This is an optimization exercise on Yosys and OpenROAD, whose aim is small area, a short achievable clock period and few clock cycles, not a production implementation.
At most, simulation tests tie the RTL to the original design; equivalence was not proved.
Not every run is shown, and edits may drop behaviour that the tests do not exercise.
Only the layout flow was run in runs 7 and 8; the RTL was not checked for function there.

`flow/flow/run.sh`:
```
#!/bin/bash
# The standard layout, with timing repair aiming at 8 ns of setup slack
# instead of 0.  The clock period and constraints are the standard flow's.
set -euo pipefail
bash standard.sh SETUP_SLACK_MARGIN=8 finish > standard.log 2>&1
```
`flow/standard.sh`:
```
#!/bin/bash
# synth_recipe.tcl (not shown) runs the flow's synth.tcl, then flattens the netlist and writes it again
# the make line also repeats each setting of config.mk as NAME=value (left out here)
make -C /OpenROAD-flow-scripts/flow DESIGN_CONFIG=/design/flow/config.mk WORK_HOME=/design/flow/orfs CLKGATE_MAP_FILE= SYNTH_SCRIPT=/design/flow/synth_recipe.tcl "${@:-finish}"
```
`flow/config.mk`:
```
export PLATFORM = sky130hd
export DESIGN_NAME = M2
export DESIGN_NICKNAME = M2
export VERILOG_FILES = /design/flow/design.v
export SDC_FILE = /design/flow/constraint.sdc
export NUM_CORES = 8
export LEC_CHECK = 0
export CAP_MARGIN = 20
export CORE_MARGIN = 2
export CORE_UTILIZATION = 40
export SLEW_MARGIN = 20
export SYNTH_MEMORY_MAX_BITS = 4096
```
`flow/constraint.sdc`:
```
create_clock -name core_clock -period 12.0 [get_ports {Clock_50}]
set_input_delay 2.4000 -clock core_clock [delete_from_list [all_inputs] [get_ports {Clock_50}]]
set_output_delay 2.4000 -clock core_clock [all_outputs]
set_load 0.01 [all_outputs]
```
`flow/design.v`:
```
typedef enum logic [4:0] {
	S_IDLE,
	S_UART_RX,
	S_M1,
	S_M2,
	S_M3
} top_state_type;
typedef enum logic [1:0] {
	S_RXC_IDLE,
	S_RXC_SYNC,
	S_RXC_ASSEMBLE_DATA,
	S_RXC_STOP_BIT
} RX_Controller_state_type;
typedef enum logic [2:0] {
	S_US_IDLE,
	S_US_STRIP_FILE_HEADER_1,
	S_US_STRIP_FILE_HEADER_2,
	S_US_START_FIRST_BYTE_RECEIVE,
	S_US_WRITE_FIRST_BYTE,
	S_US_START_SECOND_BYTE_RECEIVE,
	S_US_WRITE_SECOND_BYTE
} UART_SRAM_state_type;
typedef enum logic [3:0] {
	S_VS_WAIT_NEW_PIXEL_ROW,
	S_VS_NEW_PIXEL_ROW_DELAY_1,
	S_VS_NEW_PIXEL_ROW_DELAY_2,
	S_VS_NEW_PIXEL_ROW_DELAY_3,
	S_VS_NEW_PIXEL_ROW_DELAY_4,
	S_VS_NEW_PIXEL_ROW_DELAY_5,
	S_VS_FETCH_PIXEL_DATA_0,
	S_VS_FETCH_PIXEL_DATA_1,
	S_VS_FETCH_PIXEL_DATA_2,
	S_VS_FETCH_PIXEL_DATA_3
} VGA_SRAM_state_type;
typedef enum logic[6:0]{
    S_LEADIN_0,
    S_LEADIN_1,
    S_LEADIN_2,
    S_LEADIN_3,
    S_LEADIN_4,
    S_LEADIN_5,
    S_LEADIN_6,
    S_LEADIN_7,
    S_LEADIN_8,
    S_LEADIN_9,
    S_LEADIN_10,
    S_LEADIN_11,
    S_LEADIN_12,
    S_LEADIN_13,
    S_LEADIN_14,
    S_LEADIN_15,
    S_LEADIN_16,
    S_LEADIN_17,
    S_LEADIN_18,
    CC_0,
    CC_1,
    CC_2,
    CC_3,
    CC_4,
    CC_5,
    CC_6,
    S_LEADOUT_0,
    S_LEADOUT_1,
    S_LEADOUT_2,
    S_LEADOUT_3,
    S_LEADOUT_4,
    S_LEADOUT_5,
    S_LEADOUT_6,
    S_LEADOUT_7,
    S_LEADOUT_8,
    S_LEADOUT_9,
    S_LEADOUT_10,
    S_LEADOUT_11,
    S_LEADOUT_12,
    S_LEADOUT_13,
    S_LEADOUT_14,
    S_LEADOUT_15,
    S_LEADOUT_16,
    S_LEADOUT_17
} M1_state_type;
typedef enum logic[8:0]{
	S_IDLE_M2,
	 S_LEADIN_Fs_0,
    S_LEADIN_Fs_1,
    S_LEADIN_Fs_2,
    S_LEADIN_Fs_3,
    S_LEADIN_Fs_4,
    S_LEADIN_Fs_5,
    S_LEADIN_Fs_6,
    S_LEADIN_Fs_7,
    S_LEADIN_Fs_8,
    S_LEADIN_Fs_9,
    S_LEADIN_Fs_10,
    S_LEADIN_Fs_11,
    S_LEADIN_Fs_12,
    S_LEADIN_Fs_13,
    S_LEADIN_Fs_14,
    S_LEADIN_Fs_15,
    S_LEADIN_Fs_16,
    S_LEADIN_Fs_17,
    S_LEADIN_Fs_18,
	 S_LEADIN_CC_Fs,
    CC_Fs_0,
    CC_Fs_1,
    CC_Fs_2,
    CC_Fs_3,
    CC_Fs_4,
    CC_Fs_5,
    CC_Fs_6,
    S_LEADOUT_Fs_0,
    S_LEADOUT_Fs_1,
    S_LEADOUT_Fs_2,
    S_LEADOUT_Fs_3,
    S_LEADOUT_Fs_4,
    S_LEADOUT_Fs_5,
    S_LEADOUT_Fs_6,
    S_LEADOUT_Fs_7,
    S_LEADOUT_Fs_8,
    S_LEADOUT_Fs_9,
    S_LEADOUT_Fs_10,
    S_LEADOUT_Fs_11,
    S_LEADOUT_Fs_12,
    S_LEADOUT_Fs_13,
    S_LEADOUT_Fs_14,
    S_LEADOUT_Fs_15,
    S_LEADOUT_Fs_16,
    S_LEADOUT_Fs_17,
	 S_WS_CT_LI_WRITE_LAST_S,
	 S_LEADIN_CT_0_0,
	 S_LEADIN_CT_0,
    S_LEADIN_CT_1,
    S_LEADIN_CT_2,
    S_LEADIN_CT_3,
    S_LEADIN_CT_4,
    S_LEADIN_CT_5,
    S_LEADIN_CT_6,
    S_LEADIN_CT_7,
    S_LEADIN_CT_8,
    S_LEADIN_CT_9,
    S_LEADIN_CT_10,
    S_LEADIN_CT_11,
    S_LEADIN_CT_12,
    S_LEADIN_CT_13,
    S_LEADIN_CT_14,
    S_LEADIN_CT_15,
    S_LEADIN_CT_16,
    S_LEADIN_CT_17,
    S_LEADIN_CT_18,
    S_CC_CT_0,
    S_CC_CT_1,
    S_CC_CT_2,
    S_CC_CT_3,
    S_CC_CT_4,
    S_CC_CT_5,
    S_CC_CT_6,
	 S_CC_CT_7,
	 S_CC_CT_LO_0,
	 S_CC_CT_LO_1,
    S_LEADOUT_CT_0,
    S_LEADOUT_CT_1,
    S_LEADOUT_CT_2,
    S_LEADOUT_CT_3,
    S_LEADOUT_CT_4,
    S_LEADOUT_CT_5,
    S_LEADOUT_CT_6,
    S_LEADOUT_CT_7,
    S_LEADOUT_CT_8,
    S_LEADOUT_CT_9,
    S_LEADOUT_CT_10,
    S_LEADOUT_CT_11,
    S_LEADOUT_CT_12,
    S_LEADOUT_CT_13,
    S_LEADOUT_CT_14,
    S_LEADOUT_CT_15,
    S_LEADOUT_CT_16,
    S_LEADOUT_CT_17,
	 S_WS_CT_LI_hold,
	 S_CS_FS_LI_0,
	 S_CS_FS_LI_1,
	 S_CS_FS_LI_2,
	 S_CS_FS_LI_3,
	 S_CS_FS_LI_4,
	 S_CS_FS_LI_5,
	 S_CS_FS_LI_6,
	 S_CS_FS_LI_7,
	 S_CS_FS_LI_8,
	 S_CS_FS_CC_0,
	 S_CS_FS_CC_1,
	 S_CS_FS_CC_2,
	 S_CS_FS_CC_3,
	 S_CS_FS_CC_4,
	 S_CS_FS_CC_5,
	 S_CS_FS_CC_6,
	 S_CS_FS_CC_7,
	 S_CS_FS_LO_0,
	 S_CS_FS_LO_1,
	 S_CS_FS_LO_2,
	 S_WS_CT_LI_0,
	 S_WS_CT_LI_1,
	 S_WS_CT_LI_2,
	 S_WS_CT_LI_3,
	 S_WS_CT_LI_4,
	 S_WS_CT_LI_5,
	 S_WS_CT_LI_6,
	 S_WS_CT_LI_7,
	 S_WS_CT_LI_8,
	 S_WS_CT_LI_9,
	 S_WS_CT_CC_0,
	 S_WS_CT_CC_1,
	 S_WS_CT_CC_2,
	 S_WS_CT_CC_3,
	 S_WS_CT_CC_4,
	 S_WS_CT_CC_5,
	 S_WS_CT_CC_6,
	 S_WS_CT_CC_7,
	 S_WS_CT_CC_8,
	 S_WS_CT_LO_0,
	 S_LAST_WRITE_LI_0,
	 S_LAST_WRITE_LI_1,
	 S_LAST_WRITE_LI_2,
	 S_LAST_WRITE_LI_3,
	 S_LAST_WRITE_LO_0
} M2_state_type;
typedef enum logic[6:0]{
	S_IDLE_M3,
	S_THE_HUB,
   S_READ_16_BIT_1,
	S_READ_16_BIT_2,
	S_READ_16_BIT_3,
	S_READ_16_BIT_4,
	S_WRITE_WORD_2,
	S_WRITE_WORD_3,
	S_WRITE_WORD_4,
	S_00X,
	S_01X,
	S_100,
	S_101,
	S_110,
	S_111,
	S_ONE_DEL,
	S_READ_HEADER_0,
	S_READ_HEADER_1,
	S_READ_HEADER_2,
	S_READ_HEADER_3,
	S_READ_HEADER_4,
	S_DEQUANT
} M3_state_type;
parameter 
   VIEW_AREA_LEFT = 160,
   VIEW_AREA_RIGHT = 480,
   VIEW_AREA_TOP = 120,
   VIEW_AREA_BOTTOM = 360;
module dual_port_RAM_0 (
	input  logic        clock,
	input  logic        wren,
	input  logic [5:0]  waddr,
	input  logic [21:0] wdata,
	input  logic [5:0]  raddr,
	output logic [21:0] rdata
);
logic [21:0] mem [0:63];
always_ff @ (posedge clock) begin
	if (wren) mem[waddr] <= wdata;
end
assign rdata = mem[raddr];
endmodule
module row_pass (input logic clk, input logic [15:0] x, input logic [3:0] p0,
  output logic [29:0] ra0, ra1, ra2, ra3, rb0, rb1, rb2, rb3);
function automatic logic [59:0] csa(input logic [29:0] a, b, c);
  logic [29:0] s, cy; s = a ^ b ^ c; cy = ((a & b) | (a & c) | (b & c)) << 1; csa = {s, cy};
endfunction
function automatic logic [29:0] add30(input logic [29:0] a, b, input logic ci);
  logic [29:0] g, p, G, P, Gn, Pn;
  g = a & b; p = a ^ b; g[0] = g[0] | (p[0] & ci); G = g; P = p;
  Gn = G; Pn = P;
  Gn[1] = G[1] | (P[1] & G[0]); Pn[1] = P[1] & P[0];
  Gn[3] = G[3] | (P[3] & G[2]); Pn[3] = P[3] & P[2];
  Gn[5] = G[5] | (P[5] & G[4]); Pn[5] = P[5] & P[4];
  Gn[7] = G[7] | (P[7] & G[6]); Pn[7] = P[7] & P[6];
  Gn[9] = G[9] | (P[9] & G[8]); Pn[9] = P[9] & P[8];
  Gn[11] = G[11] | (P[11] & G[10]); Pn[11] = P[11] & P[10];
  Gn[13] = G[13] | (P[13] & G[12]); Pn[13] = P[13] & P[12];
  Gn[15] = G[15] | (P[15] & G[14]); Pn[15] = P[15] & P[14];
  Gn[17] = G[17] | (P[17] & G[16]); Pn[17] = P[17] & P[16];
  Gn[19] = G[19] | (P[19] & G[18]); Pn[19] = P[19] & P[18];
  Gn[21] = G[21] | (P[21] & G[20]); Pn[21] = P[21] & P[20];
  Gn[23] = G[23] | (P[23] & G[22]); Pn[23] = P[23] & P[22];
  Gn[25] = G[25] | (P[25] & G[24]); Pn[25] = P[25] & P[24];
  Gn[27] = G[27] | (P[27] & G[26]); Pn[27] = P[27] & P[26];
  Gn[29] = G[29] | (P[29] & G[28]); Pn[29] = P[29] & P[28];
  G = Gn; P = Pn;
  Gn = G; Pn = P;
  Gn[2] = G[2] | (P[2] & G[1]); Pn[2] = P[2] & P[1];
  Gn[3] = G[3] | (P[3] & G[1]); Pn[3] = P[3] & P[1];
  Gn[6] = G[6] | (P[6] & G[5]); Pn[6] = P[6] & P[5];
  Gn[7] = G[7] | (P[7] & G[5]); Pn[7] = P[7] & P[5];
  Gn[10] = G[10] | (P[10] & G[9]); Pn[10] = P[10] & P[9];
  Gn[11] = G[11] | (P[11] & G[9]); Pn[11] = P[11] & P[9];
  Gn[14] = G[14] | (P[14] & G[13]); Pn[14] = P[14] & P[13];
  Gn[15] = G[15] | (P[15] & G[13]); Pn[15] = P[15] & P[13];
  Gn[18] = G[18] | (P[18] & G[17]); Pn[18] = P[18] & P[17];
  Gn[19] = G[19] | (P[19] & G[17]); Pn[19] = P[19] & P[17];
  Gn[22] = G[22] | (P[22] & G[21]); Pn[22] = P[22] & P[21];
  Gn[23] = G[23] | (P[23] & G[21]); Pn[23] = P[23] & P[21];
  Gn[26] = G[26] | (P[26] & G[25]); Pn[26] = P[26] & P[25];
  Gn[27] = G[27] | (P[27] & G[25]); Pn[27] = P[27] & P[25];
  G = Gn; P = Pn;
  Gn = G; Pn = P;
  Gn[4] = G[4] | (P[4] & G[3]); Pn[4] = P[4] & P[3];
  Gn[5] = G[5] | (P[5] & G[3]); Pn[5] = P[5] & P[3];
  Gn[6] = G[6] | (P[6] & G[3]); Pn[6] = P[6] & P[3];
  Gn[7] = G[7] | (P[7] & G[3]); Pn[7] = P[7] & P[3];
  Gn[12] = G[12] | (P[12] & G[11]); Pn[12] = P[12] & P[11];
  Gn[13] = G[13] | (P[13] & G[11]); Pn[13] = P[13] & P[11];
  Gn[14] = G[14] | (P[14] & G[11]); Pn[14] = P[14] & P[11];
  Gn[15] = G[15] | (P[15] & G[11]); Pn[15] = P[15] & P[11];
  Gn[20] = G[20] | (P[20] & G[19]); Pn[20] = P[20] & P[19];
  Gn[21] = G[21] | (P[21] & G[19]); Pn[21] = P[21] & P[19];
  Gn[22] = G[22] | (P[22] & G[19]); Pn[22] = P[22] & P[19];
  Gn[23] = G[23] | (P[23] & G[19]); Pn[23] = P[23] & P[19];
  Gn[28] = G[28] | (P[28] & G[27]); Pn[28] = P[28] & P[27];
  Gn[29] = G[29] | (P[29] & G[27]); Pn[29] = P[29] & P[27];
  G = Gn; P = Pn;
  Gn = G; Pn = P;
  Gn[8] = G[8] | (P[8] & G[7]); Pn[8] = P[8] & P[7];
  Gn[9] = G[9] | (P[9] & G[7]); Pn[9] = P[9] & P[7];
  Gn[10] = G[10] | (P[10] & G[7]); Pn[10] = P[10] & P[7];
  Gn[11] = G[11] | (P[11] & G[7]); Pn[11] = P[11] & P[7];
  Gn[12] = G[12] | (P[12] & G[7]); Pn[12] = P[12] & P[7];
  Gn[13] = G[13] | (P[13] & G[7]); Pn[13] = P[13] & P[7];
  Gn[14] = G[14] | (P[14] & G[7]); Pn[14] = P[14] & P[7];
  Gn[15] = G[15] | (P[15] & G[7]); Pn[15] = P[15] & P[7];
  Gn[24] = G[24] | (P[24] & G[23]); Pn[24] = P[24] & P[23];
  Gn[25] = G[25] | (P[25] & G[23]); Pn[25] = P[25] & P[23];
  Gn[26] = G[26] | (P[26] & G[23]); Pn[26] = P[26] & P[23];
  Gn[27] = G[27] | (P[27] & G[23]); Pn[27] = P[27] & P[23];
  Gn[28] = G[28] | (P[28] & G[23]); Pn[28] = P[28] & P[23];
  Gn[29] = G[29] | (P[29] & G[23]); Pn[29] = P[29] & P[23];
  G = Gn; P = Pn;
  Gn = G; Pn = P;
  Gn[16] = G[16] | (P[16] & G[15]); Pn[16] = P[16] & P[15];
  Gn[17] = G[17] | (P[17] & G[15]); Pn[17] = P[17] & P[15];
  Gn[18] = G[18] | (P[18] & G[15]); Pn[18] = P[18] & P[15];
  Gn[19] = G[19] | (P[19] & G[15]); Pn[19] = P[19] & P[15];
  Gn[20] = G[20] | (P[20] & G[15]); Pn[20] = P[20] & P[15];
  Gn[21] = G[21] | (P[21] & G[15]); Pn[21] = P[21] & P[15];
  Gn[22] = G[22] | (P[22] & G[15]); Pn[22] = P[22] & P[15];
  Gn[23] = G[23] | (P[23] & G[15]); Pn[23] = P[23] & P[15];
  Gn[24] = G[24] | (P[24] & G[15]); Pn[24] = P[24] & P[15];
  Gn[25] = G[25] | (P[25] & G[15]); Pn[25] = P[25] & P[15];
  Gn[26] = G[26] | (P[26] & G[15]); Pn[26] = P[26] & P[15];
  Gn[27] = G[27] | (P[27] & G[15]); Pn[27] = P[27] & P[15];
  Gn[28] = G[28] | (P[28] & G[15]); Pn[28] = P[28] & P[15];
  Gn[29] = G[29] | (P[29] & G[15]); Pn[29] = P[29] & P[15];
  G = Gn; P = Pn;
  add30 = p ^ {G[28:0], ci};
endfunction
logic [17:0] x3; assign x3 = {{2{x[15]}}, x} + {x[15], x, 1'b0};
logic [1:0] sel0; logic sg0;
always_ff @(posedge clk) case (p0)
  4'd0: begin sel0 <= 2'd0; sg0 <= 1'b0; end
  4'd1: begin sel0 <= 2'd0; sg0 <= 1'b1; end
  4'd3: begin sel0 <= 2'd0; sg0 <= 1'b1; end
  4'd4: begin sel0 <= 2'd1; sg0 <= 1'b0; end
  4'd6: begin sel0 <= 2'd0; sg0 <= 1'b1; end
  4'd7: begin sel0 <= 2'd1; sg0 <= 1'b1; end
  4'd9: begin sel0 <= 2'd2; sg0 <= 1'b0; end
  4'd10: begin sel0 <= 2'd2; sg0 <= 1'b0; end
  default: begin sel0 <= 2'd3; sg0 <= 1'b0; end
endcase
logic [15:0] yu0; assign yu0 = (x ^ {16{sg0}}) ^ {1'b1, 15'd0};
logic [17:0] zu0; assign zu0 = (x3 ^ {18{sg0}}) ^ {1'b1, 17'd0};
logic [29:0] r0 [0:3];
assign r0[0] = (sel0==2'd0 ? (30'({yu0, 11'd0})) : sel0==2'd1 ? (30'({yu0, 11'd0})) : sel0==2'd2 ? (30'({zu0, 9'd0})) : 30'd0);
assign r0[1] = (sel0==2'd0 ? (30'({~zu0, 4'd0})) : sel0==2'd1 ? (30'({~zu0, 6'd0})) : sel0==2'd2 ? (30'({~zu0, 5'd0})) : 30'd0);
assign r0[2] = (sel0==2'd0 ? (30'({yu0, 3'd0})) : sel0==2'd1 ? (30'({yu0, 5'd0})) : sel0==2'd2 ? (30'({yu0, 3'd0})) : 30'd0);
assign r0[3] = (sel0==2'd0 ? 30'd0 : sel0==2'd1 ? (30'({yu0, 2'd0})) : sel0==2'd2 ? 30'd0 : 30'd0);
logic [29:0] t0_0s, t0_0c; assign {t0_0s, t0_0c} = csa(r0[0], r0[1], r0[2]);
logic [29:0] t0_1s, t0_1c; assign {t0_1s, t0_1c} = csa(t0_0s, t0_0c, r0[3]);
logic [29:0] ps0, pc0; always_ff @(posedge clk) begin ps0 <= t0_1s; pc0 <= t0_1c; end
logic [1:0] sel1; logic sg1;
always_ff @(posedge clk) case (p0)
  4'd0: begin sel1 <= 2'd0; sg1 <= 1'b0; end
  4'd1: begin sel1 <= 2'd0; sg1 <= 1'b0; end
  4'd3: begin sel1 <= 2'd0; sg1 <= 1'b0; end
  4'd4: begin sel1 <= 2'd1; sg1 <= 1'b0; end
  4'd6: begin sel1 <= 2'd0; sg1 <= 1'b0; end
  4'd7: begin sel1 <= 2'd1; sg1 <= 1'b1; end
  4'd9: begin sel1 <= 2'd2; sg1 <= 1'b0; end
  4'd10: begin sel1 <= 2'd2; sg1 <= 1'b1; end
  default: begin sel1 <= 2'd3; sg1 <= 1'b0; end
endcase
logic [15:0] yu1; assign yu1 = (x ^ {16{sg1}}) ^ {1'b1, 15'd0};
logic [17:0] zu1; assign zu1 = (x3 ^ {18{sg1}}) ^ {1'b1, 17'd0};
logic [29:0] r1 [0:3];
assign r1[0] = (sel1==2'd0 ? (30'({zu1, 9'd0})) : sel1==2'd1 ? (30'({zu1, 8'd0})) : sel1==2'd2 ? (30'({zu1, 9'd0})) : 30'd0);
assign r1[1] = (sel1==2'd0 ? (30'({yu1, 7'd0})) : sel1==2'd1 ? (30'({yu1, 4'd0})) : sel1==2'd2 ? (30'({~zu1, 5'd0})) : 30'd0);
assign r1[2] = (sel1==2'd0 ? (30'({yu1, 5'd0})) : sel1==2'd1 ? ({14'd0, ~yu1}) : sel1==2'd2 ? (30'({yu1, 3'd0})) : 30'd0);
assign r1[3] = (sel1==2'd0 ? (30'({zu1, 1'd0})) : sel1==2'd1 ? 30'd0 : sel1==2'd2 ? 30'd0 : 30'd0);
logic [29:0] t1_0s, t1_0c; assign {t1_0s, t1_0c} = csa(r1[0], r1[1], r1[2]);
logic [29:0] t1_1s, t1_1c; assign {t1_1s, t1_1c} = csa(t1_0s, t1_0c, r1[3]);
logic [29:0] ps1, pc1; always_ff @(posedge clk) begin ps1 <= t1_1s; pc1 <= t1_1c; end
logic [1:0] sel2; logic sg2;
always_ff @(posedge clk) case (p0)
  4'd0: begin sel2 <= 2'd0; sg2 <= 1'b0; end
  4'd1: begin sel2 <= 2'd0; sg2 <= 1'b1; end
  4'd3: begin sel2 <= 2'd0; sg2 <= 1'b0; end
  4'd4: begin sel2 <= 2'd1; sg2 <= 1'b1; end
  4'd6: begin sel2 <= 2'd0; sg2 <= 1'b1; end
  4'd7: begin sel2 <= 2'd1; sg2 <= 1'b0; end
  4'd9: begin sel2 <= 2'd2; sg2 <= 1'b0; end
  4'd10: begin sel2 <= 2'd2; sg2 <= 1'b1; end
  default: begin sel2 <= 2'd3; sg2 <= 1'b0; end
endcase
logic [15:0] yu2; assign yu2 = (x ^ {16{sg2}}) ^ {1'b1, 15'd0};
logic [17:0] zu2; assign zu2 = (x3 ^ {18{sg2}}) ^ {1'b1, 17'd0};
logic [29:0] r2 [0:3];
assign r2[0] = (sel2==2'd0 ? (30'({yu2, 10'd0})) : sel2==2'd1 ? (30'({zu2, 8'd0})) : sel2==2'd2 ? (30'({zu2, 9'd0})) : 30'd0);
assign r2[1] = (sel2==2'd0 ? (30'({zu2, 5'd0})) : sel2==2'd1 ? (30'({yu2, 4'd0})) : sel2==2'd2 ? (30'({~zu2, 5'd0})) : 30'd0);
assign r2[2] = (sel2==2'd0 ? (30'({yu2, 4'd0})) : sel2==2'd1 ? ({14'd0, ~yu2}) : sel2==2'd2 ? (30'({yu2, 3'd0})) : 30'd0);
assign r2[3] = (sel2==2'd0 ? (30'(yu2)) : sel2==2'd1 ? 30'd0 : sel2==2'd2 ? 30'd0 : 30'd0);
logic [29:0] t2_0s, t2_0c; assign {t2_0s, t2_0c} = csa(r2[0], r2[1], r2[2]);
logic [29:0] t2_1s, t2_1c; assign {t2_1s, t2_1c} = csa(t2_0s, t2_0c, r2[3]);
logic [29:0] ps2, pc2; always_ff @(posedge clk) begin ps2 <= t2_1s; pc2 <= t2_1c; end
logic [1:0] sel3; logic sg3;
always_ff @(posedge clk) case (p0)
  4'd0: begin sel3 <= 2'd0; sg3 <= 1'b0; end
  4'd1: begin sel3 <= 2'd0; sg3 <= 1'b1; end
  4'd3: begin sel3 <= 2'd0; sg3 <= 1'b0; end
  4'd4: begin sel3 <= 2'd1; sg3 <= 1'b1; end
  4'd6: begin sel3 <= 2'd0; sg3 <= 1'b0; end
  4'd7: begin sel3 <= 2'd1; sg3 <= 1'b0; end
  4'd9: begin sel3 <= 2'd2; sg3 <= 1'b0; end
  4'd10: begin sel3 <= 2'd2; sg3 <= 1'b0; end
  default: begin sel3 <= 2'd3; sg3 <= 1'b0; end
endcase
logic [15:0] yu3; assign yu3 = (x ^ {16{sg3}}) ^ {1'b1, 15'd0};
logic [17:0] zu3; assign zu3 = (x3 ^ {18{sg3}}) ^ {1'b1, 17'd0};
logic [29:0] r3 [0:3];
assign r3[0] = (sel3==2'd0 ? (30'({zu3, 7'd0})) : sel3==2'd1 ? (30'({yu3, 11'd0})) : sel3==2'd2 ? (30'({zu3, 9'd0})) : 30'd0);
assign r3[1] = (sel3==2'd0 ? (30'({yu3, 4'd0})) : sel3==2'd1 ? (30'({~zu3, 6'd0})) : sel3==2'd2 ? (30'({~zu3, 5'd0})) : 30'd0);
assign r3[2] = (sel3==2'd0 ? ({14'd0, ~yu3}) : sel3==2'd1 ? (30'({yu3, 5'd0})) : sel3==2'd2 ? (30'({yu3, 3'd0})) : 30'd0);
assign r3[3] = (sel3==2'd0 ? 30'd0 : sel3==2'd1 ? (30'({yu3, 2'd0})) : sel3==2'd2 ? 30'd0 : 30'd0);
logic [29:0] t3_0s, t3_0c; assign {t3_0s, t3_0c} = csa(r3[0], r3[1], r3[2]);
logic [29:0] t3_1s, t3_1c; assign {t3_1s, t3_1c} = csa(t3_0s, t3_0c, r3[3]);
logic [29:0] ps3, pc3; always_ff @(posedge clk) begin ps3 <= t3_1s; pc3 <= t3_1c; end
logic [3:0] p1; always_ff @(posedge clk) p1 <= p0;
logic xb, ld; always_ff @(posedge clk) begin ld <= (p1 == 4'd11); case (p1)
  4'd1: xb <= 1'b1;
  4'd2: xb <= 1'b1;
  4'd3: xb <= 1'b1;
  4'd5: xb <= 1'b1;
  4'd6: xb <= 1'b1;
  4'd11: xb <= 1'b1;
  default: xb <= 1'b0;
endcase end
logic [29:0] ra [0:3]; logic [29:0] rb [0:3];
logic [29:0] ua0p, ua0s, ua0c;
assign ua0p = ra[2];
assign ua0s = ua0p ^ ps0 ^ pc0; assign ua0c = {((ua0p & ps0) | (ua0p & pc0) | (ps0 & pc0)), 1'b0};
always_ff @(posedge clk) ra[0] <= ld ? 30'd622106390 : add30(ua0s, ua0c, 1'b0);
logic [29:0] ub0p, ub0s, ub0c;
assign ub0p = rb[2];
assign ub0s = ub0p ^ ps0 ^ pc0; assign ub0c = {((ub0p & ps0) | (ub0p & pc0) | (ps0 & pc0)), 1'b0};
always_ff @(posedge clk) rb[0] <= ld ? 30'd56197755 : (add30(ub0s, ub0c, 1'b0) ^ {30{xb}});
logic [29:0] ua1p, ua1s, ua1c;
assign ua1p = ra[0];
assign ua1s = ua1p ^ ps1 ^ pc1; assign ua1c = {((ua1p & ps1) | (ua1p & pc1) | (ps1 & pc1)), 1'b0};
always_ff @(posedge clk) ra[1] <= ld ? 30'd622106030 : add30(ua1s, ua1c, 1'b0);
logic [29:0] ub1p, ub1s, ub1c;
assign ub1p = rb[0];
assign ub1s = ub1p ^ ps1 ^ pc1; assign ub1c = {((ub1p & ps1) | (ub1p & pc1) | (ps1 & pc1)), 1'b0};
always_ff @(posedge clk) rb[1] <= ld ? 30'd56197829 : (add30(ub1s, ub1c, 1'b0) ^ {30{xb}});
logic [29:0] ua2p, ua2s, ua2c;
assign ua2p = ra[3];
assign ua2s = ua2p ^ ps2 ^ pc2; assign ua2c = {((ua2p & ps2) | (ua2p & pc2) | (ps2 & pc2)), 1'b0};
always_ff @(posedge clk) ra[2] <= ld ? 30'd622100626 : add30(ua2s, ua2c, 1'b0);
logic [29:0] ub2p, ub2s, ub2c;
assign ub2p = rb[3];
assign ub2s = ub2p ^ ps2 ^ pc2; assign ub2c = {((ub2p & ps2) | (ub2p & pc2) | (ps2 & pc2)), 1'b0};
always_ff @(posedge clk) rb[2] <= ld ? 30'd56197007 : (add30(ub2s, ub2c, 1'b0) ^ {30{xb}});
logic [29:0] ua3p, ua3s, ua3c;
assign ua3p = ra[1];
assign ua3s = ua3p ^ ps3 ^ pc3; assign ua3c = {((ua3p & ps3) | (ua3p & pc3) | (ps3 & pc3)), 1'b0};
always_ff @(posedge clk) ra[3] <= ld ? 30'd622103425 : add30(ua3s, ua3c, 1'b0);
logic [29:0] ub3p, ub3s, ub3c;
assign ub3p = rb[1];
assign ub3s = ub3p ^ ps3 ^ pc3; assign ub3c = {((ub3p & ps3) | (ub3p & pc3) | (ps3 & pc3)), 1'b0};
always_ff @(posedge clk) rb[3] <= ld ? 30'd56198288 : (add30(ub3s, ub3c, 1'b0) ^ {30{xb}});
assign ra0 = ra[0]; assign rb0 = rb[0];
assign ra1 = ra[1]; assign rb1 = rb[1];
assign ra2 = ra[2]; assign rb2 = rb[2];
assign ra3 = ra[3]; assign rb3 = rb[3];
endmodule
module col_pass (input logic clk, input logic [21:0] x, input logic [3:0] p0,
  output logic [31:0] ra0, ra1, ra2, ra3, rb0, rb1, rb2, rb3);
function automatic logic [63:0] csa(input logic [31:0] a, b, c);
  logic [31:0] s, cy; s = a ^ b ^ c; cy = ((a & b) | (a & c) | (b & c)) << 1; csa = {s, cy};
endfunction
function automatic logic [31:0] add32(input logic [31:0] a, b, input logic ci);
  logic [31:0] g, p, G, P, Gn, Pn;
  g = a & b; p = a ^ b; g[0] = g[0] | (p[0] & ci); G = g; P = p;
  Gn = G; Pn = P;
  Gn[1] = G[1] | (P[1] & G[0]); Pn[1] = P[1] & P[0];
  Gn[3] = G[3] | (P[3] & G[2]); Pn[3] = P[3] & P[2];
  Gn[5] = G[5] | (P[5] & G[4]); Pn[5] = P[5] & P[4];
  Gn[7] = G[7] | (P[7] & G[6]); Pn[7] = P[7] & P[6];
  Gn[9] = G[9] | (P[9] & G[8]); Pn[9] = P[9] & P[8];
  Gn[11] = G[11] | (P[11] & G[10]); Pn[11] = P[11] & P[10];
  Gn[13] = G[13] | (P[13] & G[12]); Pn[13] = P[13] & P[12];
  Gn[15] = G[15] | (P[15] & G[14]); Pn[15] = P[15] & P[14];
  Gn[17] = G[17] | (P[17] & G[16]); Pn[17] = P[17] & P[16];
  Gn[19] = G[19] | (P[19] & G[18]); Pn[19] = P[19] & P[18];
  Gn[21] = G[21] | (P[21] & G[20]); Pn[21] = P[21] & P[20];
  Gn[23] = G[23] | (P[23] & G[22]); Pn[23] = P[23] & P[22];
  Gn[25] = G[25] | (P[25] & G[24]); Pn[25] = P[25] & P[24];
  Gn[27] = G[27] | (P[27] & G[26]); Pn[27] = P[27] & P[26];
  Gn[29] = G[29] | (P[29] & G[28]); Pn[29] = P[29] & P[28];
  Gn[31] = G[31] | (P[31] & G[30]); Pn[31] = P[31] & P[30];
  G = Gn; P = Pn;
  Gn = G; Pn = P;
  Gn[2] = G[2] | (P[2] & G[1]); Pn[2] = P[2] & P[1];
  Gn[3] = G[3] | (P[3] & G[1]); Pn[3] = P[3] & P[1];
  Gn[6] = G[6] | (P[6] & G[5]); Pn[6] = P[6] & P[5];
  Gn[7] = G[7] | (P[7] & G[5]); Pn[7] = P[7] & P[5];
  Gn[10] = G[10] | (P[10] & G[9]); Pn[10] = P[10] & P[9];
  Gn[11] = G[11] | (P[11] & G[9]); Pn[11] = P[11] & P[9];
  Gn[14] = G[14] | (P[14] & G[13]); Pn[14] = P[14] & P[13];
  Gn[15] = G[15] | (P[15] & G[13]); Pn[15] = P[15] & P[13];
  Gn[18] = G[18] | (P[18] & G[17]); Pn[18] = P[18] & P[17];
  Gn[19] = G[19] | (P[19] & G[17]); Pn[19] = P[19] & P[17];
  Gn[22] = G[22] | (P[22] & G[21]); Pn[22] = P[22] & P[21];
  Gn[23] = G[23] | (P[23] & G[21]); Pn[23] = P[23] & P[21];
  Gn[26] = G[26] | (P[26] & G[25]); Pn[26] = P[26] & P[25];
  Gn[27] = G[27] | (P[27] & G[25]); Pn[27] = P[27] & P[25];
  Gn[30] = G[30] | (P[30] & G[29]); Pn[30] = P[30] & P[29];
  Gn[31] = G[31] | (P[31] & G[29]); Pn[31] = P[31] & P[29];
  G = Gn; P = Pn;
  Gn = G; Pn = P;
  Gn[4] = G[4] | (P[4] & G[3]); Pn[4] = P[4] & P[3];
  Gn[5] = G[5] | (P[5] & G[3]); Pn[5] = P[5] & P[3];
  Gn[6] = G[6] | (P[6] & G[3]); Pn[6] = P[6] & P[3];
  Gn[7] = G[7] | (P[7] & G[3]); Pn[7] = P[7] & P[3];
  Gn[12] = G[12] | (P[12] & G[11]); Pn[12] = P[12] & P[11];
  Gn[13] = G[13] | (P[13] & G[11]); Pn[13] = P[13] & P[11];
  Gn[14] = G[14] | (P[14] & G[11]); Pn[14] = P[14] & P[11];
  Gn[15] = G[15] | (P[15] & G[11]); Pn[15] = P[15] & P[11];
  Gn[20] = G[20] | (P[20] & G[19]); Pn[20] = P[20] & P[19];
  Gn[21] = G[21] | (P[21] & G[19]); Pn[21] = P[21] & P[19];
  Gn[22] = G[22] | (P[22] & G[19]); Pn[22] = P[22] & P[19];
  Gn[23] = G[23] | (P[23] & G[19]); Pn[23] = P[23] & P[19];
  Gn[28] = G[28] | (P[28] & G[27]); Pn[28] = P[28] & P[27];
  Gn[29] = G[29] | (P[29] & G[27]); Pn[29] = P[29] & P[27];
  Gn[30] = G[30] | (P[30] & G[27]); Pn[30] = P[30] & P[27];
  Gn[31] = G[31] | (P[31] & G[27]); Pn[31] = P[31] & P[27];
  G = Gn; P = Pn;
  Gn = G; Pn = P;
  Gn[8] = G[8] | (P[8] & G[7]); Pn[8] = P[8] & P[7];
  Gn[9] = G[9] | (P[9] & G[7]); Pn[9] = P[9] & P[7];
  Gn[10] = G[10] | (P[10] & G[7]); Pn[10] = P[10] & P[7];
  Gn[11] = G[11] | (P[11] & G[7]); Pn[11] = P[11] & P[7];
  Gn[12] = G[12] | (P[12] & G[7]); Pn[12] = P[12] & P[7];
  Gn[13] = G[13] | (P[13] & G[7]); Pn[13] = P[13] & P[7];
  Gn[14] = G[14] | (P[14] & G[7]); Pn[14] = P[14] & P[7];
  Gn[15] = G[15] | (P[15] & G[7]); Pn[15] = P[15] & P[7];
  Gn[24] = G[24] | (P[24] & G[23]); Pn[24] = P[24] & P[23];
  Gn[25] = G[25] | (P[25] & G[23]); Pn[25] = P[25] & P[23];
  Gn[26] = G[26] | (P[26] & G[23]); Pn[26] = P[26] & P[23];
  Gn[27] = G[27] | (P[27] & G[23]); Pn[27] = P[27] & P[23];
  Gn[28] = G[28] | (P[28] & G[23]); Pn[28] = P[28] & P[23];
  Gn[29] = G[29] | (P[29] & G[23]); Pn[29] = P[29] & P[23];
  Gn[30] = G[30] | (P[30] & G[23]); Pn[30] = P[30] & P[23];
  Gn[31] = G[31] | (P[31] & G[23]); Pn[31] = P[31] & P[23];
  G = Gn; P = Pn;
  Gn = G; Pn = P;
  Gn[16] = G[16] | (P[16] & G[15]); Pn[16] = P[16] & P[15];
  Gn[17] = G[17] | (P[17] & G[15]); Pn[17] = P[17] & P[15];
  Gn[18] = G[18] | (P[18] & G[15]); Pn[18] = P[18] & P[15];
  Gn[19] = G[19] | (P[19] & G[15]); Pn[19] = P[19] & P[15];
  Gn[20] = G[20] | (P[20] & G[15]); Pn[20] = P[20] & P[15];
  Gn[21] = G[21] | (P[21] & G[15]); Pn[21] = P[21] & P[15];
  Gn[22] = G[22] | (P[22] & G[15]); Pn[22] = P[22] & P[15];
  Gn[23] = G[23] | (P[23] & G[15]); Pn[23] = P[23] & P[15];
  Gn[24] = G[24] | (P[24] & G[15]); Pn[24] = P[24] & P[15];
  Gn[25] = G[25] | (P[25] & G[15]); Pn[25] = P[25] & P[15];
  Gn[26] = G[26] | (P[26] & G[15]); Pn[26] = P[26] & P[15];
  Gn[27] = G[27] | (P[27] & G[15]); Pn[27] = P[27] & P[15];
  Gn[28] = G[28] | (P[28] & G[15]); Pn[28] = P[28] & P[15];
  Gn[29] = G[29] | (P[29] & G[15]); Pn[29] = P[29] & P[15];
  Gn[30] = G[30] | (P[30] & G[15]); Pn[30] = P[30] & P[15];
  Gn[31] = G[31] | (P[31] & G[15]); Pn[31] = P[31] & P[15];
  G = Gn; P = Pn;
  add32 = p ^ {G[30:0], ci};
endfunction
logic [23:0] x3; assign x3 = {{2{x[21]}}, x} + {x[21], x, 1'b0};
logic [1:0] sel0; logic sg0;
always_ff @(posedge clk) case (p0)
  4'd0: begin sel0 <= 2'd0; sg0 <= 1'b0; end
  4'd1: begin sel0 <= 2'd0; sg0 <= 1'b1; end
  4'd3: begin sel0 <= 2'd0; sg0 <= 1'b1; end
  4'd4: begin sel0 <= 2'd1; sg0 <= 1'b0; end
  4'd6: begin sel0 <= 2'd0; sg0 <= 1'b1; end
  4'd7: begin sel0 <= 2'd1; sg0 <= 1'b1; end
  4'd9: begin sel0 <= 2'd2; sg0 <= 1'b0; end
  4'd10: begin sel0 <= 2'd2; sg0 <= 1'b0; end
  default: begin sel0 <= 2'd3; sg0 <= 1'b0; end
endcase
logic [21:0] yu0; assign yu0 = (x ^ {22{sg0}}) ^ {1'b1, 21'd0};
logic [23:0] zu0; assign zu0 = (x3 ^ {24{sg0}}) ^ {1'b1, 23'd0};
logic [31:0] r0 [0:3];
assign r0[0] = (sel0==2'd0 ? (32'({yu0, 11'd0})) : sel0==2'd1 ? (32'({yu0, 11'd0})) : sel0==2'd2 ? (32'({zu0, 9'd0})) : 32'd0);
assign r0[1] = (sel0==2'd0 ? (32'({~zu0, 4'd0})) : sel0==2'd1 ? (32'({~zu0, 6'd0})) : sel0==2'd2 ? (32'({~zu0, 5'd0})) : 32'd0);
assign r0[2] = (sel0==2'd0 ? (32'({yu0, 3'd0})) : sel0==2'd1 ? (32'({yu0, 5'd0})) : sel0==2'd2 ? (32'({yu0, 3'd0})) : 32'd0);
assign r0[3] = (sel0==2'd0 ? 32'd0 : sel0==2'd1 ? (32'({yu0, 2'd0})) : sel0==2'd2 ? 32'd0 : 32'd0);
logic [31:0] t0_0s, t0_0c; assign {t0_0s, t0_0c} = csa(r0[0], r0[1], r0[2]);
logic [31:0] t0_1s, t0_1c; assign {t0_1s, t0_1c} = csa(t0_0s, t0_0c, r0[3]);
logic [31:0] ps0, pc0; always_ff @(posedge clk) begin ps0 <= t0_1s; pc0 <= t0_1c; end
logic [1:0] sel1; logic sg1;
always_ff @(posedge clk) case (p0)
  4'd0: begin sel1 <= 2'd0; sg1 <= 1'b0; end
  4'd1: begin sel1 <= 2'd0; sg1 <= 1'b0; end
  4'd3: begin sel1 <= 2'd0; sg1 <= 1'b0; end
  4'd4: begin sel1 <= 2'd1; sg1 <= 1'b0; end
  4'd6: begin sel1 <= 2'd0; sg1 <= 1'b0; end
  4'd7: begin sel1 <= 2'd1; sg1 <= 1'b1; end
  4'd9: begin sel1 <= 2'd2; sg1 <= 1'b0; end
  4'd10: begin sel1 <= 2'd2; sg1 <= 1'b1; end
  default: begin sel1 <= 2'd3; sg1 <= 1'b0; end
endcase
logic [21:0] yu1; assign yu1 = (x ^ {22{sg1}}) ^ {1'b1, 21'd0};
logic [23:0] zu1; assign zu1 = (x3 ^ {24{sg1}}) ^ {1'b1, 23'd0};
logic [31:0] r1 [0:3];
assign r1[0] = (sel1==2'd0 ? (32'({zu1, 9'd0})) : sel1==2'd1 ? (32'({zu1, 8'd0})) : sel1==2'd2 ? (32'({zu1, 9'd0})) : 32'd0);
assign r1[1] = (sel1==2'd0 ? (32'({yu1, 7'd0})) : sel1==2'd1 ? (32'({yu1, 4'd0})) : sel1==2'd2 ? (32'({~zu1, 5'd0})) : 32'd0);
assign r1[2] = (sel1==2'd0 ? (32'({yu1, 5'd0})) : sel1==2'd1 ? ({10'd0, ~yu1}) : sel1==2'd2 ? (32'({yu1, 3'd0})) : 32'd0);
assign r1[3] = (sel1==2'd0 ? (32'({zu1, 1'd0})) : sel1==2'd1 ? 32'd0 : sel1==2'd2 ? 32'd0 : 32'd0);
logic [31:0] t1_0s, t1_0c; assign {t1_0s, t1_0c} = csa(r1[0], r1[1], r1[2]);
logic [31:0] t1_1s, t1_1c; assign {t1_1s, t1_1c} = csa(t1_0s, t1_0c, r1[3]);
logic [31:0] ps1, pc1; always_ff @(posedge clk) begin ps1 <= t1_1s; pc1 <= t1_1c; end
logic [1:0] sel2; logic sg2;
always_ff @(posedge clk) case (p0)
  4'd0: begin sel2 <= 2'd0; sg2 <= 1'b0; end
  4'd1: begin sel2 <= 2'd0; sg2 <= 1'b1; end
  4'd3: begin sel2 <= 2'd0; sg2 <= 1'b0; end
  4'd4: begin sel2 <= 2'd1; sg2 <= 1'b1; end
  4'd6: begin sel2 <= 2'd0; sg2 <= 1'b1; end
  4'd7: begin sel2 <= 2'd1; sg2 <= 1'b0; end
  4'd9: begin sel2 <= 2'd2; sg2 <= 1'b0; end
  4'd10: begin sel2 <= 2'd2; sg2 <= 1'b1; end
  default: begin sel2 <= 2'd3; sg2 <= 1'b0; end
endcase
logic [21:0] yu2; assign yu2 = (x ^ {22{sg2}}) ^ {1'b1, 21'd0};
logic [23:0] zu2; assign zu2 = (x3 ^ {24{sg2}}) ^ {1'b1, 23'd0};
logic [31:0] r2 [0:3];
assign r2[0] = (sel2==2'd0 ? (32'({yu2, 10'd0})) : sel2==2'd1 ? (32'({zu2, 8'd0})) : sel2==2'd2 ? (32'({zu2, 9'd0})) : 32'd0);
assign r2[1] = (sel2==2'd0 ? (32'({zu2, 5'd0})) : sel2==2'd1 ? (32'({yu2, 4'd0})) : sel2==2'd2 ? (32'({~zu2, 5'd0})) : 32'd0);
assign r2[2] = (sel2==2'd0 ? (32'({yu2, 4'd0})) : sel2==2'd1 ? ({10'd0, ~yu2}) : sel2==2'd2 ? (32'({yu2, 3'd0})) : 32'd0);
assign r2[3] = (sel2==2'd0 ? (32'(yu2)) : sel2==2'd1 ? 32'd0 : sel2==2'd2 ? 32'd0 : 32'd0);
logic [31:0] t2_0s, t2_0c; assign {t2_0s, t2_0c} = csa(r2[0], r2[1], r2[2]);
logic [31:0] t2_1s, t2_1c; assign {t2_1s, t2_1c} = csa(t2_0s, t2_0c, r2[3]);
logic [31:0] ps2, pc2; always_ff @(posedge clk) begin ps2 <= t2_1s; pc2 <= t2_1c; end
logic [1:0] sel3; logic sg3;
always_ff @(posedge clk) case (p0)
  4'd0: begin sel3 <= 2'd0; sg3 <= 1'b0; end
  4'd1: begin sel3 <= 2'd0; sg3 <= 1'b1; end
  4'd3: begin sel3 <= 2'd0; sg3 <= 1'b0; end
  4'd4: begin sel3 <= 2'd1; sg3 <= 1'b1; end
  4'd6: begin sel3 <= 2'd0; sg3 <= 1'b0; end
  4'd7: begin sel3 <= 2'd1; sg3 <= 1'b0; end
  4'd9: begin sel3 <= 2'd2; sg3 <= 1'b0; end
  4'd10: begin sel3 <= 2'd2; sg3 <= 1'b0; end
  default: begin sel3 <= 2'd3; sg3 <= 1'b0; end
endcase
logic [21:0] yu3; assign yu3 = (x ^ {22{sg3}}) ^ {1'b1, 21'd0};
logic [23:0] zu3; assign zu3 = (x3 ^ {24{sg3}}) ^ {1'b1, 23'd0};
logic [31:0] r3 [0:3];
assign r3[0] = (sel3==2'd0 ? (32'({zu3, 7'd0})) : sel3==2'd1 ? (32'({yu3, 11'd0})) : sel3==2'd2 ? (32'({zu3, 9'd0})) : 32'd0);
assign r3[1] = (sel3==2'd0 ? (32'({yu3, 4'd0})) : sel3==2'd1 ? (32'({~zu3, 6'd0})) : sel3==2'd2 ? (32'({~zu3, 5'd0})) : 32'd0);
assign r3[2] = (sel3==2'd0 ? ({10'd0, ~yu3}) : sel3==2'd1 ? (32'({yu3, 5'd0})) : sel3==2'd2 ? (32'({yu3, 3'd0})) : 32'd0);
assign r3[3] = (sel3==2'd0 ? 32'd0 : sel3==2'd1 ? (32'({yu3, 2'd0})) : sel3==2'd2 ? 32'd0 : 32'd0);
logic [31:0] t3_0s, t3_0c; assign {t3_0s, t3_0c} = csa(r3[0], r3[1], r3[2]);
logic [31:0] t3_1s, t3_1c; assign {t3_1s, t3_1c} = csa(t3_0s, t3_0c, r3[3]);
logic [31:0] ps3, pc3; always_ff @(posedge clk) begin ps3 <= t3_1s; pc3 <= t3_1c; end
logic [3:0] p1; always_ff @(posedge clk) p1 <= p0;
logic xb, ld; always_ff @(posedge clk) begin ld <= (p1 == 4'd11); case (p1)
  4'd1: xb <= 1'b1;
  4'd2: xb <= 1'b1;
  4'd3: xb <= 1'b1;
  4'd5: xb <= 1'b1;
  4'd6: xb <= 1'b1;
  4'd11: xb <= 1'b1;
  default: xb <= 1'b0;
endcase end
logic [31:0] ra [0:3]; logic [31:0] rb [0:3];
logic [31:0] ua0p, ua0s, ua0c;
assign ua0p = ra[2];
assign ua0s = ua0p ^ ps0 ^ pc0; assign ua0c = {((ua0p & ps0) | (ua0p & pc0) | (ps0 & pc0)), 1'b0};
always_ff @(posedge clk) ra[0] <= ld ? 32'd1159730966 : add32(ua0s, ua0c, 1'b0);
logic [31:0] ub0p, ub0s, ub0c;
assign ub0p = rb[2];
assign ub0s = ub0p ^ ps0 ^ pc0; assign ub0c = {((ub0p & ps0) | (ub0p & pc0) | (ps0 & pc0)), 1'b0};
always_ff @(posedge clk) rb[0] <= ld ? 32'd3596616315 : (add32(ub0s, ub0c, 1'b0) ^ {32{xb}});
logic [31:0] ua1p, ua1s, ua1c;
assign ua1p = ra[0];
assign ua1s = ua1p ^ ps1 ^ pc1; assign ua1c = {((ua1p & ps1) | (ua1p & pc1) | (ps1 & pc1)), 1'b0};
always_ff @(posedge clk) ra[1] <= ld ? 32'd1159730606 : add32(ua1s, ua1c, 1'b0);
logic [31:0] ub1p, ub1s, ub1c;
assign ub1p = rb[0];
assign ub1s = ub1p ^ ps1 ^ pc1; assign ub1c = {((ub1p & ps1) | (ub1p & pc1) | (ps1 & pc1)), 1'b0};
always_ff @(posedge clk) rb[1] <= ld ? 32'd3596616389 : (add32(ub1s, ub1c, 1'b0) ^ {32{xb}});
logic [31:0] ua2p, ua2s, ua2c;
assign ua2p = ra[3];
assign ua2s = ua2p ^ ps2 ^ pc2; assign ua2c = {((ua2p & ps2) | (ua2p & pc2) | (ps2 & pc2)), 1'b0};
always_ff @(posedge clk) ra[2] <= ld ? 32'd1159725202 : add32(ua2s, ua2c, 1'b0);
logic [31:0] ub2p, ub2s, ub2c;
assign ub2p = rb[3];
assign ub2s = ub2p ^ ps2 ^ pc2; assign ub2c = {((ub2p & ps2) | (ub2p & pc2) | (ps2 & pc2)), 1'b0};
always_ff @(posedge clk) rb[2] <= ld ? 32'd3596615567 : (add32(ub2s, ub2c, 1'b0) ^ {32{xb}});
logic [31:0] ua3p, ua3s, ua3c;
assign ua3p = ra[1];
assign ua3s = ua3p ^ ps3 ^ pc3; assign ua3c = {((ua3p & ps3) | (ua3p & pc3) | (ps3 & pc3)), 1'b0};
always_ff @(posedge clk) ra[3] <= ld ? 32'd1159728001 : add32(ua3s, ua3c, 1'b0);
logic [31:0] ub3p, ub3s, ub3c;
assign ub3p = rb[1];
assign ub3s = ub3p ^ ps3 ^ pc3; assign ub3c = {((ub3p & ps3) | (ub3p & pc3) | (ps3 & pc3)), 1'b0};
always_ff @(posedge clk) rb[3] <= ld ? 32'd3596616848 : (add32(ub3s, ub3c, 1'b0) ^ {32{xb}});
assign ra0 = ra[0]; assign rb0 = rb[0];
assign ra1 = ra[1]; assign rb1 = rb[1];
assign ra2 = ra[2]; assign rb2 = rb[2];
assign ra3 = ra[3]; assign rb3 = rb[3];
endmodule
`timescale 1ns/100ps
`default_nettype none
module M2 (
	input  logic        Clock_50,
	input  logic        Resetn,
	input  logic [15:0] SRAM_read_data,
	input  logic        M2_start,
	output logic        SRAM_we_n,
	output logic        M2_done,
	output logic [15:0] SRAM_write_data,
	output logic [17:0] SRAM_address
);
function automatic logic [7:0] clip(input logic [31:0] s);
	clip = s[31] ? 8'd0 : (|s[30:24]) ? 8'd255 : s[23:16];
endfunction
function automatic logic [3:0] inc12(input logic [3:0] v);
	inc12 = (v == 4'd11) ? 4'd0 : v + 4'd1;
endfunction
function automatic logic [2:0] nof(input logic [3:0] p);
	case (p)
		4'd0: nof = 3'd1; 4'd1: nof = 3'd3; 4'd3: nof = 3'd5; 4'd4: nof = 3'd2;
		4'd6: nof = 3'd7; 4'd7: nof = 3'd6; 4'd9: nof = 3'd0; default: nof = 3'd4;
	endcase
endfunction
logic        run;
logic [3:0]  q;              
logic [3:0]  rp0;            
logic [3:0]  cp0;            
logic        rd_on;          
logic        q_rd;
assign q_rd = (q != 4'd2) && (q != 4'd5) && (q != 4'd8) && (q != 4'd11);
logic [14:0] rowb;
logic [2:0]  rk;
logic [5:0]  rbc;
logic [4:0]  rbr;
logic [1:0]  rpl;
logic        r_last_bc;
logic [14:0] rinc;
assign r_last_bc = (rpl == 2'd0) ? (rbc == 6'd39) : (rbc == 6'd19);
always_comb begin
	if (rk != 3'd7)      rinc = (rpl == 2'd0) ? 15'd40 : 15'd20;
	else if (!r_last_bc) rinc = (rpl == 2'd0) ? -15'sd279 : -15'sd139;
	else                 rinc = 15'd1;
end
logic [16:0] waddr;
logic [2:0]  wk;
logic [1:0]  wp;
logic [5:0]  wbc;
logic [4:0]  wbr;
logic [1:0]  wpl;
logic        w_last_bc;
logic [16:0] winc;
assign w_last_bc = (wpl == 2'd0) ? (wbc == 6'd39) : (wbc == 6'd19);
always_comb begin
	if (wk != 3'd7)                    winc = (wpl == 2'd0) ? 17'd160 : 17'd80;
	else if (wp != 2'd3 || !w_last_bc) winc = (wpl == 2'd0) ? -17'sd1119 : -17'sd559;
	else                               winc = 17'd1;
end
logic [15:0] wb [0:7];
logic [3:0]  wb_cnt;
logic        wslot;          
logic        do_write;
logic        last_write;
assign last_write = (wpl == 2'd2) && (wbr == 5'd29) && w_last_bc && (wp == 2'd3) && (wk == 3'd7);
assign do_write = wslot && (wb_cnt != 4'd0);
logic iss0, iss1, iss2, xv;
always_ff @(posedge Clock_50 or negedge Resetn) begin
	if (!Resetn) begin
		run <= 1'b0; rd_on <= 1'b1;
		q <= 4'd0; rp0 <= 4'd9; cp0 <= 4'd2; wslot <= 1'b0;
		rowb <= 15'd9600; rk <= 3'd0; rbc <= 6'd0; rbr <= 5'd0; rpl <= 2'd0;
		waddr <= 17'd0; wk <= 3'd0; wp <= 2'd0; wbc <= 6'd0; wbr <= 5'd0; wpl <= 2'd0;
		SRAM_address <= 18'd0; SRAM_we_n <= 1'b1; SRAM_write_data <= 16'd0;
		M2_done <= 1'b0;
		iss0 <= 1'b0; iss1 <= 1'b0; iss2 <= 1'b0; xv <= 1'b0;
	end else begin
		iss1 <= iss0; iss2 <= iss1; xv <= iss2;
		iss0 <= 1'b0;
		SRAM_we_n <= 1'b1;
		if (!run) begin
			if (M2_start && !M2_done) run <= 1'b1;
		end else begin
			q <= inc12(q); rp0 <= inc12(rp0); cp0 <= inc12(cp0);
			wslot <= (q == 4'd1) || (q == 4'd4) || (q == 4'd7) || (q == 4'd10);
			if (q_rd) begin
				if (rd_on) begin
					SRAM_address <= {rowb, nof(q)};
					iss0 <= 1'b1;
					if (q == 4'd10) begin
						rowb <= rowb + rinc;
						rk <= rk + 3'd1;
						if (rk == 3'd7) begin
							if (!r_last_bc) rbc <= rbc + 6'd1;
							else begin
								rbc <= 6'd0;
								if (rbr != 5'd29) rbr <= rbr + 5'd1;
								else begin
									rbr <= 5'd0;
									if (rpl == 2'd2) rd_on <= 1'b0;
									else rpl <= rpl + 2'd1;
								end
							end
						end
					end
				end
			end else if (wb_cnt != 4'd0) begin
				SRAM_address <= {1'b0, waddr};
				SRAM_we_n <= 1'b0;
				SRAM_write_data <= wb[0];
				waddr <= waddr + winc;
				wk <= wk + 3'd1;
				if (wk == 3'd7) begin
					wp <= wp + 2'd1;
					if (wp == 2'd3) begin
						if (!w_last_bc) wbc <= wbc + 6'd1;
						else begin
							wbc <= 6'd0;
							if (wbr != 5'd29) wbr <= wbr + 5'd1;
							else begin
								wbr <= 5'd0;
								wpl <= wpl + 2'd1;
							end
						end
					end
				end
				if (last_write) begin
					M2_done <= 1'b1;
					run <= 1'b0;
				end
			end
		end
	end
end
logic [15:0] xr;
always_ff @(posedge Clock_50) xr <= SRAM_read_data;
logic [29:0] rpa [0:3];
logic [29:0] rpb [0:3];
row_pass rpass (
	.clk(Clock_50), .x(xr), .p0(rp0),
	.ra0(rpa[0]), .ra1(rpa[1]), .ra2(rpa[2]), .ra3(rpa[3]),
	.rb0(rpb[0]), .rb1(rpb[1]), .rb2(rpb[2]), .rb3(rpb[3])
);
logic        row_v;          
logic        row_end;        
logic [2:0]  rp_k;
logic        rp_par;
logic [21:0] stg [0:7];
logic        tw_we;
logic [2:0]  tw_i, tw_k;
logic        tw_par;
logic [5:0]  tw_addr;
always_ff @(posedge Clock_50) begin
	if (row_end) begin
		stg[0] <= rpa[2][29:8];    
		stg[1] <= rpa[0][29:8];    
		stg[2] <= rpb[1][29:8];    
		stg[3] <= rpa[1][29:8];    
		stg[4] <= rpb[3][29:8];    
		stg[5] <= rpb[2][29:8];    
		stg[6] <= rpa[3][29:8];    
		stg[7] <= rpb[0][29:8];    
	end else begin
		for (int j = 0; j < 7; j++) stg[j] <= stg[j + 1];
	end
end
function automatic logic [2:0] mof(input logic [2:0] i);
	case (i)
		3'd0: mof = 3'd1; 3'd1: mof = 3'd3; 3'd2: mof = 3'd5; 3'd3: mof = 3'd2;
		3'd4: mof = 3'd7; 3'd5: mof = 3'd6; 3'd6: mof = 3'd0; default: mof = 3'd4;
	endcase
endfunction
logic        cp_on, cp_pend, cp_par, cp_pend_par;
logic [2:0]  cp_m;
logic        cp_on_n, cp_par_n;
logic [2:0]  cp_m_n, cp_n_n;
logic [5:0]  cp_addr;
logic        cv1, col_done, col_odd;
logic [2:0]  cm1;
always_comb begin
	cp_on_n = cp_on; cp_m_n = cp_m; cp_par_n = cp_par;
	if (run && cp0 == 4'd11) begin
		if (cp_pend) begin
			cp_on_n = 1'b1; cp_m_n = 3'd0; cp_par_n = cp_pend_par;
		end else if (cp_on) begin
			cp_m_n = cp_m + 3'd1;
			if (cp_m == 3'd7) cp_on_n = 1'b0;
		end
	end
	cp_n_n = nof(run ? inc12(cp0) : cp0);
end
always_ff @(posedge Clock_50 or negedge Resetn) begin
	if (!Resetn) begin
		row_v <= 1'b0; row_end <= 1'b0; rp_k <= 3'd0; rp_par <= 1'b0;
		tw_we <= 1'b0; tw_i <= 3'd0; tw_k <= 3'd0; tw_par <= 1'b0; tw_addr <= 6'd0;
		cp_on <= 1'b0; cp_pend <= 1'b0; cp_par <= 1'b0; cp_pend_par <= 1'b0; cp_m <= 3'd0;
		cp_addr <= 6'd0;
		cv1 <= 1'b0; cm1 <= 3'd0; col_done <= 1'b0; col_odd <= 1'b0;
	end else begin
		if (run && q == 4'd10) row_v <= rd_on;
		row_end <= run && (q == 4'd3) && row_v;
		if (row_end) begin
			rp_k <= rp_k + 3'd1;
			if (rp_k == 3'd7) rp_par <= ~rp_par;
			tw_we <= 1'b1; tw_i <= 3'd0; tw_k <= rp_k; tw_par <= rp_par;
			tw_addr <= rp_par ? {mof(3'd0), rp_k} : {rp_k, mof(3'd0)};
		end else if (tw_we) begin
			tw_i <= tw_i + 3'd1;
			if (tw_i == 3'd7) tw_we <= 1'b0;
			tw_addr <= tw_par ? {mof(tw_i + 3'd1), tw_k} : {tw_k, mof(tw_i + 3'd1)};
		end
		if (row_end && rp_k == 3'd7) begin
			cp_pend <= 1'b1; cp_pend_par <= rp_par;
		end else if (run && cp0 == 4'd11) cp_pend <= 1'b0;
		cp_on <= cp_on_n; cp_m <= cp_m_n; cp_par <= cp_par_n;
		cp_addr <= cp_par_n ? {cp_m_n, cp_n_n} : {cp_n_n, cp_m_n};
		cv1 <= cp_on; cm1 <= cp_m;
		col_done <= (q == 4'd10) && cv1;
		col_odd <= cm1[0];
	end
end
logic [21:0] tb_rdata;
dual_port_RAM_0 tbuf (
	.clock(Clock_50), .wren(tw_we), .waddr(tw_addr), .wdata(stg[0]),
	.raddr(cp_addr), .rdata(tb_rdata)
);
logic [21:0] cx;
always_ff @(posedge Clock_50) cx <= tb_rdata;
logic [31:0] cpa [0:3];
logic [31:0] cpb [0:3];
col_pass cpass (
	.clk(Clock_50), .x(cx), .p0(cp0),
	.ra0(cpa[0]), .ra1(cpa[1]), .ra2(cpa[2]), .ra3(cpa[3]),
	.rb0(cpb[0]), .rb1(cpb[1]), .rb2(cpb[2]), .rb3(cpb[3])
);
logic [7:0] ev [0:7];
always_ff @(posedge Clock_50) begin
	if (col_done && !col_odd) begin
		for (int c = 0; c < 4; c++) begin
			ev[3 - c] <= clip(cpa[c]);
			ev[4 + c] <= clip(cpb[c]);
		end
	end
	if (col_done && col_odd) begin
		for (int c = 0; c < 4; c++) begin
			wb[3 - c] <= {ev[3 - c], clip(cpa[c])};
			wb[4 + c] <= {ev[4 + c], clip(cpb[c])};
		end
	end else if (do_write) begin
		for (int j = 0; j < 7; j++) wb[j] <= wb[j + 1];
	end
end
always_ff @(posedge Clock_50 or negedge Resetn) begin
	if (!Resetn) wb_cnt <= 4'd0;
	else if (col_done && col_odd) wb_cnt <= 4'd8;
	else if (do_write) wb_cnt <= wb_cnt - 4'd1;
end
endmodule
```
Figure 1. A small window of the routed layout (run 1).
Window x 137 to 167, y 137 to 167 um. Cells in grey, sequential cells in the stronger grey; small squares are vias.
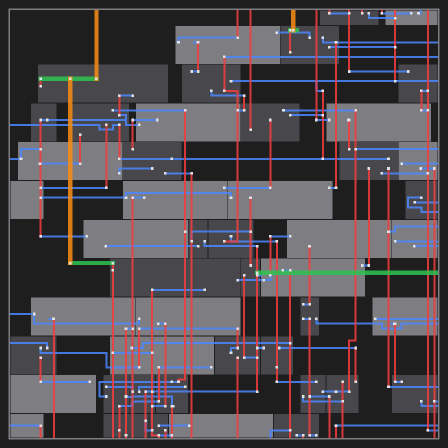
- orange: met4
- green: met3
- red: met2
- blue: met1
- most frequent: dfxtp_1 (14), mux2_2 (9), xor2_1 (3)
- sequential cells in the window: 15
- netlist names of flops here include: stg (9), rpass.ra (6)
- cells with their middle in the window: 42

Figure 2. Where the registers sit (run 1).
The bar under the picture is 200 um long.
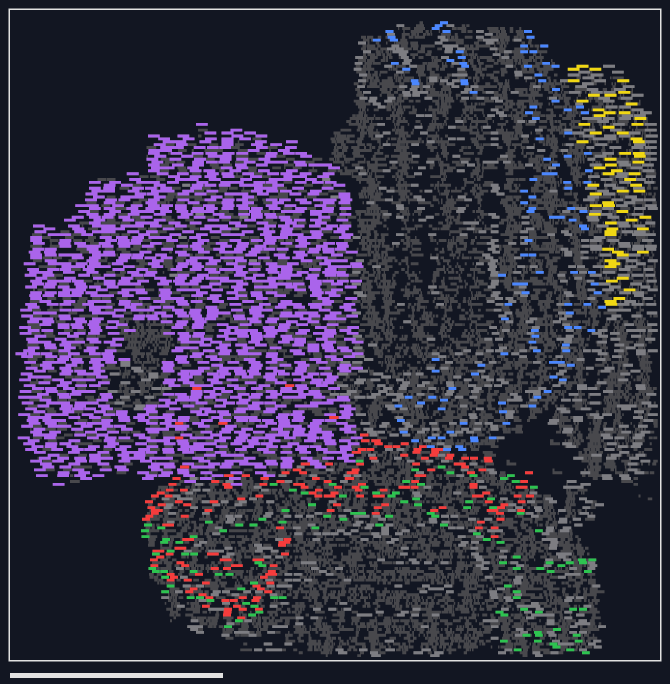
- yellow: ev (flops 64; where upper right)
- purple: tbuf.mem (flops 1408)
- red: stg (flops 176)
- blue: cpass.rb (flops 128)
- green: rpass.rb (flops 120)
final core occ: 45.7%
Seq area share: 45.6%
Reg area: 75900 um^2

Figure 3. Pin map (run 1).
The bar under the picture is 200 um long. Pins as bars across the die edge, other pins in grey.
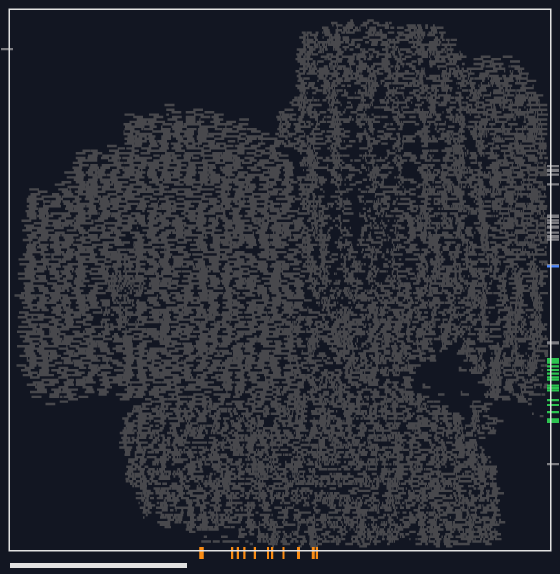
- green: SRAM_address (pins 18; direction output; edge right)
- blue: SRAM_we_n (pins 1; direction output; edge right)
- orange: SRAM_read_data (pins 16; direction input; edge bottom)
- all pins by edge: 38 right, 16 bottom, 1 left

==> summary.txt, run 1 <==
Timing
  • Final hold violations: 0
  • Slew @ Worst Pin: 1.17 ns
  • Setup_tns: 0 ns
  • Setup ws final: 7.90 ns
  • RSZ-0062 raised after global routing: true

Finish
  • Finished Layout Cells: 16400
  • Multi-input gate share of total cell area: 41.7%
  • Max reg flops: 1408
  • N_diodes: 5
  • Share of cells above drive strength 1: 16.8%
  • Non-CTS buffers: 331
  • Multi-input logic area: 69600 um^2
  • Final clock-cell share: 6.43%
  • Layout area overhead: 13.9%

Clocking
  • Hold buffer count at CTS: 0
  • PostCTS Resize Cnt: 350
  • Clk slew on worst S/H paths: 0.06 ns
  • CTS root buf: clkbuf_16
  • CTS tree: yes
  • Clock tree buffer depth: 4

Floorplan
  • Tap cells: 4816
  • Starting Density: 40.1%
  • Die height: 609 um

Worst setup path
  • Worst EP required: 12.84 ns
  • Critical path arrival: 4.94 ns
  • Worst R2R Path Depth: 20
  • Critical path launch point type: flop

Logic synthesis
  • Main area contributors after synthesis: edfxtp_1 33%, dfxtp_1 16%, fa_1 9.9%
  • Synth area leader: edfxtp_1
  • Top cells by instance count after synthesis: 1622 x edfxtp_1, 1152 x dfxtp_1, 1006 x nor2_1
  • Synth async-reset ratio: 5.39%

Status
  • Status: timing/DRC/antenna clean

Placed design
  • Gpl congestion: 0.934
  • DP Area: 153000 um^2

Worst hold path
  • Worst Hold Class: reg2reg

Route
  • Drt via density: 5.49
  • First DRT Iteration DRCs: 8724
  • WL final: 406000 um
  • Via Count: 89800

GRT
  • Initial antenna violation count: 17
  • Largest net degree at the start of global routing: 154
Testbench counts for the RTL of run 1, summed over its fixed seeds: cycles 1,383,204.
## run 1: critical path: cells and delay by family, from the launching register on
kind | cells | cell delay, ns
adders and majority gates | 4 | 1.21
and+or+nand+nor | 1 | 0.14
buffers and inverters | 7 | 0.86
DFF | 1 | 0.36
AOI/OAI and AO/OA | 6 | 1.23
xor gates and xnor gates | 2 | 0.22
## run 1: path summary, 6_finish.rpt
check | to | start | slack [ns]
max reg2reg | cpass.ps0[20] | cx[1] | 7.90
min in group asynchronous | SRAM_address[10] | Resetn | 1.58
min reg2reg | rpass.ra[0][1] | rpass.ra[2][1] | 0.41
min | rpass.ra[0][1] | rpass.ra[2][1] | 0.41
max | cpass.ps0[20] | cx[1] | 7.90
max in group asynchronous | row_end | Resetn | 8.75
## run 1: layer usage
layer,up-vias,global-route usage (%),part of all wire [%]
li1,40100,-,-
met1,46000,30.7,44
met2,3072,34.8,47
met3,643,2.87,6.3
met4,4,5.73,2.8
met5,-,0,0.0047
## run 1: logic make-up (layout without fill, tap and decap cells)
| group | after synthesis | after routing | synth area share [%] |
|---|---|---|---|
| AOI/OAI and AO/OA | 1688 | 1688 | 7.40 |
| xor gates and xnor gates | 1117 | 1117 | 6.72 |
| adders and majority gates | 1451 | 1451 | 16.1 |
| buffers and inverters | 913 | 1304 | 2.35 |
| DFF | 2932 | 2932 | 51.7 |
| muxes | 671 | 671 | 8.68 |
| other | 1 | 15 | 0.00256 |
| and+or+nand+nor | 2366 | 2367 | 6.99 |
## run 1: cell usage in the layout, fill, tap and decap left out, drive strengths merged, types with 44 or more instances in the layout
| master | count |
|---|---|
| dfrtp | 149 |
| nor3 | 95 |
| o21bai | 52 |
| a21oi | 500 |
| a31oi | 44 |
| nand3 | 70 |
| nor2 | 1008 |
| clkbuf | 454 |
| or2 | 47 |
| mux4 | 462 |
| edfxtp | 1622 |
| o31ai | 79 |
| inv | 398 |
| o21ai | 297 |
| ha | 725 |
| fa | 726 |
| or3 | 49 |
| mux2 | 169 |
| nand2b | 105 |
| o21a | 65 |
| buf | 294 |
| xor2 | 407 |
| clkinv | 81 |
| nor2b | 56 |
| o22ai | 204 |
| a21o | 193 |
| a211oi | 45 |
| xnor2 | 709 |
| dfxtp | 1152 |
| nand2 | 768 |
Figure 4. M2 wires (run 1).
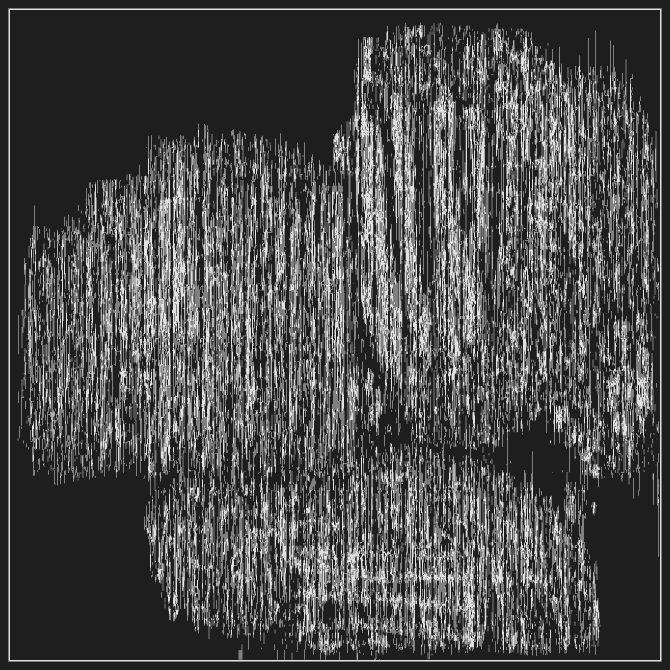

==> run 1 -> run 2 <==
--- a/flow/config.mk
+++ b/flow/config.mk
@@ -9,4 +9,5 @@
 export CORE_MARGIN = 2
 export CORE_UTILIZATION = 40
+export CTS_BUF_LIST = sky130_fd_sc_hd__clkbuf_4 sky130_fd_sc_hd__clkbuf_8
 export SLEW_MARGIN = 20
 export SYNTH_MEMORY_MAX_BITS = 4096
Figure 5. M2 wires (run 2).
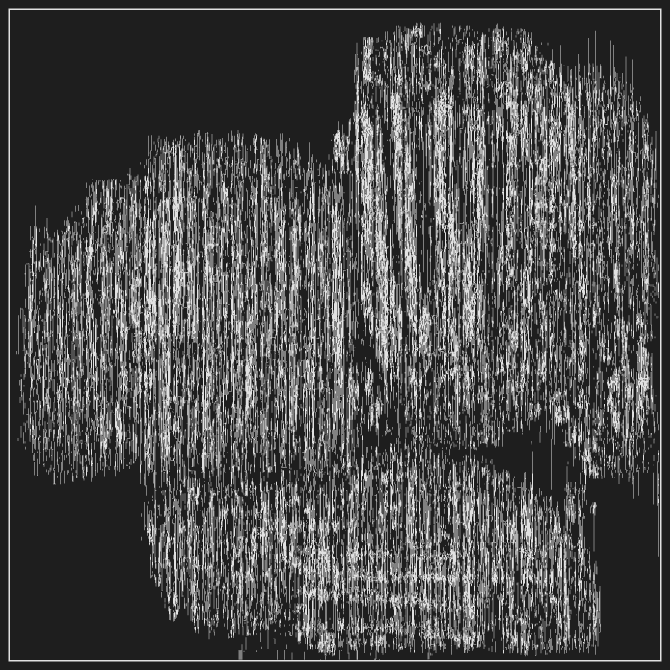
- longest straight run: 158 um
- main direction: vertical
- wire length on this layer: 190 mm
- share of all routed wire: 47%
- nets with wire on the layer: 11223

Figure 6. A small window of the routed layout (run 2).
Window x 137 to 167, y 137 to 167 um. Cells in grey, sequential cells in the stronger grey; small squares are vias.
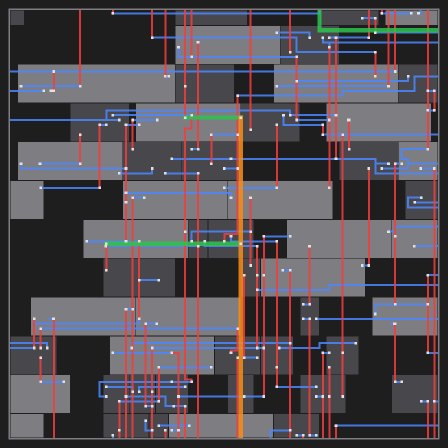

Figure 7. Pin map (run 2).
The bar under the picture is 200 um long. Pins as bars across the die edge, other pins in grey.
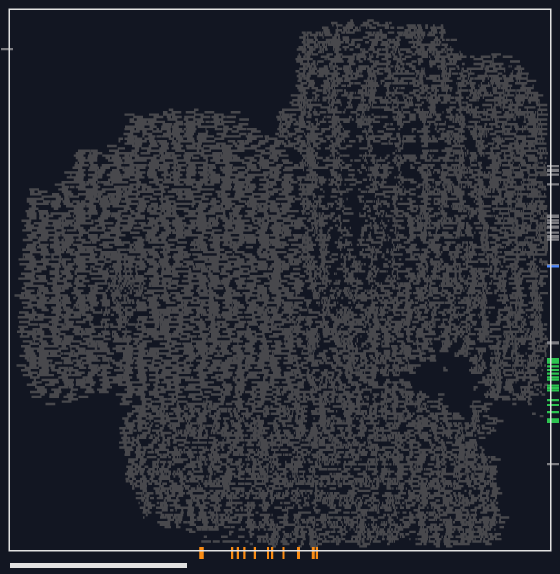
- orange: SRAM_read_data (pins 16; direction input; edge bottom)
- blue: SRAM_we_n (pins 1; direction output; edge right)
- green: SRAM_address (pins 18; direction output; edge right)

Figure 8. Where the registers sit (run 2).
The bar under the picture is 200 um long.
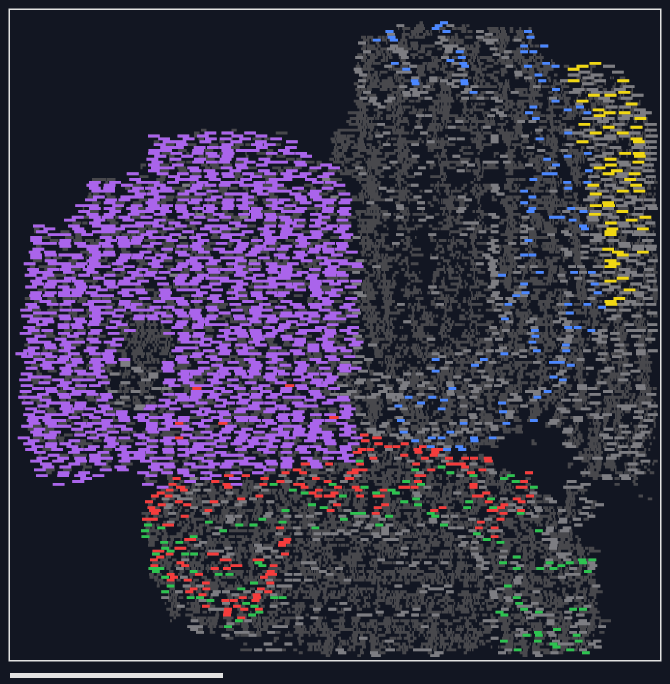
- green: rpass.rb (flops 120)
- yellow: ev (flops 64; where upper right)
- red: stg (flops 176)
- purple: tbuf.mem (flops 1408)
- blue: cpass.rb (flops 128)
Reg area: 75900 um^2
Seq area share: 45.5%
final core occ: 45.8%

==> run 2 against run 1 <==
Net effect: global-route usage grew 0.099 points; sequential share of layout area shrank 0.094 points; non-clock buffer count grew 34; maximum frequency shrank 1.3%; worst hold slack gained 0.0016 ns; largest cell class unchanged; synthesized area is the same.
==> summary.txt, run 2 <==
Status
  • Status: timing/DRC/antenna clean

Clocking
  • CTS tree: yes
  • Clk slew on worst S/H paths: 0.06 ns (about the same)

Worst setup path
  • Worst R2R Path Depth: 17 (-15%)
  • Critical path arrival: 5.25 ns (+0.31 ns)
  • Worst EP required: 13.10 ns (+0.26 ns)

GRT
  • Busiest grt layer: met2
  • Largest net degree at the start of global routing: 154 (unchanged)
  • Met1 GRT Util: 30.6% (-0.045 points)
  • GR Util met3: 3.05% (+0.19 points)

Worst hold path
  • Worst Hold Class: reg2reg

Route
  • Met1 WL: 180000 um (+0.26%)
  • Via Count: 91000 (+1.3%)
  • WL final: 408000 um (+0.53%)
  • DR WL met3: 26000 um (+2.6%)
  • Met2 routed wirelength: 190000 um (+0.42%)
  • First DRT Iteration DRCs: 8470 (-2.9%)

Logic synthesis
  • Synth async-reset ratio: 5.39% (unchanged)
  • Main area contributors after synthesis: edfxtp_1 33%, dfxtp_1 16%, fa_1 9.9%
  • Synth area leader: edfxtp_1
  • Top cells by instance count after synthesis: 1622 x edfxtp_1, 1152 x dfxtp_1, 1006 x nor2_1

Finish
  • Finished Layout Cells: 16700 (+2.2%)
  • Most frequent cells in the layout: 1622 x edfxtp_1, 1080 x dfxtp_1, 935 x nor2_1, 762 x nand2_1, 710 x ha_1
  • Share of cells above drive strength 1: 20.1% (+3.3 points)
  • Max reg flops: 1408 (unchanged)

Timing
  • Slew @ Worst Pin: 1.23 ns (+0.0594 ns)
  • Final hold violations: 0 (unchanged)
  • Setup_tns: 0 ns (unchanged)
  • RSZ-0062 raised after global routing: true

Placed design
  • Gpl congestion: 0.934 (unchanged)

Floorplan
  • Die height: 609 um (unchanged)
## run 2: cell counts after synthesis
Identical to the previous run, type by type.
## run 2: final timing paths
path | startpoint | to | slack, ns
worst max-delay path | cx[4] | cpass.ps0[19] | 7.84
worst min-delay path | ev[7][1] | wb[7][9] | 0.41
worst max register to register | cx[4] | cpass.ps0[19] | 7.84
worst min register to register | ev[7][1] | wb[7][9] | 0.41
max in group asynchronous | Resetn | row_end | 9.00
min in group asynchronous | Resetn | SRAM_address[12] | 1.37
## run 2: cell families after synthesis
| logic type | after synthesis | share of synthesized area (%) |
|---|---|---|
| multiplexers | 671 | 8.68 |
| AO/OA/AOI/OAI | 1688 | 7.40 |
| XOR/XNOR | 1117 | 6.72 |
| adder cells (fa/ha/maj) | 1451 | 16.1 |
| other | 1 | 0.00256 |
| flip-flops | 2932 | 51.7 |
| AND/OR/NAND/NOR | 2366 | 6.99 |
| buffers and inverters | 913 | 2.35 |
## run 2: repair_timing
item | 4_1_cts | 5_1_grt
endpoints found under the hold margin | 0 | 0
pin swaps | 69 | 113
endpoints found under the setup margin | 448 | 280
gates cloned | 2 | 0
gates resized for setup | 415 | 230
buffers inserted | 71 | 76
## run 2: critical path, stage by stage, from the launching register on
cell and delay (ns):
dfxtp_4 0.35, buf_6 0.12, ha_4 0.24, o211ai_1 0.26
a21oi_4 0.06, o41a_1 0.41, o31ai_4 0.30, buf_12 0.16
a21oi_4 0.07, a21oi_4 0.24, xnor2_2 0.14, buf_6 0.19
xnor2_4 0.15, a21oi_2 0.10, a2bb2oi_2 0.18, fa_1 0.57
inv_1 0.05, fa_2 0.50
## run 2: area by class of cell
type	instances	area, um^2
Clock inverter	170	1440
Multi-Input combinational cell	7304	69800
Antenna cell	5	12.5
Fill cell	32500	198000
Timing Repair Buffer	365	3160
Tap cell	4816	6030
Sequential cell	2932	75900
Inverter	384	1440
Clock buffer	745	9200
## run 2: through the flow
stage	area [um^2]	setup slack, ns	utilization, %	hold slack, ns
3_5_place_dp	153000	6.91	41.8	0.399
4_1_cts	165000	7.71	45.3	0.412
6_report	167000	7.84	45.8	0.411
3_3_place_gp	153000	6.89	41.8	0.397
5_1_grt	167000	7.70	45.8	0.411
2_1_floorplan	146000	8.00	-	0.331
==> run 2 -> run 3 <==
--- a/flow/design.v
+++ b/flow/design.v
@@ -265,5 +265,5 @@
 assign rdata = mem[raddr];
 endmodule
-module row_pass (input logic clk, input logic [15:0] x, input logic [3:0] p0,
+module row_pass (input logic clk, input logic [15:0] x, input logic [17:0] x3, input logic [3:0] p0,
   output logic [29:0] ra0, ra1, ra2, ra3, rb0, rb1, rb2, rb3);
 function automatic logic [59:0] csa(input logic [29:0] a, b, c);
@@ -356,5 +356,4 @@
   add30 = p ^ {G[28:0], ci};
 endfunction
-logic [17:0] x3; assign x3 = {{2{x[15]}}, x} + {x[15], x, 1'b0};
 logic [1:0] sel0; logic sg0;
 always_ff @(posedge clk) case (p0)
@@ -493,5 +492,5 @@
 assign ra3 = ra[3]; assign rb3 = rb[3];
 endmodule
-module col_pass (input logic clk, input logic [21:0] x, input logic [3:0] p0,
+module col_pass (input logic clk, input logic [21:0] x, input logic [23:0] x3, input logic [3:0] p0,
   output logic [31:0] ra0, ra1, ra2, ra3, rb0, rb1, rb2, rb3);
 function automatic logic [63:0] csa(input logic [31:0] a, b, c);
@@ -593,5 +592,4 @@
   add32 = p ^ {G[30:0], ci};
 endfunction
-logic [23:0] x3; assign x3 = {{2{x[21]}}, x} + {x[21], x, 1'b0};
 logic [1:0] sel0; logic sg0;
 always_ff @(posedge clk) case (p0)
@@ -758,4 +756,5 @@
 logic [3:0]  rp0;            
 logic [3:0]  cp0;            
+logic [3:0]  cp1;            
 logic        rd_on;          
 logic        q_rd;
@@ -795,27 +794,22 @@
 assign last_write = (wpl == 2'd2) && (wbr == 5'd29) && w_last_bc && (wp == 2'd3) && (wk == 3'd7);
 assign do_write = wslot && (wb_cnt != 4'd0);
-logic iss0, iss1, iss2, xv;
 always_ff @(posedge Clock_50 or negedge Resetn) begin
 	if (!Resetn) begin
 		run <= 1'b0; rd_on <= 1'b1;
-		q <= 4'd0; rp0 <= 4'd9; cp0 <= 4'd2; wslot <= 1'b0;
+		q <= 4'd0; rp0 <= 4'd9; cp0 <= 4'd2; cp1 <= 4'd1; wslot <= 1'b0;
 		rowb <= 15'd9600; rk <= 3'd0; rbc <= 6'd0; rbr <= 5'd0; rpl <= 2'd0;
 		waddr <= 17'd0; wk <= 3'd0; wp <= 2'd0; wbc <= 6'd0; wbr <= 5'd0; wpl <= 2'd0;
 		SRAM_address <= 18'd0; SRAM_we_n <= 1'b1; SRAM_write_data <= 16'd0;
 		M2_done <= 1'b0;
-		iss0 <= 1'b0; iss1 <= 1'b0; iss2 <= 1'b0; xv <= 1'b0;
 	end else begin
-		iss1 <= iss0; iss2 <= iss1; xv <= iss2;
-		iss0 <= 1'b0;
 		SRAM_we_n <= 1'b1;
 		if (!run) begin
 			if (M2_start && !M2_done) run <= 1'b1;
 		end else begin
-			q <= inc12(q); rp0 <= inc12(rp0); cp0 <= inc12(cp0);
+			q <= inc12(q); rp0 <= inc12(rp0); cp0 <= inc12(cp0); cp1 <= inc12(cp1);
 			wslot <= (q == 4'd1) || (q == 4'd4) || (q == 4'd7) || (q == 4'd10);
 			if (q_rd) begin
 				if (rd_on) begin
 					SRAM_address <= {rowb, nof(q)};
-					iss0 <= 1'b1;
 					if (q == 4'd10) begin
 						rowb <= rowb + rinc;
@@ -864,9 +858,13 @@
 end
 logic [15:0] xr;
-always_ff @(posedge Clock_50) xr <= SRAM_read_data;
+logic [17:0] xr3;            
+always_ff @(posedge Clock_50) begin
+	xr <= SRAM_read_data;
+	xr3 <= {{2{SRAM_read_data[15]}}, SRAM_read_data} + {SRAM_read_data[15], SRAM_read_data, 1'b0};
+end
 logic [29:0] rpa [0:3];
 logic [29:0] rpb [0:3];
 row_pass rpass (
-	.clk(Clock_50), .x(xr), .p0(rp0),
+	.clk(Clock_50), .x(xr), .x3(xr3), .p0(rp0),
 	.ra0(rpa[0]), .ra1(rpa[1]), .ra2(rpa[2]), .ra3(rpa[3]),
 	.rb0(rpb[0]), .rb1(rpb[1]), .rb2(rpb[2]), .rb3(rpb[3])
@@ -906,6 +904,6 @@
 logic [2:0]  cp_m_n, cp_n_n;
 logic [5:0]  cp_addr;
-logic        cv1, col_done, col_odd;
-logic [2:0]  cm1;
+logic        cv1, cv2, col_done, col_odd;
+logic [2:0]  cm1, cm2;
 always_comb begin
 	cp_on_n = cp_on; cp_m_n = cp_m; cp_par_n = cp_par;
@@ -926,5 +924,5 @@
 		cp_on <= 1'b0; cp_pend <= 1'b0; cp_par <= 1'b0; cp_pend_par <= 1'b0; cp_m <= 3'd0;
 		cp_addr <= 6'd0;
-		cv1 <= 1'b0; cm1 <= 3'd0; col_done <= 1'b0; col_odd <= 1'b0;
+		cv1 <= 1'b0; cm1 <= 3'd0; cv2 <= 1'b0; cm2 <= 3'd0; col_done <= 1'b0; col_odd <= 1'b0;
 	end else begin
 		if (run && q == 4'd10) row_v <= rd_on;
@@ -946,6 +944,7 @@
 		cp_addr <= cp_par_n ? {cp_m_n, cp_n_n} : {cp_n_n, cp_m_n};
 		cv1 <= cp_on; cm1 <= cp_m;
-		col_done <= (q == 4'd10) && cv1;
-		col_odd <= cm1[0];
+		cv2 <= cv1;   cm2 <= cm1;
+		col_done <= (q == 4'd11) && cv2;
+		col_odd <= cm2[0];
 	end
 end
@@ -955,10 +954,15 @@
 	.raddr(cp_addr), .rdata(tb_rdata)
 );
-logic [21:0] cx;
-always_ff @(posedge Clock_50) cx <= tb_rdata;
+logic [21:0] cx, cx2;
+logic [23:0] cx3;            
+always_ff @(posedge Clock_50) begin
+	cx <= tb_rdata;
+	cx2 <= cx;
+	cx3 <= {{2{cx[21]}}, cx} + {cx[21], cx, 1'b0};
+end
 logic [31:0] cpa [0:3];
 logic [31:0] cpb [0:3];
 col_pass cpass (
-	.clk(Clock_50), .x(cx), .p0(cp0),
+	.clk(Clock_50), .x(cx2), .x3(cx3), .p0(cp1),
 	.ra0(cpa[0]), .ra1(cpa[1]), .ra2(cpa[2]), .ra3(cpa[3]),
 	.rb0(cpb[0]), .rb1(cpb[1]), .rb2(cpb[2]), .rb3(cpb[3])
--- a/flow/config.mk
+++ b/flow/config.mk
@@ -9,5 +9,6 @@
 export CORE_MARGIN = 2
 export CORE_UTILIZATION = 40
-export CTS_BUF_LIST = sky130_fd_sc_hd__clkbuf_4 sky130_fd_sc_hd__clkbuf_8
+export CTS_CLUSTER_DIAMETER = 70
+export CTS_CLUSTER_SIZE = 30
 export SLEW_MARGIN = 20
 export SYNTH_MEMORY_MAX_BITS = 4096
Figure 9. Where the registers sit (run 3).
The bar under the picture is 200 um long.
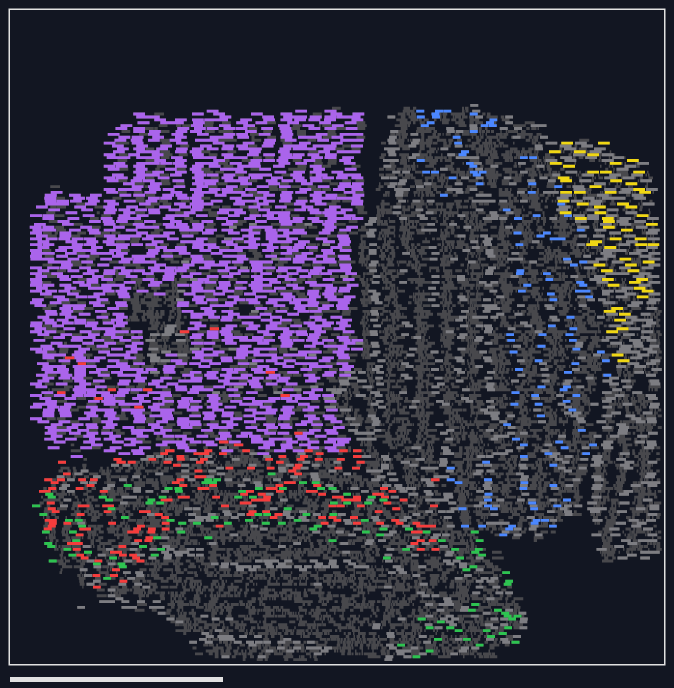
Reg area: 77200 um^2

Figure 10. Pin map (run 3).
The bar under the picture is 200 um long. Pins as bars across the die edge, other pins in grey.
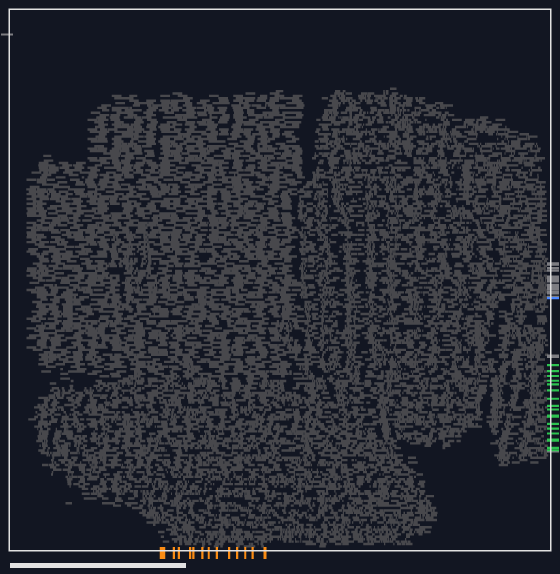
- blue: SRAM_we_n (pins 1; direction output; edge right)
- orange: SRAM_read_data (pins 16; direction input; edge bottom)
- green: SRAM_address (pins 18; direction output; edge right)

Figure 11. M2 wires (run 3).
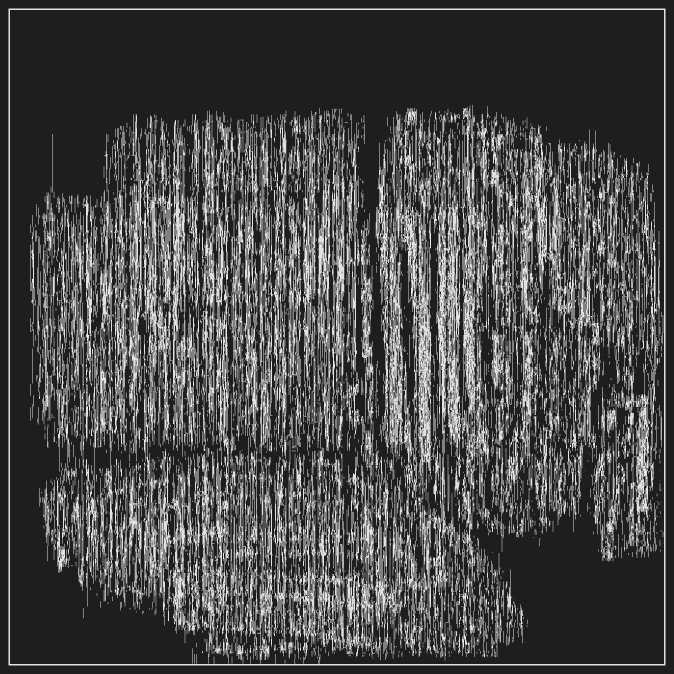
- wire length on this layer: 184 mm
- longest straight run: 173 um

Figure 12. A small window of the routed layout (run 3).
Window x 138 to 168, y 138 to 168 um. Cells in grey, sequential cells in the stronger grey; small squares are vias.
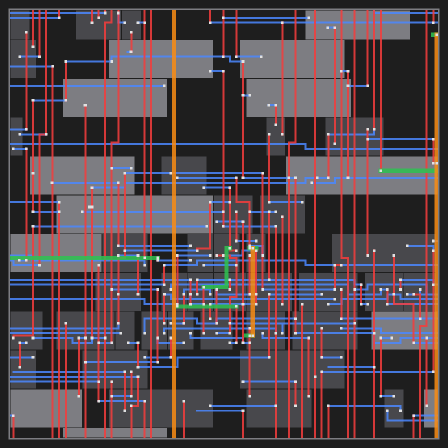
- red: met2
- blue: met1
- green: met3
- orange: met4
- sequential cells in the window: 11
- most frequent: dfxtp_1 (9), xnor2_1 (5), nand2_1 (4)
- cells with their middle in the window: 45
- netlist names of flops here include: rpass.rb (5), stg (4)

==> run 3 against run 2 <==
Net effect: core utilization is 2.2 points lower; worst hold slack worse by 0.056 ns; setup slack better by 0.24 ns; highest routed layer unchanged.
==> summary.txt, run 3 <==
Finish
  • Max reg flops: 1408 (unchanged)
  • Share of cells above drive strength 1: 11.7% (-8.4 points)
  • Most frequent cells in the layout: 1622 x edfxtp_1, 1174 x dfxtp_1, 958 x nor2_1, 800 x nand2_1, 758 x xnor2_1
  • Filler Cell Count: 33200 (+2.0%)

Logic synthesis
  • Main area contributors after synthesis: edfxtp_1 33%, dfxtp_1 16%, fa_1 9.8%
  • Top cells by instance count after synthesis: 1622 x edfxtp_1, 1212 x dfxtp_1, 1019 x nor2_1
  • Prevailing post-synth register cell: edfxtp_1
  • Synth area leader: edfxtp_1
  • Synth async-reset ratio: 5.47% (+0.082 points)

GRT
  • Largest net degree at the start of global routing: 176 (+14%)
  • Met1 GRT Util: 28.4% (-2.2 points)
  • GR Util met3: 2.39% (-0.66 points)
  • Busiest grt layer: met2

Clocking
  • Clk slew on worst S/H paths: 0.09 ns (+0.03 ns)
  • CTS tree: yes
  • Clock tree buffer depth: 4

Worst setup path
  • Worst path bufs/invs: 1 (-3)
  • Critical path arrival: 1.52 ns (-3.73 ns)
  • Max incr delay on CP: 0.38 ns (-0.19 ns)
  • CP max-delay cell: dfrtp_1
  • Delay-heaviest family, CP: flip-flops
  • Critical path launch point type: flop
  • Worst EP required: 9.60 ns (-3.50 ns)
  • Crit-path cells: dlygate4sd2_1

Timing
  • RSZ-0062 raised after global routing: true
  • Setup ws final: 8.08 ns (+0.237 ns)
  • Fin Hold WS: 0.355 ns (-0.0564 ns)
  • Achievable Freq: 255 MHz
  • Max Slew Vio Count: 0
  • Slew @ Worst Pin: 1.24 ns (+0.00935 ns)
  • Setup_tns: 0 ns (unchanged)

Route
  • Routed WL per cell: 23.8 um
  • Top Metal Used: met5
  • Met1 WL: 169000 um (-6.2%)
  • First DRT Iteration DRCs: 8473 (+0.035%)
  • Met2 routed wirelength: 184000 um (-3.3%)
  • WL final: 386000 um (-5.4%)
  • DR WL met3: 23000 um (-12%)

Status
  • Status: timing/DRC/antenna clean

Placed design
  • Gpl congestion: 0.937 (+0.35%)
  • Setup WS pre-CTS: 6.89 ns (-0.0166 ns)

Worst hold path
  • Worst Hold Class: reg2reg

Floorplan
  • Die height: 613 um (+0.66%)
Testbench counts for the RTL of run 3, summed over its fixed seeds: cycles 1,383,204.
## run 3: cell count changes after synthesis, sizes merged, moves of 21 or more
cell,delta
xnor2,+49
a21oi,+66
inv,+46
dfxtp,+60
or3,-21
nand2b,-53
nor2b,+37
nand2,+37
clkbuf,+54
## run 3: final cells by class
cell class              instances  area (um^2)  area share (%)
diodes                          3         7.51         0.00467
clock buffers                 187         4390            2.73
clock inverters               106         1300           0.806
inverters                     429         1610            1.00
multi-input cells            7381        68300            42.4
flip-flops and latches       2998        77200            48.0
well taps                    4950         6190            3.85
repair buffers                208         1910            1.19
## run 3: final timing paths
| check | start | endpoint | slack (ns) | depth (start not counted) |
|---|---|---|---|---|
| setup reg to reg | rpass.sel2[0] | rpass.ps0[15] | 8.12 | 9 |
| hold / removal | cm2 | col_odd | 0.35 | 0 |
| min in group asynchronous | Resetn | SRAM_address[16] | 1.56 | 1 |
| setup / recovery | M2_done | M2_done | 8.08 | 1 |
| hold reg to reg | cm2 | col_odd | 0.35 | 0 |
| max in group asynchronous | Resetn | wk[0] | 8.99 | 2 |
## run 3: cells by family after synthesis
family	Yosys count	share of synthesized area, %
AND/OR/NAND/NOR	2371	6.88
other	1	0.00253
multiplexers	675	8.59
flip-flops	2998	52.0
adder cells (fa/ha/maj)	1448	15.9
AO/OA/AOI/OAI	1693	7.11
buffers and inverters	1018	2.58
XOR/XNOR	1184	6.99
## run 3: stage by stage
step	cell area [um^2]	cells	util, %
global route	161000	16300	43.6
CTS	160000	16200	43.5
global placement	154000	15900	41.8
floorplan	148000	11400	-
detailed placement	154000	15900	41.8
finish	161000	16300	43.6
## run 3: timing repair
action | in CTS | in global routing
buffers inserted | 22 | 15
hold endpoints to repair | 0 | 0
setup endpoints to repair | 224 | 99
gates resized for setup | 98 | 50
pin swaps | 10 | 20
hold buffers | 0 | 0
gates cloned | 1 | 0
## run 3: worst reg2reg max path, cell delays in order, from the launching register on
cell      delay, ns
dfxtp_4        0.80
buf_6          0.54
buf_6          0.51
nand2b_1       0.18
buf_4          0.36
o22ai_1        0.12
a21oi_1        0.25
fa_1           0.45
inv_1          0.08
fa_1           0.51
==> run 3 -> run 4 <==
--- a/flow/config.mk
+++ b/flow/config.mk
@@ -6,4 +6,5 @@
 export NUM_CORES = 8
 export LEC_CHECK = 0
+export ABC_AREA = 1
 export CAP_MARGIN = 20
 export CORE_MARGIN = 2
Figure 13. A small window of the routed layout (run 4).
Window x 140 to 170, y 140 to 170 um. Cells in grey, sequential cells in the stronger grey; small squares are vias.
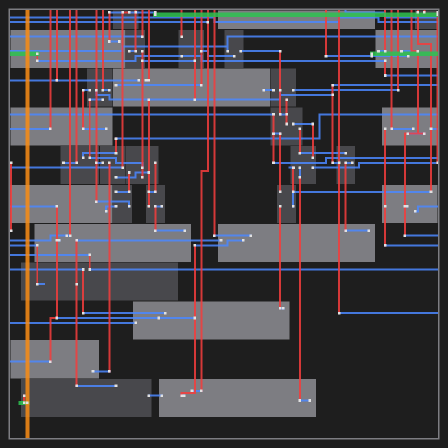
- orange: met4
- blue: met1
- red: met2
- green: met3
- sequential cells in the window: 9
- cells with their middle in the window: 25
- netlist names of flops here include: tbuf.mem (9)
- most frequent: edfxtp_1 (9), nor2_1 (4), o21ai_0 (4)

Figure 14. Pin map (run 4).
The bar under the picture is 200 um long. Pins as bars across the die edge, other pins in grey.
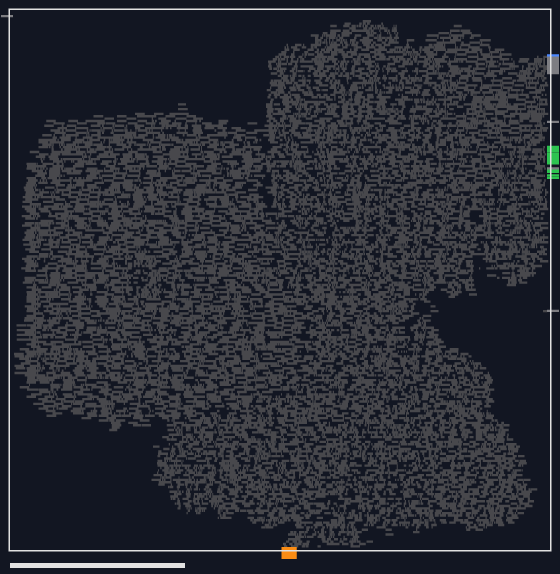
- blue: SRAM_we_n (pins 1; direction output; edge right)
- orange: SRAM_read_data (pins 16; direction input; edge bottom)
- green: SRAM_address (pins 18; direction output; edge right)
- all pins by edge: 38 right, 16 bottom, 1 left

Figure 15. M2 wires (run 4).
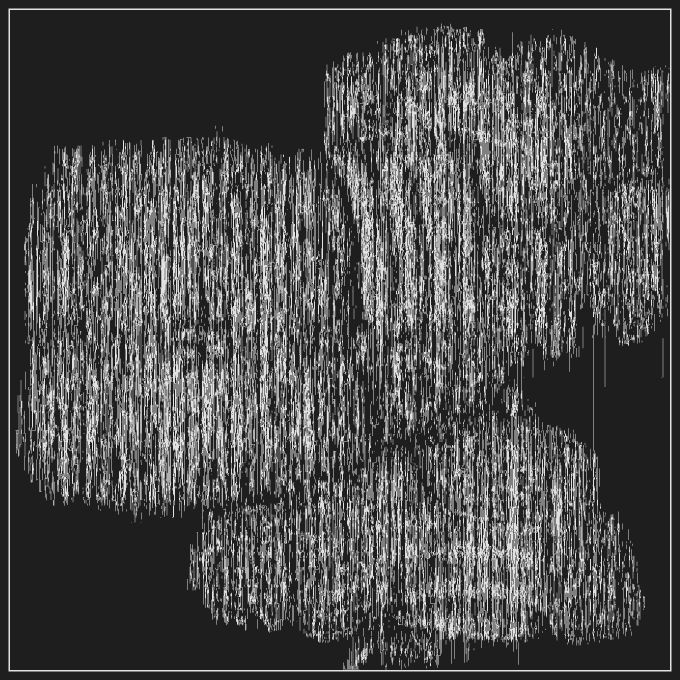
- main direction: vertical
- wire length on this layer: 195 mm
- longest straight run: 128 um
- share of all routed wire: 45%
WL final: 434000 um
M2 GR Usage: 35.1%
Via Count: 108000

Figure 16. Where the registers sit (run 4).
The bar under the picture is 200 um long.
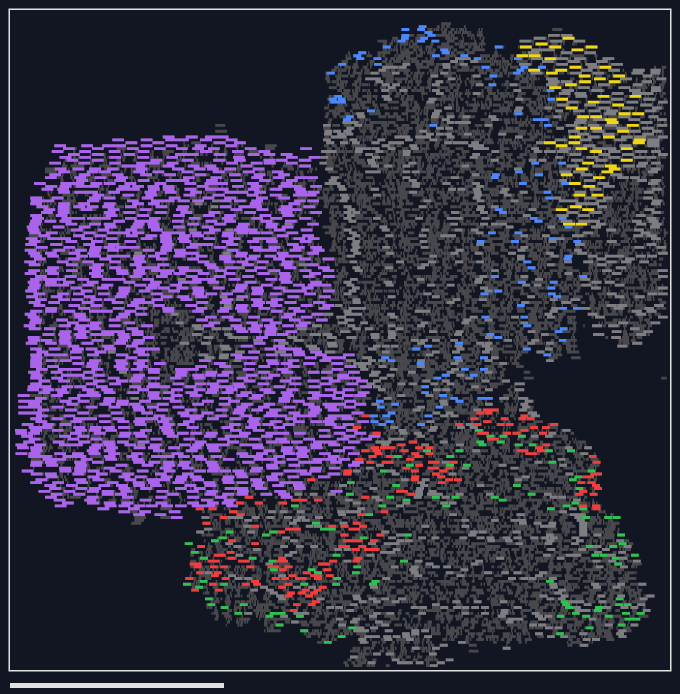
- purple: tbuf.mem (flops 1408)
- blue: cpass.rb (flops 128)
- red: stg (flops 176)
- green: rpass.rb (flops 120)
- yellow: ev (flops 64; where upper right)
- not coloured: 1102
Reg area: 77200 um^2
Seq area share: 47.1%
final core occ: 43.6%

==> run 4 against run 3 <==
Net effect: non-clock buffer count increased by 16; cell count increased by 22%; wire length increased by 12%; critical path type unchanged.
==> summary.txt, run 4 <==
Floorplan
  • Die height: 618 um (+0.83%)

Worst hold path
  • WHS Path Cells: 0 (unchanged)
  • Worst Hold Class: reg2reg
  • Hold Path End: cm2
  • Hold Path Origin: cm1

Status
  • Status: timing/DRC/antenna clean

Finish
  • Filler Cell Count: 35800 (+7.8%)
  • Design Area, Final: 164000 um^2 (+1.8%)
  • Most frequent cells in the layout: 2513 x nand2_1, 1627 x nor2_1, 1622 x edfxtp_1, 1230 x inv_1, 1227 x o21ai_0
  • Share of cells above drive strength 1: 5.75% (-6.0 points)

Timing
  • Setup_tns: 0 ns (unchanged)
  • Achievable Freq: 250 MHz (-1.8%)

Clocking
  • CTS root buf: clkbuf_16
  • Clock tree buffer depth: 4 (unchanged)
  • Clk slew on worst S/H paths: 0.10 ns (about the same)
  • CTS tree: yes

Worst setup path
  • Worst reg2reg path endpoint: cpass.ps1[8]
  • Worst path bufs/invs: 1 (unchanged)
  • Crit Reg-Reg Startpoint: cpass.sel2[0]
  • Worst R2R Path Depth: 9 (unchanged)
  • Crit-path cells: buf_6
  • Critical path arrival: 1.59 ns (+0.07 ns)
  • Critical path launch point type: flop
  • Worst EP required: 9.60 ns (about the same)
  • Max incr delay on CP: 0.54 ns (+0.16 ns)
  • CP max-delay cell: dfstp_2
  • Reg-to-reg slack, setup: 8.08 ns (-0.04 ns)
  • Delay-heaviest family, CP: flip-flops

Logic synthesis
  • Synth async-reset ratio: 5.47% (unchanged)
  • Post-synth cell types: 77
  • Prevailing post-synth register cell: edfxtp_1

Route
  • First DRT Iteration DRCs: 11600 (+37%)

GRT
  • Largest net degree at the start of global routing: 188 (+6.8%)

Placed design
  • Gpl congestion: 0.930 (-0.78%)
  • DP Area: 156000 um^2 (+1.4%)
-- run 4: layer usage --
layer | GRT usage (%) | vias to the layer above | wire (um)
met1 | 32.1 | 52500 | 193000
met4 | 5.99 | 2 | 12700
met2 | 35.1 | 3950 | 195000
met5 | 0 | - | 8
met3 | 3.02 | 636 | 32600
li1 | - | 50400 | -
-- run 4: area by class of cell --
type | count | area [um^2] | area share, %
Antenna cell | 8 | 20.0 | 0.0122
Clock buffer | 206 | 4930 | 3.01
Clock inverter | 142 | 2020 | 1.23
Inverter | 1259 | 4810 | 2.94
Multi-Input combinational cell | 10100 | 66700 | 40.7
Sequential cell | 2998 | 77200 | 47.1
Tap cell | 4994 | 6250 | 3.82
Timing Repair Buffer | 224 | 1850 | 1.13
-- run 4: cell families (layout without fill, tap and decap cells) --
kind of cell / count (synthesis) / count (layout) / synth area share [%]
AOI/OAI and AO/OA: 3075 / 3075 / 11.7
xor gates and xnor gates: 514 / 514 / 2.98
adders and majority gates: 1446 / 1446 / 15.6
buffers and inverters: 1957 / 1831 / 5.03
DFF: 2998 / 2998 / 51.1
muxes: 5 / 5 / 0.0365
other: 1 / 18 / 0.00249
and+or+nand+nor: 5014 / 5014 / 13.5
-- run 4: worst max path at each step --
stage | start | endpoint | slack (ns)
after floorplan | SRAM_read_data[0] | xr3[13] | 7.96
after global placement | cp_addr[0] | cx[19] | 7.09
after detailed placement | cp_addr[0] | cx[19] | 7.08
after CTS | cp_addr[0] | cx[19] | 7.90
after global routing | SRAM_we_n | SRAM_we_n | 7.93
final | SRAM_we_n | SRAM_we_n | 8.01
-- run 4: what timing repair did --
item                                    4_1_cts  5_1_grt
hold buffers                                  0        0
endpoints found under the setup margin      109       48
pin swaps                                     0        2
gates resized for setup                     178       26
setup buffers                                15        8
-- run 4: through the flow --
stage	cells	utilization, %	setup WS, ns	hold slack, ns
2_1_floorplan	15000	-	7.96	0.331
3_3_place_gp	19500	41.7	7.09	0.335
3_5_place_dp	19500	41.7	7.08	0.336
4_1_cts	19900	43.5	7.90	0.333
5_1_grt	19900	43.6	7.93	0.344
6_report	19900	43.6	8.01	0.332
==> run 4 -> run 5 <==
--- a/flow/config.mk
+++ b/flow/config.mk
@@ -6,8 +6,7 @@
 export NUM_CORES = 8
 export LEC_CHECK = 0
-export ABC_AREA = 1
 export CAP_MARGIN = 20
 export CORE_MARGIN = 2
-export CORE_UTILIZATION = 40
+export CORE_UTILIZATION = 55
 export CTS_CLUSTER_DIAMETER = 70
 export CTS_CLUSTER_SIZE = 30
Figure 17. A small window of the routed layout (run 5).
Window x 116 to 146, y 116 to 146 um. Cells in grey, sequential cells in the stronger grey; small squares are vias.
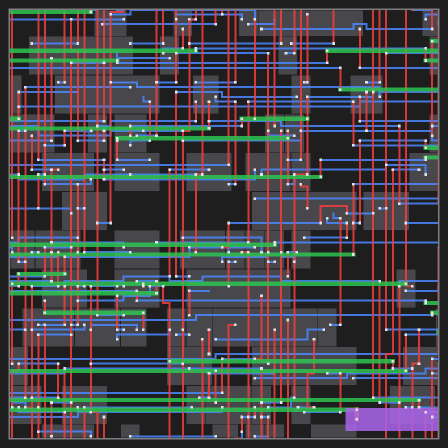
- red: met2
- green: met3
- orange: met4
- blue: met1
- purple: met5
- sequential cells in the window: 0
- most frequent: nor2_1 (14), xnor2_1 (13), fa_1 (7)
- cells with their middle in the window: 55

Figure 18. Where the registers sit (run 5).
The bar under the picture is 200 um long.
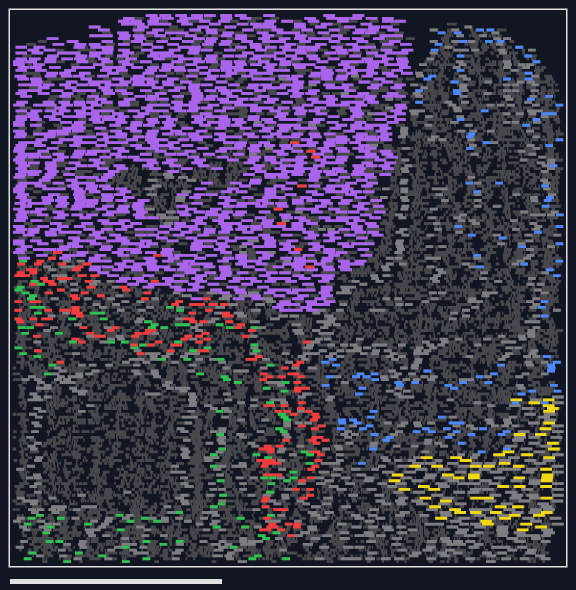
- green: rpass.rb (flops 120)
- yellow: ev (flops 64; where lower right)
- red: stg (flops 176)
- purple: tbuf.mem (flops 1408)
- blue: cpass.rb (flops 128)

Figure 19. M2 wires (run 5).
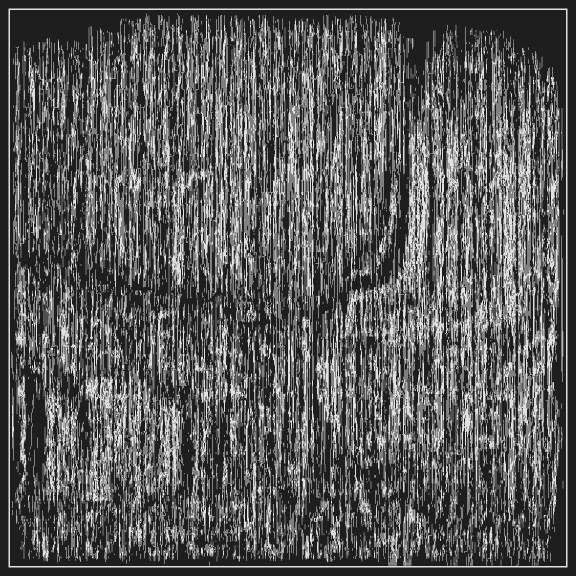
- main direction: vertical
- longest straight run: 288 um
- nets with wire on the layer: 10881
- share of all routed wire: 47%
- wire length on this layer: 185 mm

Figure 20. Pin map (run 5).
The bar under the picture is 200 um long. Pins as bars across the die edge, other pins in grey.
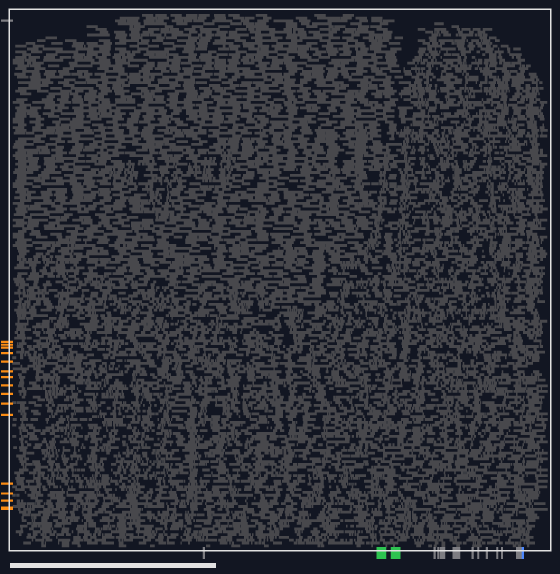
die width: 523 um
die height: 523 um

==> run 5 against run 4 <==
Net effect: wire length decreased by 9.7%; largest cell class unchanged; die area decreased by 28%; non-clock buffer count increased by 8; maximum frequency increased by 1.7%; synthesized area decreased by 1.6%; critical path depth increased by 12; synthesized cell count decreased by 24%; first-iteration DRC count decreased by 26%.
==> summary.txt, run 5 <==
Timing
  • Achievable Freq: 255 MHz (+1.7%)
  • Fin Hold WS: 0.392 ns (+0.0591 ns)
  • Setup_tns: 0 ns (unchanged)
  • Final setup viols: 0

Placed design
  • DP Area: 153000 um^2 (-2.4%)
  • Post-DP HPWL: 272000 um
  • Placed Cells: 14600 (-25%)
  • Gpl congestion: 0.931 (+0.15%)

Worst setup path
  • Critical path launch point type: flop
  • Critical path arrival: 4.77 ns (+3.18 ns)
  • Max incr delay on CP: 0.59 ns (+0.05 ns)
  • Worst path bufs/invs: 1 (unchanged)
  • Worst EP required: 12.85 ns (+3.25 ns)
  • Delay-heaviest family, CP: compound AO/OA/AOI/OAI gates
  • CP max-delay cell: fa_1
  • Crit-path cells: fa_1, ha_1, a21o_1, a21o_1, a2111oi_4, o31ai_2, o211ai_1, buf_4, a2111o_1, a31oi_2, a31o_2, a211o_1, nand2_1

Clocking
  • Hold buffer count at CTS: 0 (unchanged)
  • CTS tree: yes
  • Clk slew on worst S/H paths: 0.11 ns (about the same)
  • TritonCTS Buffers: 176
  • Clock tree buffer depth: 4 (unchanged)
  • CTS root buf: clkbuf_16

Finish
  • Layout area overhead: 7.82%
  • Design Area, Final: 160000 um^2 (-2.3%)
  • Share of cells above drive strength 1: 12.5% (+6.7 points)
  • Filler Cell Count: 21200 (-41%)
  • Most frequent cells in the layout: 1622 x edfxtp_1, 1171 x dfxtp_1, 955 x nor2_1, 799 x nand2_1, 758 x xnor2_1
  • Finished Layout Cells: 14900 (-25%)

Route
  • WL final: 392000 um (-9.7%)
  • Via Count: 89100 (-17%)
  • First DRT Iteration DRCs: 8552 (-26%)

GRT
  • Largest net degree at the start of global routing: 148 (-21%)

Logic synthesis
  • Prevailing post-synth register cell: edfxtp_1
  • Post-synth cell types: 91 (+18%)
  • Synth async-reset ratio: 5.47% (unchanged)
  • Yosys warning count: 26

Status
  • Status: timing/DRC/antenna clean

Worst hold path
  • Worst Hold Class: reg2reg
==> run 5: path summary, 6_finish.rpt <==
path / cells after the start / slack, ns / start / end
max: 13 / 8.07 / rpass.pc2[2] / rpass.rb[2][29]
min: 0 / 0.39 / cx[0] / cx3[0]
max reg2reg: 13 / 8.07 / rpass.pc2[2] / rpass.rb[2][29]
min reg2reg: 0 / 0.39 / cx[0] / cx3[0]
max in group asynchronous: 2 / 9.10 / Resetn / cp_addr[2]
min in group asynchronous: 1 / 1.45 / Resetn / rp0[2]
==> run 5: what timing repair did <==
| item | CTS | global route |
|---|---|---|
| pin swaps | 9 | 25 |
| gates resized for setup | 149 | 72 |
| gates cloned | 2 | 0 |
| buffers inserted | 12 | 12 |
| endpoints found under the setup margin | 270 | 127 |
==> run 5: area by class of cell <==
class	instances	area [um^2]	share of cell area, %
Clock inverter	121	1620	1.01
Timing Repair Buffer	232	2080	1.30
Sequential cell	2998	77200	48.3
Tap cell	3552	4440	2.78
Multi-Input combinational cell	7381	68200	42.7
Inverter	429	1610	1.01
Clock buffer	199	4690	2.93
Antenna cell	11	27.5	0.0172
==> run 5: cell families after synthesis <==
| kind of cell | share of synthesized area (%) |
|---|---|
| muxes | 8.59 |
| adders and majority gates | 15.9 |
| xor gates and xnor gates | 6.99 |
| other | 0.00253 |
| DFF | 52.0 |
| buffers and inverters | 2.58 |
| AOI/OAI and AO/OA | 7.11 |
| and+or+nand+nor | 6.88 |
==> run 5: per-layer routing <==
layer  GRT usage, %  part of all wire [%]
met1           41.9                    44
met4           7.49                   2.7
met5              0                 0.014
met3           2.79                   6.0
met2           45.8                    47
==> run 5: stage by stage <==
| step | worst slack [ns] | util (%) |
|---|---|---|
| 6_report | 8.07 | 59.6 |
| 5_1_grt | 7.94 | 59.6 |
| 4_1_cts | 7.99 | 59.5 |
| 3_5_place_dp | 6.89 | 57.0 |
| 3_3_place_gp | 6.85 | 57.0 |
| 2_1_floorplan | 7.81 | - |
==> run 5 -> run 6 <==
--- a/flow/config.mk
+++ b/flow/config.mk
@@ -8,7 +8,7 @@
 export CAP_MARGIN = 20
 export CORE_MARGIN = 2
-export CORE_UTILIZATION = 55
-export CTS_CLUSTER_DIAMETER = 70
-export CTS_CLUSTER_SIZE = 30
+export CORE_UTILIZATION = 40
+export CTS_CLUSTER_DIAMETER = 100
+export CTS_CLUSTER_SIZE = 25
 export SLEW_MARGIN = 20
 export SYNTH_MEMORY_MAX_BITS = 4096
Figure 21. Pin map (run 6).
The bar under the picture is 200 um long. Pins as bars across the die edge, other pins in grey.
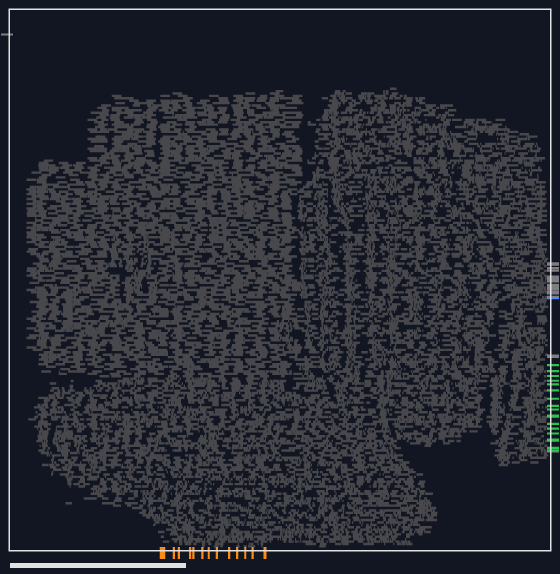
die width: 613 um
PortBufs: 54
die height: 613 um

Figure 22. M2 wires (run 6).
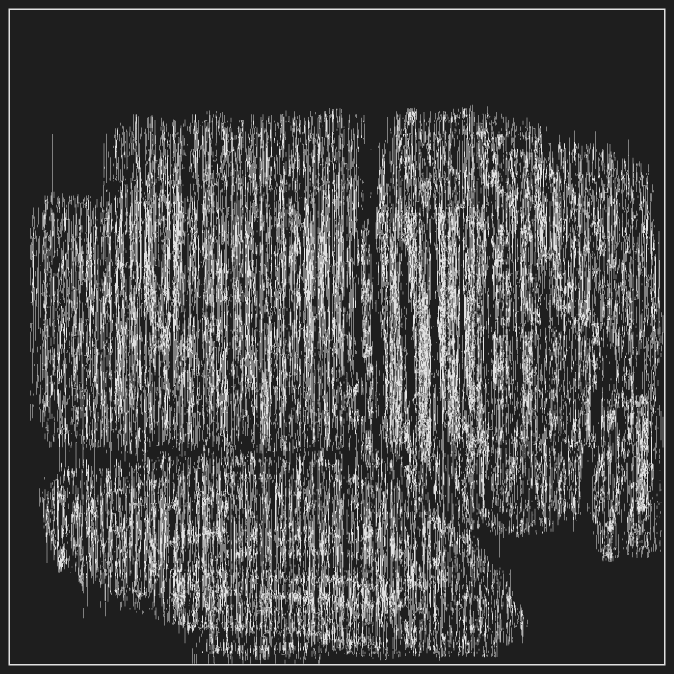
- nets with wire on the layer: 10841
- longest straight run: 160 um
- main direction: vertical
- wire length on this layer: 184 mm
Via Count: 88200
WL final: 385000 um
M2 GR Usage: 34.0%

Figure 23. Where the registers sit (run 6).
The bar under the picture is 200 um long.
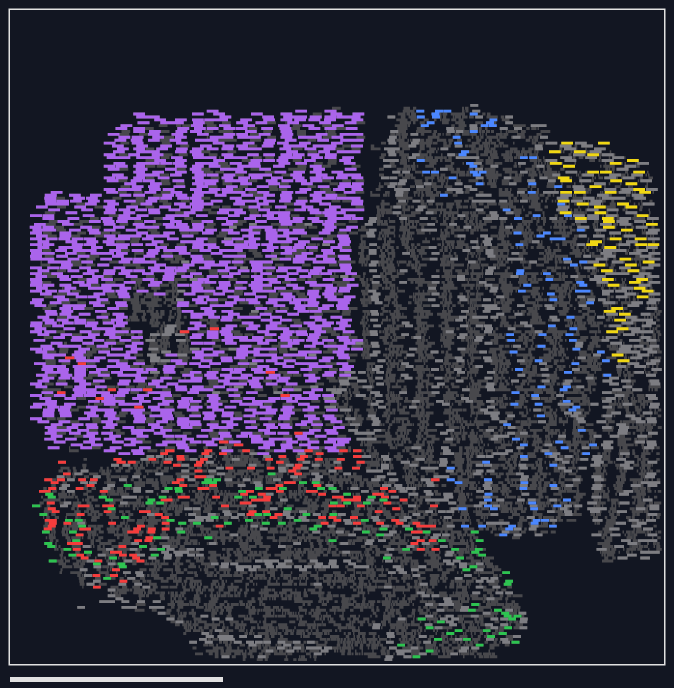
Reg area: 77200 um^2
Seq area share: 48.3%

Figure 24. A small window of the routed layout (run 6).
Window x 138 to 168, y 138 to 168 um. Cells in grey, sequential cells in the stronger grey; small squares are vias.
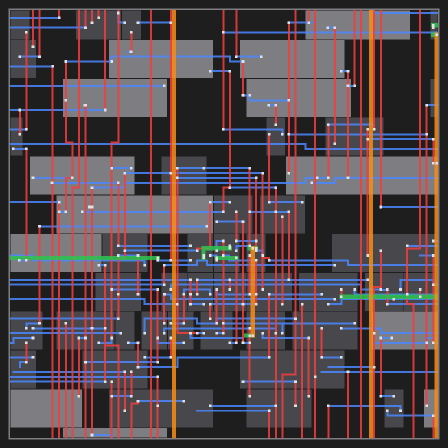

==> run 6 against run 5 <==
Net effect: worst hold slack got worse by 0.036 ns; synthesized cell count unchanged; flip-flop and latch count stayed put; setup slack got worse by 0.035 ns; die area rose by 37%; critical path depth increased by 2; core utilization decreased by 16 points; cell count rose by 8.7%; design area fell by 0.10%.
==> summary.txt, run 6 <==
Status
  • Status: timing/DRC/antenna clean

Finish
  • Design Area, Final: 160000 um^2 (-0.10%)
  • Filler Cell Count: 33300 (+57%)
  • Most frequent cells in the layout: 1622 x edfxtp_1, 1172 x dfxtp_1, 957 x nor2_1, 800 x nand2_1, 758 x xnor2_1
  • Share of cells above drive strength 1: 11.0% (-1.5 points)
  • Final core occ: 43.3% (-16 points)

Placed design
  • Post-DP HPWL: 268000 um (-1.3%)
  • Setup WS pre-CTS: 6.89 ns (-0.00561 ns)
  • Gpl congestion: 0.937 (+0.63%)

Logic synthesis
  • Post-synth cell types: 91 (unchanged)
  • Prevailing post-synth register cell: edfxtp_1

Worst setup path
  • Critical path arrival: 4.78 ns (about the same)
  • Worst reg2reg path endpoint: cx[11]
  • Worst EP required: 12.82 ns (-0.03 ns)
  • Reg-to-reg slack, setup: 8.09 ns (+0.02 ns)
  • Worst R2R Path Depth: 5 (-8)
  • Critical path launch point type: input port
  • Crit Reg-Reg Startpoint: cp_addr[1]

Clocking
  • TritonCTS Buffers: 155 (-12%)
  • Setup bufs post-CTS: 15 (+3)
  • Clock tree buffer depth: 4 (unchanged)
  • Hold buffer count at CTS: 0 (unchanged)

Timing
  • Achievable Freq: 253 MHz (-0.88%)
  • Fin Hold WS: 0.356 ns (-0.0356 ns)
  • Setup ws final: 8.04 ns (-0.0347 ns)

Worst hold path
  • Hold Path End: col_odd
  • WHS Path Cells: 0 (unchanged)
  • Worst Hold Class: reg2reg

GRT
  • Largest net degree at the start of global routing: 176 (+19%)

Route
  • First DRT Iteration DRCs: 8838 (+3.3%)
[run 6: worst max path at each step]
stage / from / depth (start not counted) / slack [ns] / to
2_1_floorplan: SRAM_read_data[2] / 11 / 7.81 / xr3[15]
3_3_place_gp: SRAM_read_data[1] / 14 / 6.81 / xr3[15]
3_5_place_dp: SRAM_read_data[1] / 12 / 6.89 / xr3[16]
4_1_cts: SRAM_write_data[8] / 1 / 8.00 / SRAM_write_data[8]
5_1_grt: cpass.pc3[3] / 16 / 7.91 / cpass.rb[3][29]
6_report: SRAM_read_data[4] / 15 / 8.04 / xr3[7]
[run 6: cell families after synthesis]
| logic type | after synthesis | synth area share [%] |
|---|---|---|
| flip-flops | 2998 | 52.0 |
| AND/OR/NAND/NOR | 2371 | 6.88 |
| AO/OA/AOI/OAI | 1693 | 7.11 |
| adder cells (fa/ha/maj) | 1448 | 15.9 |
| XOR/XNOR | 1184 | 6.99 |
| buffers and inverters | 1018 | 2.58 |
| multiplexers | 675 | 8.59 |
| other | 1 | 0.00253 |
[run 6: final cells by class]
class                      count  area, um^2  share of cell area, %
antenna                        3        7.51                0.00470
clock buffer                 229        4270                   2.68
clock inverter                30         352                  0.220
inverter                     429        1610                   1.01
multi-input combinational   7381       68300                   42.7
sequential                  2998       77200                   48.3
tap                         4950        6190                   3.88
timing repair buffer         204        1830                   1.15
[run 6: routing by layer]
layer | global-route usage, % | routed length (um) | vias to the layer above
met5 | 0 | 14 | -
met4 | 4.71 | 9700 | 2
li1 | - | - | 39800
met2 | 34.0 | 184000 | 2787
met1 | 28.5 | 168000 | 45200
met3 | 2.33 | 23000 | 454
[run 6: critical path, stage by stage]
cell	delay [ns]
clkdlybuf4s50_1	0.45
ha_1	0.34
o21ai_1	0.13
a21boi_1	0.13
o21ai_2	0.20
a21boi_2	0.09
buf_4	0.13
buf_4	0.12
buf_4	0.12
buf_4	0.12
buf_4	0.12
buf_4	0.12
buf_4	0.12
buf_4	0.12
nor2_1	0.08
==> run 6 -> run 7 <==
--- a/flow/design.v
+++ b/flow/design.v
@@ -371,8 +371,8 @@
 logic [17:0] zu0; assign zu0 = (x3 ^ {18{sg0}}) ^ {1'b1, 17'd0};
 logic [29:0] r0 [0:3];
-assign r0[0] = (sel0==2'd0 ? (30'({yu0, 11'd0})) : sel0==2'd1 ? (30'({yu0, 11'd0})) : sel0==2'd2 ? (30'({zu0, 9'd0})) : 30'd0);
-assign r0[1] = (sel0==2'd0 ? (30'({~zu0, 4'd0})) : sel0==2'd1 ? (30'({~zu0, 6'd0})) : sel0==2'd2 ? (30'({~zu0, 5'd0})) : 30'd0);
-assign r0[2] = (sel0==2'd0 ? (30'({yu0, 3'd0})) : sel0==2'd1 ? (30'({yu0, 5'd0})) : sel0==2'd2 ? (30'({yu0, 3'd0})) : 30'd0);
-assign r0[3] = (sel0==2'd0 ? 30'd0 : sel0==2'd1 ? (30'({yu0, 2'd0})) : sel0==2'd2 ? 30'd0 : 30'd0);
+assign r0[0] = (sel0==2'd0 ? (30'({yu0, 3'd0})) : sel0==2'd1 ? (30'({~zu0, 2'd0})) : sel0==2'd2 ? (30'({yu0, 3'd0})) : 30'd0);
+assign r0[1] = (sel0==2'd0 ? (30'({yu0, 11'd0})) : sel0==2'd1 ? (30'({yu0, 11'd0})) : sel0==2'd2 ? (30'({yu0, 11'd0})) : 30'd0);
+assign r0[2] = (sel0==2'd0 ? (30'({~zu0, 4'd0})) : sel0==2'd1 ? (30'({~zu0, 4'd0})) : sel0==2'd2 ? (30'({~yu0, 9'd0})) : 30'd0);
+assign r0[3] = (sel0==2'd0 ? 30'd0 : sel0==2'd1 ? (30'({~zu0, 5'd0})) : sel0==2'd2 ? (30'({~zu0, 5'd0})) : 30'd0);
 logic [29:0] t0_0s, t0_0c; assign {t0_0s, t0_0c} = csa(r0[0], r0[1], r0[2]);
 logic [29:0] t0_1s, t0_1c; assign {t0_1s, t0_1c} = csa(t0_0s, t0_0c, r0[3]);
@@ -393,8 +393,8 @@
 logic [17:0] zu1; assign zu1 = (x3 ^ {18{sg1}}) ^ {1'b1, 17'd0};
 logic [29:0] r1 [0:3];
-assign r1[0] = (sel1==2'd0 ? (30'({zu1, 9'd0})) : sel1==2'd1 ? (30'({zu1, 8'd0})) : sel1==2'd2 ? (30'({zu1, 9'd0})) : 30'd0);
-assign r1[1] = (sel1==2'd0 ? (30'({yu1, 7'd0})) : sel1==2'd1 ? (30'({yu1, 4'd0})) : sel1==2'd2 ? (30'({~zu1, 5'd0})) : 30'd0);
-assign r1[2] = (sel1==2'd0 ? (30'({yu1, 5'd0})) : sel1==2'd1 ? ({14'd0, ~yu1}) : sel1==2'd2 ? (30'({yu1, 3'd0})) : 30'd0);
-assign r1[3] = (sel1==2'd0 ? (30'({zu1, 1'd0})) : sel1==2'd1 ? 30'd0 : sel1==2'd2 ? 30'd0 : 30'd0);
+assign r1[0] = (sel1==2'd0 ? (30'({yu1, 10'd0})) : sel1==2'd1 ? (30'({yu1, 3'd0})) : sel1==2'd2 ? (30'({yu1, 3'd0})) : 30'd0);
+assign r1[1] = (sel1==2'd0 ? (30'({zu1, 1'd0})) : sel1==2'd1 ? (30'({zu1, 1'd0})) : sel1==2'd2 ? (30'({zu1, 8'd0})) : 30'd0);
+assign r1[2] = (sel1==2'd0 ? (30'({zu1, 8'd0})) : sel1==2'd1 ? (30'({zu1, 8'd0})) : sel1==2'd2 ? (30'({zu1, 8'd0})) : 30'd0);
+assign r1[3] = (sel1==2'd0 ? (30'({~zu1, 5'd0})) : sel1==2'd1 ? (30'(yu1)) : sel1==2'd2 ? (30'({~zu1, 5'd0})) : 30'd0);
 logic [29:0] t1_0s, t1_0c; assign {t1_0s, t1_0c} = csa(r1[0], r1[1], r1[2]);
 logic [29:0] t1_1s, t1_1c; assign {t1_1s, t1_1c} = csa(t1_0s, t1_0c, r1[3]);
@@ -415,8 +415,8 @@
 logic [17:0] zu2; assign zu2 = (x3 ^ {18{sg2}}) ^ {1'b1, 17'd0};
 logic [29:0] r2 [0:3];
-assign r2[0] = (sel2==2'd0 ? (30'({yu2, 10'd0})) : sel2==2'd1 ? (30'({zu2, 8'd0})) : sel2==2'd2 ? (30'({zu2, 9'd0})) : 30'd0);
-assign r2[1] = (sel2==2'd0 ? (30'({zu2, 5'd0})) : sel2==2'd1 ? (30'({yu2, 4'd0})) : sel2==2'd2 ? (30'({~zu2, 5'd0})) : 30'd0);
-assign r2[2] = (sel2==2'd0 ? (30'({yu2, 4'd0})) : sel2==2'd1 ? ({14'd0, ~yu2}) : sel2==2'd2 ? (30'({yu2, 3'd0})) : 30'd0);
-assign r2[3] = (sel2==2'd0 ? (30'(yu2)) : sel2==2'd1 ? 30'd0 : sel2==2'd2 ? 30'd0 : 30'd0);
+assign r2[0] = (sel2==2'd0 ? (30'(yu2)) : sel2==2'd1 ? ({14'd0, ~yu2}) : sel2==2'd2 ? (30'({zu2, 3'd0})) : 30'd0);
+assign r2[1] = (sel2==2'd0 ? (30'({yu2, 4'd0})) : sel2==2'd1 ? (30'({yu2, 4'd0})) : sel2==2'd2 ? (30'({yu2, 4'd0})) : 30'd0);
+assign r2[2] = (sel2==2'd0 ? (30'({yu2, 10'd0})) : sel2==2'd1 ? (30'({yu2, 10'd0})) : sel2==2'd2 ? (30'({yu2, 10'd0})) : 30'd0);
+assign r2[3] = (sel2==2'd0 ? (30'({zu2, 5'd0})) : sel2==2'd1 ? (30'({~yu2, 8'd0})) : sel2==2'd2 ? (30'({zu2, 7'd0})) : 30'd0);
 logic [29:0] t2_0s, t2_0c; assign {t2_0s, t2_0c} = csa(r2[0], r2[1], r2[2]);
 logic [29:0] t2_1s, t2_1c; assign {t2_1s, t2_1c} = csa(t2_0s, t2_0c, r2[3]);
@@ -437,8 +437,8 @@
 logic [17:0] zu3; assign zu3 = (x3 ^ {18{sg3}}) ^ {1'b1, 17'd0};
 logic [29:0] r3 [0:3];
-assign r3[0] = (sel3==2'd0 ? (30'({zu3, 7'd0})) : sel3==2'd1 ? (30'({yu3, 11'd0})) : sel3==2'd2 ? (30'({zu3, 9'd0})) : 30'd0);
-assign r3[1] = (sel3==2'd0 ? (30'({yu3, 4'd0})) : sel3==2'd1 ? (30'({~zu3, 6'd0})) : sel3==2'd2 ? (30'({~zu3, 5'd0})) : 30'd0);
-assign r3[2] = (sel3==2'd0 ? ({14'd0, ~yu3}) : sel3==2'd1 ? (30'({yu3, 5'd0})) : sel3==2'd2 ? (30'({yu3, 3'd0})) : 30'd0);
-assign r3[3] = (sel3==2'd0 ? 30'd0 : sel3==2'd1 ? (30'({yu3, 2'd0})) : sel3==2'd2 ? 30'd0 : 30'd0);
+assign r3[0] = (sel3==2'd0 ? (30'({yu3, 4'd0})) : sel3==2'd1 ? (30'({~yu3, 5'd0})) : sel3==2'd2 ? (30'({yu3, 4'd0})) : 30'd0);
+assign r3[1] = (sel3==2'd0 ? ({14'd0, ~yu3}) : sel3==2'd1 ? (30'({yu3, 2'd0})) : sel3==2'd2 ? (30'({zu3, 3'd0})) : 30'd0);
+assign r3[2] = (sel3==2'd0 ? (30'({zu3, 7'd0})) : sel3==2'd1 ? (30'({zu3, 7'd0})) : sel3==2'd2 ? (30'({zu3, 7'd0})) : 30'd0);
+assign r3[3] = (sel3==2'd0 ? 30'd0 : sel3==2'd1 ? (30'({zu3, 9'd0})) : sel3==2'd2 ? (30'({yu3, 10'd0})) : 30'd0);
 logic [29:0] t3_0s, t3_0c; assign {t3_0s, t3_0c} = csa(r3[0], r3[1], r3[2]);
 logic [29:0] t3_1s, t3_1c; assign {t3_1s, t3_1c} = csa(t3_0s, t3_0c, r3[3]);
@@ -458,33 +458,33 @@
 assign ua0p = ra[2];
 assign ua0s = ua0p ^ ps0 ^ pc0; assign ua0c = {((ua0p & ps0) | (ua0p & pc0) | (ps0 & pc0)), 1'b0};
-always_ff @(posedge clk) ra[0] <= ld ? 30'd622106390 : add30(ua0s, ua0c, 1'b0);
+always_ff @(posedge clk) ra[0] <= ld ? 30'd665229697 : add30(ua0s, ua0c, 1'b0);
 logic [29:0] ub0p, ub0s, ub0c;
 assign ub0p = rb[2];
 assign ub0s = ub0p ^ ps0 ^ pc0; assign ub0c = {((ub0p & ps0) | (ub0p & pc0) | (ps0 & pc0)), 1'b0};
-always_ff @(posedge clk) rb[0] <= ld ? 30'd56197755 : (add30(ub0s, ub0c, 1'b0) ^ {30{xb}});
+always_ff @(posedge clk) rb[0] <= ld ? 30'd15171664 : (add30(ub0s, ub0c, 1'b0) ^ {30{xb}});
 logic [29:0] ua1p, ua1s, ua1c;
 assign ua1p = ra[0];
 assign ua1s = ua1p ^ ps1 ^ pc1; assign ua1c = {((ua1p & ps1) | (ua1p & pc1) | (ps1 & pc1)), 1'b0};
-always_ff @(posedge clk) ra[1] <= ld ? 30'd622106030 : add30(ua1s, ua1c, 1'b0);
+always_ff @(posedge clk) ra[1] <= ld ? 30'd617648649 : add30(ua1s, ua1c, 1'b0);
 logic [29:0] ub1p, ub1s, ub1c;
 assign ub1p = rb[0];
 assign ub1s = ub1p ^ ps1 ^ pc1; assign ub1c = {((ub1p & ps1) | (ub1p & pc1) | (ps1 & pc1)), 1'b0};
-always_ff @(posedge clk) rb[1] <= ld ? 30'd56197829 : (add30(ub1s, ub1c, 1'b0) ^ {30{xb}});
+always_ff @(posedge clk) rb[1] <= ld ? 30'd62752426 : (add30(ub1s, ub1c, 1'b0) ^ {30{xb}});
 logic [29:0] ua2p, ua2s, ua2c;
 assign ua2p = ra[3];
 assign ua2s = ua2p ^ ps2 ^ pc2; assign ua2c = {((ua2p & ps2) | (ua2p & pc2) | (ps2 & pc2)), 1'b0};
-always_ff @(posedge clk) ra[2] <= ld ? 30'd622100626 : add30(ua2s, ua2c, 1'b0);
+always_ff @(posedge clk) ra[2] <= ld ? 30'd637174150 : add30(ua2s, ua2c, 1'b0);
 logic [29:0] ub2p, ub2s, ub2c;
 assign ub2p = rb[3];
 assign ub2s = ub2p ^ ps2 ^ pc2; assign ub2c = {((ub2p & ps2) | (ub2p & pc2) | (ps2 & pc2)), 1'b0};
-always_ff @(posedge clk) rb[2] <= ld ? 30'd56197007 : (add30(ub2s, ub2c, 1'b0) ^ {30{xb}});
+always_ff @(posedge clk) rb[2] <= ld ? 30'd43220699 : (add30(ub2s, ub2c, 1'b0) ^ {30{xb}});
 logic [29:0] ua3p, ua3s, ua3c;
 assign ua3p = ra[1];
 assign ua3s = ua3p ^ ps3 ^ pc3; assign ua3c = {((ua3p & ps3) | (ua3p & pc3) | (ps3 & pc3)), 1'b0};
-always_ff @(posedge clk) ra[3] <= ld ? 30'd622103425 : add30(ua3s, ua3c, 1'b0);
+always_ff @(posedge clk) ra[3] <= ld ? 30'd589598849 : add30(ua3s, ua3c, 1'b0);
 logic [29:0] ub3p, ub3s, ub3c;
 assign ub3p = rb[1];
 assign ub3s = ub3p ^ ps3 ^ pc3; assign ub3c = {((ub3p & ps3) | (ub3p & pc3) | (ps3 & pc3)), 1'b0};
-always_ff @(posedge clk) rb[3] <= ld ? 30'd56198288 : (add30(ub3s, ub3c, 1'b0) ^ {30{xb}});
+always_ff @(posedge clk) rb[3] <= ld ? 30'd90800080 : (add30(ub3s, ub3c, 1'b0) ^ {30{xb}});
 assign ra0 = ra[0]; assign rb0 = rb[0];
 assign ra1 = ra[1]; assign rb1 = rb[1];
@@ -607,8 +607,8 @@
 logic [23:0] zu0; assign zu0 = (x3 ^ {24{sg0}}) ^ {1'b1, 23'd0};
 logic [31:0] r0 [0:3];
-assign r0[0] = (sel0==2'd0 ? (32'({yu0, 11'd0})) : sel0==2'd1 ? (32'({yu0, 11'd0})) : sel0==2'd2 ? (32'({zu0, 9'd0})) : 32'd0);
-assign r0[1] = (sel0==2'd0 ? (32'({~zu0, 4'd0})) : sel0==2'd1 ? (32'({~zu0, 6'd0})) : sel0==2'd2 ? (32'({~zu0, 5'd0})) : 32'd0);
-assign r0[2] = (sel0==2'd0 ? (32'({yu0, 3'd0})) : sel0==2'd1 ? (32'({yu0, 5'd0})) : sel0==2'd2 ? (32'({yu0, 3'd0})) : 32'd0);
-assign r0[3] = (sel0==2'd0 ? 32'd0 : sel0==2'd1 ? (32'({yu0, 2'd0})) : sel0==2'd2 ? 32'd0 : 32'd0);
+assign r0[0] = (sel0==2'd0 ? (32'({yu0, 3'd0})) : sel0==2'd1 ? (32'({~zu0, 2'd0})) : sel0==2'd2 ? (32'({yu0, 3'd0})) : 32'd0);
+assign r0[1] = (sel0==2'd0 ? (32'({yu0, 11'd0})) : sel0==2'd1 ? (32'({yu0, 11'd0})) : sel0==2'd2 ? (32'({yu0, 11'd0})) : 32'd0);
+assign r0[2] = (sel0==2'd0 ? (32'({~zu0, 4'd0})) : sel0==2'd1 ? (32'({~zu0, 4'd0})) : sel0==2'd2 ? (32'({~yu0, 9'd0})) : 32'd0);
+assign r0[3] = (sel0==2'd0 ? 32'd0 : sel0==2'd1 ? (32'({~zu0, 5'd0})) : sel0==2'd2 ? (32'({~zu0, 5'd0})) : 32'd0);
 logic [31:0] t0_0s, t0_0c; assign {t0_0s, t0_0c} = csa(r0[0], r0[1], r0[2]);
 logic [31:0] t0_1s, t0_1c; assign {t0_1s, t0_1c} = csa(t0_0s, t0_0c, r0[3]);
@@ -629,8 +629,8 @@
 logic [23:0] zu1; assign zu1 = (x3 ^ {24{sg1}}) ^ {1'b1, 23'd0};
 logic [31:0] r1 [0:3];
-assign r1[0] = (sel1==2'd0 ? (32'({zu1, 9'd0})) : sel1==2'd1 ? (32'({zu1, 8'd0})) : sel1==2'd2 ? (32'({zu1, 9'd0})) : 32'd0);
-assign r1[1] = (sel1==2'd0 ? (32'({yu1, 7'd0})) : sel1==2'd1 ? (32'({yu1, 4'd0})) : sel1==2'd2 ? (32'({~zu1, 5'd0})) : 32'd0);
-assign r1[2] = (sel1==2'd0 ? (32'({yu1, 5'd0})) : sel1==2'd1 ? ({10'd0, ~yu1}) : sel1==2'd2 ? (32'({yu1, 3'd0})) : 32'd0);
-assign r1[3] = (sel1==2'd0 ? (32'({zu1, 1'd0})) : sel1==2'd1 ? 32'd0 : sel1==2'd2 ? 32'd0 : 32'd0);
+assign r1[0] = (sel1==2'd0 ? (32'({yu1, 10'd0})) : sel1==2'd1 ? (32'({yu1, 3'd0})) : sel1==2'd2 ? (32'({yu1, 3'd0})) : 32'd0);
+assign r1[1] = (sel1==2'd0 ? (32'({zu1, 1'd0})) : sel1==2'd1 ? (32'({zu1, 1'd0})) : sel1==2'd2 ? (32'({zu1, 8'd0})) : 32'd0);
+assign r1[2] = (sel1==2'd0 ? (32'({zu1, 8'd0})) : sel1==2'd1 ? (32'({zu1, 8'd0})) : sel1==2'd2 ? (32'({zu1, 8'd0})) : 32'd0);
+assign r1[3] = (sel1==2'd0 ? (32'({~zu1, 5'd0})) : sel1==2'd1 ? (32'(yu1)) : sel1==2'd2 ? (32'({~zu1, 5'd0})) : 32'd0);
 logic [31:0] t1_0s, t1_0c; assign {t1_0s, t1_0c} = csa(r1[0], r1[1], r1[2]);
 logic [31:0] t1_1s, t1_1c; assign {t1_1s, t1_1c} = csa(t1_0s, t1_0c, r1[3]);
@@ -651,8 +651,8 @@
 logic [23:0] zu2; assign zu2 = (x3 ^ {24{sg2}}) ^ {1'b1, 23'd0};
 logic [31:0] r2 [0:3];
-assign r2[0] = (sel2==2'd0 ? (32'({yu2, 10'd0})) : sel2==2'd1 ? (32'({zu2, 8'd0})) : sel2==2'd2 ? (32'({zu2, 9'd0})) : 32'd0);
-assign r2[1] = (sel2==2'd0 ? (32'({zu2, 5'd0})) : sel2==2'd1 ? (32'({yu2, 4'd0})) : sel2==2'd2 ? (32'({~zu2, 5'd0})) : 32'd0);
-assign r2[2] = (sel2==2'd0 ? (32'({yu2, 4'd0})) : sel2==2'd1 ? ({10'd0, ~yu2}) : sel2==2'd2 ? (32'({yu2, 3'd0})) : 32'd0);
-assign r2[3] = (sel2==2'd0 ? (32'(yu2)) : sel2==2'd1 ? 32'd0 : sel2==2'd2 ? 32'd0 : 32'd0);
+assign r2[0] = (sel2==2'd0 ? (32'(yu2)) : sel2==2'd1 ? ({10'd0, ~yu2}) : sel2==2'd2 ? (32'({zu2, 3'd0})) : 32'd0);
+assign r2[1] = (sel2==2'd0 ? (32'({yu2, 4'd0})) : sel2==2'd1 ? (32'({yu2, 4'd0})) : sel2==2'd2 ? (32'({yu2, 4'd0})) : 32'd0);
+assign r2[2] = (sel2==2'd0 ? (32'({yu2, 10'd0})) : sel2==2'd1 ? (32'({yu2, 10'd0})) : sel2==2'd2 ? (32'({yu2, 10'd0})) : 32'd0);
+assign r2[3] = (sel2==2'd0 ? (32'({zu2, 5'd0})) : sel2==2'd1 ? (32'({~yu2, 8'd0})) : sel2==2'd2 ? (32'({zu2, 7'd0})) : 32'd0);
 logic [31:0] t2_0s, t2_0c; assign {t2_0s, t2_0c} = csa(r2[0], r2[1], r2[2]);
 logic [31:0] t2_1s, t2_1c; assign {t2_1s, t2_1c} = csa(t2_0s, t2_0c, r2[3]);
@@ -673,8 +673,8 @@
 logic [23:0] zu3; assign zu3 = (x3 ^ {24{sg3}}) ^ {1'b1, 23'd0};
 logic [31:0] r3 [0:3];
-assign r3[0] = (sel3==2'd0 ? (32'({zu3, 7'd0})) : sel3==2'd1 ? (32'({yu3, 11'd0})) : sel3==2'd2 ? (32'({zu3, 9'd0})) : 32'd0);
-assign r3[1] = (sel3==2'd0 ? (32'({yu3, 4'd0})) : sel3==2'd1 ? (32'({~zu3, 6'd0})) : sel3==2'd2 ? (32'({~zu3, 5'd0})) : 32'd0);
-assign r3[2] = (sel3==2'd0 ? ({10'd0, ~yu3}) : sel3==2'd1 ? (32'({yu3, 5'd0})) : sel3==2'd2 ? (32'({yu3, 3'd0})) : 32'd0);
-assign r3[3] = (sel3==2'd0 ? 32'd0 : sel3==2'd1 ? (32'({yu3, 2'd0})) : sel3==2'd2 ? 32'd0 : 32'd0);
+assign r3[0] = (sel3==2'd0 ? (32'({yu3, 4'd0})) : sel3==2'd1 ? (32'({~yu3, 5'd0})) : sel3==2'd2 ? (32'({yu3, 4'd0})) : 32'd0);
+assign r3[1] = (sel3==2'd0 ? ({10'd0, ~yu3}) : sel3==2'd1 ? (32'({yu3, 2'd0})) : sel3==2'd2 ? (32'({zu3, 3'd0})) : 32'd0);
+assign r3[2] = (sel3==2'd0 ? (32'({zu3, 7'd0})) : sel3==2'd1 ? (32'({zu3, 7'd0})) : sel3==2'd2 ? (32'({zu3, 7'd0})) : 32'd0);
+assign r3[3] = (sel3==2'd0 ? 32'd0 : sel3==2'd1 ? (32'({zu3, 9'd0})) : sel3==2'd2 ? (32'({yu3, 10'd0})) : 32'd0);
 logic [31:0] t3_0s, t3_0c; assign {t3_0s, t3_0c} = csa(r3[0], r3[1], r3[2]);
 logic [31:0] t3_1s, t3_1c; assign {t3_1s, t3_1c} = csa(t3_0s, t3_0c, r3[3]);
@@ -694,33 +694,33 @@
 assign ua0p = ra[2];
 assign ua0s = ua0p ^ ps0 ^ pc0; assign ua0c = {((ua0p & ps0) | (ua0p & pc0) | (ps0 & pc0)), 1'b0};
-always_ff @(posedge clk) ra[0] <= ld ? 32'd1159730966 : add32(ua0s, ua0c, 1'b0);
+always_ff @(posedge clk) ra[0] <= ld ? 32'd3919583617 : add32(ua0s, ua0c, 1'b0);
 logic [31:0] ub0p, ub0s, ub0c;
 assign ub0p = rb[2];
 assign ub0s = ub0p ^ ps0 ^ pc0; assign ub0c = {((ub0p & ps0) | (ub0p & pc0) | (ps0 & pc0)), 1'b0};
-always_ff @(posedge clk) rb[0] <= ld ? 32'd3596616315 : (add32(ub0s, ub0c, 1'b0) ^ {32{xb}});
+always_ff @(posedge clk) rb[0] <= ld ? 32'd970981456 : (add32(ub0s, ub0c, 1'b0) ^ {32{xb}});
 logic [31:0] ua1p, ua1s, ua1c;
 assign ua1p = ra[0];
 assign ua1s = ua1p ^ ps1 ^ pc1; assign ua1c = {((ua1p & ps1) | (ua1p & pc1) | (ps1 & pc1)), 1'b0};
-always_ff @(posedge clk) ra[1] <= ld ? 32'd1159730606 : add32(ua1s, ua1c, 1'b0);
+always_ff @(posedge clk) ra[1] <= ld ? 32'd874517001 : add32(ua1s, ua1c, 1'b0);
 logic [31:0] ub1p, ub1s, ub1c;
 assign ub1p = rb[0];
 assign ub1s = ub1p ^ ps1 ^ pc1; assign ub1c = {((ub1p & ps1) | (ub1p & pc1) | (ps1 & pc1)), 1'b0};
-always_ff @(posedge clk) rb[1] <= ld ? 32'd3596616389 : (add32(ub1s, ub1c, 1'b0) ^ {32{xb}});
+always_ff @(posedge clk) rb[1] <= ld ? 32'd4016047786 : (add32(ub1s, ub1c, 1'b0) ^ {32{xb}});
 logic [31:0] ua2p, ua2s, ua2c;
 assign ua2p = ra[3];
 assign ua2s = ua2p ^ ps2 ^ pc2; assign ua2c = {((ua2p & ps2) | (ua2p & pc2) | (ps2 & pc2)), 1'b0};
-always_ff @(posedge clk) ra[2] <= ld ? 32'd1159725202 : add32(ua2s, ua2c, 1'b0);
+always_ff @(posedge clk) ra[2] <= ld ? 32'd2124415366 : add32(ua2s, ua2c, 1'b0);
 logic [31:0] ub2p, ub2s, ub2c;
 assign ub2p = rb[3];
 assign ub2s = ub2p ^ ps2 ^ pc2; assign ub2c = {((ub2p & ps2) | (ub2p & pc2) | (ps2 & pc2)), 1'b0};
-always_ff @(posedge clk) rb[2] <= ld ? 32'd3596615567 : (add32(ub2s, ub2c, 1'b0) ^ {32{xb}});
+always_ff @(posedge clk) rb[2] <= ld ? 32'd2766143195 : (add32(ub2s, ub2c, 1'b0) ^ {32{xb}});
 logic [31:0] ua3p, ua3s, ua3c;
 assign ua3p = ra[1];
 assign ua3s = ua3p ^ ps3 ^ pc3; assign ua3c = {((ua3p & ps3) | (ua3p & pc3) | (ps3 & pc3)), 1'b0};
-always_ff @(posedge clk) ra[3] <= ld ? 32'd1159728001 : add32(ua3s, ua3c, 1'b0);
+always_ff @(posedge clk) ra[3] <= ld ? 32'd3374321793 : add32(ua3s, ua3c, 1'b0);
 logic [31:0] ub3p, ub3s, ub3c;
 assign ub3p = rb[1];
 assign ub3s = ub3p ^ ps3 ^ pc3; assign ub3c = {((ub3p & ps3) | (ub3p & pc3) | (ps3 & pc3)), 1'b0};
-always_ff @(posedge clk) rb[3] <= ld ? 32'd3596616848 : (add32(ub3s, ub3c, 1'b0) ^ {32{xb}});
+always_ff @(posedge clk) rb[3] <= ld ? 32'd1516240848 : (add32(ub3s, ub3c, 1'b0) ^ {32{xb}});
 assign ra0 = ra[0]; assign rb0 = rb[0];
 assign ra1 = ra[1]; assign rb1 = rb[1];
@@ -797,5 +797,5 @@
 	if (!Resetn) begin
 		run <= 1'b0; rd_on <= 1'b1;
-		q <= 4'd0; rp0 <= 4'd9; cp0 <= 4'd2; cp1 <= 4'd1; wslot <= 1'b0;
+		q <= 4'd0; rp0 <= 4'd8; cp0 <= 4'd2; cp1 <= 4'd1; wslot <= 1'b0;
 		rowb <= 15'd9600; rk <= 3'd0; rbc <= 6'd0; rbr <= 5'd0; rpl <= 2'd0;
 		waddr <= 17'd0; wk <= 3'd0; wp <= 2'd0; wbc <= 6'd0; wbr <= 5'd0; wpl <= 2'd0;
@@ -857,14 +857,15 @@
 	end
 end
-logic [15:0] xr;
+logic [15:0] xr, xr2;
 logic [17:0] xr3;            
 always_ff @(posedge Clock_50) begin
 	xr <= SRAM_read_data;
-	xr3 <= {{2{SRAM_read_data[15]}}, SRAM_read_data} + {SRAM_read_data[15], SRAM_read_data, 1'b0};
+	xr2 <= xr;
+	xr3 <= {{2{xr[15]}}, xr} + {xr[15], xr, 1'b0};
 end
 logic [29:0] rpa [0:3];
 logic [29:0] rpb [0:3];
 row_pass rpass (
-	.clk(Clock_50), .x(xr), .x3(xr3), .p0(rp0),
+	.clk(Clock_50), .x(xr2), .x3(xr3), .p0(rp0),
 	.ra0(rpa[0]), .ra1(rpa[1]), .ra2(rpa[2]), .ra3(rpa[3]),
 	.rb0(rpb[0]), .rb1(rpb[1]), .rb2(rpb[2]), .rb3(rpb[3])
@@ -927,5 +928,5 @@
 	end else begin
 		if (run && q == 4'd10) row_v <= rd_on;
-		row_end <= run && (q == 4'd3) && row_v;
+		row_end <= run && (q == 4'd4) && row_v;
 		if (row_end) begin
 			rp_k <= rp_k + 3'd1;
--- a/flow/config.mk
+++ b/flow/config.mk
@@ -9,6 +9,6 @@
 export CORE_MARGIN = 2
 export CORE_UTILIZATION = 40
-export CTS_CLUSTER_DIAMETER = 100
-export CTS_CLUSTER_SIZE = 25
+export CTS_CLUSTER_DIAMETER = 70
+export CTS_CLUSTER_SIZE = 30
 export SLEW_MARGIN = 20
 export SYNTH_MEMORY_MAX_BITS = 4096
Figure 25. Pin map (run 7).
The bar under the picture is 200 um long. Pins as bars across the die edge, other pins in grey.
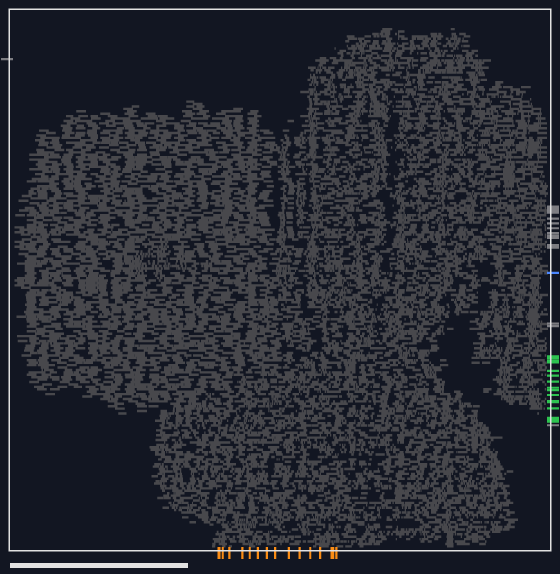
- blue: SRAM_we_n (pins 1; direction output; edge right)
- green: SRAM_address (pins 18; direction output; edge right)
- orange: SRAM_read_data (pins 16; direction input; edge bottom)
- all pins by edge: 38 right, 16 bottom, 1 left
die height: 608 um
die width: 608 um

Figure 26. Where the registers sit (run 7).
The bar under the picture is 200 um long.
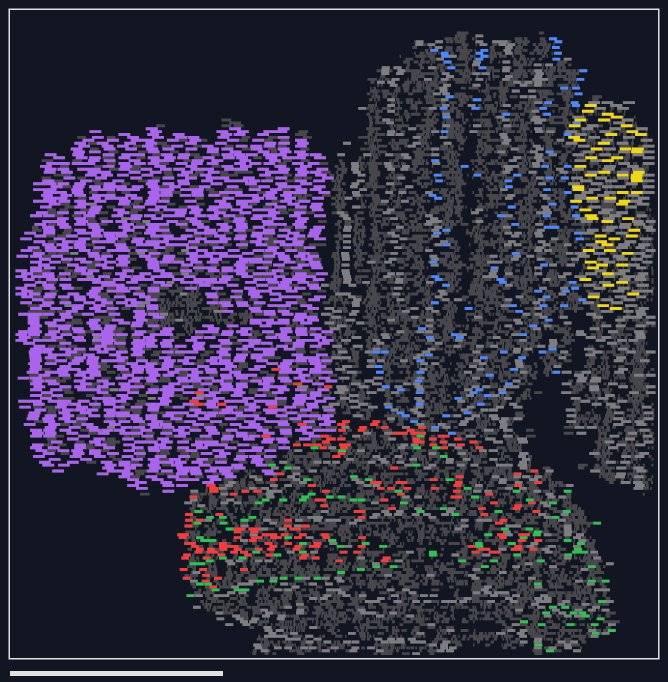
- blue: cpass.rb (flops 128)
- green: rpass.rb (flops 120)
- yellow: ev (flops 64; where upper right)
- purple: tbuf.mem (flops 1408)
- red: stg (flops 176)
Reg area: 77200 um^2
final core occ: 43.9%
Seq area share: 48.5%

==> run 7 against run 6 <==
Net effect: clock skew shrank 0.0030 ns; still clean; via count is 1.2% lower; synthesized cell count is 2.8% lower; register-to-register slack got worse by 0.07 ns; synthesized area fell by 1.7%; first-iteration DRC count is 3.4% lower; setup slack worse by 0.016 ns.
==> summary.txt, run 7 <==
Logic synthesis
  • Main area contributors after synthesis: edfxtp_1 33%, dfxtp_1 17%, fa_1 9.8%
  • Post-synthesis mux area share: 8.64% (+0.055 points)
  • Largest family of logic cells by synthesized area: adder cells
  • Prevailing post-synth register cell: edfxtp_1
  • Synth Area in XOR/XNOR: 6.38% (-0.61 points)
  • Sequential-to-total area share from yosys stat: 52.9%
  • Synth Area in Compound Gates: 6.45% (-0.66 points)
  • Syn_area_per_cell: 13.2 um^2
  • Count of state elements after synthesis: 2999
  • Post-Synth Simple-Gate Area: 7.24% (+0.37 points)
  • Synth area leader: edfxtp_1
  • Synth Area in Adders: 15.9% (about the same)
  • Post-synth cell types: 89 (-2.2%)
  • Share of the synthesized area in the top cell type: 33.4%

Worst setup path
  • CP dominant cell by count: a21o_1
  • Max incr delay on CP: 0.60 ns (+0.15 ns)
  • Critical path launch point type: flop
  • CP max-delay cell: or4b_2
  • CP Max Fanout: 4
  • Crit-path cells: fa_1, ha_1, a21o_1, a21o_1, a2111oi_4, o31ai_2, nand4_1, a21oi_1, buf_4, a41o_4, o21ai_2, or4b_2, and3_1
  • Worst reg2reg path endpoint: cpass.rb[1][31]
  • Worst R2R Path Depth: 13 (+8)
  • Worst setup path category: reg2reg
  • Worst EP required: 12.83 ns (about the same)
  • Reg-to-reg slack, setup: 8.02 ns (-0.07 ns)
  • Delay-heaviest family, CP: compound AO/OA/AOI/OAI gates
  • Critical path arrival: 4.80 ns (+0.02 ns)
  • Crit Reg-Reg Startpoint: cpass.rb[0][2]
  • Worst path bufs/invs: 1 (-8)
  • WP depth: 13 (-2)

Timing
  • Max Slew Vio Count: 0
  • Final worst path period share: 33.1%
  • Achievable Freq: 251 MHz (-0.41%)
  • Clk_skew: 0.0615 ns

GRT
  • Grt ovf: 0
  • Largest net degree at the start of global routing: 164 (-6.8%)
  • First-pass GRT wire length: 587000 um

Clocking
  • Clock tree buffer depth: 4 (unchanged)
  • Clock latency (worst-skew pair): 0.96 ns
  • TritonCTS Buffers: 176 (+14%)
  • Hold buffer count at CTS: 0 (unchanged)

Worst hold path
  • Worst Hold Class: reg2reg
  • Hold Path End: cm2
  • WHS Path Cells: 0 (unchanged)

Placed design
  • Gpl congestion: 0.914 (-2.4%)
  • Post-DP HPWL: 271000 um (+1.0%)
  • PortBufs: 54 (unchanged)

Status
  • Status: timing/DRC/antenna clean

Route
  • Via Count: 87200 (-1.2%)
  • First DRT Iteration DRCs: 8535 (-3.4%)
  • WL final: 396000 um (+2.8%)
  • DRT antenna net count: 0

Finish
  • Most frequent cells in the layout: 1622 x edfxtp_1, 1170 x dfxtp_1, 893 x nand2_1, 889 x nor2_1, 712 x fa_1
  • Nets: 12400
  • Share of cells above drive strength 1: 13.1% (+2.1 points)

Floorplan
  • Core ar.: 363000 um^2
Figure 27. A small window of the routed layout (run 7).
Window x 137 to 167, y 137 to 167 um. Cells in grey, sequential cells in the stronger grey; small squares are vias.
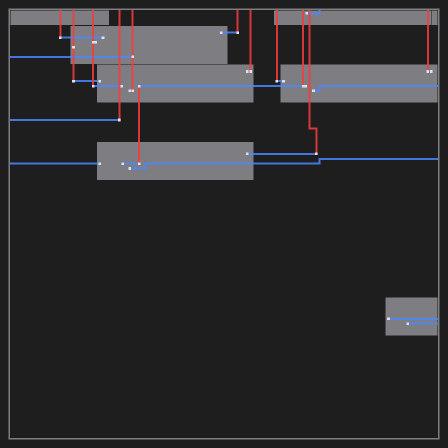
- red: met2
- blue: met1
- most frequent: edfxtp_1 (4), dfxtp_1 (1)
- cells with their middle in the window: 5
- sequential cells in the window: 5
- netlist names of flops here include: tbuf.mem (4), rpass.ra (1)

Figure 28. M2 wires (run 7).
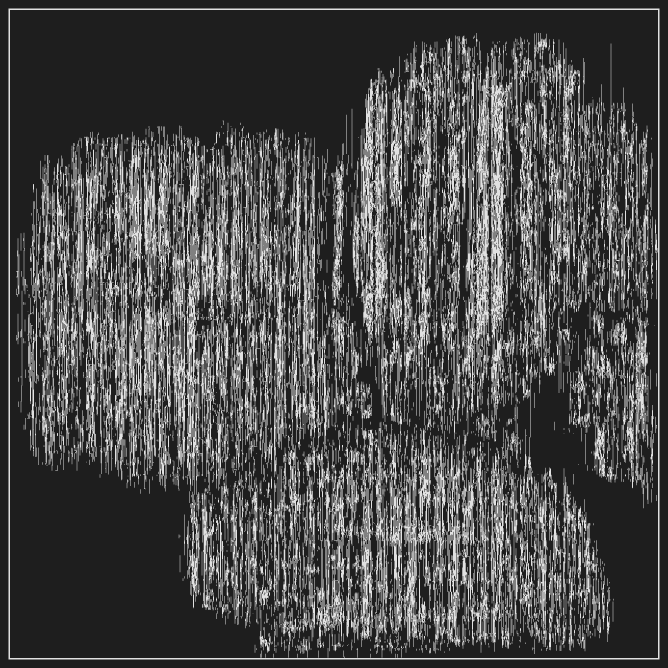
- nets with wire on the layer: 10608
- longest straight run: 183 um
- share of all routed wire: 47%
- main direction: vertical

-- run 7: worst max path at each step --
stage | from | end | slack [ns]
after CTS | SRAM_we_n | SRAM_we_n | 7.95
final | cpass.rb[0][2] | cpass.rb[1][31] | 8.02
after global routing | cpass.rb[0][2] | cpass.rb[1][31] | 7.94
after detailed placement | cp_addr[0] | cx[18] | 7.27
after global placement | cp_addr[0] | cx[18] | 7.29
after floorplan | col_odd | wb[0][0] | 8.00
-- run 7: cell families after synthesis --
| logic type | after synthesis |
|---|---|
| AOI/OAI and AO/OA | 1502 |
| xor gates and xnor gates | 1062 |
| adders and majority gates | 1425 |
| buffers and inverters | 970 |
| DFF | 2999 |
| muxes | 661 |
| and+or+nand+nor | 2445 |
-- run 7: repair_timing --
item / CTS / global route
setup buffers: 25 / 14
gates resized for setup: 204 / 48
gates cloned: 2 / 0
endpoints found under the setup margin: 175 / 83
pin swaps: 15 / 25
-- run 7: layer usage --
metal  global-route usage (%)  routed length (um)  part of all wire [%]
met5                        0                  12                0.0030
met4                     5.62               11400                   2.9
met3                     2.69               25900                   6.5
met2                     34.7              186000                    47
met1                     29.6              173000                    44
-- run 7: final cells by class --
cell class / instances / area (um^2)
Inverter: 435 / 1640
Clock buffer: 195 / 4640
Fill cell: 32300 / 203000
Tap cell: 4794 / 6000
Clock inverter: 128 / 1850
Antenna cell: 10 / 25.0
Sequential cell: 2999 / 77200
Multi-Input combinational cell: 7095 / 65700
Timing Repair Buffer: 248 / 2040
-- run 7: metrics by stage --
step / std cells / worst slack (ns) / utilization (%) / area, um^2 / hold slack (ns)
3_3_place_gp: 15500 / 7.29 / 41.9 / 152000 / 0.338
2_1_floorplan: 11100 / 8.00 / - / 146000 / 0.331
4_1_cts: 15900 / 7.95 / 43.8 / 159000 / 0.369
6_report: 15900 / 8.02 / 43.9 / 159000 / 0.367
5_1_grt: 15900 / 7.94 / 43.9 / 159000 / 0.382
3_5_place_dp: 15500 / 7.27 / 41.9 / 152000 / 0.338
==> run 7 -> run 8 <==
--- a/flow/config.mk
+++ b/flow/config.mk
@@ -9,6 +9,6 @@
 export CORE_MARGIN = 2
 export CORE_UTILIZATION = 40
-export CTS_CLUSTER_DIAMETER = 70
-export CTS_CLUSTER_SIZE = 30
+export CTS_CLUSTER_DIAMETER = 60
+export CTS_CLUSTER_SIZE = 35
 export SLEW_MARGIN = 20
 export SYNTH_MEMORY_MAX_BITS = 4096
Figure 29. Pin map (run 8).
The bar under the picture is 200 um long. Pins as bars across the die edge, other pins in grey.
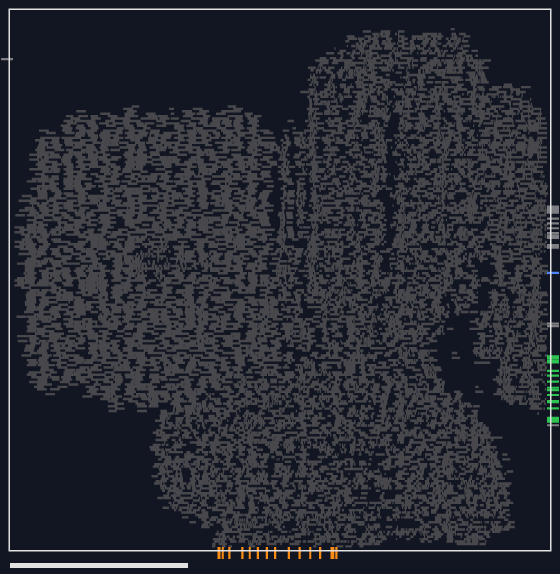
- orange: SRAM_read_data (pins 16; direction input; edge bottom)
- green: SRAM_address (pins 18; direction output; edge right)
- blue: SRAM_we_n (pins 1; direction output; edge right)
- all pins by edge: 38 right, 16 bottom, 1 left

Figure 30. M2 wires (run 8).
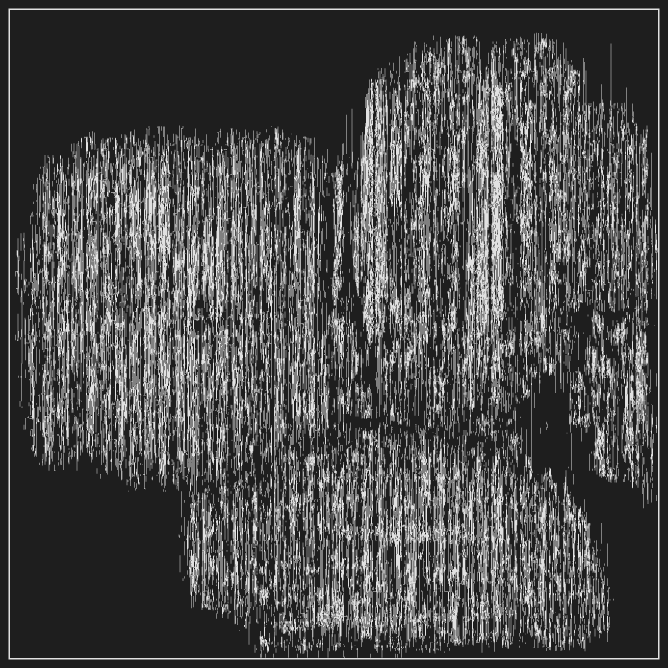
- nets with wire on the layer: 10696
- main direction: vertical
- wire length on this layer: 187 mm
- share of all routed wire: 47%
WL final: 398000 um
Via Count: 87700

==> run 8 against run 7 <==
Net effect: still clean on timing, DRC and antenna; sequential share of layout area shrank 0.81 points; maximum frequency grew 0.86%; synthesized area is the same; global-route usage grew 0.095 points; flip-flop and latch count is the same; count of clock-buffer cells in the layout grew 103; critical path type is now reg2out; critical endpoint is now SRAM_we_n; largest cell class unchanged.
==> summary.txt, run 8 <==
Worst setup path
  • Worst path bufs/invs: 1 (unchanged)
  • Delay-heaviest family, CP: flip-flops
  • Worst setup path category: reg2out
  • Worst EP required: 9.60 ns (-3.23 ns)
  • Critical path arrival: 1.54 ns (-3.26 ns)

Logic synthesis
  • Prevailing post-synth register cell: edfxtp_1
  • Main area contributors after synthesis: edfxtp_1 33%, dfxtp_1 17%, fa_1 9.8%

Route
  • First DRT Iteration DRCs: 8756 (+2.6%)
  • DRT antenna net count: 0 (unchanged)

GRT
  • Grt ovf: 0 (unchanged)
  • First-pass GRT wire length: 590000 um (+0.56%)
  • Largest net degree at the start of global routing: 164 (unchanged)

Clocking
  • TritonCTS Buffers: 263 (+49%)
  • Clock tree buffer depth: 4 (unchanged)
  • Clock latency (worst-skew pair): 0.94 ns (-0.02 ns)

Status
  • Status: timing/DRC/antenna clean

Timing
  • Final worst path period share: 32.9% (-0.28 points)

Finish
  • Design Area, Final: 162000 um^2 (+1.7%)
  • Share of cells above drive strength 1: 14.2% (+1.1 points)

Placed design
  • DP Area: 152000 um^2 (unchanged)
  • PortBufs: 54 (unchanged)
Figure 31. A small window of the routed layout (run 8).
Window x 137 to 167, y 137 to 167 um. Cells in grey, sequential cells in the stronger grey; small squares are vias.
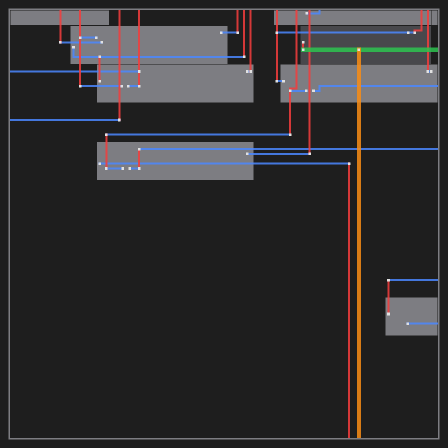
- green: met3
- red: met2
- orange: met4
- blue: met1
- cells with their middle in the window: 6
- netlist names of flops here include: tbuf.mem (4), rpass.ra (1)
- sequential cells in the window: 5
- most frequent: edfxtp_1 (4), clkbuf_16 (1), dfxtp_1 (1)

Figure 32. Where the registers sit (run 8).
The bar under the picture is 200 um long.
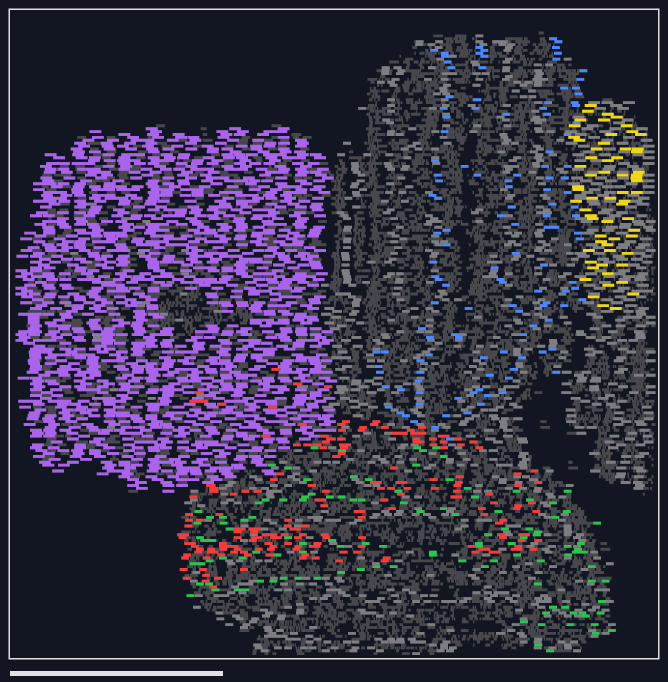
- yellow: ev (flops 64; where upper right)
- red: stg (flops 176)
- purple: tbuf.mem (flops 1408)
- blue: cpass.rb (flops 128)
- green: rpass.rb (flops 120)

## run 8: cell counts after synthesis
Identical to the previous run, type by type.
## run 8: cell families (layout without fill, tap and decap cells)
kind of cell / Yosys count / count (layout) / share of synthesized area (%)
xor gates and xnor gates: 1062 / 1062 / 6.38
and+or+nand+nor: 2445 / 2445 / 7.24
other: 0 / 7 / 0
adders and majority gates: 1425 / 1425 / 15.9
buffers and inverters: 970 / 1159 / 2.50
AOI/OAI and AO/OA: 1502 / 1502 / 6.45
DFF: 2999 / 2999 / 52.9
muxes: 661 / 661 / 8.64
## run 8: layout make-up
class / instances / share of cell area, %
Antenna cell: 7 / 0.0108
Sequential cell: 2999 / 47.7
Tap cell: 4794 / 3.71
Clock inverter: 181 / 1.32
Multi-Input combinational cell: 7095 / 40.6
Clock buffer: 298 / 4.35
Inverter: 435 / 1.01
Timing Repair Buffer: 245 / 1.26
## run 8: timing repair
item	in CTS	in global routing
pin swaps	12	27
setup buffers	20	16
endpoints found under the setup margin	179	106
gates resized for setup	194	55
gates cloned	2	0
## run 8: stage by stage
step | setup slack, ns | std cells
2_1_floorplan | 8.00 | 11100
3_3_place_gp | 7.29 | 15500
3_5_place_dp | 7.27 | 15500
4_1_cts | 7.99 | 16000
5_1_grt | 7.96 | 16100
6_report | 8.06 | 16100
## run 8: final timing paths
path                            from               end  slack [ns]  cells after the start
max in group asynchronous     Resetn   SRAM_address[4]        9.27                      2
max reg2reg                   wpl[1]         waddr[14]        8.09                     18
min                              cm1               cm2        0.34                      0
min in group asynchronous     Resetn  SRAM_address[14]        1.51                      1
max                        SRAM_we_n         SRAM_we_n        8.06                      1
min reg2reg                      cm1               cm2        0.34                      0
## run 8: per-layer routing
| layer | track usage, % | up-vias | part of all wire (%) |
|---|---|---|---|
| met5 | 0 | - | 0.013 |
| met1 | 29.6 | 44900 | 44 |
| li1 | - | 39100 | - |
| met3 | 2.82 | 610 | 6.4 |
| met4 | 5.89 | 8 | 2.9 |
| met2 | 34.9 | 3022 | 47 |
==> run 8 -> run 9 <==
--- a/flow/design.v
+++ b/flow/design.v
@@ -783,5 +783,6 @@
 assign w_last_bc = (wpl == 2'd0) ? (wbc == 6'd39) : (wbc == 6'd19);
 always_comb begin
-	if (wk != 3'd7)                    winc = (wpl == 2'd0) ? 17'd160 : 17'd80;
+	if (wk == 3'd3)                    winc = (wpl == 2'd0) ? -17'sd800 : -17'sd400;
+	else if (wk != 3'd7)               winc = (wpl == 2'd0) ? 17'd320 : 17'd160;
 	else if (wp != 2'd3 || !w_last_bc) winc = (wpl == 2'd0) ? -17'sd1119 : -17'sd559;
 	else                               winc = 17'd1;
@@ -800,5 +801,5 @@
 		rowb <= 15'd9600; rk <= 3'd0; rbc <= 6'd0; rbr <= 5'd0; rpl <= 2'd0;
 		waddr <= 17'd0; wk <= 3'd0; wp <= 2'd0; wbc <= 6'd0; wbr <= 5'd0; wpl <= 2'd0;
-		SRAM_address <= 18'd0; SRAM_we_n <= 1'b1; SRAM_write_data <= 16'd0;
+		SRAM_we_n <= 1'b1;
 		M2_done <= 1'b0;
 	end else begin
@@ -811,5 +812,4 @@
 			if (q_rd) begin
 				if (rd_on) begin
-					SRAM_address <= {rowb, nof(q)};
 					if (q == 4'd10) begin
 						rowb <= rowb + rinc;
@@ -830,7 +830,5 @@
 				end
 			end else if (wb_cnt != 4'd0) begin
-				SRAM_address <= {1'b0, waddr};
 				SRAM_we_n <= 1'b0;
-				SRAM_write_data <= wb[0];
 				waddr <= waddr + winc;
 				wk <= wk + 3'd1;
@@ -857,4 +855,13 @@
 	end
 end
+always_ff @(posedge Clock_50) begin
+	if (run) begin
+		if (q_rd) SRAM_address <= {rowb, nof(q)};
+		else begin
+			SRAM_address <= {1'b0, waddr};
+			SRAM_write_data <= wb[wk];
+		end
+	end
+end
 logic [15:0] xr, xr2;
 logic [17:0] xr3;            
@@ -969,19 +976,20 @@
 	.rb0(cpb[0]), .rb1(cpb[1]), .rb2(cpb[2]), .rb3(cpb[3])
 );
-logic [7:0] ev [0:7];
+logic [7:0] smp [0:7];
+always_comb begin
+	for (int c = 0; c < 4; c++) begin
+		smp[3 - c] = clip(cpa[c]);
+		smp[4 + c] = clip(cpb[c]);
+	end
+end
 always_ff @(posedge Clock_50) begin
 	if (col_done && !col_odd) begin
-		for (int c = 0; c < 4; c++) begin
-			ev[3 - c] <= clip(cpa[c]);
-			ev[4 + c] <= clip(cpb[c]);
-		end
+		for (int j = 0; j < 4; j++) wb[j] <= {smp[2 * j], smp[2 * j + 1]};
 	end
 	if (col_done && col_odd) begin
-		for (int c = 0; c < 4; c++) begin
-			wb[3 - c] <= {ev[3 - c], clip(cpa[c])};
-			wb[4 + c] <= {ev[4 + c], clip(cpb[c])};
+		for (int j = 0; j < 4; j++) begin
+			wb[j]     <= {wb[j][15:8], smp[2 * j]};
+			wb[4 + j] <= {wb[j][7:0], smp[2 * j + 1]};
 		end
-	end else if (do_write) begin
-		for (int j = 0; j < 7; j++) wb[j] <= wb[j + 1];
 	end
 end
--- a/flow/config.mk
+++ b/flow/config.mk
@@ -9,6 +9,6 @@
 export CORE_MARGIN = 2
 export CORE_UTILIZATION = 40
-export CTS_CLUSTER_DIAMETER = 60
-export CTS_CLUSTER_SIZE = 35
+export CTS_CLUSTER_DIAMETER = 70
+export CTS_CLUSTER_SIZE = 30
 export SLEW_MARGIN = 20
 export SYNTH_MEMORY_MAX_BITS = 4096
Figure 33. A small window of the routed layout (run 9).
Window x 136 to 166, y 136 to 166 um. Cells in grey, sequential cells in the stronger grey; small squares are vias.
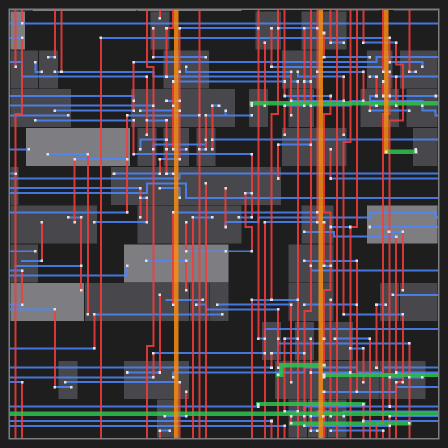

Figure 34. Where the registers sit (run 9).
The bar under the picture is 200 um long.
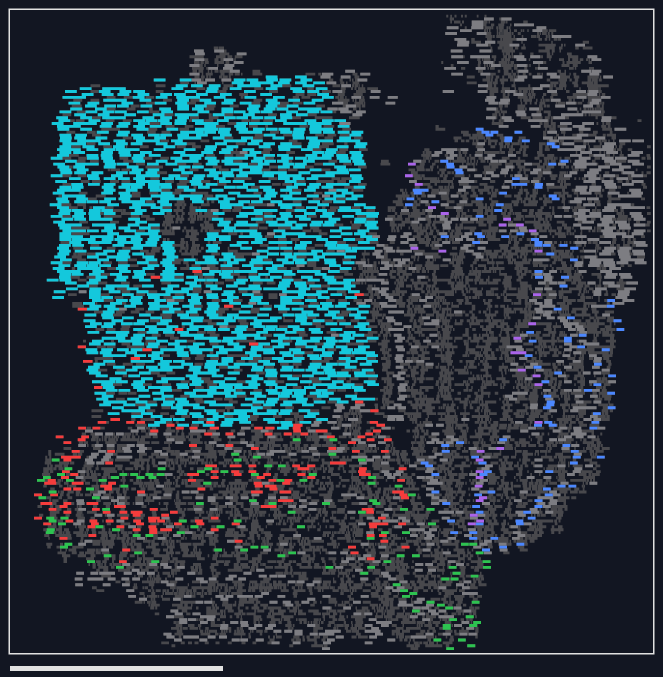
Reg area: 75500 um^2
Seq area share: 48.3%
final core occ: 43.8%

Figure 35. M2 wires (run 9).
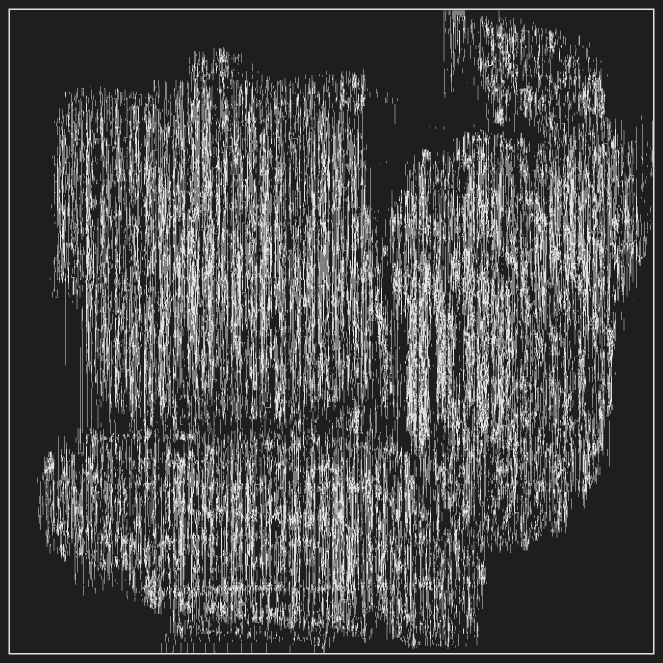
Via Count: 84800
M2 GR Usage: 35.4%
WL final: 388000 um

Figure 36. Pin map (run 9).
The bar under the picture is 200 um long. Pins as bars across the die edge, other pins in grey.
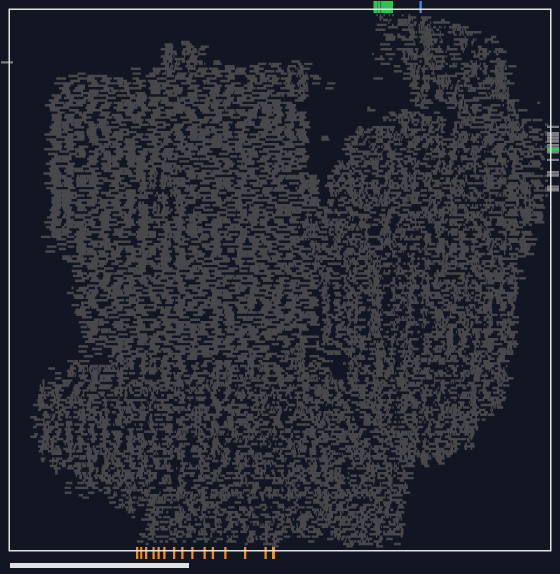
- orange: SRAM_read_data (pins 16; direction input; edge bottom)
- blue: SRAM_we_n (pins 1; direction output; edge top)
- green: SRAM_address (pins 18; direction output; edge 16 top, 2 right)
- all pins by edge: 20 right, 18 top, 16 bottom, 1 left
die width: 603 um
die height: 603 um

==> run 9 against run 8 <==
Net effect: critical path type unchanged; synthesized cell count shrank 3.4%; clock skew grew 0.023 ns; first-iteration DRC count shrank 10%; still clean; synthesized area shrank 1.6%; worst hold slack gained 0.018 ns; die area shrank 1.6%.
==> summary.txt, run 9 <==
Logic synthesis
  • Synth Area in Compound Gates: 6.92% (+0.47 points)
  • Post-Synth Simple-Gate Area: 6.47% (-0.78 points)
  • Main area contributors after synthesis: edfxtp_1 33%, dfxtp_1 17%, fa_1 9.9%
  • Synth Area in XOR/XNOR: 6.25% (-0.13 points)
  • Prevailing post-synth register cell: edfxtp_1
  • Largest family of logic cells by synthesized area: adder cells
  • Synth Area in Adders: 16.2% (+0.34 points)

Placed design
  • PortBufs: 54 (unchanged)
  • Setup WS pre-CTS: 7.47 ns (+0.199 ns)

Timing
  • Final worst path period share: 32.9% (about the same)
  • Setup ws final: 8.05 ns (-0.00342 ns)

Worst setup path
  • Worst EP required: 9.60 ns (about the same)
  • Critical path arrival: 1.55 ns (about the same)
  • Worst path bufs/invs: 1 (unchanged)

GRT
  • First-pass GRT wire length: 576000 um (-2.3%)
  • Grt ovf: 0 (unchanged)
  • Largest net degree at the start of global routing: 138 (-16%)

Clocking
  • Clock latency (worst-skew pair): 0.93 ns (about the same)
  • Clock tree buffer depth: 4 (unchanged)
  • TritonCTS Buffers: 171 (-35%)

Route
  • First DRT Iteration DRCs: 7882 (-10%)
  • DRT antenna net count: 0 (unchanged)

Status
  • Status: timing/DRC/antenna clean
Testbench counts for the RTL of run 9, summed over its fixed seeds: cycles 1,383,204.
==> run 9: final timing paths <==
path                                  from         endpoint  slack, ns  cells after the start
max in group asynchronous           Resetn       cp_addr[1]       9.12                      2
min in group asynchronous           Resetn           rbc[5]       1.56                      1
max                        SRAM_address[1]  SRAM_address[1]       8.05                      1
min reg2reg                         xr[12]          xr2[12]       0.36                      0
max reg2reg                  rpass.sel3[1]    rpass.ps2[11]       8.08                      9
min                                 xr[12]          xr2[12]       0.36                      0
==> run 9: area by class of cell <==
cell class | count | share of cell area (%)
diodes | 7 | 0.0112
clock buffers | 197 | 2.92
clock inverters | 113 | 1.03
inverters | 446 | 1.08
multi-input cells | 6806 | 41.6
flip-flops and latches | 2935 | 48.3
well taps | 4751 | 3.80
repair buffers | 222 | 1.23
==> run 9: per-stage QoR <==
stage | instance area, um^2 | utilization [%] | hold WS, ns | std cells
after detailed placement | 150000 | 41.9 | 0.351 | 15100
final | 156000 | 43.8 | 0.361 | 15500
after global routing | 156000 | 43.8 | 0.378 | 15500
after floorplan | 143000 | - | 0.331 | 10700
after CTS | 156000 | 43.7 | 0.360 | 15500
after global placement | 149000 | 41.9 | 0.345 | 15100
==> run 9: cell families (layout without fill, tap and decap cells) <==
group / Yosys count / in the layout
adders and majority gates: 1434 / 1434
xor gates and xnor gates: 1023 / 1023
DFF: 2935 / 2935
buffers and inverters: 945 / 978
other: 0 / 7
muxes: 702 / 702
AOI/OAI and AO/OA: 1526 / 1526
and+or+nand+nor: 2120 / 2121
==> run 9: repair_timing <==
item / 4_1_cts / 5_1_grt
setup buffers: 9 / 7
cloned: 1 / 1
pin swaps: 7 / 12
hold buffers: 0 / 0
resized for setup: 148 / 46
endpoints found under the setup margin: 124 / 75
==> run 9: per-layer routing <==
layer	global-route usage [%]	wire (um)	vias up
li1	-	-	37900
met1	29.0	167000	43800
met2	35.4	185000	2715
met3	2.67	24000	517
met4	5.95	12200	6
met5	0	30	-
==> run 9 -> run 10 <==
==> flow/flow/run.sh (replaced) <==
#!/bin/bash
# The standard layout, with timing repair aiming at 8.1 ns of setup slack
# instead of 0.  The clock period and constraints are the standard flow's.
set -euo pipefail
bash standard.sh SETUP_SLACK_MARGIN=8.1 finish > standard.log 2>&1
Figure 37. A small window of the routed layout (run 10).
Window x 136 to 166, y 136 to 166 um. Cells in grey, sequential cells in the stronger grey; small squares are vias.
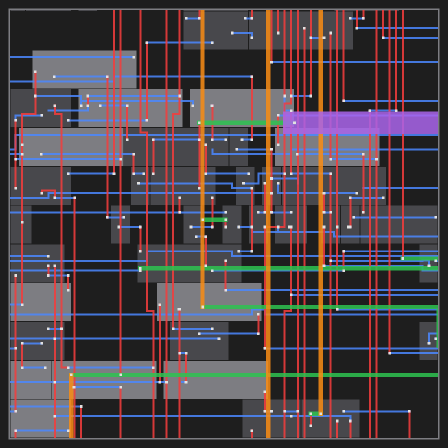

Figure 38. Pin map (run 10).
The bar under the picture is 200 um long. Pins as bars across the die edge, other pins in grey.
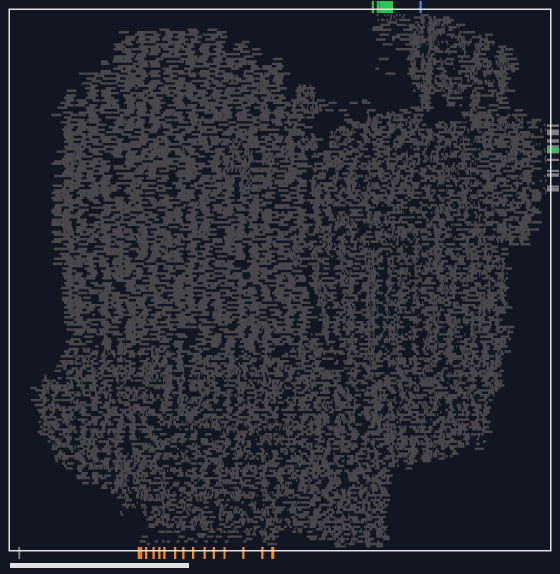
- orange: SRAM_read_data (pins 16; direction input; edge bottom)
- green: SRAM_address (pins 18; direction output; edge 16 top, 2 right)
- blue: SRAM_we_n (pins 1; direction output; edge top)

==> run 10 against run 9 <==
Net effect: non-clock buffer count grew 9; design area rose by 0.13%; clock skew up 0.019 ns; count of clock-buffer cells in the layout up 1; synthesized area stayed put; global-route usage increased by 0.17 points; first-iteration DRC count is 13% higher; via count is 0.37% higher; sequential share of layout area decreased by 0.056 points.
==> summary.txt, run 10 <==
Timing
  • Final worst path period share: 32.9% (+0.045 points)
  • Setup ws final: 8.05 ns (-0.00535 ns)

GRT
  • Grt ovf: 0 (unchanged)
  • Largest net degree at the start of global routing: 93 (-33%)
  • First-pass GRT wire length: 581000 um (+0.86%)

Placed design
  • DP Area: 149000 um^2 (about the same)
  • Placed Cells: 15100 (-0.020%)
  • Setup WS pre-CTS: 7.11 ns (-0.354 ns)
  • PortBufs: 54 (unchanged)

Logic synthesis
  • Prevailing post-synth register cell: edfxtp_1
  • Syn_area_per_cell: 13.4 um^2
  • Main area contributors after synthesis: edfxtp_1 33%, dfxtp_1 17%, fa_1 9.9%

Clocking
  • Clock latency (worst-skew pair): 0.94 ns (about the same)
  • Hold buffer count at CTS: 0 (unchanged)
  • H-tree Lvls: 4
  • TritonCTS Buffers: 170 (-0.58%)

Floorplan
  • Die width: 603 um (unchanged)
  • Die height: 603 um (unchanged)

Worst setup path
  • Worst EP required: 9.60 ns (about the same)
  • Critical path arrival: 1.55 ns (about the same)
  • Worst path bufs/invs: 1 (unchanged)
  • Reg-to-reg slack, setup: 8.10 ns (+0.02 ns)

Finish
  • Reg area: 75500 um^2 (about the same)
  • Commonest non-fill, non-tap cell in the layout: edfxtp_1
  • Design Area, Final: 156000 um^2 (+0.13%)
  • Finished Layout Cells: 15500 (+0.019%)

Status
  • Status: timing/DRC/antenna clean

Route
  • First DRT Iteration DRCs: 8917 (+13%)
  • DRT antenna net count: 0 (unchanged)
Figure 39. M2 wires (run 10).
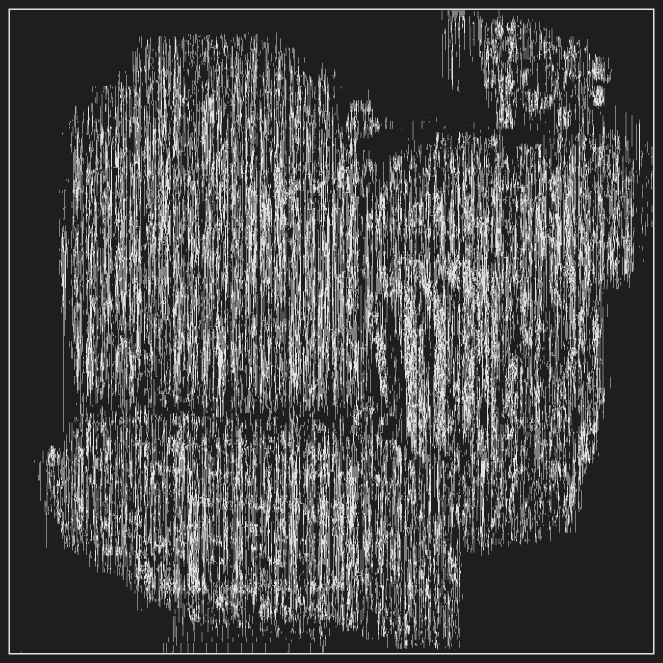
M2 GR Usage: 35.7%
WL final: 391000 um
Via Count: 85200

Figure 40. Where the registers sit (run 10).
The bar under the picture is 200 um long.
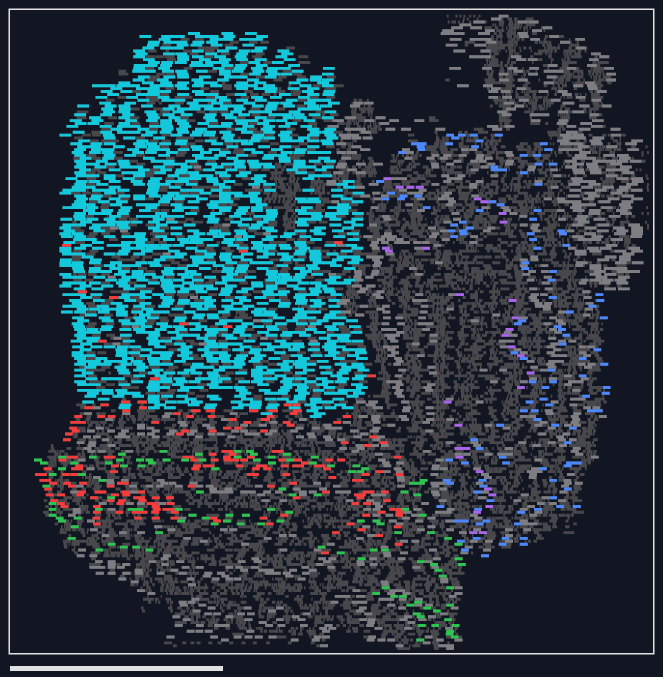
- purple: cpass.ps3 (flops 32)
- blue: cpass.rb (flops 128)
- red: stg (flops 176)
- cyan: tbuf.mem (flops 1408)
- green: rpass.rb (flops 120)

## run 10: cell counts after synthesis
Identical to the previous run, type by type.
## run 10: metal layers
| layer | up-vias | global-route usage [%] | part of all wire, % | routed length (um) |
|---|---|---|---|---|
| met4 | 6 | 5.55 | 2.8 | 11100 |
| met1 | 43900 | 29.4 | 43 | 167000 |
| met2 | 2868 | 35.7 | 48 | 188000 |
| li1 | 37800 | - | - | - |
| met5 | - | 0 | 0.011 | 43 |
| met3 | 534 | 2.61 | 6.3 | 24700 |
## run 10: path summary, 6_finish.rpt
check / cells past startpoint / startpoint / endpoint
hold reg to reg: 0 / xr[14] / xr2[14]
max in group asynchronous: 2 / Resetn / wk[2]
min in group asynchronous: 1 / Resetn / rowb[5]
setup reg to reg: 9 / cpass.sel3[1] / cpass.pc1[23]
hold / removal: 0 / xr[14] / xr2[14]
setup / recovery: 1 / SRAM_address[0] / SRAM_address[0]
## run 10: final cells by class
class,count,share of cell area (%)
antenna,3,0.00480
clock buffer,198,2.97
clock inverter,110,1.05
inverter,446,1.08
multi-input combinational,6806,41.7
sequential,2935,48.2
tap,4751,3.80
timing repair buffer,231,1.19
## run 10: timing repair
item | in CTS | in global routing
setup buffers | 18 | 12
gates resized for setup | 207 | 66
pin swaps | 18 | 26
gates cloned | 0 | 1
hold endpoints to repair | 0 | 0
setup endpoints to repair | 170 | 102
## run 10: cells by family after synthesis
group | count (synthesis) | share of synthesized area, %
XOR/XNOR | 1023 | 6.25
adder cells (fa/ha/maj) | 1434 | 16.2
flip-flops | 2935 | 52.5
AO/OA/AOI/OAI | 1526 | 6.92
multiplexers | 702 | 9.11
AND/OR/NAND/NOR | 2120 | 6.47
buffers and inverters | 945 | 2.48
## run 10: per-stage QoR
stage / hold slack [ns] / utilization [%]
finish: 0.359 / 43.9
CTS: 0.360 / 43.8
global placement: 0.339 / 41.9
global route: 0.361 / 43.9
detailed placement: 0.344 / 41.9
floorplan: 0.331 / -
==> run 10 -> run 11 <==
--- a/flow/config.mk
+++ b/flow/config.mk
@@ -13,2 +13,3 @@
 export SLEW_MARGIN = 20
 export SYNTH_MEMORY_MAX_BITS = 4096
+export TNS_END_PERCENT = 10
Figure 41. A small window of the routed layout (run 11).
Window x 136 to 166, y 136 to 166 um. Cells in grey, sequential cells in the stronger grey; small squares are vias.
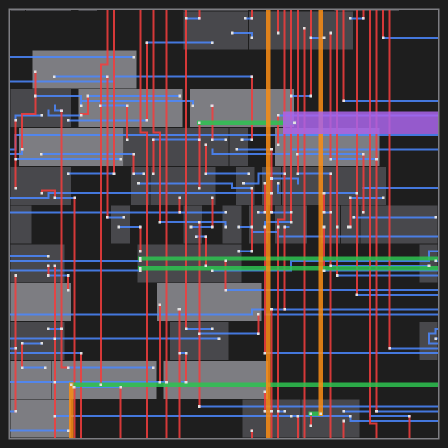

Figure 42. Pin map (run 11).
The bar under the picture is 200 um long. Pins as bars across the die edge, other pins in grey.
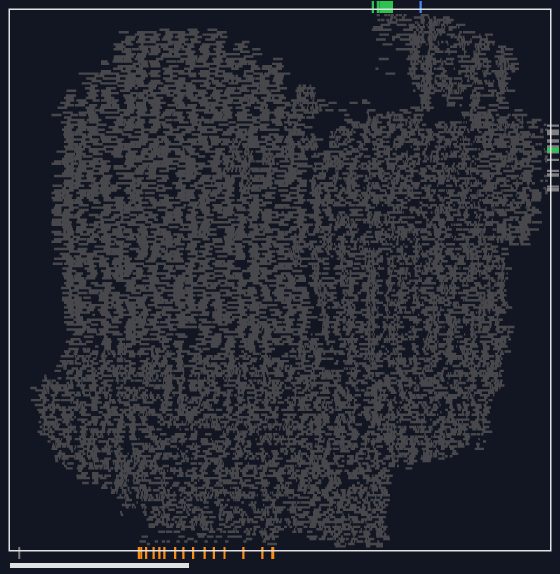

Figure 43. M2 wires (run 11).
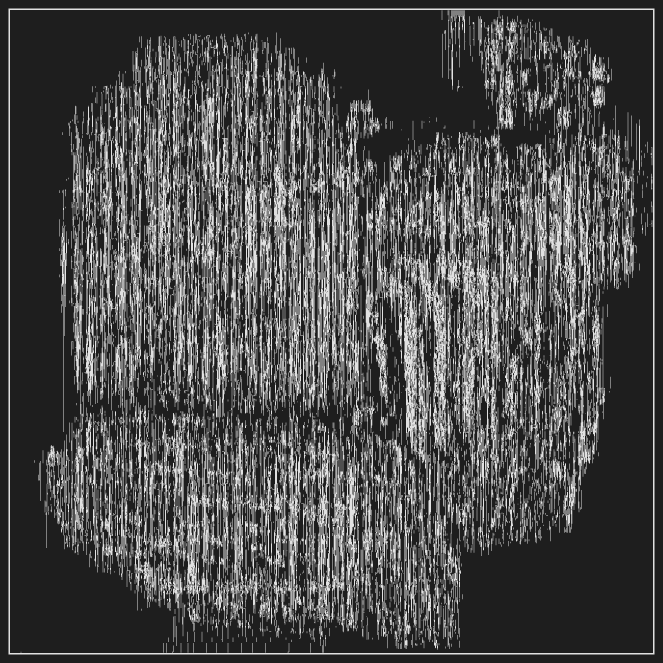
- longest straight run: 194 um
- wire length on this layer: 188 mm
- share of all routed wire: 48%
- main direction: vertical

Figure 44. Where the registers sit (run 11).
The bar under the picture is 200 um long.
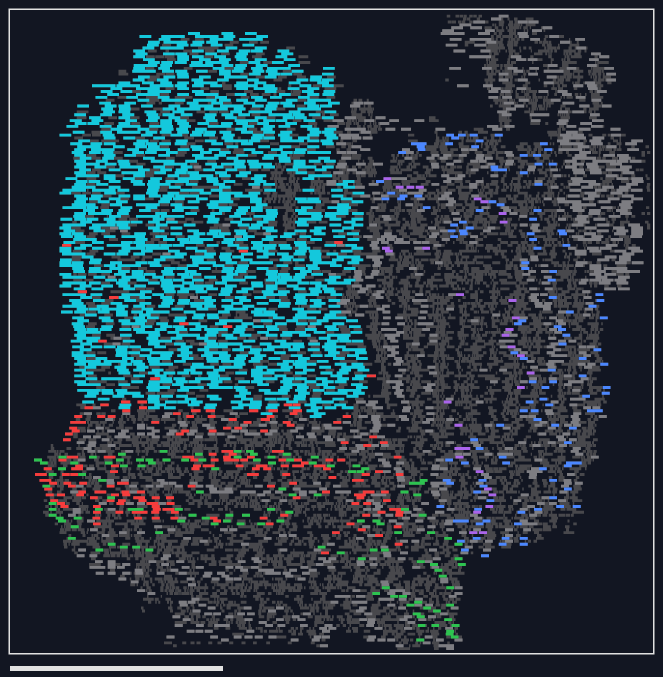
- blue: cpass.rb (flops 128)
- purple: cpass.ps3 (flops 32)
- red: stg (flops 176)
- green: rpass.rb (flops 120)
- cyan: tbuf.mem (flops 1408)
- not coloured: 1071
Reg area: 75500 um^2
final core occ: 43.9%
Seq area share: 48.3%

==> run 11 against run 10 <==
Net effect: critical path depth did not move; sequential share of layout area is essentially flat; clock skew about the same; synthesized cell count unchanged; highest routed layer unchanged; global-route usage about the same; synthesized area stayed put; worst hold slack improved by 0.0011 ns; still clean; die area unchanged.
==> summary.txt, run 11 <==
Worst setup path
  • Worst reg2reg path endpoint: cpass.ra[2][31]
  • Reg-to-reg slack, setup: 8.06 ns (-0.04 ns)
  • Critical path arrival: 1.64 ns (+0.09 ns)
  • Worst EP required: 9.60 ns (about the same)
  • Crit Reg-Reg Startpoint: cpass.ps2[3]
  • Worst path bufs/invs: 1 (unchanged)
  • Worst R2R Path Depth: 12 (+3)

Finish
  • Design Area, Final: 156000 um^2 (about the same)
  • Layout area overhead: 9.09%
  • Biggest regs: tbuf.mem x1408, stg x176
  • Finished Layout Cells: 15500 (+0.013%)
  • Commonest non-fill, non-tap cell in the layout: edfxtp_1

Clocking
  • CTS sink cnt: 2935
  • Hold buffer count at CTS: 0 (unchanged)
  • TritonCTS Buffers: 170 (unchanged)
  • Clock latency (worst-skew pair): 0.94 ns (about the same)
  • H-tree Lvls: 4 (unchanged)
  • CTS tree: yes

Logic synthesis
  • Main area contributors after synthesis: edfxtp_1 33%, dfxtp_1 17%, fa_1 9.9%
  • Syn_area_per_cell: 13.4 um^2 (unchanged)
  • Prevailing post-synth register cell: edfxtp_1
  • Top cells by instance count after synthesis: 1592 x edfxtp_1, 1213 x dfxtp_1, 893 x nor2_1

Route
  • Via Count: 85100 (-0.059%)
  • WL final: 390000 um (-0.14%)
  • DRT antenna net count: 0 (unchanged)
  • First DRT Iteration DRCs: 8572 (-3.9%)
  • Post-route DRC: 0

Floorplan
  • Die width: 603 um (unchanged)
  • Die height: 603 um (unchanged)

GRT
  • First-pass GRT wire length: 581000 um (-0.14%)
  • Grt ovf: 0 (unchanged)
  • Largest net degree at the start of global routing: 93 (unchanged)

Placed design
  • Placed Cells: 15100 (unchanged)
  • Setup WS pre-CTS: 7.11 ns (unchanged)
  • DP Area: 149000 um^2 (unchanged)
  • PortBufs: 54 (unchanged)

Worst hold path
  • WHS Path Cells: 0 (unchanged)
  • Hold Path Origin: xr[0]

Timing
  • Final worst path period share: 33.6% (+0.70 points)
  • Setup ws final: 7.96 ns (-0.0844 ns)
  • Setup_tns: 0 ns

Status
  • Status: timing/DRC/antenna clean
-- run 11: how the worst max path moves through the flow --
stage,startpoint,to,depth (start not counted)
after floorplan,rpl[0],rowb[13],17
after global placement,cp_addr[0],cx[14],5
after detailed placement,cp_addr[0],cx[17],5
after CTS,SRAM_address[0],SRAM_address[0],1
after global routing,cpass.pc2[6],cpass.rb[2][31],12
final,SRAM_address[0],SRAM_address[0],1
-- run 11: metal layers --
| metal | global-route usage, % | vias to the layer above | part of all wire [%] |
|---|---|---|---|
| li1 | - | 37800 | - |
| met1 | 29.4 | 43900 | 43 |
| met2 | 35.6 | 2879 | 48 |
| met3 | 2.60 | 537 | 6.2 |
| met4 | 5.53 | 6 | 2.9 |
| met5 | 0 | - | 0.011 |
-- run 11: area by class of cell --
class / instances / area (um^2) / share of cell area, %
Multi-Input combinational cell: 6805 / 65100 / 41.6
Tap cell: 4751 / 5940 / 3.80
Clock inverter: 110 / 1650 / 1.05
Antenna cell: 8 / 20.0 / 0.0128
Clock buffer: 198 / 4650 / 2.97
Sequential cell: 2935 / 75500 / 48.3
Inverter: 446 / 1680 / 1.07
Timing Repair Buffer: 229 / 1930 / 1.23
-- run 11: cells by family (layout without fill, tap and decap cells) --
kind of cell             Yosys count  in the layout  synth area share (%)
AO/OA/AOI/OAI                   1526           1526                  6.92
AND/OR/NAND/NOR                 2120           2120                  6.47
multiplexers                     702            702                  9.11
buffers and inverters            945            983                  2.48
XOR/XNOR                        1023           1023                  6.25
other                              0              8                     0
adder cells (fa/ha/maj)         1434           1434                  16.2
flip-flops                      2935           2935                  52.5
-- run 11: worst reg2reg max path, stage by stage, from the launching register on --
cell	delay (ns)
dfxtp_1	0.33
ha_1	0.27
ha_1	0.33
o21ai_0	0.15
o21ai_0	0.50
nand3_1	0.29
a21o_1	0.37
o311ai_1	0.76
nand3_1	0.27
a31oi_1	0.24
or2_2	0.15
xnor2_1	0.11
nor2_1	0.05
-- run 11: timing repair --
action,in CTS,in global routing
pin swaps,3,30
setup buffers,8,20
endpoints found under the setup margin,170,208
resized for setup,61,75
==> run 11 -> run 12 <==
--- a/flow/config.mk
+++ b/flow/config.mk
@@ -13,3 +13,3 @@
 export SLEW_MARGIN = 20
 export SYNTH_MEMORY_MAX_BITS = 4096
-export TNS_END_PERCENT = 10
+export TNS_END_PERCENT = 40
Figure 45. M2 wires (run 12).
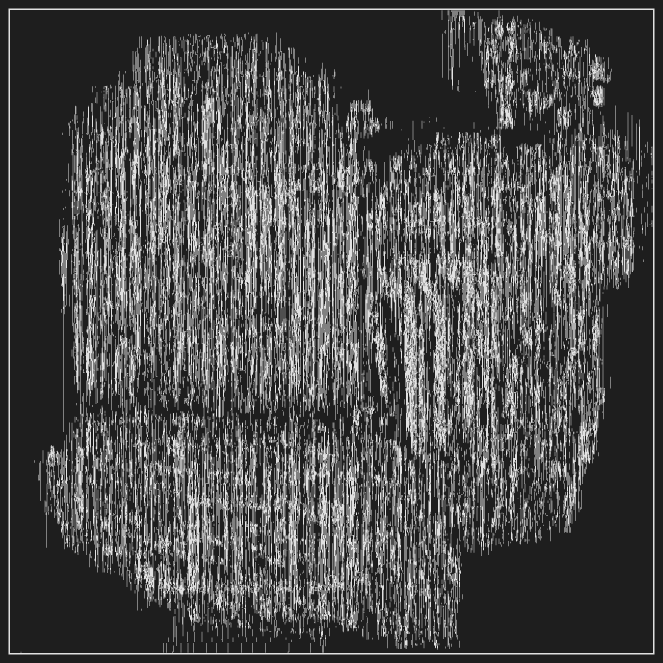
- share of all routed wire: 48%
- wire length on this layer: 188 mm
- nets with wire on the layer: 10500

Figure 46. Where the registers sit (run 12).
The bar under the picture is 200 um long.
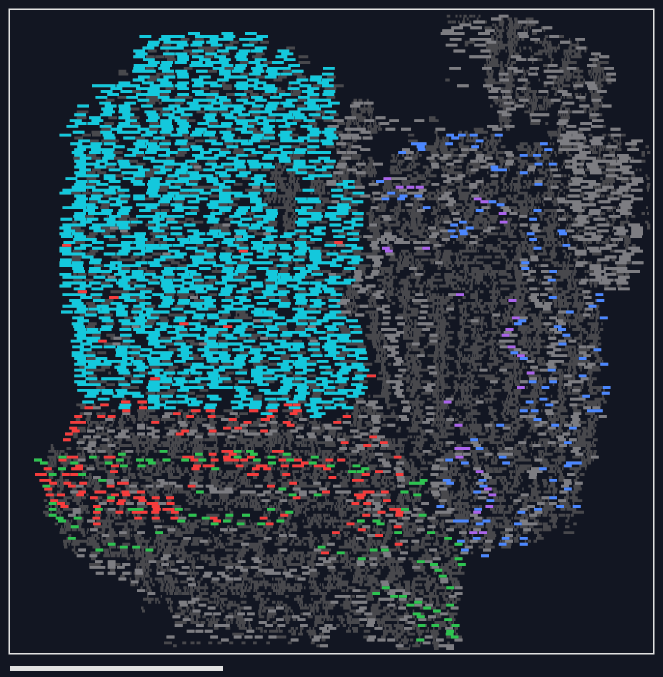
final core occ: 43.9%
Seq area share: 48.2%

==> run 12 against run 11 <==
Net effect: largest cell class unchanged; clock skew about the same; highest routed layer unchanged; critical path type unchanged; global-route usage about the same; still clean; wire length up 0.10%; maximum frequency up 1.8%; count of clock-buffer cells in the layout unchanged; via count up 0.17%; first-iteration DRC count up 3.7%.
==> summary.txt, run 12 <==
GRT
  • M2 GR Usage: 35.6% (about the same)
  • Met1 GRT Util: 29.4% (about the same)
  • Grt ovf: 0 (unchanged)
  • Largest net degree at the start of global routing: 93 (unchanged)

Route
  • DRT antenna net count: 0 (unchanged)
  • DR WL met3: 24800 um (+2.0%)
  • Met1 WL: 167000 um (about the same)
  • Via Count: 85200 (+0.17%)

Worst setup path
  • Reg-to-reg slack, setup: 8.14 ns (+0.08 ns)
  • Worst EP required: 9.60 ns (about the same)
  • Crit Reg-Reg Startpoint: cpass.pc0[17]
  • Worst path bufs/invs: 1 (unchanged)
  • Worst R2R Path Depth: 13 (+1)

Finish
  • Finished Layout Cells: 15500 (-0.0065%)
  • Layout area overhead: 9.13% (about the same)

Clocking
  • CTS tree: yes
  • Clock latency (worst-skew pair): 0.94 ns (about the same)
  • Hold buffer count at CTS: 0 (unchanged)
  • H-tree Lvls: 4 (unchanged)

Floorplan
  • Die height: 603 um (unchanged)

Logic synthesis
  • Prevailing post-synth register cell: edfxtp_1
  • Syn_area_per_cell: 13.4 um^2 (unchanged)

Timing
  • Setup_tns: 0 ns (unchanged)

Placed design
  • PortBufs: 54 (unchanged)
  • Placed Cells: 15100 (unchanged)

Status
  • Status: timing/DRC/antenna clean

Worst hold path
  • WHS Path Cells: 0 (unchanged)
Figure 47. Pin map (run 12).
The bar under the picture is 200 um long. Pins as bars across the die edge, other pins in grey.
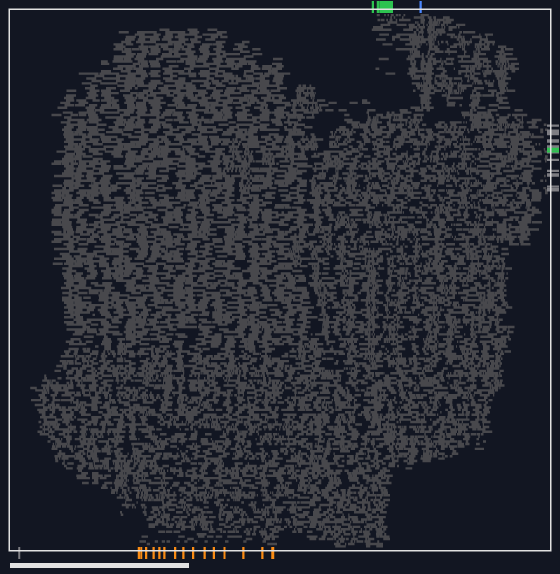
- green: SRAM_address (pins 18; direction output; edge 16 top, 2 right)
- orange: SRAM_read_data (pins 16; direction input; edge bottom)
- blue: SRAM_we_n (pins 1; direction output; edge top)
- all pins by edge: 20 right, 18 top, 17 bottom

Figure 48. A small window of the routed layout (run 12).
Window x 136 to 166, y 136 to 166 um. Cells in grey, sequential cells in the stronger grey; small squares are vias.
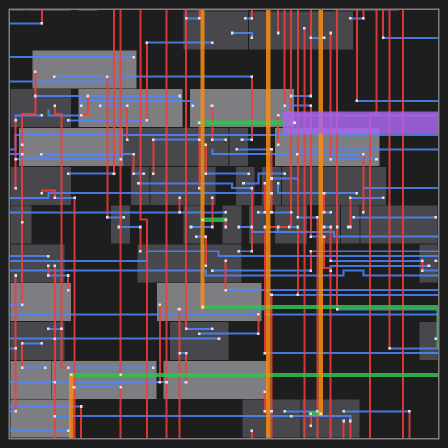
- green: met3
- orange: met4
- blue: met1
- red: met2
- purple: met5
- netlist names of flops here include: stg (4), rpass.pc2 (3), rpass.ps2 (2)
- most frequent: dfxtp_1 (10), fa_1 (7), inv_1 (6)
- cells with their middle in the window: 35
- sequential cells in the window: 10

==> run 12: cell types whose count changed in the layout (fill, tap and decap cells not counted), moves of 2 or more <==
cell	previous run	this run
ha_4	2	4
buf_6	9	11
a21oi_1	427	425
inv_1	440	438
a31oi_1	23	21
clkinvlp_4	3	5
dlygate4sd2_1	33	16
o31ai_4	2	0
a21oi_2	9	11
buf_2	0	17
o31ai_2	0	2
clkbuf_2	2	0
diode_2	8	5
ha_1	720	718
==> run 12: cell families after synthesis <==
| logic type | Yosys count | share of synthesized area [%] |
|---|---|---|
| buffers and inverters | 945 | 2.48 |
| flip-flops | 2935 | 52.5 |
| AND/OR/NAND/NOR | 2120 | 6.47 |
| XOR/XNOR | 1023 | 6.25 |
| multiplexers | 702 | 9.11 |
| adder cells (fa/ha/maj) | 1434 | 16.2 |
| AO/OA/AOI/OAI | 1526 | 6.92 |
==> run 12: per-stage QoR <==
step	utilization (%)	worst slack (ns)	hold slack (ns)	cell area, um^2
3_3_place_gp	41.9	7.21	0.339	149000
4_1_cts	43.8	7.88	0.360	156000
2_1_floorplan	-	8.28	0.331	143000
6_report	43.9	8.03	0.359	157000
5_1_grt	43.9	7.95	0.361	157000
3_5_place_dp	41.9	7.11	0.344	149000
==> run 12: worst max path at each step <==
stage / start / endpoint / cells past startpoint
floorplan: rpl[0] / rowb[13] / 17
global placement: cp_addr[0] / cx[14] / 5
detailed placement: cp_addr[0] / cx[17] / 5
CTS: rpass.ps2[2] / rpass.ra[2][27] / 11
global route: rpass.pc0[7] / rpass.ra[0][29] / 13
finish: SRAM_write_data[3] / SRAM_write_data[3] / 1
==> run 12: area by class of cell <==
| type | count | area (um^2) | area share, % |
|---|---|---|---|
| Clock buffer | 198 | 4650 | 2.97 |
| Inverter | 446 | 1680 | 1.08 |
| Clock inverter | 110 | 1650 | 1.05 |
| Antenna cell | 5 | 12.5 | 0.00799 |
| Sequential cell | 2935 | 75500 | 48.2 |
| Tap cell | 4751 | 5940 | 3.80 |
| Multi-Input combinational cell | 6805 | 65200 | 41.6 |
| Timing Repair Buffer | 231 | 1910 | 1.22 |
==> run 12: what timing repair did <==
item	4_1_cts	5_1_grt
buffers inserted	17	13
setup endpoints to repair	170	180
resized for setup	146	67
gates cloned	0	0
pin swaps	16	24
==> run 12 -> run 13 <==
--- a/flow/design.v
+++ b/flow/design.v
@@ -753,4 +753,6 @@
 endfunction
 logic        run;
+logic        wr;             
+assign SRAM_we_n = ~wr;
 logic [3:0]  q;              
 logic [3:0]  rp0;            
@@ -801,8 +803,8 @@
 		rowb <= 15'd9600; rk <= 3'd0; rbc <= 6'd0; rbr <= 5'd0; rpl <= 2'd0;
 		waddr <= 17'd0; wk <= 3'd0; wp <= 2'd0; wbc <= 6'd0; wbr <= 5'd0; wpl <= 2'd0;
-		SRAM_we_n <= 1'b1;
+		wr <= 1'b0;
 		M2_done <= 1'b0;
 	end else begin
-		SRAM_we_n <= 1'b1;
+		wr <= 1'b0;
 		if (!run) begin
 			if (M2_start && !M2_done) run <= 1'b1;
@@ -830,5 +832,5 @@
 				end
 			end else if (wb_cnt != 4'd0) begin
-				SRAM_we_n <= 1'b0;
+				wr <= 1'b1;
 				waddr <= waddr + winc;
 				wk <= wk + 3'd1;
--- a/flow/config.mk
+++ b/flow/config.mk
@@ -13,3 +13,2 @@
 export SLEW_MARGIN = 20
 export SYNTH_MEMORY_MAX_BITS = 4096
-export TNS_END_PERCENT = 40
Figure 49. Where the registers sit (run 13).
The bar under the picture is 200 um long.
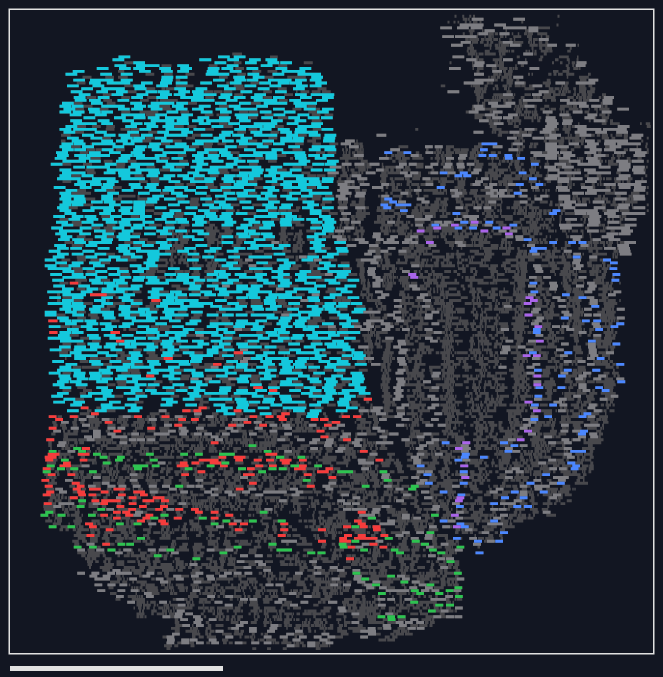
- blue: cpass.rb (flops 128)
- green: rpass.rb (flops 120)
- cyan: tbuf.mem (flops 1408)
- red: stg (flops 176)
- purple: cpass.ps3 (flops 32; where middle right)
- not coloured: 1071
Reg area: 75500 um^2
Seq area share: 48.1%
final core occ: 44.0%

Figure 50. Pin map (run 13).
The bar under the picture is 200 um long. Pins as bars across the die edge, other pins in grey.
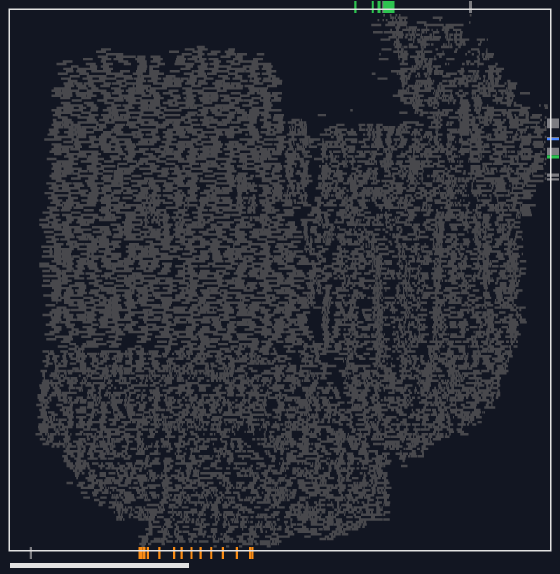
die height: 603 um
die width: 603 um

Figure 51. M2 wires (run 13).
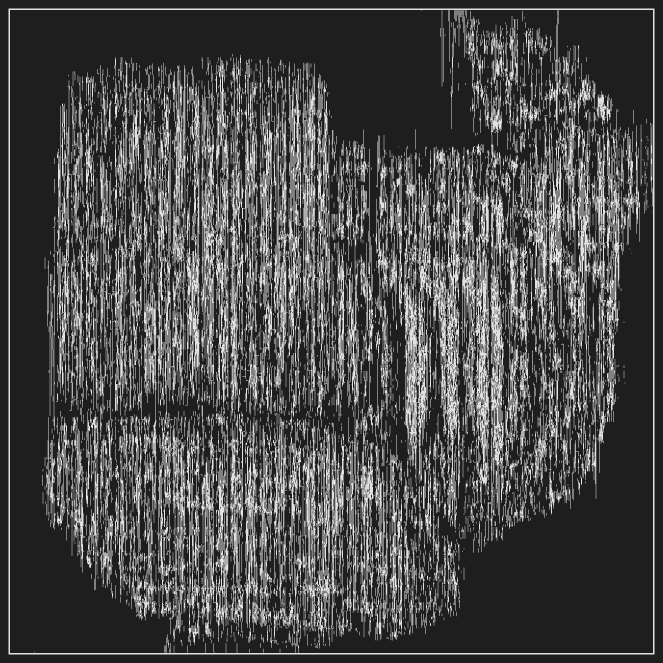
- wire length on this layer: 180 mm
- share of all routed wire: 48%

Figure 52. A small window of the routed layout (run 13).
Window x 136 to 166, y 136 to 166 um. Cells in grey, sequential cells in the stronger grey; small squares are vias.
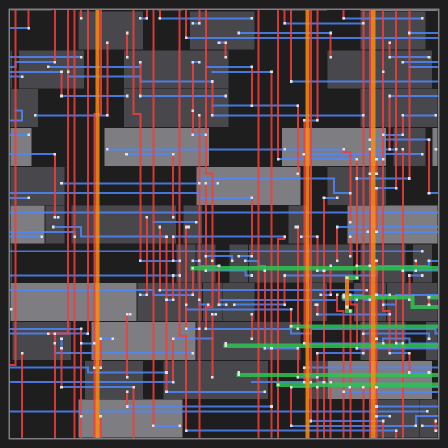
- green: met3
- red: met2
- orange: met4
- blue: met1
- cells with their middle in the window: 42
- most frequent: fa_1 (8), dfxtp_1 (7)
- sequential cells in the window: 8
- netlist names of flops here include: stg (3), rpass.ps2 (2)

==> run 13 against run 12 <==
Net effect: die area about the same; count of clock-buffer cells in the layout down 15; sequential share of layout area down 0.093 points; global-route usage down 0.73 points; register-to-register slack worse by 0.02 ns; worst hold slack better by 0.0058 ns.
==> summary.txt, run 13 <==
Worst setup path
  • Crit-path cells: buf_2
  • Max incr delay on CP: 0.46 ns
  • Worst path bufs/invs: 1 (unchanged)
  • Worst EP required: 9.60 ns (about the same)

Clocking
  • Clock latency (worst-skew pair): 0.94 ns (about the same)
  • CTS tree: yes
  • Hold buffer count at CTS: 0 (unchanged)
  • Clk slew on worst S/H paths: 0.10 ns
  • CTS sink cnt: 2935
  • H-tree Lvls: 4 (unchanged)

Logic synthesis
  • Yosys warning count: 26
  • Most frequent cell after synthesis: edfxtp_1
  • Synth Area in XOR/XNOR: 6.34% (+0.088 points)
  • Post-Synth Simple-Gate Area: 6.67% (+0.21 points)
  • Syn_area_per_cell: 13.5 um^2 (+0.63%)
  • Prevailing post-synth register cell: edfxtp_1
  • Post-Syn Area: 143000 um^2
  • Synth Area in Compound Gates: 6.61% (-0.31 points)
  • Synth Area in Adders: 16.2% (about the same)
  • Largest family of logic cells by synthesized area: adder cells
  • Post-synthesis mux area share: 9.16% (+0.049 points)

Placed design
  • PortBufs: 54 (unchanged)
  • Setup WS pre-CTS: 6.81 ns (-0.299 ns)

Finish
  • Nets: 12000
  • Largest register by flop count: tbuf.mem
  • Layout area overhead: 9.25%

Timing
  • Fin Hold WS: 0.365 ns (+0.00584 ns)
  • Setup_tns: 0 ns (unchanged)
  • Setup ws final: 8.09 ns (+0.0598 ns)
  • Clk_skew: 0.0930 ns
  • Max Slew Vio Count: 0

Status
  • Status: timing/DRC/antenna clean

GRT
  • Initial antenna violation count: 27
  • Grt ovf: 0 (unchanged)
  • Largest net degree at the start of global routing: 112 (+20%)

Route
  • Post-route DRC: 0
  • Via Count: 84000 (-1.4%)
  • DRT antenna net count: 0 (unchanged)

Floorplan
  • Full die area: 364000 um^2
Testbench counts for the RTL of run 13, summed over its fixed seeds: cycles 1,383,204.
==> run 13: cell families (layout without fill, tap and decap cells) <==
logic type / after synthesis / after routing
muxes: 709 / 709
and+or+nand+nor: 2096 / 2096
AOI/OAI and AO/OA: 1464 / 1464
buffers and inverters: 947 / 998
other: 0 / 4
adders and majority gates: 1434 / 1434
xor gates and xnor gates: 1038 / 1038
DFF: 2935 / 2935
==> run 13: cell type report <==
| type | instances | area [um^2] | area share, % |
|---|---|---|---|
| flip-flops and latches | 2935 | 75500 | 48.1 |
| multi-input cells | 6741 | 65600 | 41.9 |
| well taps | 4751 | 5940 | 3.79 |
| clock buffers | 183 | 4350 | 2.78 |
| repair buffers | 247 | 1980 | 1.26 |
| inverters | 454 | 1710 | 1.09 |
| clock inverters | 114 | 1670 | 1.07 |
| diodes | 4 | 10.0 | 0.00639 |
==> run 13: per-layer routing <==
metal	global-route usage, %	routed length (um)	up-vias
li1	-	-	37600
met1	28.5	163000	43300
met2	34.2	180000	2622
met3	2.51	22200	542
met4	5.74	11800	2
met5	0	13	-
==> run 13: path summary, 6_finish.rpt <==
path / from / to / slack (ns) / depth (start not counted)
worst max register to register: cpass.rb[0][5] / cpass.rb[1][31] / 8.12 / 13
max in group asynchronous: Resetn / row_end / 9.02 / 2
worst max-delay path: SRAM_write_data[7] / SRAM_write_data[7] / 8.09 / 1
worst min register to register: xr[0] / xr3[0] / 0.36 / 0
worst min-delay path: xr[0] / xr3[0] / 0.36 / 0
min in group asynchronous: Resetn / rowb[11] / 1.51 / 1
==> run 13: timing repair <==
item                                    4_1_cts  5_1_grt
endpoints found under the hold margin         0        0
endpoints found under the setup margin      214      108
gates resized for setup                     238      104
pin swaps                                    22       43
buffers inserted                             22       18
cloned                                        1        0
==> run 13: per-stage QoR <==
| step | instance area, um^2 | utilization (%) | instances |
|---|---|---|---|
| after floorplan | 143000 | - | 10600 |
| final | 157000 | 44.0 | 15400 |
| after global routing | 157000 | 44.0 | 15400 |
| after global placement | 150000 | 42.0 | 15100 |
| after detailed placement | 150000 | 42.0 | 15100 |
| after CTS | 156000 | 43.8 | 15400 |
==> run 13 -> run 14 <==
--- a/flow/config.mk
+++ b/flow/config.mk
@@ -11,4 +11,5 @@
 export CTS_CLUSTER_DIAMETER = 70
 export CTS_CLUSTER_SIZE = 30
+export PLACE_DENSITY_LB_ADDON = 0.2
 export SLEW_MARGIN = 20
 export SYNTH_MEMORY_MAX_BITS = 4096
Figure 53. Where the registers sit (run 14).
The bar under the picture is 200 um long.
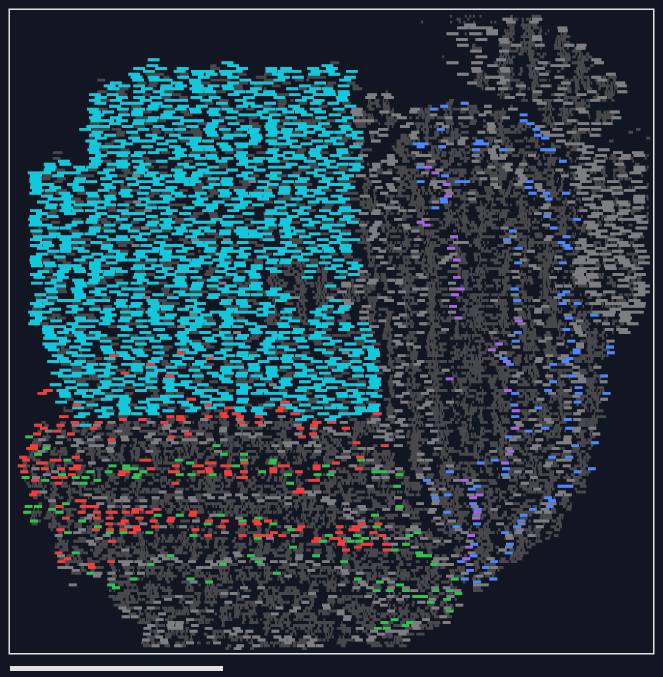
final core occ: 44.2%
Seq area share: 47.9%
Reg area: 75500 um^2

Figure 54. A small window of the routed layout (run 14).
Window x 136 to 166, y 136 to 166 um. Cells in grey, sequential cells in the stronger grey; small squares are vias.
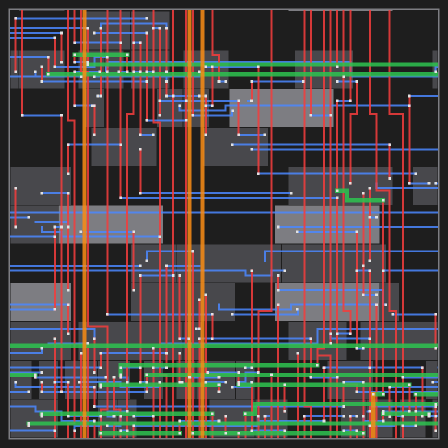

==> run 14 against run 13 <==
Net effect: worst hold slack gained 0.0038 ns; setup slack gained 0.0068 ns; global-route usage grew 0.92 points; register-to-register slack gained 0.03 ns; via count grew 0.50%.
==> summary.txt, run 14 <==
Worst setup path
  • Crit-path cells: buf_2
  • CP Launch Point: SRAM_address[17]
  • Crit Reg-Reg Startpoint: wk[2]
  • Max incr delay on CP: 0.44 ns (-0.02 ns)

Placed design
  • Setup WS pre-CTS: 6.96 ns (+0.142 ns)
  • DP Area: 150000 um^2 (about the same)

Clocking
  • H-tree Lvls: 4 (unchanged)
  • Hold buffer count at CTS: 0 (unchanged)
  • CTS sink cnt: 2935 (unchanged)
  • Clk slew on worst S/H paths: 0.07 ns (-0.03 ns)

Floorplan
  • Full die area: 364000 um^2 (unchanged)

Timing
  • Clk_skew: 0.0745 ns (-0.0185 ns)
  • Setup_tns: 0 ns (unchanged)

GRT
  • Grt ovf: 0 (unchanged)
  • Initial antenna violation count: 14 (-48%)

Logic synthesis
  • Most frequent cell after synthesis: edfxtp_1
  • Post-Syn Area: 143000 um^2 (unchanged)
  • Syn_area_per_cell: 13.5 um^2 (unchanged)

Finish
  • Nets: 12000 (+0.11%)
  • Layout area overhead: 9.94%

Route
  • Post-route DRC: 0 (unchanged)

Status
  • Status: timing/DRC/antenna clean
Figure 55. Pin map (run 14).
The bar under the picture is 200 um long. Pins as bars across the die edge, other pins in grey.
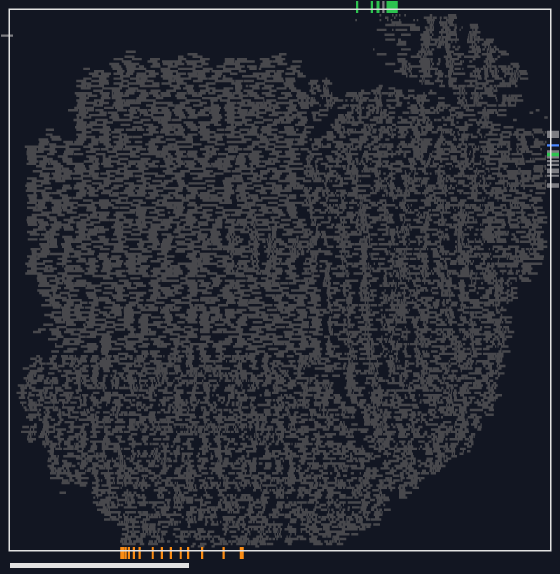
- orange: SRAM_read_data (pins 16; direction input; edge bottom)
- green: SRAM_address (pins 18; direction output; edge 16 top, 2 right)
- blue: SRAM_we_n (pins 1; direction output; edge right)
- all pins by edge: 21 right, 17 top, 16 bottom, 1 left

Figure 56. M2 wires (run 14).
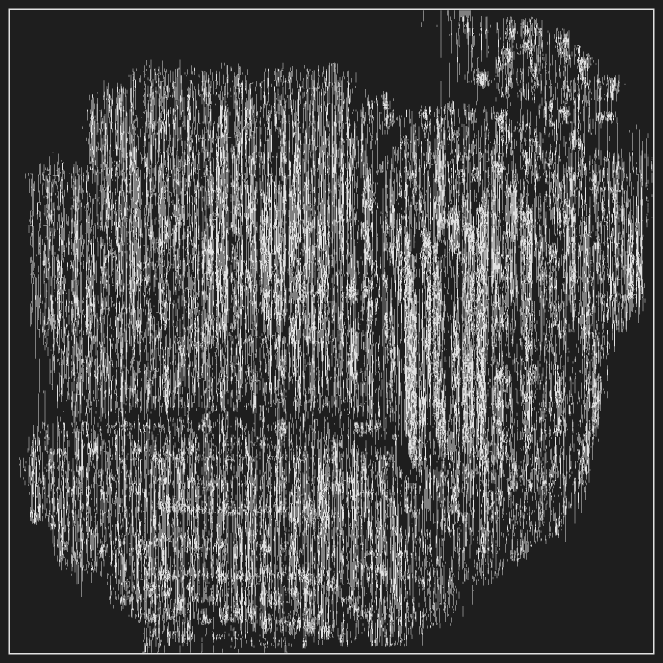
- wire length on this layer: 189 mm
- main direction: vertical
WL final: 394000 um
Via Count: 84400
M2 GR Usage: 36.1%

## run 14: cell counts after synthesis
Identical to the previous run, type by type.
## run 14: cells by family after synthesis
family,Yosys count
flops,2935
simple gates,2096
compound gates,1464
fa+ha+maj,1434
xor+xnor,1038
buf+inv,947
mux,709
## run 14: metal layers
layer / vias to the layer above / wire [um] / GRT usage [%]
met4: 0 / 10600 / 5.22
li1: 37600 / - / -
met1: 43500 / 171000 / 29.8
met5: - / 0 / 0
met2: 2765 / 189000 / 36.1
met3: 521 / 23000 / 2.58
## run 14: final timing paths
| path | end | depth (start not counted) |
|---|---|---|
| max in group asynchronous | row_end | 2 |
| max reg2reg | waddr[16] | 17 |
| min in group asynchronous | rowb[14] | 1 |
| min reg2reg | col_odd | 0 |
| max | SRAM_address[17] | 1 |
| min | col_odd | 0 |
## run 14: per-stage QoR
step	instances	hold slack [ns]	util, %
CTS	15500	0.374	44.1
global placement	15100	0.346	42.0
global route	15500	0.375	44.2
detailed placement	15100	0.356	42.0
finish	15500	0.369	44.2
floorplan	10600	0.331	-
## run 14: repair_timing
item,in CTS,in global routing
resized for setup,239,105
pin swaps,19,41
endpoints found under the setup margin,197,134
gates cloned,3,1
setup buffers,21,12
## run 14: cell type report
class	count	area, um^2	share of cell area (%)
sequential	2935	75500	47.9
multi-input combinational	6742	65600	41.6
tap	4751	5940	3.77
clock buffer	207	4960	3.15
clock inverter	150	2030	1.29
timing repair buffer	233	1970	1.25
inverter	454	1710	1.08
antenna	4	10.0	0.00635
==> run 14 -> run 15 <==
==> flow/flow/run.sh (replaced) <==
#!/bin/bash
# The standard layout, with timing repair aiming at 8.2 ns of setup slack
# instead of 0.  The clock period and constraints are the standard flow's.
set -euo pipefail
bash standard.sh SETUP_SLACK_MARGIN=8.2 finish > standard.log 2>&1
--- a/flow/config.mk
+++ b/flow/config.mk
@@ -11,5 +11,4 @@
 export CTS_CLUSTER_DIAMETER = 70
 export CTS_CLUSTER_SIZE = 30
-export PLACE_DENSITY_LB_ADDON = 0.2
 export SLEW_MARGIN = 20
 export SYNTH_MEMORY_MAX_BITS = 4096
Figure 57. A small window of the routed layout (run 15).
Window x 136 to 166, y 136 to 166 um. Cells in grey, sequential cells in the stronger grey; small squares are vias.
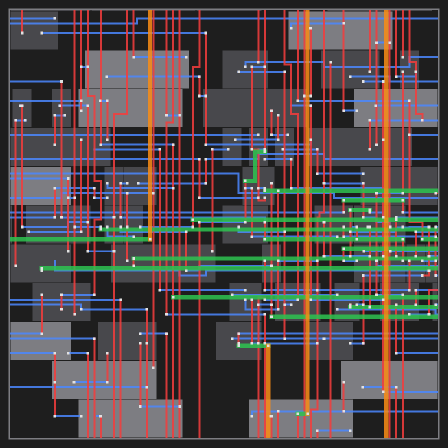
- red: met2
- green: met3
- orange: met4
- blue: met1
- sequential cells in the window: 10
- netlist names of flops here include: stg (4), rpass.pc2 (2), rpass.ps2 (2)
- cells with their middle in the window: 47
- most frequent: dfxtp_1 (10), fa_1 (6)

Figure 58. Pin map (run 15).
The bar under the picture is 200 um long. Pins as bars across the die edge, other pins in grey.
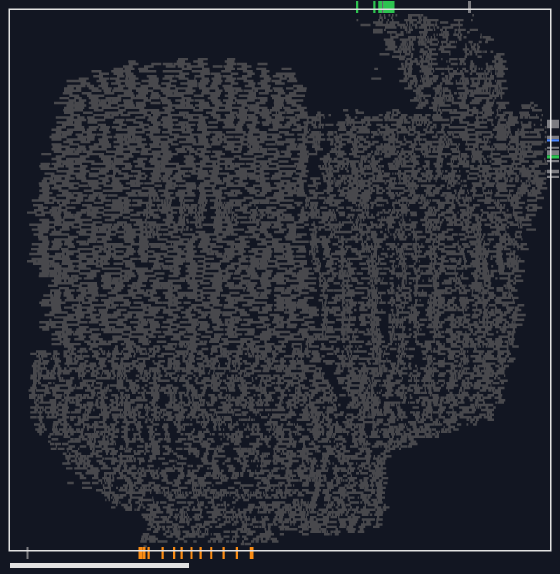
- orange: SRAM_read_data (pins 16; direction input; edge bottom)
- blue: SRAM_we_n (pins 1; direction output; edge right)
- green: SRAM_address (pins 18; direction output; edge 16 top, 2 right)
- all pins by edge: 19 right, 19 top, 17 bottom

==> run 15 against run 14 <==
Net effect: synthesized cell count unchanged; critical path depth unchanged; critical endpoint is now SRAM_write_data[15].
==> summary.txt, run 15 <==
Placed design
  • Setup WS pre-CTS: 6.97 ns (+0.0132 ns)
  • DP Area: 150000 um^2 (about the same)
  • Placed Cells: 15100 (-0.027%)

Timing
  • Final worst path period share: 32.9%
  • Fin Hold WS: 0.376 ns (+0.00692 ns)
  • Setup_tns: 0 ns (unchanged)
  • Final critical-path required period: 3.95 ns
  • Clk_skew: 0.0715 ns (-0.00304 ns)
  • Final setup viols: 0
  • Max Slew Vio Count: 0

GRT
  • Grt ovf: 0 (unchanged)
  • First-pass GRT wire length: 564000 um
  • Initial antenna violation count: 21 (+7)
  • Largest net degree at the start of global routing: 187

Logic synthesis
  • Post-Syn Area: 143000 um^2 (unchanged)
  • Synth area leader: edfxtp_1
  • Sequential-to-total area share from yosys stat: 52.5%
  • Most frequent cell after synthesis: edfxtp_1
  • Top cells by instance count after synthesis: 1592 x edfxtp_1, 1213 x dfxtp_1, 880 x nor2_1
  • Share of the synthesized area in the top cell type: 33.3%
  • Syn Inst Count: 10600
  • Synth async-reset ratio: 4.43%
  • Syn_area_per_cell: 13.5 um^2 (unchanged)

Finish
  • Layout area overhead: 9.88% (about the same)
  • Final core occ: 44.2% (about the same)
  • Share of cells above drive strength 1: 15.0%
  • Commonest non-fill, non-tap cell in the layout: edfxtp_1
  • Finished Layout Cells: 15500 (-0.11%)
  • Biggest regs: tbuf.mem x1408, stg x176
  • Nets: 12000 (-0.0083%)

Worst setup path
  • Worst reg2reg path endpoint: cpass.rb[1][31]
  • Worst path bufs/invs: 1
  • Crit-path cells: buf_2
  • Max incr delay on CP: 0.46 ns (+0.02 ns)
  • Critical path launch point type: flop
  • Worst R2R Path Depth: 13 (-4)
  • Crit Reg-Reg Startpoint: cpass.rb[0][5]
  • Worst setup path category: reg2out
  • Critical path arrival: 1.55 ns
  • Reg-to-reg slack, setup: 8.19 ns

Floorplan
  • Full die area: 364000 um^2 (unchanged)
  • Std-Cell Rows: 219
  • I/O pin cnt: 55
  • Die width: 603 um

Clocking
  • H-tree Lvls: 4 (unchanged)
  • CTS root buf: clkbuf_16
  • Hold buffer count at CTS: 0 (unchanged)
  • Clk slew on worst S/H paths: 0.11 ns (+0.04 ns)
  • CTS sink cnt: 2935 (unchanged)

Worst hold path
  • Hold Path End: cm2
  • Hold Path Origin: cm1
  • WHS Path Cells: 0 (unchanged)

Status
  • Status: timing/DRC/antenna clean

Route
  • Post-route DRC: 0 (unchanged)
  • Routed WL per cell: 24.5 um
  • First DRT Iteration DRCs: 8309
Figure 59. M2 wires (run 15).
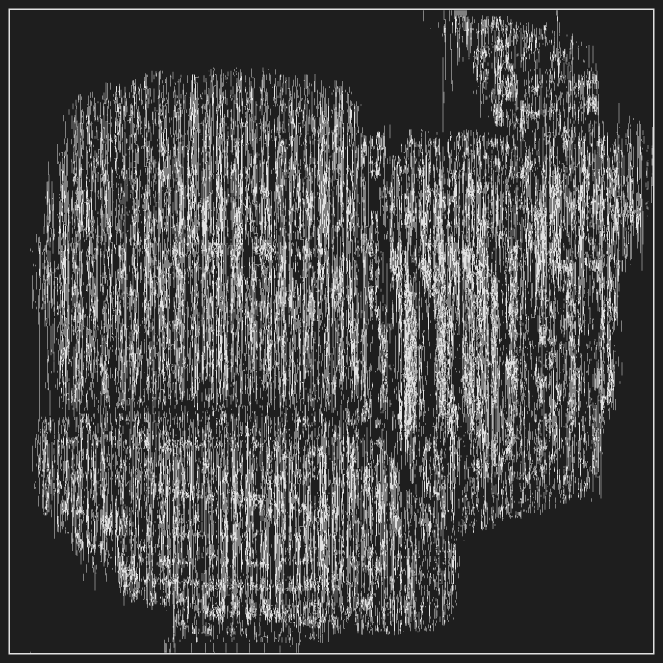
WL final: 379000 um
M2 GR Usage: 34.4%
Via Count: 83900

Figure 60. Where the registers sit (run 15).
The bar under the picture is 200 um long.
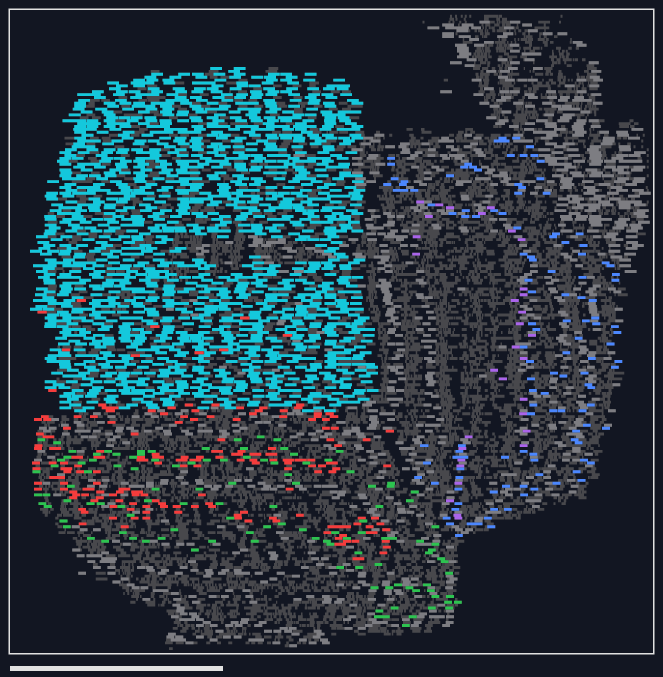
- green: rpass.rb (flops 120)
- blue: cpass.rb (flops 128)
- purple: cpass.ps3 (flops 32; where middle right)
- red: stg (flops 176)
- cyan: tbuf.mem (flops 1408)
- not coloured: 1071

run 15: cell types whose count changed in the layout (fill, tap and decap cells not counted), sizes merged:
| cell | change |
|---|---|
| clkbuf | -16 |
| bufbuf | -1 |
| buf | +19 |
| nor2 | -1 |
| clkinv | -5 |
| clkinvlp | -12 |
| diode | +7 |
| bufinv | +4 |
| inv | -12 |
run 15: worst max path at each step:
stage	startpoint	endpoint	slack (ns)	cells past startpoint
6_report	SRAM_write_data[15]	SRAM_write_data[15]	8.05	1
3_3_place_gp	wk[2]	waddr[16]	6.88	16
2_1_floorplan	wpl[0]	waddr[16]	8.27	21
5_1_grt	SRAM_write_data[15]	SRAM_write_data[15]	7.97	1
4_1_cts	SRAM_write_data[15]	SRAM_write_data[15]	7.92	1
3_5_place_dp	wk[2]	waddr[16]	6.97	16
run 15: repair_timing:
item,CTS,global route
buffers inserted,28,28
resized for setup,274,130
cloned,2,0
endpoints found under the hold margin,0,0
setup endpoints to repair,183,135
pin swaps,29,67
run 15: cells by family (layout without fill, tap and decap cells):
| kind of cell | Yosys count | in the layout | share of synthesized area [%] |
|---|---|---|---|
| muxes | 709 | 709 | 9.16 |
| xor gates and xnor gates | 1038 | 1038 | 6.34 |
| adders and majority gates | 1434 | 1434 | 16.2 |
| other | 0 | 11 | 0 |
| DFF | 2935 | 2935 | 52.5 |
| AOI/OAI and AO/OA | 1464 | 1464 | 6.61 |
| and+or+nand+nor | 2096 | 2096 | 6.67 |
| buffers and inverters | 947 | 1021 | 2.48 |
run 15: final cells by class:
type	instances	area [um^2]	area share, %
timing repair buffer	251	2130	1.35
tap	4751	5940	3.77
antenna	11	27.5	0.0175
multi-input combinational	6741	65900	41.8
inverter	454	1710	1.08
sequential	2935	75500	47.9
clock inverter	125	1860	1.18
clock buffer	191	4620	2.93
run 15: per-layer routing:
metal | routed length, um | track usage, % | share of wire [%]
met5 | 27 | 0 | 0.0071
met4 | 10500 | 5.28 | 2.8
met3 | 21800 | 2.43 | 5.8
met2 | 181000 | 34.4 | 48
met1 | 166000 | 28.7 | 44
==> run 15 -> run 16 <==
--- a/flow/config.mk
+++ b/flow/config.mk
@@ -8,5 +8,5 @@
 export CAP_MARGIN = 20
 export CORE_MARGIN = 2
-export CORE_UTILIZATION = 40
+export CORE_UTILIZATION = 50
 export CTS_CLUSTER_DIAMETER = 70
 export CTS_CLUSTER_SIZE = 30
Figure 61. A small window of the routed layout (run 16).
Window x 120 to 150, y 120 to 150 um. Cells in grey, sequential cells in the stronger grey; small squares are vias.
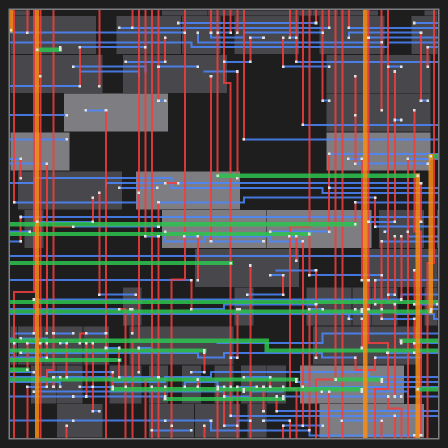

Figure 62. Pin map (run 16).
The bar under the picture is 200 um long. Pins as bars across the die edge, other pins in grey.
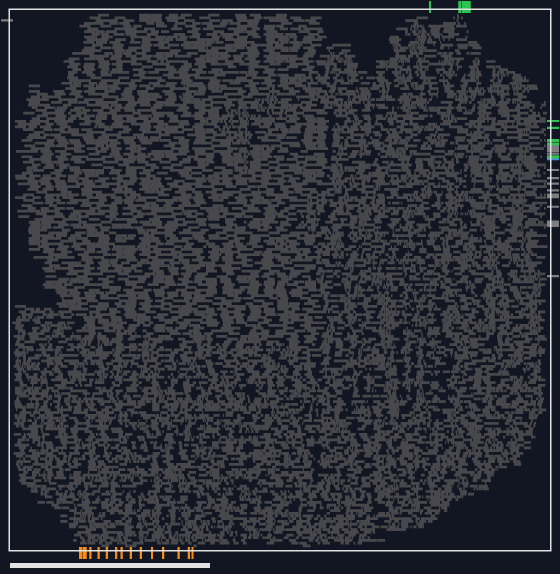
- green: SRAM_address (pins 18; direction output; edge 11 top, 7 right)
- orange: SRAM_read_data (pins 16; direction input; edge bottom)
- blue: SRAM_we_n (pins 1; direction output; edge right)
- all pins by edge: 27 right, 16 bottom, 11 top, 1 left
die height: 540 um
die width: 540 um

Figure 63. Where the registers sit (run 16).
The bar under the picture is 200 um long.
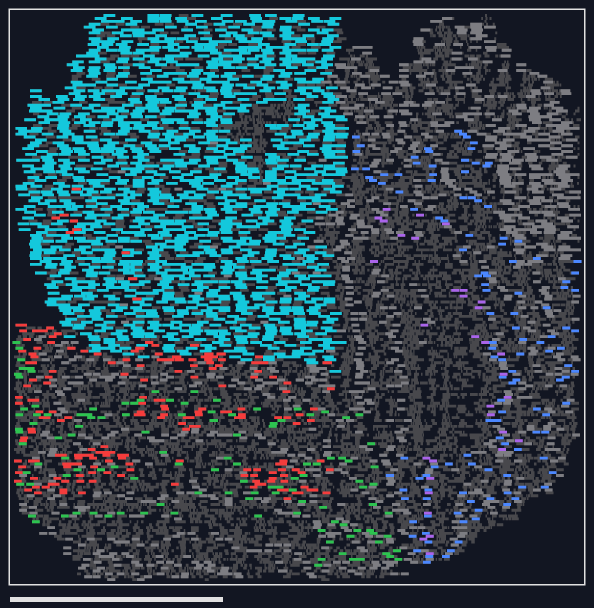
- purple: cpass.ps3 (flops 32)
- green: rpass.rb (flops 120)
- red: stg (flops 176)
- blue: cpass.rb (flops 128)
- cyan: tbuf.mem (flops 1408)

Figure 64. M2 wires (run 16).
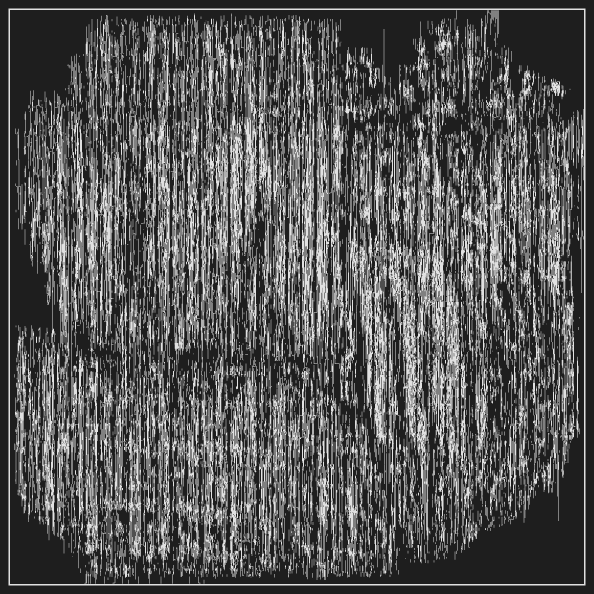
- longest straight run: 208 um
- share of all routed wire: 48%
- main direction: vertical
- wire length on this layer: 185 mm
- nets with wire on the layer: 10356

==> run 16 against run 15 <==
Net effect: non-clock buffer count is 13 lower; maximum frequency grew 0.28%; sequential share of layout area increased by 0.52 points; critical path depth did not move; die area shrank 20%; core utilization grew 10 points; still clean on timing, DRC and antenna; cell count is 6.5% lower.
==> summary.txt, run 16 <==
Timing
  • Setup_tns: 0 ns (unchanged)
  • Max Slew Vio Count: 0 (unchanged)
  • Final critical-path required period: 3.94 ns (-0.0112 ns)

Route
  • First DRT Iteration DRCs: 8015 (-3.5%)
  • Post-route DRC: 0 (unchanged)
  • Via Count: 84200 (+0.38%)
  • Routed WL per cell: 26.6 um (+8.4%)

Worst setup path
  • Reg-to-reg slack, setup: 8.22 ns (+0.03 ns)
  • WP depth: 1 (unchanged)
  • CP Capture Point: SRAM_address[0]
  • Worst path bufs/invs: 1 (unchanged)
  • Worst R2R Path Depth: 14 (+1)
  • Crit Reg-Reg Startpoint: cpass.rb[0][5]
  • Crit-path cells: buf_6
  • Worst reg2reg path endpoint: cpass.rb[1][31]
  • Critical path arrival: 1.54 ns (about the same)

GRT
  • Largest net degree at the start of global routing: 191 (+2.1%)
  • GR Util met3: 2.84% (+0.41 points)
  • M2 GR Usage: 43.6% (+9.3 points)
  • Grt ovf: 0 (unchanged)
  • Met1 GRT Util: 36.6% (+7.8 points)
  • Initial antenna violation count: 22 (+4.8%)

Clocking
  • Hold buffer count at CTS: 0 (unchanged)
  • H-tree Lvls: 4 (unchanged)
  • Clk slew on worst S/H paths: 0.10 ns (about the same)

Finish
  • Share of cells above drive strength 1: 14.8% (-0.16 points)
  • Biggest regs: tbuf.mem x1408, stg x176

Placed design
  • DP Area: 148000 um^2 (-0.83%)
  • Setup WS pre-CTS: 7.19 ns (+0.220 ns)

Floorplan
  • Std-Cell Rows: 196 (-11%)
  • Full die area: 291000 um^2 (-20%)

Status
  • Status: timing/DRC/antenna clean

Logic synthesis
  • Top cells by instance count after synthesis: 1592 x edfxtp_1, 1213 x dfxtp_1, 880 x nor2_1
run 16: worst min path at each step:
| stage | cells after the start | end | slack, ns | startpoint |
|---|---|---|---|---|
| after floorplan | 0 | cm2 | 0.33 | cm1 |
| after global placement | 0 | cv2 | 0.34 | cv1 |
| after detailed placement | 0 | cv2 | 0.33 | cv1 |
| after CTS | 0 | cv2 | 0.36 | cv1 |
| after global routing | 0 | cv2 | 0.37 | cv1 |
| final | 0 | cv2 | 0.36 | cv1 |
run 16: routing by layer:
metal | part of all wire [%] | vias to the layer above | wire length (um)
met2 | 48 | 2777 | 185000
met4 | 3.5 | 6 | 13500
met5 | 0.012 | - | 45
met1 | 43 | 43300 | 164000
li1 | - | 37600 | -
met3 | 5.8 | 573 | 22400
run 16: layout make-up:
type / instances / area, um^2
fill: 23300 / 129000
sequential: 2935 / 75500
multi-input combinational: 6741 / 65800
tap: 3762 / 4710
clock buffer: 196 / 4580
timing repair buffer: 238 / 1990
inverter: 454 / 1710
clock inverter: 123 / 1680
antenna: 3 / 7.51
run 16: per-stage QoR:
stage	hold slack, ns	instances	util (%)
2_1_floorplan	0.331	10600	-
3_3_place_gp	0.337	14100	52.0
3_5_place_dp	0.335	14100	52.0
4_1_cts	0.363	14400	54.4
5_1_grt	0.372	14500	54.7
6_report	0.359	14500	54.7
run 16: cell families (layout without fill, tap and decap cells):
logic type | Yosys count | after routing | share of synthesized area [%]
AOI/OAI and AO/OA | 1464 | 1464 | 6.61
xor gates and xnor gates | 1038 | 1038 | 6.34
adders and majority gates | 1434 | 1434 | 16.2
buffers and inverters | 947 | 1011 | 2.48
DFF | 2935 | 2935 | 52.5
muxes | 709 | 709 | 9.16
other | 0 | 3 | 0
and+or+nand+nor | 2096 | 2096 | 6.67
run 16: repair_timing:
item / CTS / global route
pin swaps: 24 / 67
buffers inserted: 24 / 21
hold endpoints to repair: 0 / 0
endpoints found under the setup margin: 216 / 151
gates cloned: 2 / 0
resized for setup: 275 / 112
==> run 16 -> run 17 <==
--- a/flow/config.mk
+++ b/flow/config.mk
@@ -8,7 +8,7 @@
 export CAP_MARGIN = 20
 export CORE_MARGIN = 2
-export CORE_UTILIZATION = 50
-export CTS_CLUSTER_DIAMETER = 70
-export CTS_CLUSTER_SIZE = 30
+export CORE_UTILIZATION = 40
+export CTS_CLUSTER_DIAMETER = 50
+export CTS_CLUSTER_SIZE = 20
 export SLEW_MARGIN = 20
 export SYNTH_MEMORY_MAX_BITS = 4096
Figure 65. A small window of the routed layout (run 17).
Window x 136 to 166, y 136 to 166 um. Cells in grey, sequential cells in the stronger grey; small squares are vias.
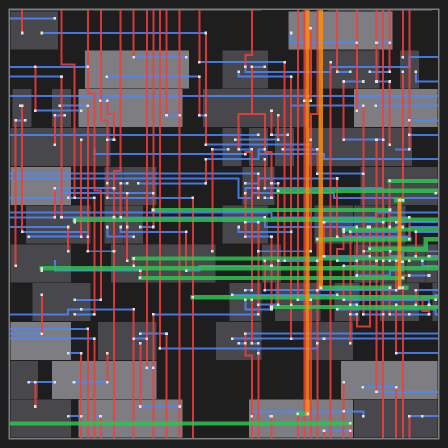
- blue: met1
- green: met3
- red: met2
- orange: met4
- netlist names of flops here include: stg (4), rpass.pc2 (2), rpass.ps2 (2)
- most frequent: dfxtp_1 (10), fa_1 (6)
- cells with their middle in the window: 48
- sequential cells in the window: 10

Figure 66. Where the registers sit (run 17).
The bar under the picture is 200 um long.
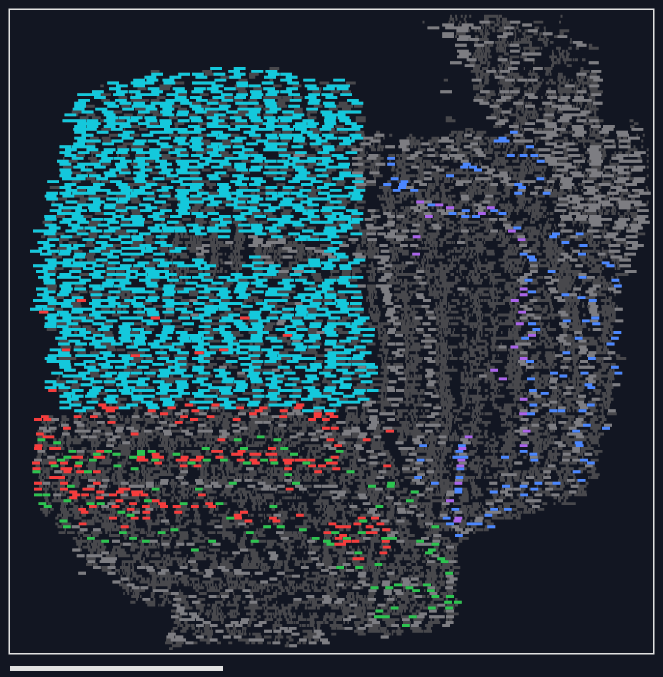
- cyan: tbuf.mem (flops 1408)
- red: stg (flops 176)
- green: rpass.rb (flops 120)
- blue: cpass.rb (flops 128)
- purple: cpass.ps3 (flops 32; where middle right)
- not coloured: 1071

==> run 17 against run 16 <==
Net effect: core utilization decreased by 8.9 points; flip-flop and latch count unchanged; synthesized cell count unchanged; first-iteration DRC count increased by 5.3%; design area increased by 4.6%; die area increased by 25%; sequential share of layout area decreased by 2.2 points; non-clock buffer count increased by 11; critical endpoint is now SRAM_write_data[15]; largest cell class unchanged; highest routed layer unchanged.
==> summary.txt, run 17 <==
Status
  • Status: timing/DRC/antenna clean

Finish
  • Finished Layout Cells: 15800 (+9.2%)
  • Share of cells above drive strength 1: 17.1% (+2.3 points)
  • Final core occ: 45.8% (-8.9 points)
  • Biggest regs: tbuf.mem x1408, stg x176
  • Filler Cell Count: 31100 (+33%)

Floorplan
  • Die width: 603 um (+12%)
  • Die height: 603 um (+12%)

Timing
  • Fin Hold WS: 0.356 ns (-0.00308 ns)
  • Setup_tns: 0 ns (unchanged)
  • Final critical-path required period: 3.94 ns (-0.00171 ns)

Worst hold path
  • Hold Path End: xr3[0]
  • Hold Path Origin: xr[0]

GRT
  • Initial antenna violation count: 22 (unchanged)
  • Largest net degree at the start of global routing: 187 (-2.1%)
  • Grt ovf: 0 (unchanged)

Placed design
  • Placed Cells: 15100 (+7.0%)
  • Setup WS pre-CTS: 6.97 ns (-0.220 ns)
  • DP Area: 150000 um^2 (+0.84%)

Worst setup path
  • Crit-path cells: buf_2
  • Crit Reg-Reg Startpoint: cpass.rb[0][5]
  • Worst path bufs/invs: 1 (unchanged)
  • Worst R2R Path Depth: 13 (-1)
  • Critical path arrival: 1.54 ns (about the same)

Clocking
  • Clk slew on worst S/H paths: 0.06 ns (-0.04 ns)

Route
  • Via Count: 85100 (+1.0%)
Figure 67. M2 wires (run 17).
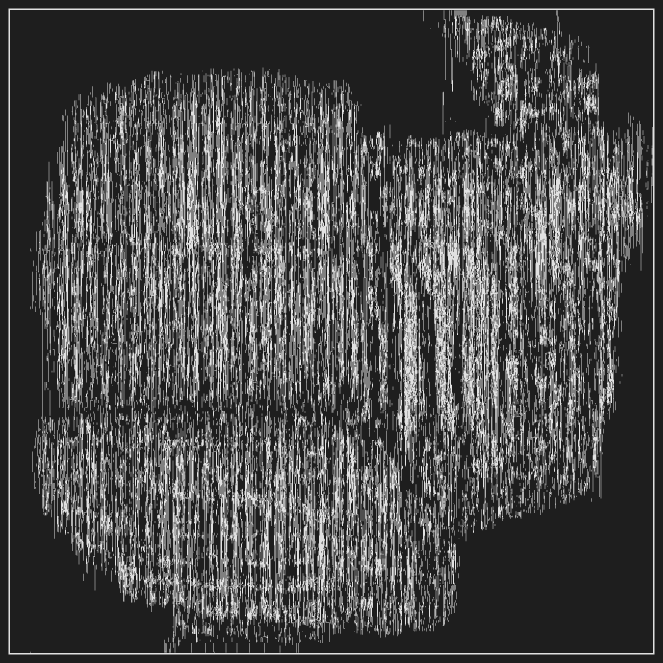
- share of all routed wire: 48%
- longest straight run: 183 um
- nets with wire on the layer: 10646

Figure 68. Pin map (run 17).
The bar under the picture is 200 um long. Pins as bars across the die edge, other pins in grey.
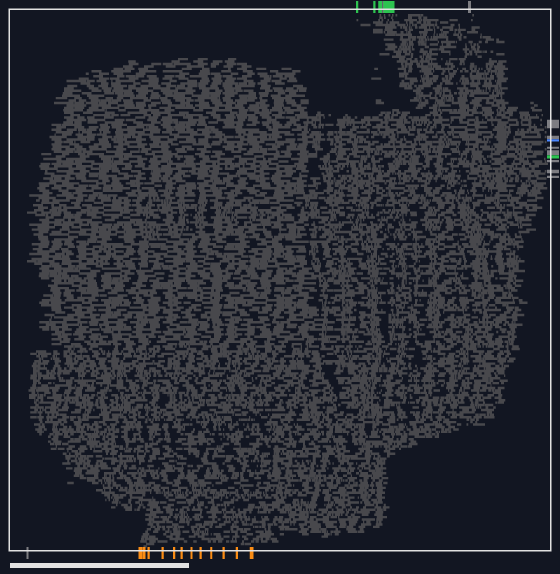
- orange: SRAM_read_data (pins 16; direction input; edge bottom)
- green: SRAM_address (pins 18; direction output; edge 16 top, 2 right)
- blue: SRAM_we_n (pins 1; direction output; edge right)

==> run 17: cell counts after synthesis <==
No cell type changed its count.
==> run 17: what timing repair did <==
action	CTS	global route
endpoints found under the setup margin	188	138
resized for setup	272	115
endpoints found under the hold margin	0	0
pin swaps	27	59
gates cloned	2	0
buffers inserted	27	27
hold buffers	0	0
==> run 17: final cells by class <==
class                      instances  area share [%]
clock inverter                   250            1.81
timing repair buffer             249            1.29
inverter                         454            1.05
tap                             4751            3.64
antenna                            7          0.0107
sequential                      2935            46.2
multi-input combinational       6741            40.4
clock buffer                     392            5.59
==> run 17: worst max-delay path by stage <==
stage                             start                  end  slack, ns  cells past startpoint
floorplan                        wpl[0]            waddr[16]       8.27                     21
global placement                  wk[2]            waddr[16]       6.88                     16
detailed placement                wk[2]            waddr[16]       6.97                     16
CTS                              wpl[0]            waddr[16]       7.95                     21
global route         SRAM_write_data[7]   SRAM_write_data[7]       8.00                      1
finish              SRAM_write_data[15]  SRAM_write_data[15]       8.06                      1
==> run 17: cell families (layout without fill, tap and decap cells) <==
logic type	count (synthesis)	after routing	synth area share (%)
other	0	7	0
AO/OA/AOI/OAI	1464	1464	6.61
AND/OR/NAND/NOR	2096	2096	6.67
buffers and inverters	947	1345	2.48
multiplexers	709	709	9.16
adder cells (fa/ha/maj)	1434	1434	16.2
XOR/XNOR	1038	1038	6.34
flip-flops	2935	2935	52.5
==> run 17: metal layers <==
layer  vias to the layer above  global-route usage, %  share of wire [%]  wire length (um)
met4                         4                   5.68                2.7             10500
met1                     43400                   28.8                 43            167000
met2                      2876                   34.5                 48            182000
met5                         -                      0             0.0070                27
met3                       602                   2.98                6.3             24000
li1                      38200                      -                  -                 -
==> run 17 -> run 18 <==
==> flow/flow/run.sh (replaced) <==
#!/bin/bash
# The standard layout, with timing repair aiming at 8.25 ns of setup slack
# instead of 0.  The clock period and constraints are the standard flow's.
set -euo pipefail
bash standard.sh SETUP_SLACK_MARGIN=8.25 finish > standard.log 2>&1
--- a/flow/config.mk
+++ b/flow/config.mk
@@ -8,7 +8,7 @@
 export CAP_MARGIN = 20
 export CORE_MARGIN = 2
-export CORE_UTILIZATION = 40
-export CTS_CLUSTER_DIAMETER = 50
-export CTS_CLUSTER_SIZE = 20
+export CORE_UTILIZATION = 45
+export CTS_CLUSTER_DIAMETER = 70
+export CTS_CLUSTER_SIZE = 30
 export SLEW_MARGIN = 20
 export SYNTH_MEMORY_MAX_BITS = 4096
Figure 69. M2 wires (run 18).
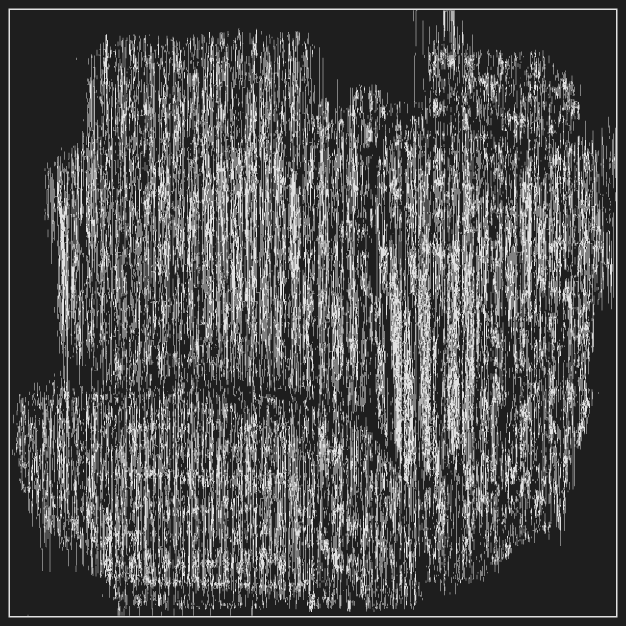
- main direction: vertical
- longest straight run: 220 um
- share of all routed wire: 49%
- wire length on this layer: 187 mm
Via Count: 84400
M2 GR Usage: 39.9%

Figure 70. Pin map (run 18).
The bar under the picture is 200 um long. Pins as bars across the die edge, other pins in grey.
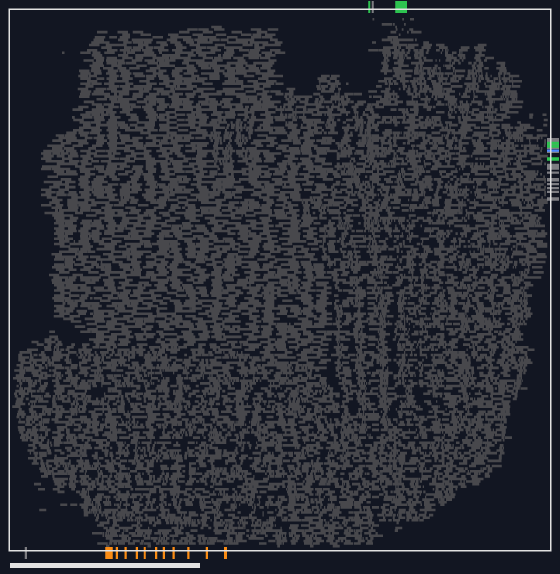
- orange: SRAM_read_data (pins 16; direction input; edge bottom)
- blue: SRAM_we_n (pins 1; direction output; edge right)
- green: SRAM_address (pins 18; direction output; edge 13 top, 5 right)
- all pins by edge: 24 right, 17 bottom, 14 top
die width: 569 um
die height: 569 um

Figure 71. A small window of the routed layout (run 18).
Window x 127 to 157, y 127 to 157 um. Cells in grey, sequential cells in the stronger grey; small squares are vias.
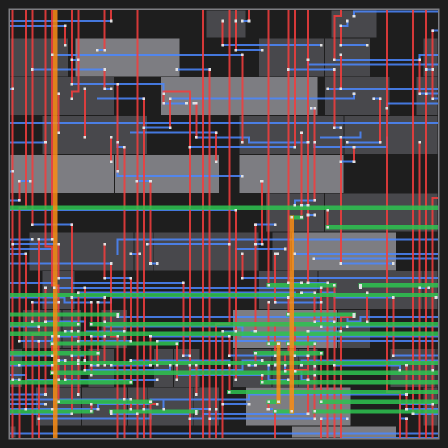

Figure 72. Where the registers sit (run 18).
The bar under the picture is 200 um long.
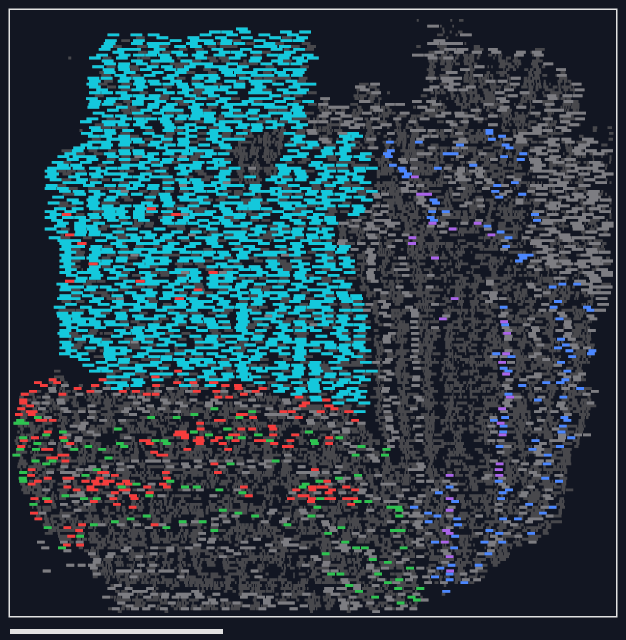
- red: stg (flops 176)
- blue: cpass.rb (flops 128; where a vertical strip on the right)
- cyan: tbuf.mem (flops 1408)
- green: rpass.rb (flops 120)
- purple: cpass.ps3 (flops 32)
- not coloured: 1071

==> run 18 against run 17 <==
Net effect: still clean; wire length about the same; global-route usage is 2.8 points higher; via count fell by 0.85%; critical endpoint is now SRAM_address[4]; highest routed layer unchanged.
==> summary.txt, run 18 <==
Status
  • Status: timing/DRC/antenna clean

Worst setup path
  • Worst path bufs/invs: 1 (unchanged)
  • Critical path arrival: 1.48 ns (-0.06 ns)
  • CP max-delay cell: edfxtp_1
  • Crit-path cells: buf_2

Logic synthesis
  • Share of the synthesized area in the top cell type: 33.3%
  • Synth area leader: edfxtp_1
  • Post-synth cell types: 95
  • Prevailing post-synth register cell: edfxtp_1
  • Syn Inst Count: 10600

Finish
  • Nets: 12000
  • Share of cells above drive strength 1: 15.3% (-1.8 points)
  • Filler Cell Count: 27100 (-13%)
  • Final core occ: 49.4% (+3.6 points)
  • Biggest regs: tbuf.mem x1408, stg x176

Floorplan
  • Core ar.: 318000 um^2

GRT
  • Largest net degree at the start of global routing: 190 (+1.6%)
  • Grt ovf: 0 (unchanged)
  • Initial antenna violation count: 19 (-14%)

Timing
  • Final critical-path required period: 3.88 ns (-0.0630 ns)
  • Clk_skew: 0.0757 ns
  • Slew @ Worst Pin: 1.15 ns
  • Achievable Freq: 258 MHz
  • Setup_tns: 0 ns (unchanged)
  • Final setup viols: 0
  • Final hold violations: 0

Clocking
  • CTS root buf: clkbuf_16
  • Clock tree buffer depth: 4
  • Clk slew on worst S/H paths: 0.09 ns (+0.03 ns)
  • Hold buffer count at CTS: 0 (unchanged)
  • Clock latency (worst-skew pair): 0.93 ns

Route
  • Post-route DRC: 0

Worst hold path
  • Worst Hold Class: reg2reg
run 18: cell counts after synthesis:
No cell type changed its count.
run 18: through the flow:
stage / setup slack [ns] / cells / cell area (um^2) / hold WS (ns)
3_5_place_dp: 7.24 / 14500 / 149000 / 0.344
3_3_place_gp: 6.98 / 14500 / 149000 / 0.342
2_1_floorplan: 8.27 / 10600 / 143000 / 0.331
5_1_grt: 8.06 / 14900 / 157000 / 0.368
4_1_cts: 8.04 / 14800 / 156000 / 0.364
6_report: 8.12 / 14900 / 157000 / 0.362
run 18: worst paths after layout:
path	end	depth (start not counted)	from	slack, ns
worst max-delay path	SRAM_address[4]	1	SRAM_address[4]	8.12
max in group asynchronous	cp_addr[3]	2	Resetn	9.12
worst min-delay path	cv2	0	cv1	0.36
min in group asynchronous	rowb[12]	1	Resetn	1.57
worst min register to register	cv2	0	cv1	0.36
worst max register to register	cpass.rb[1][31]	12	cpass.rb[0][17]	8.25
run 18: what timing repair did:
item,4_1_cts,5_1_grt
resized for setup,289,150
setup buffers,27,34
hold endpoints to repair,0,0
pin swaps,34,99
gates cloned,3,0
endpoints found under the setup margin,306,146
run 18: cell type report:
class | count | area [um^2] | area share (%)
clock inverter | 113 | 1640 | 1.05
antenna | 3 | 7.51 | 0.00478
timing repair buffer | 258 | 2170 | 1.39
clock buffer | 199 | 4650 | 2.96
inverter | 454 | 1710 | 1.09
multi-input combinational | 6742 | 66000 | 42.0
tap | 4180 | 5230 | 3.33
sequential | 2935 | 75500 | 48.1
run 18: layer usage:
| layer | vias up | global-route usage [%] | part of all wire, % |
|---|---|---|---|
| met5 | - | 0 | 0.0070 |
| met4 | 4 | 6.51 | 3.0 |
| met3 | 532 | 2.53 | 5.9 |
| met2 | 2816 | 39.9 | 49 |
| met1 | 43400 | 32.6 | 42 |
| li1 | 37600 | - | - |
run 18: cells by family (layout without fill, tap and decap cells):
group	Yosys count	in the layout	share of synthesized area, %
AO/OA/AOI/OAI	1464	1464	6.61
XOR/XNOR	1038	1038	6.34
multiplexers	709	709	9.16
adder cells (fa/ha/maj)	1434	1434	16.2
buffers and inverters	947	1024	2.48
AND/OR/NAND/NOR	2096	2097	6.67
flip-flops	2935	2935	52.5
other	0	3	0

## port drivers added, routing unchanged
The flow's constraints put no driver on any port. The routed layouts listed below were extracted and timed again, unchanged, in two steps.
Step 1, drivers: a clkbuf_16 drives Clock_50 and a buf_2 each remaining input, both assumed.
Step 2 also shifts input and output timing later by t, the mid clock arrival at the registers, as if the neighbouring blocks saw the same clock.
a / b / c = ideal / step 1 / step 2; a / b = the first two.
run | t (ns) | slack for setup (ns) | clock arrival spread, ns
run 1 | 1.030 | 7.897 / 7.897 / 7.755 | 0.073 / 0.073
run 2 | 1.245 | 7.841 / 7.754 / 7.793 | 0.108 / 0.108
run 3 | 0.991 | 8.078 / 7.974 / 7.238 | 0.104 / 0.104
run 4 | 1.045 | 8.006 / 7.900 / 7.207 | 0.097 / 0.098
run 5 | 0.980 | 8.074 / 7.988 / 7.248 | 0.052 / 0.053
run 6 | 0.957 | 8.040 / 7.974 / 7.167 | 0.096 / 0.096
run 7 | 1.030 | 8.024 / 7.927 / 8.024 | 0.068 / 0.067
run 8 | 1.019 | 8.057 / 7.953 / 8.092 | 0.058 / 0.058
run 9 | 0.986 | 8.054 / 7.962 / 8.077 | 0.081 / 0.081
run 10 | 0.997 | 8.049 / 7.948 / 8.104 | 0.092 / 0.092
run 11 | 0.995 | 7.964 / 7.863 / 8.055 | 0.095 / 0.095
run 12 | 0.996 | 8.035 / 7.934 / 8.139 | 0.093 / 0.092
run 13 | 0.995 | 8.094 / 7.989 / 8.089 | 0.095 / 0.095
run 14 | 1.015 | 8.101 / 7.999 / 8.130 | 0.087 / 0.087
run 15 | 1.005 | 8.048 / 7.947 / 8.090 | 0.078 / 0.078
run 16 | 0.973 | 8.059 / 7.966 / 7.955 | 0.075 / 0.075
run 17 | 1.038 | 8.060 / 7.958 / 8.131 | 0.077 / 0.077
run 18 | 0.984 | 8.123 / 8.027 / 8.181 | 0.083 / 0.083
After both steps every run listed still meets setup and hold. For run 6, which loses most, drivers alone change the setup slack by -0.066 ns; drivers and shift together by -0.873 ns. The worst setup slack also covers recovery checks on asynchronous resets.
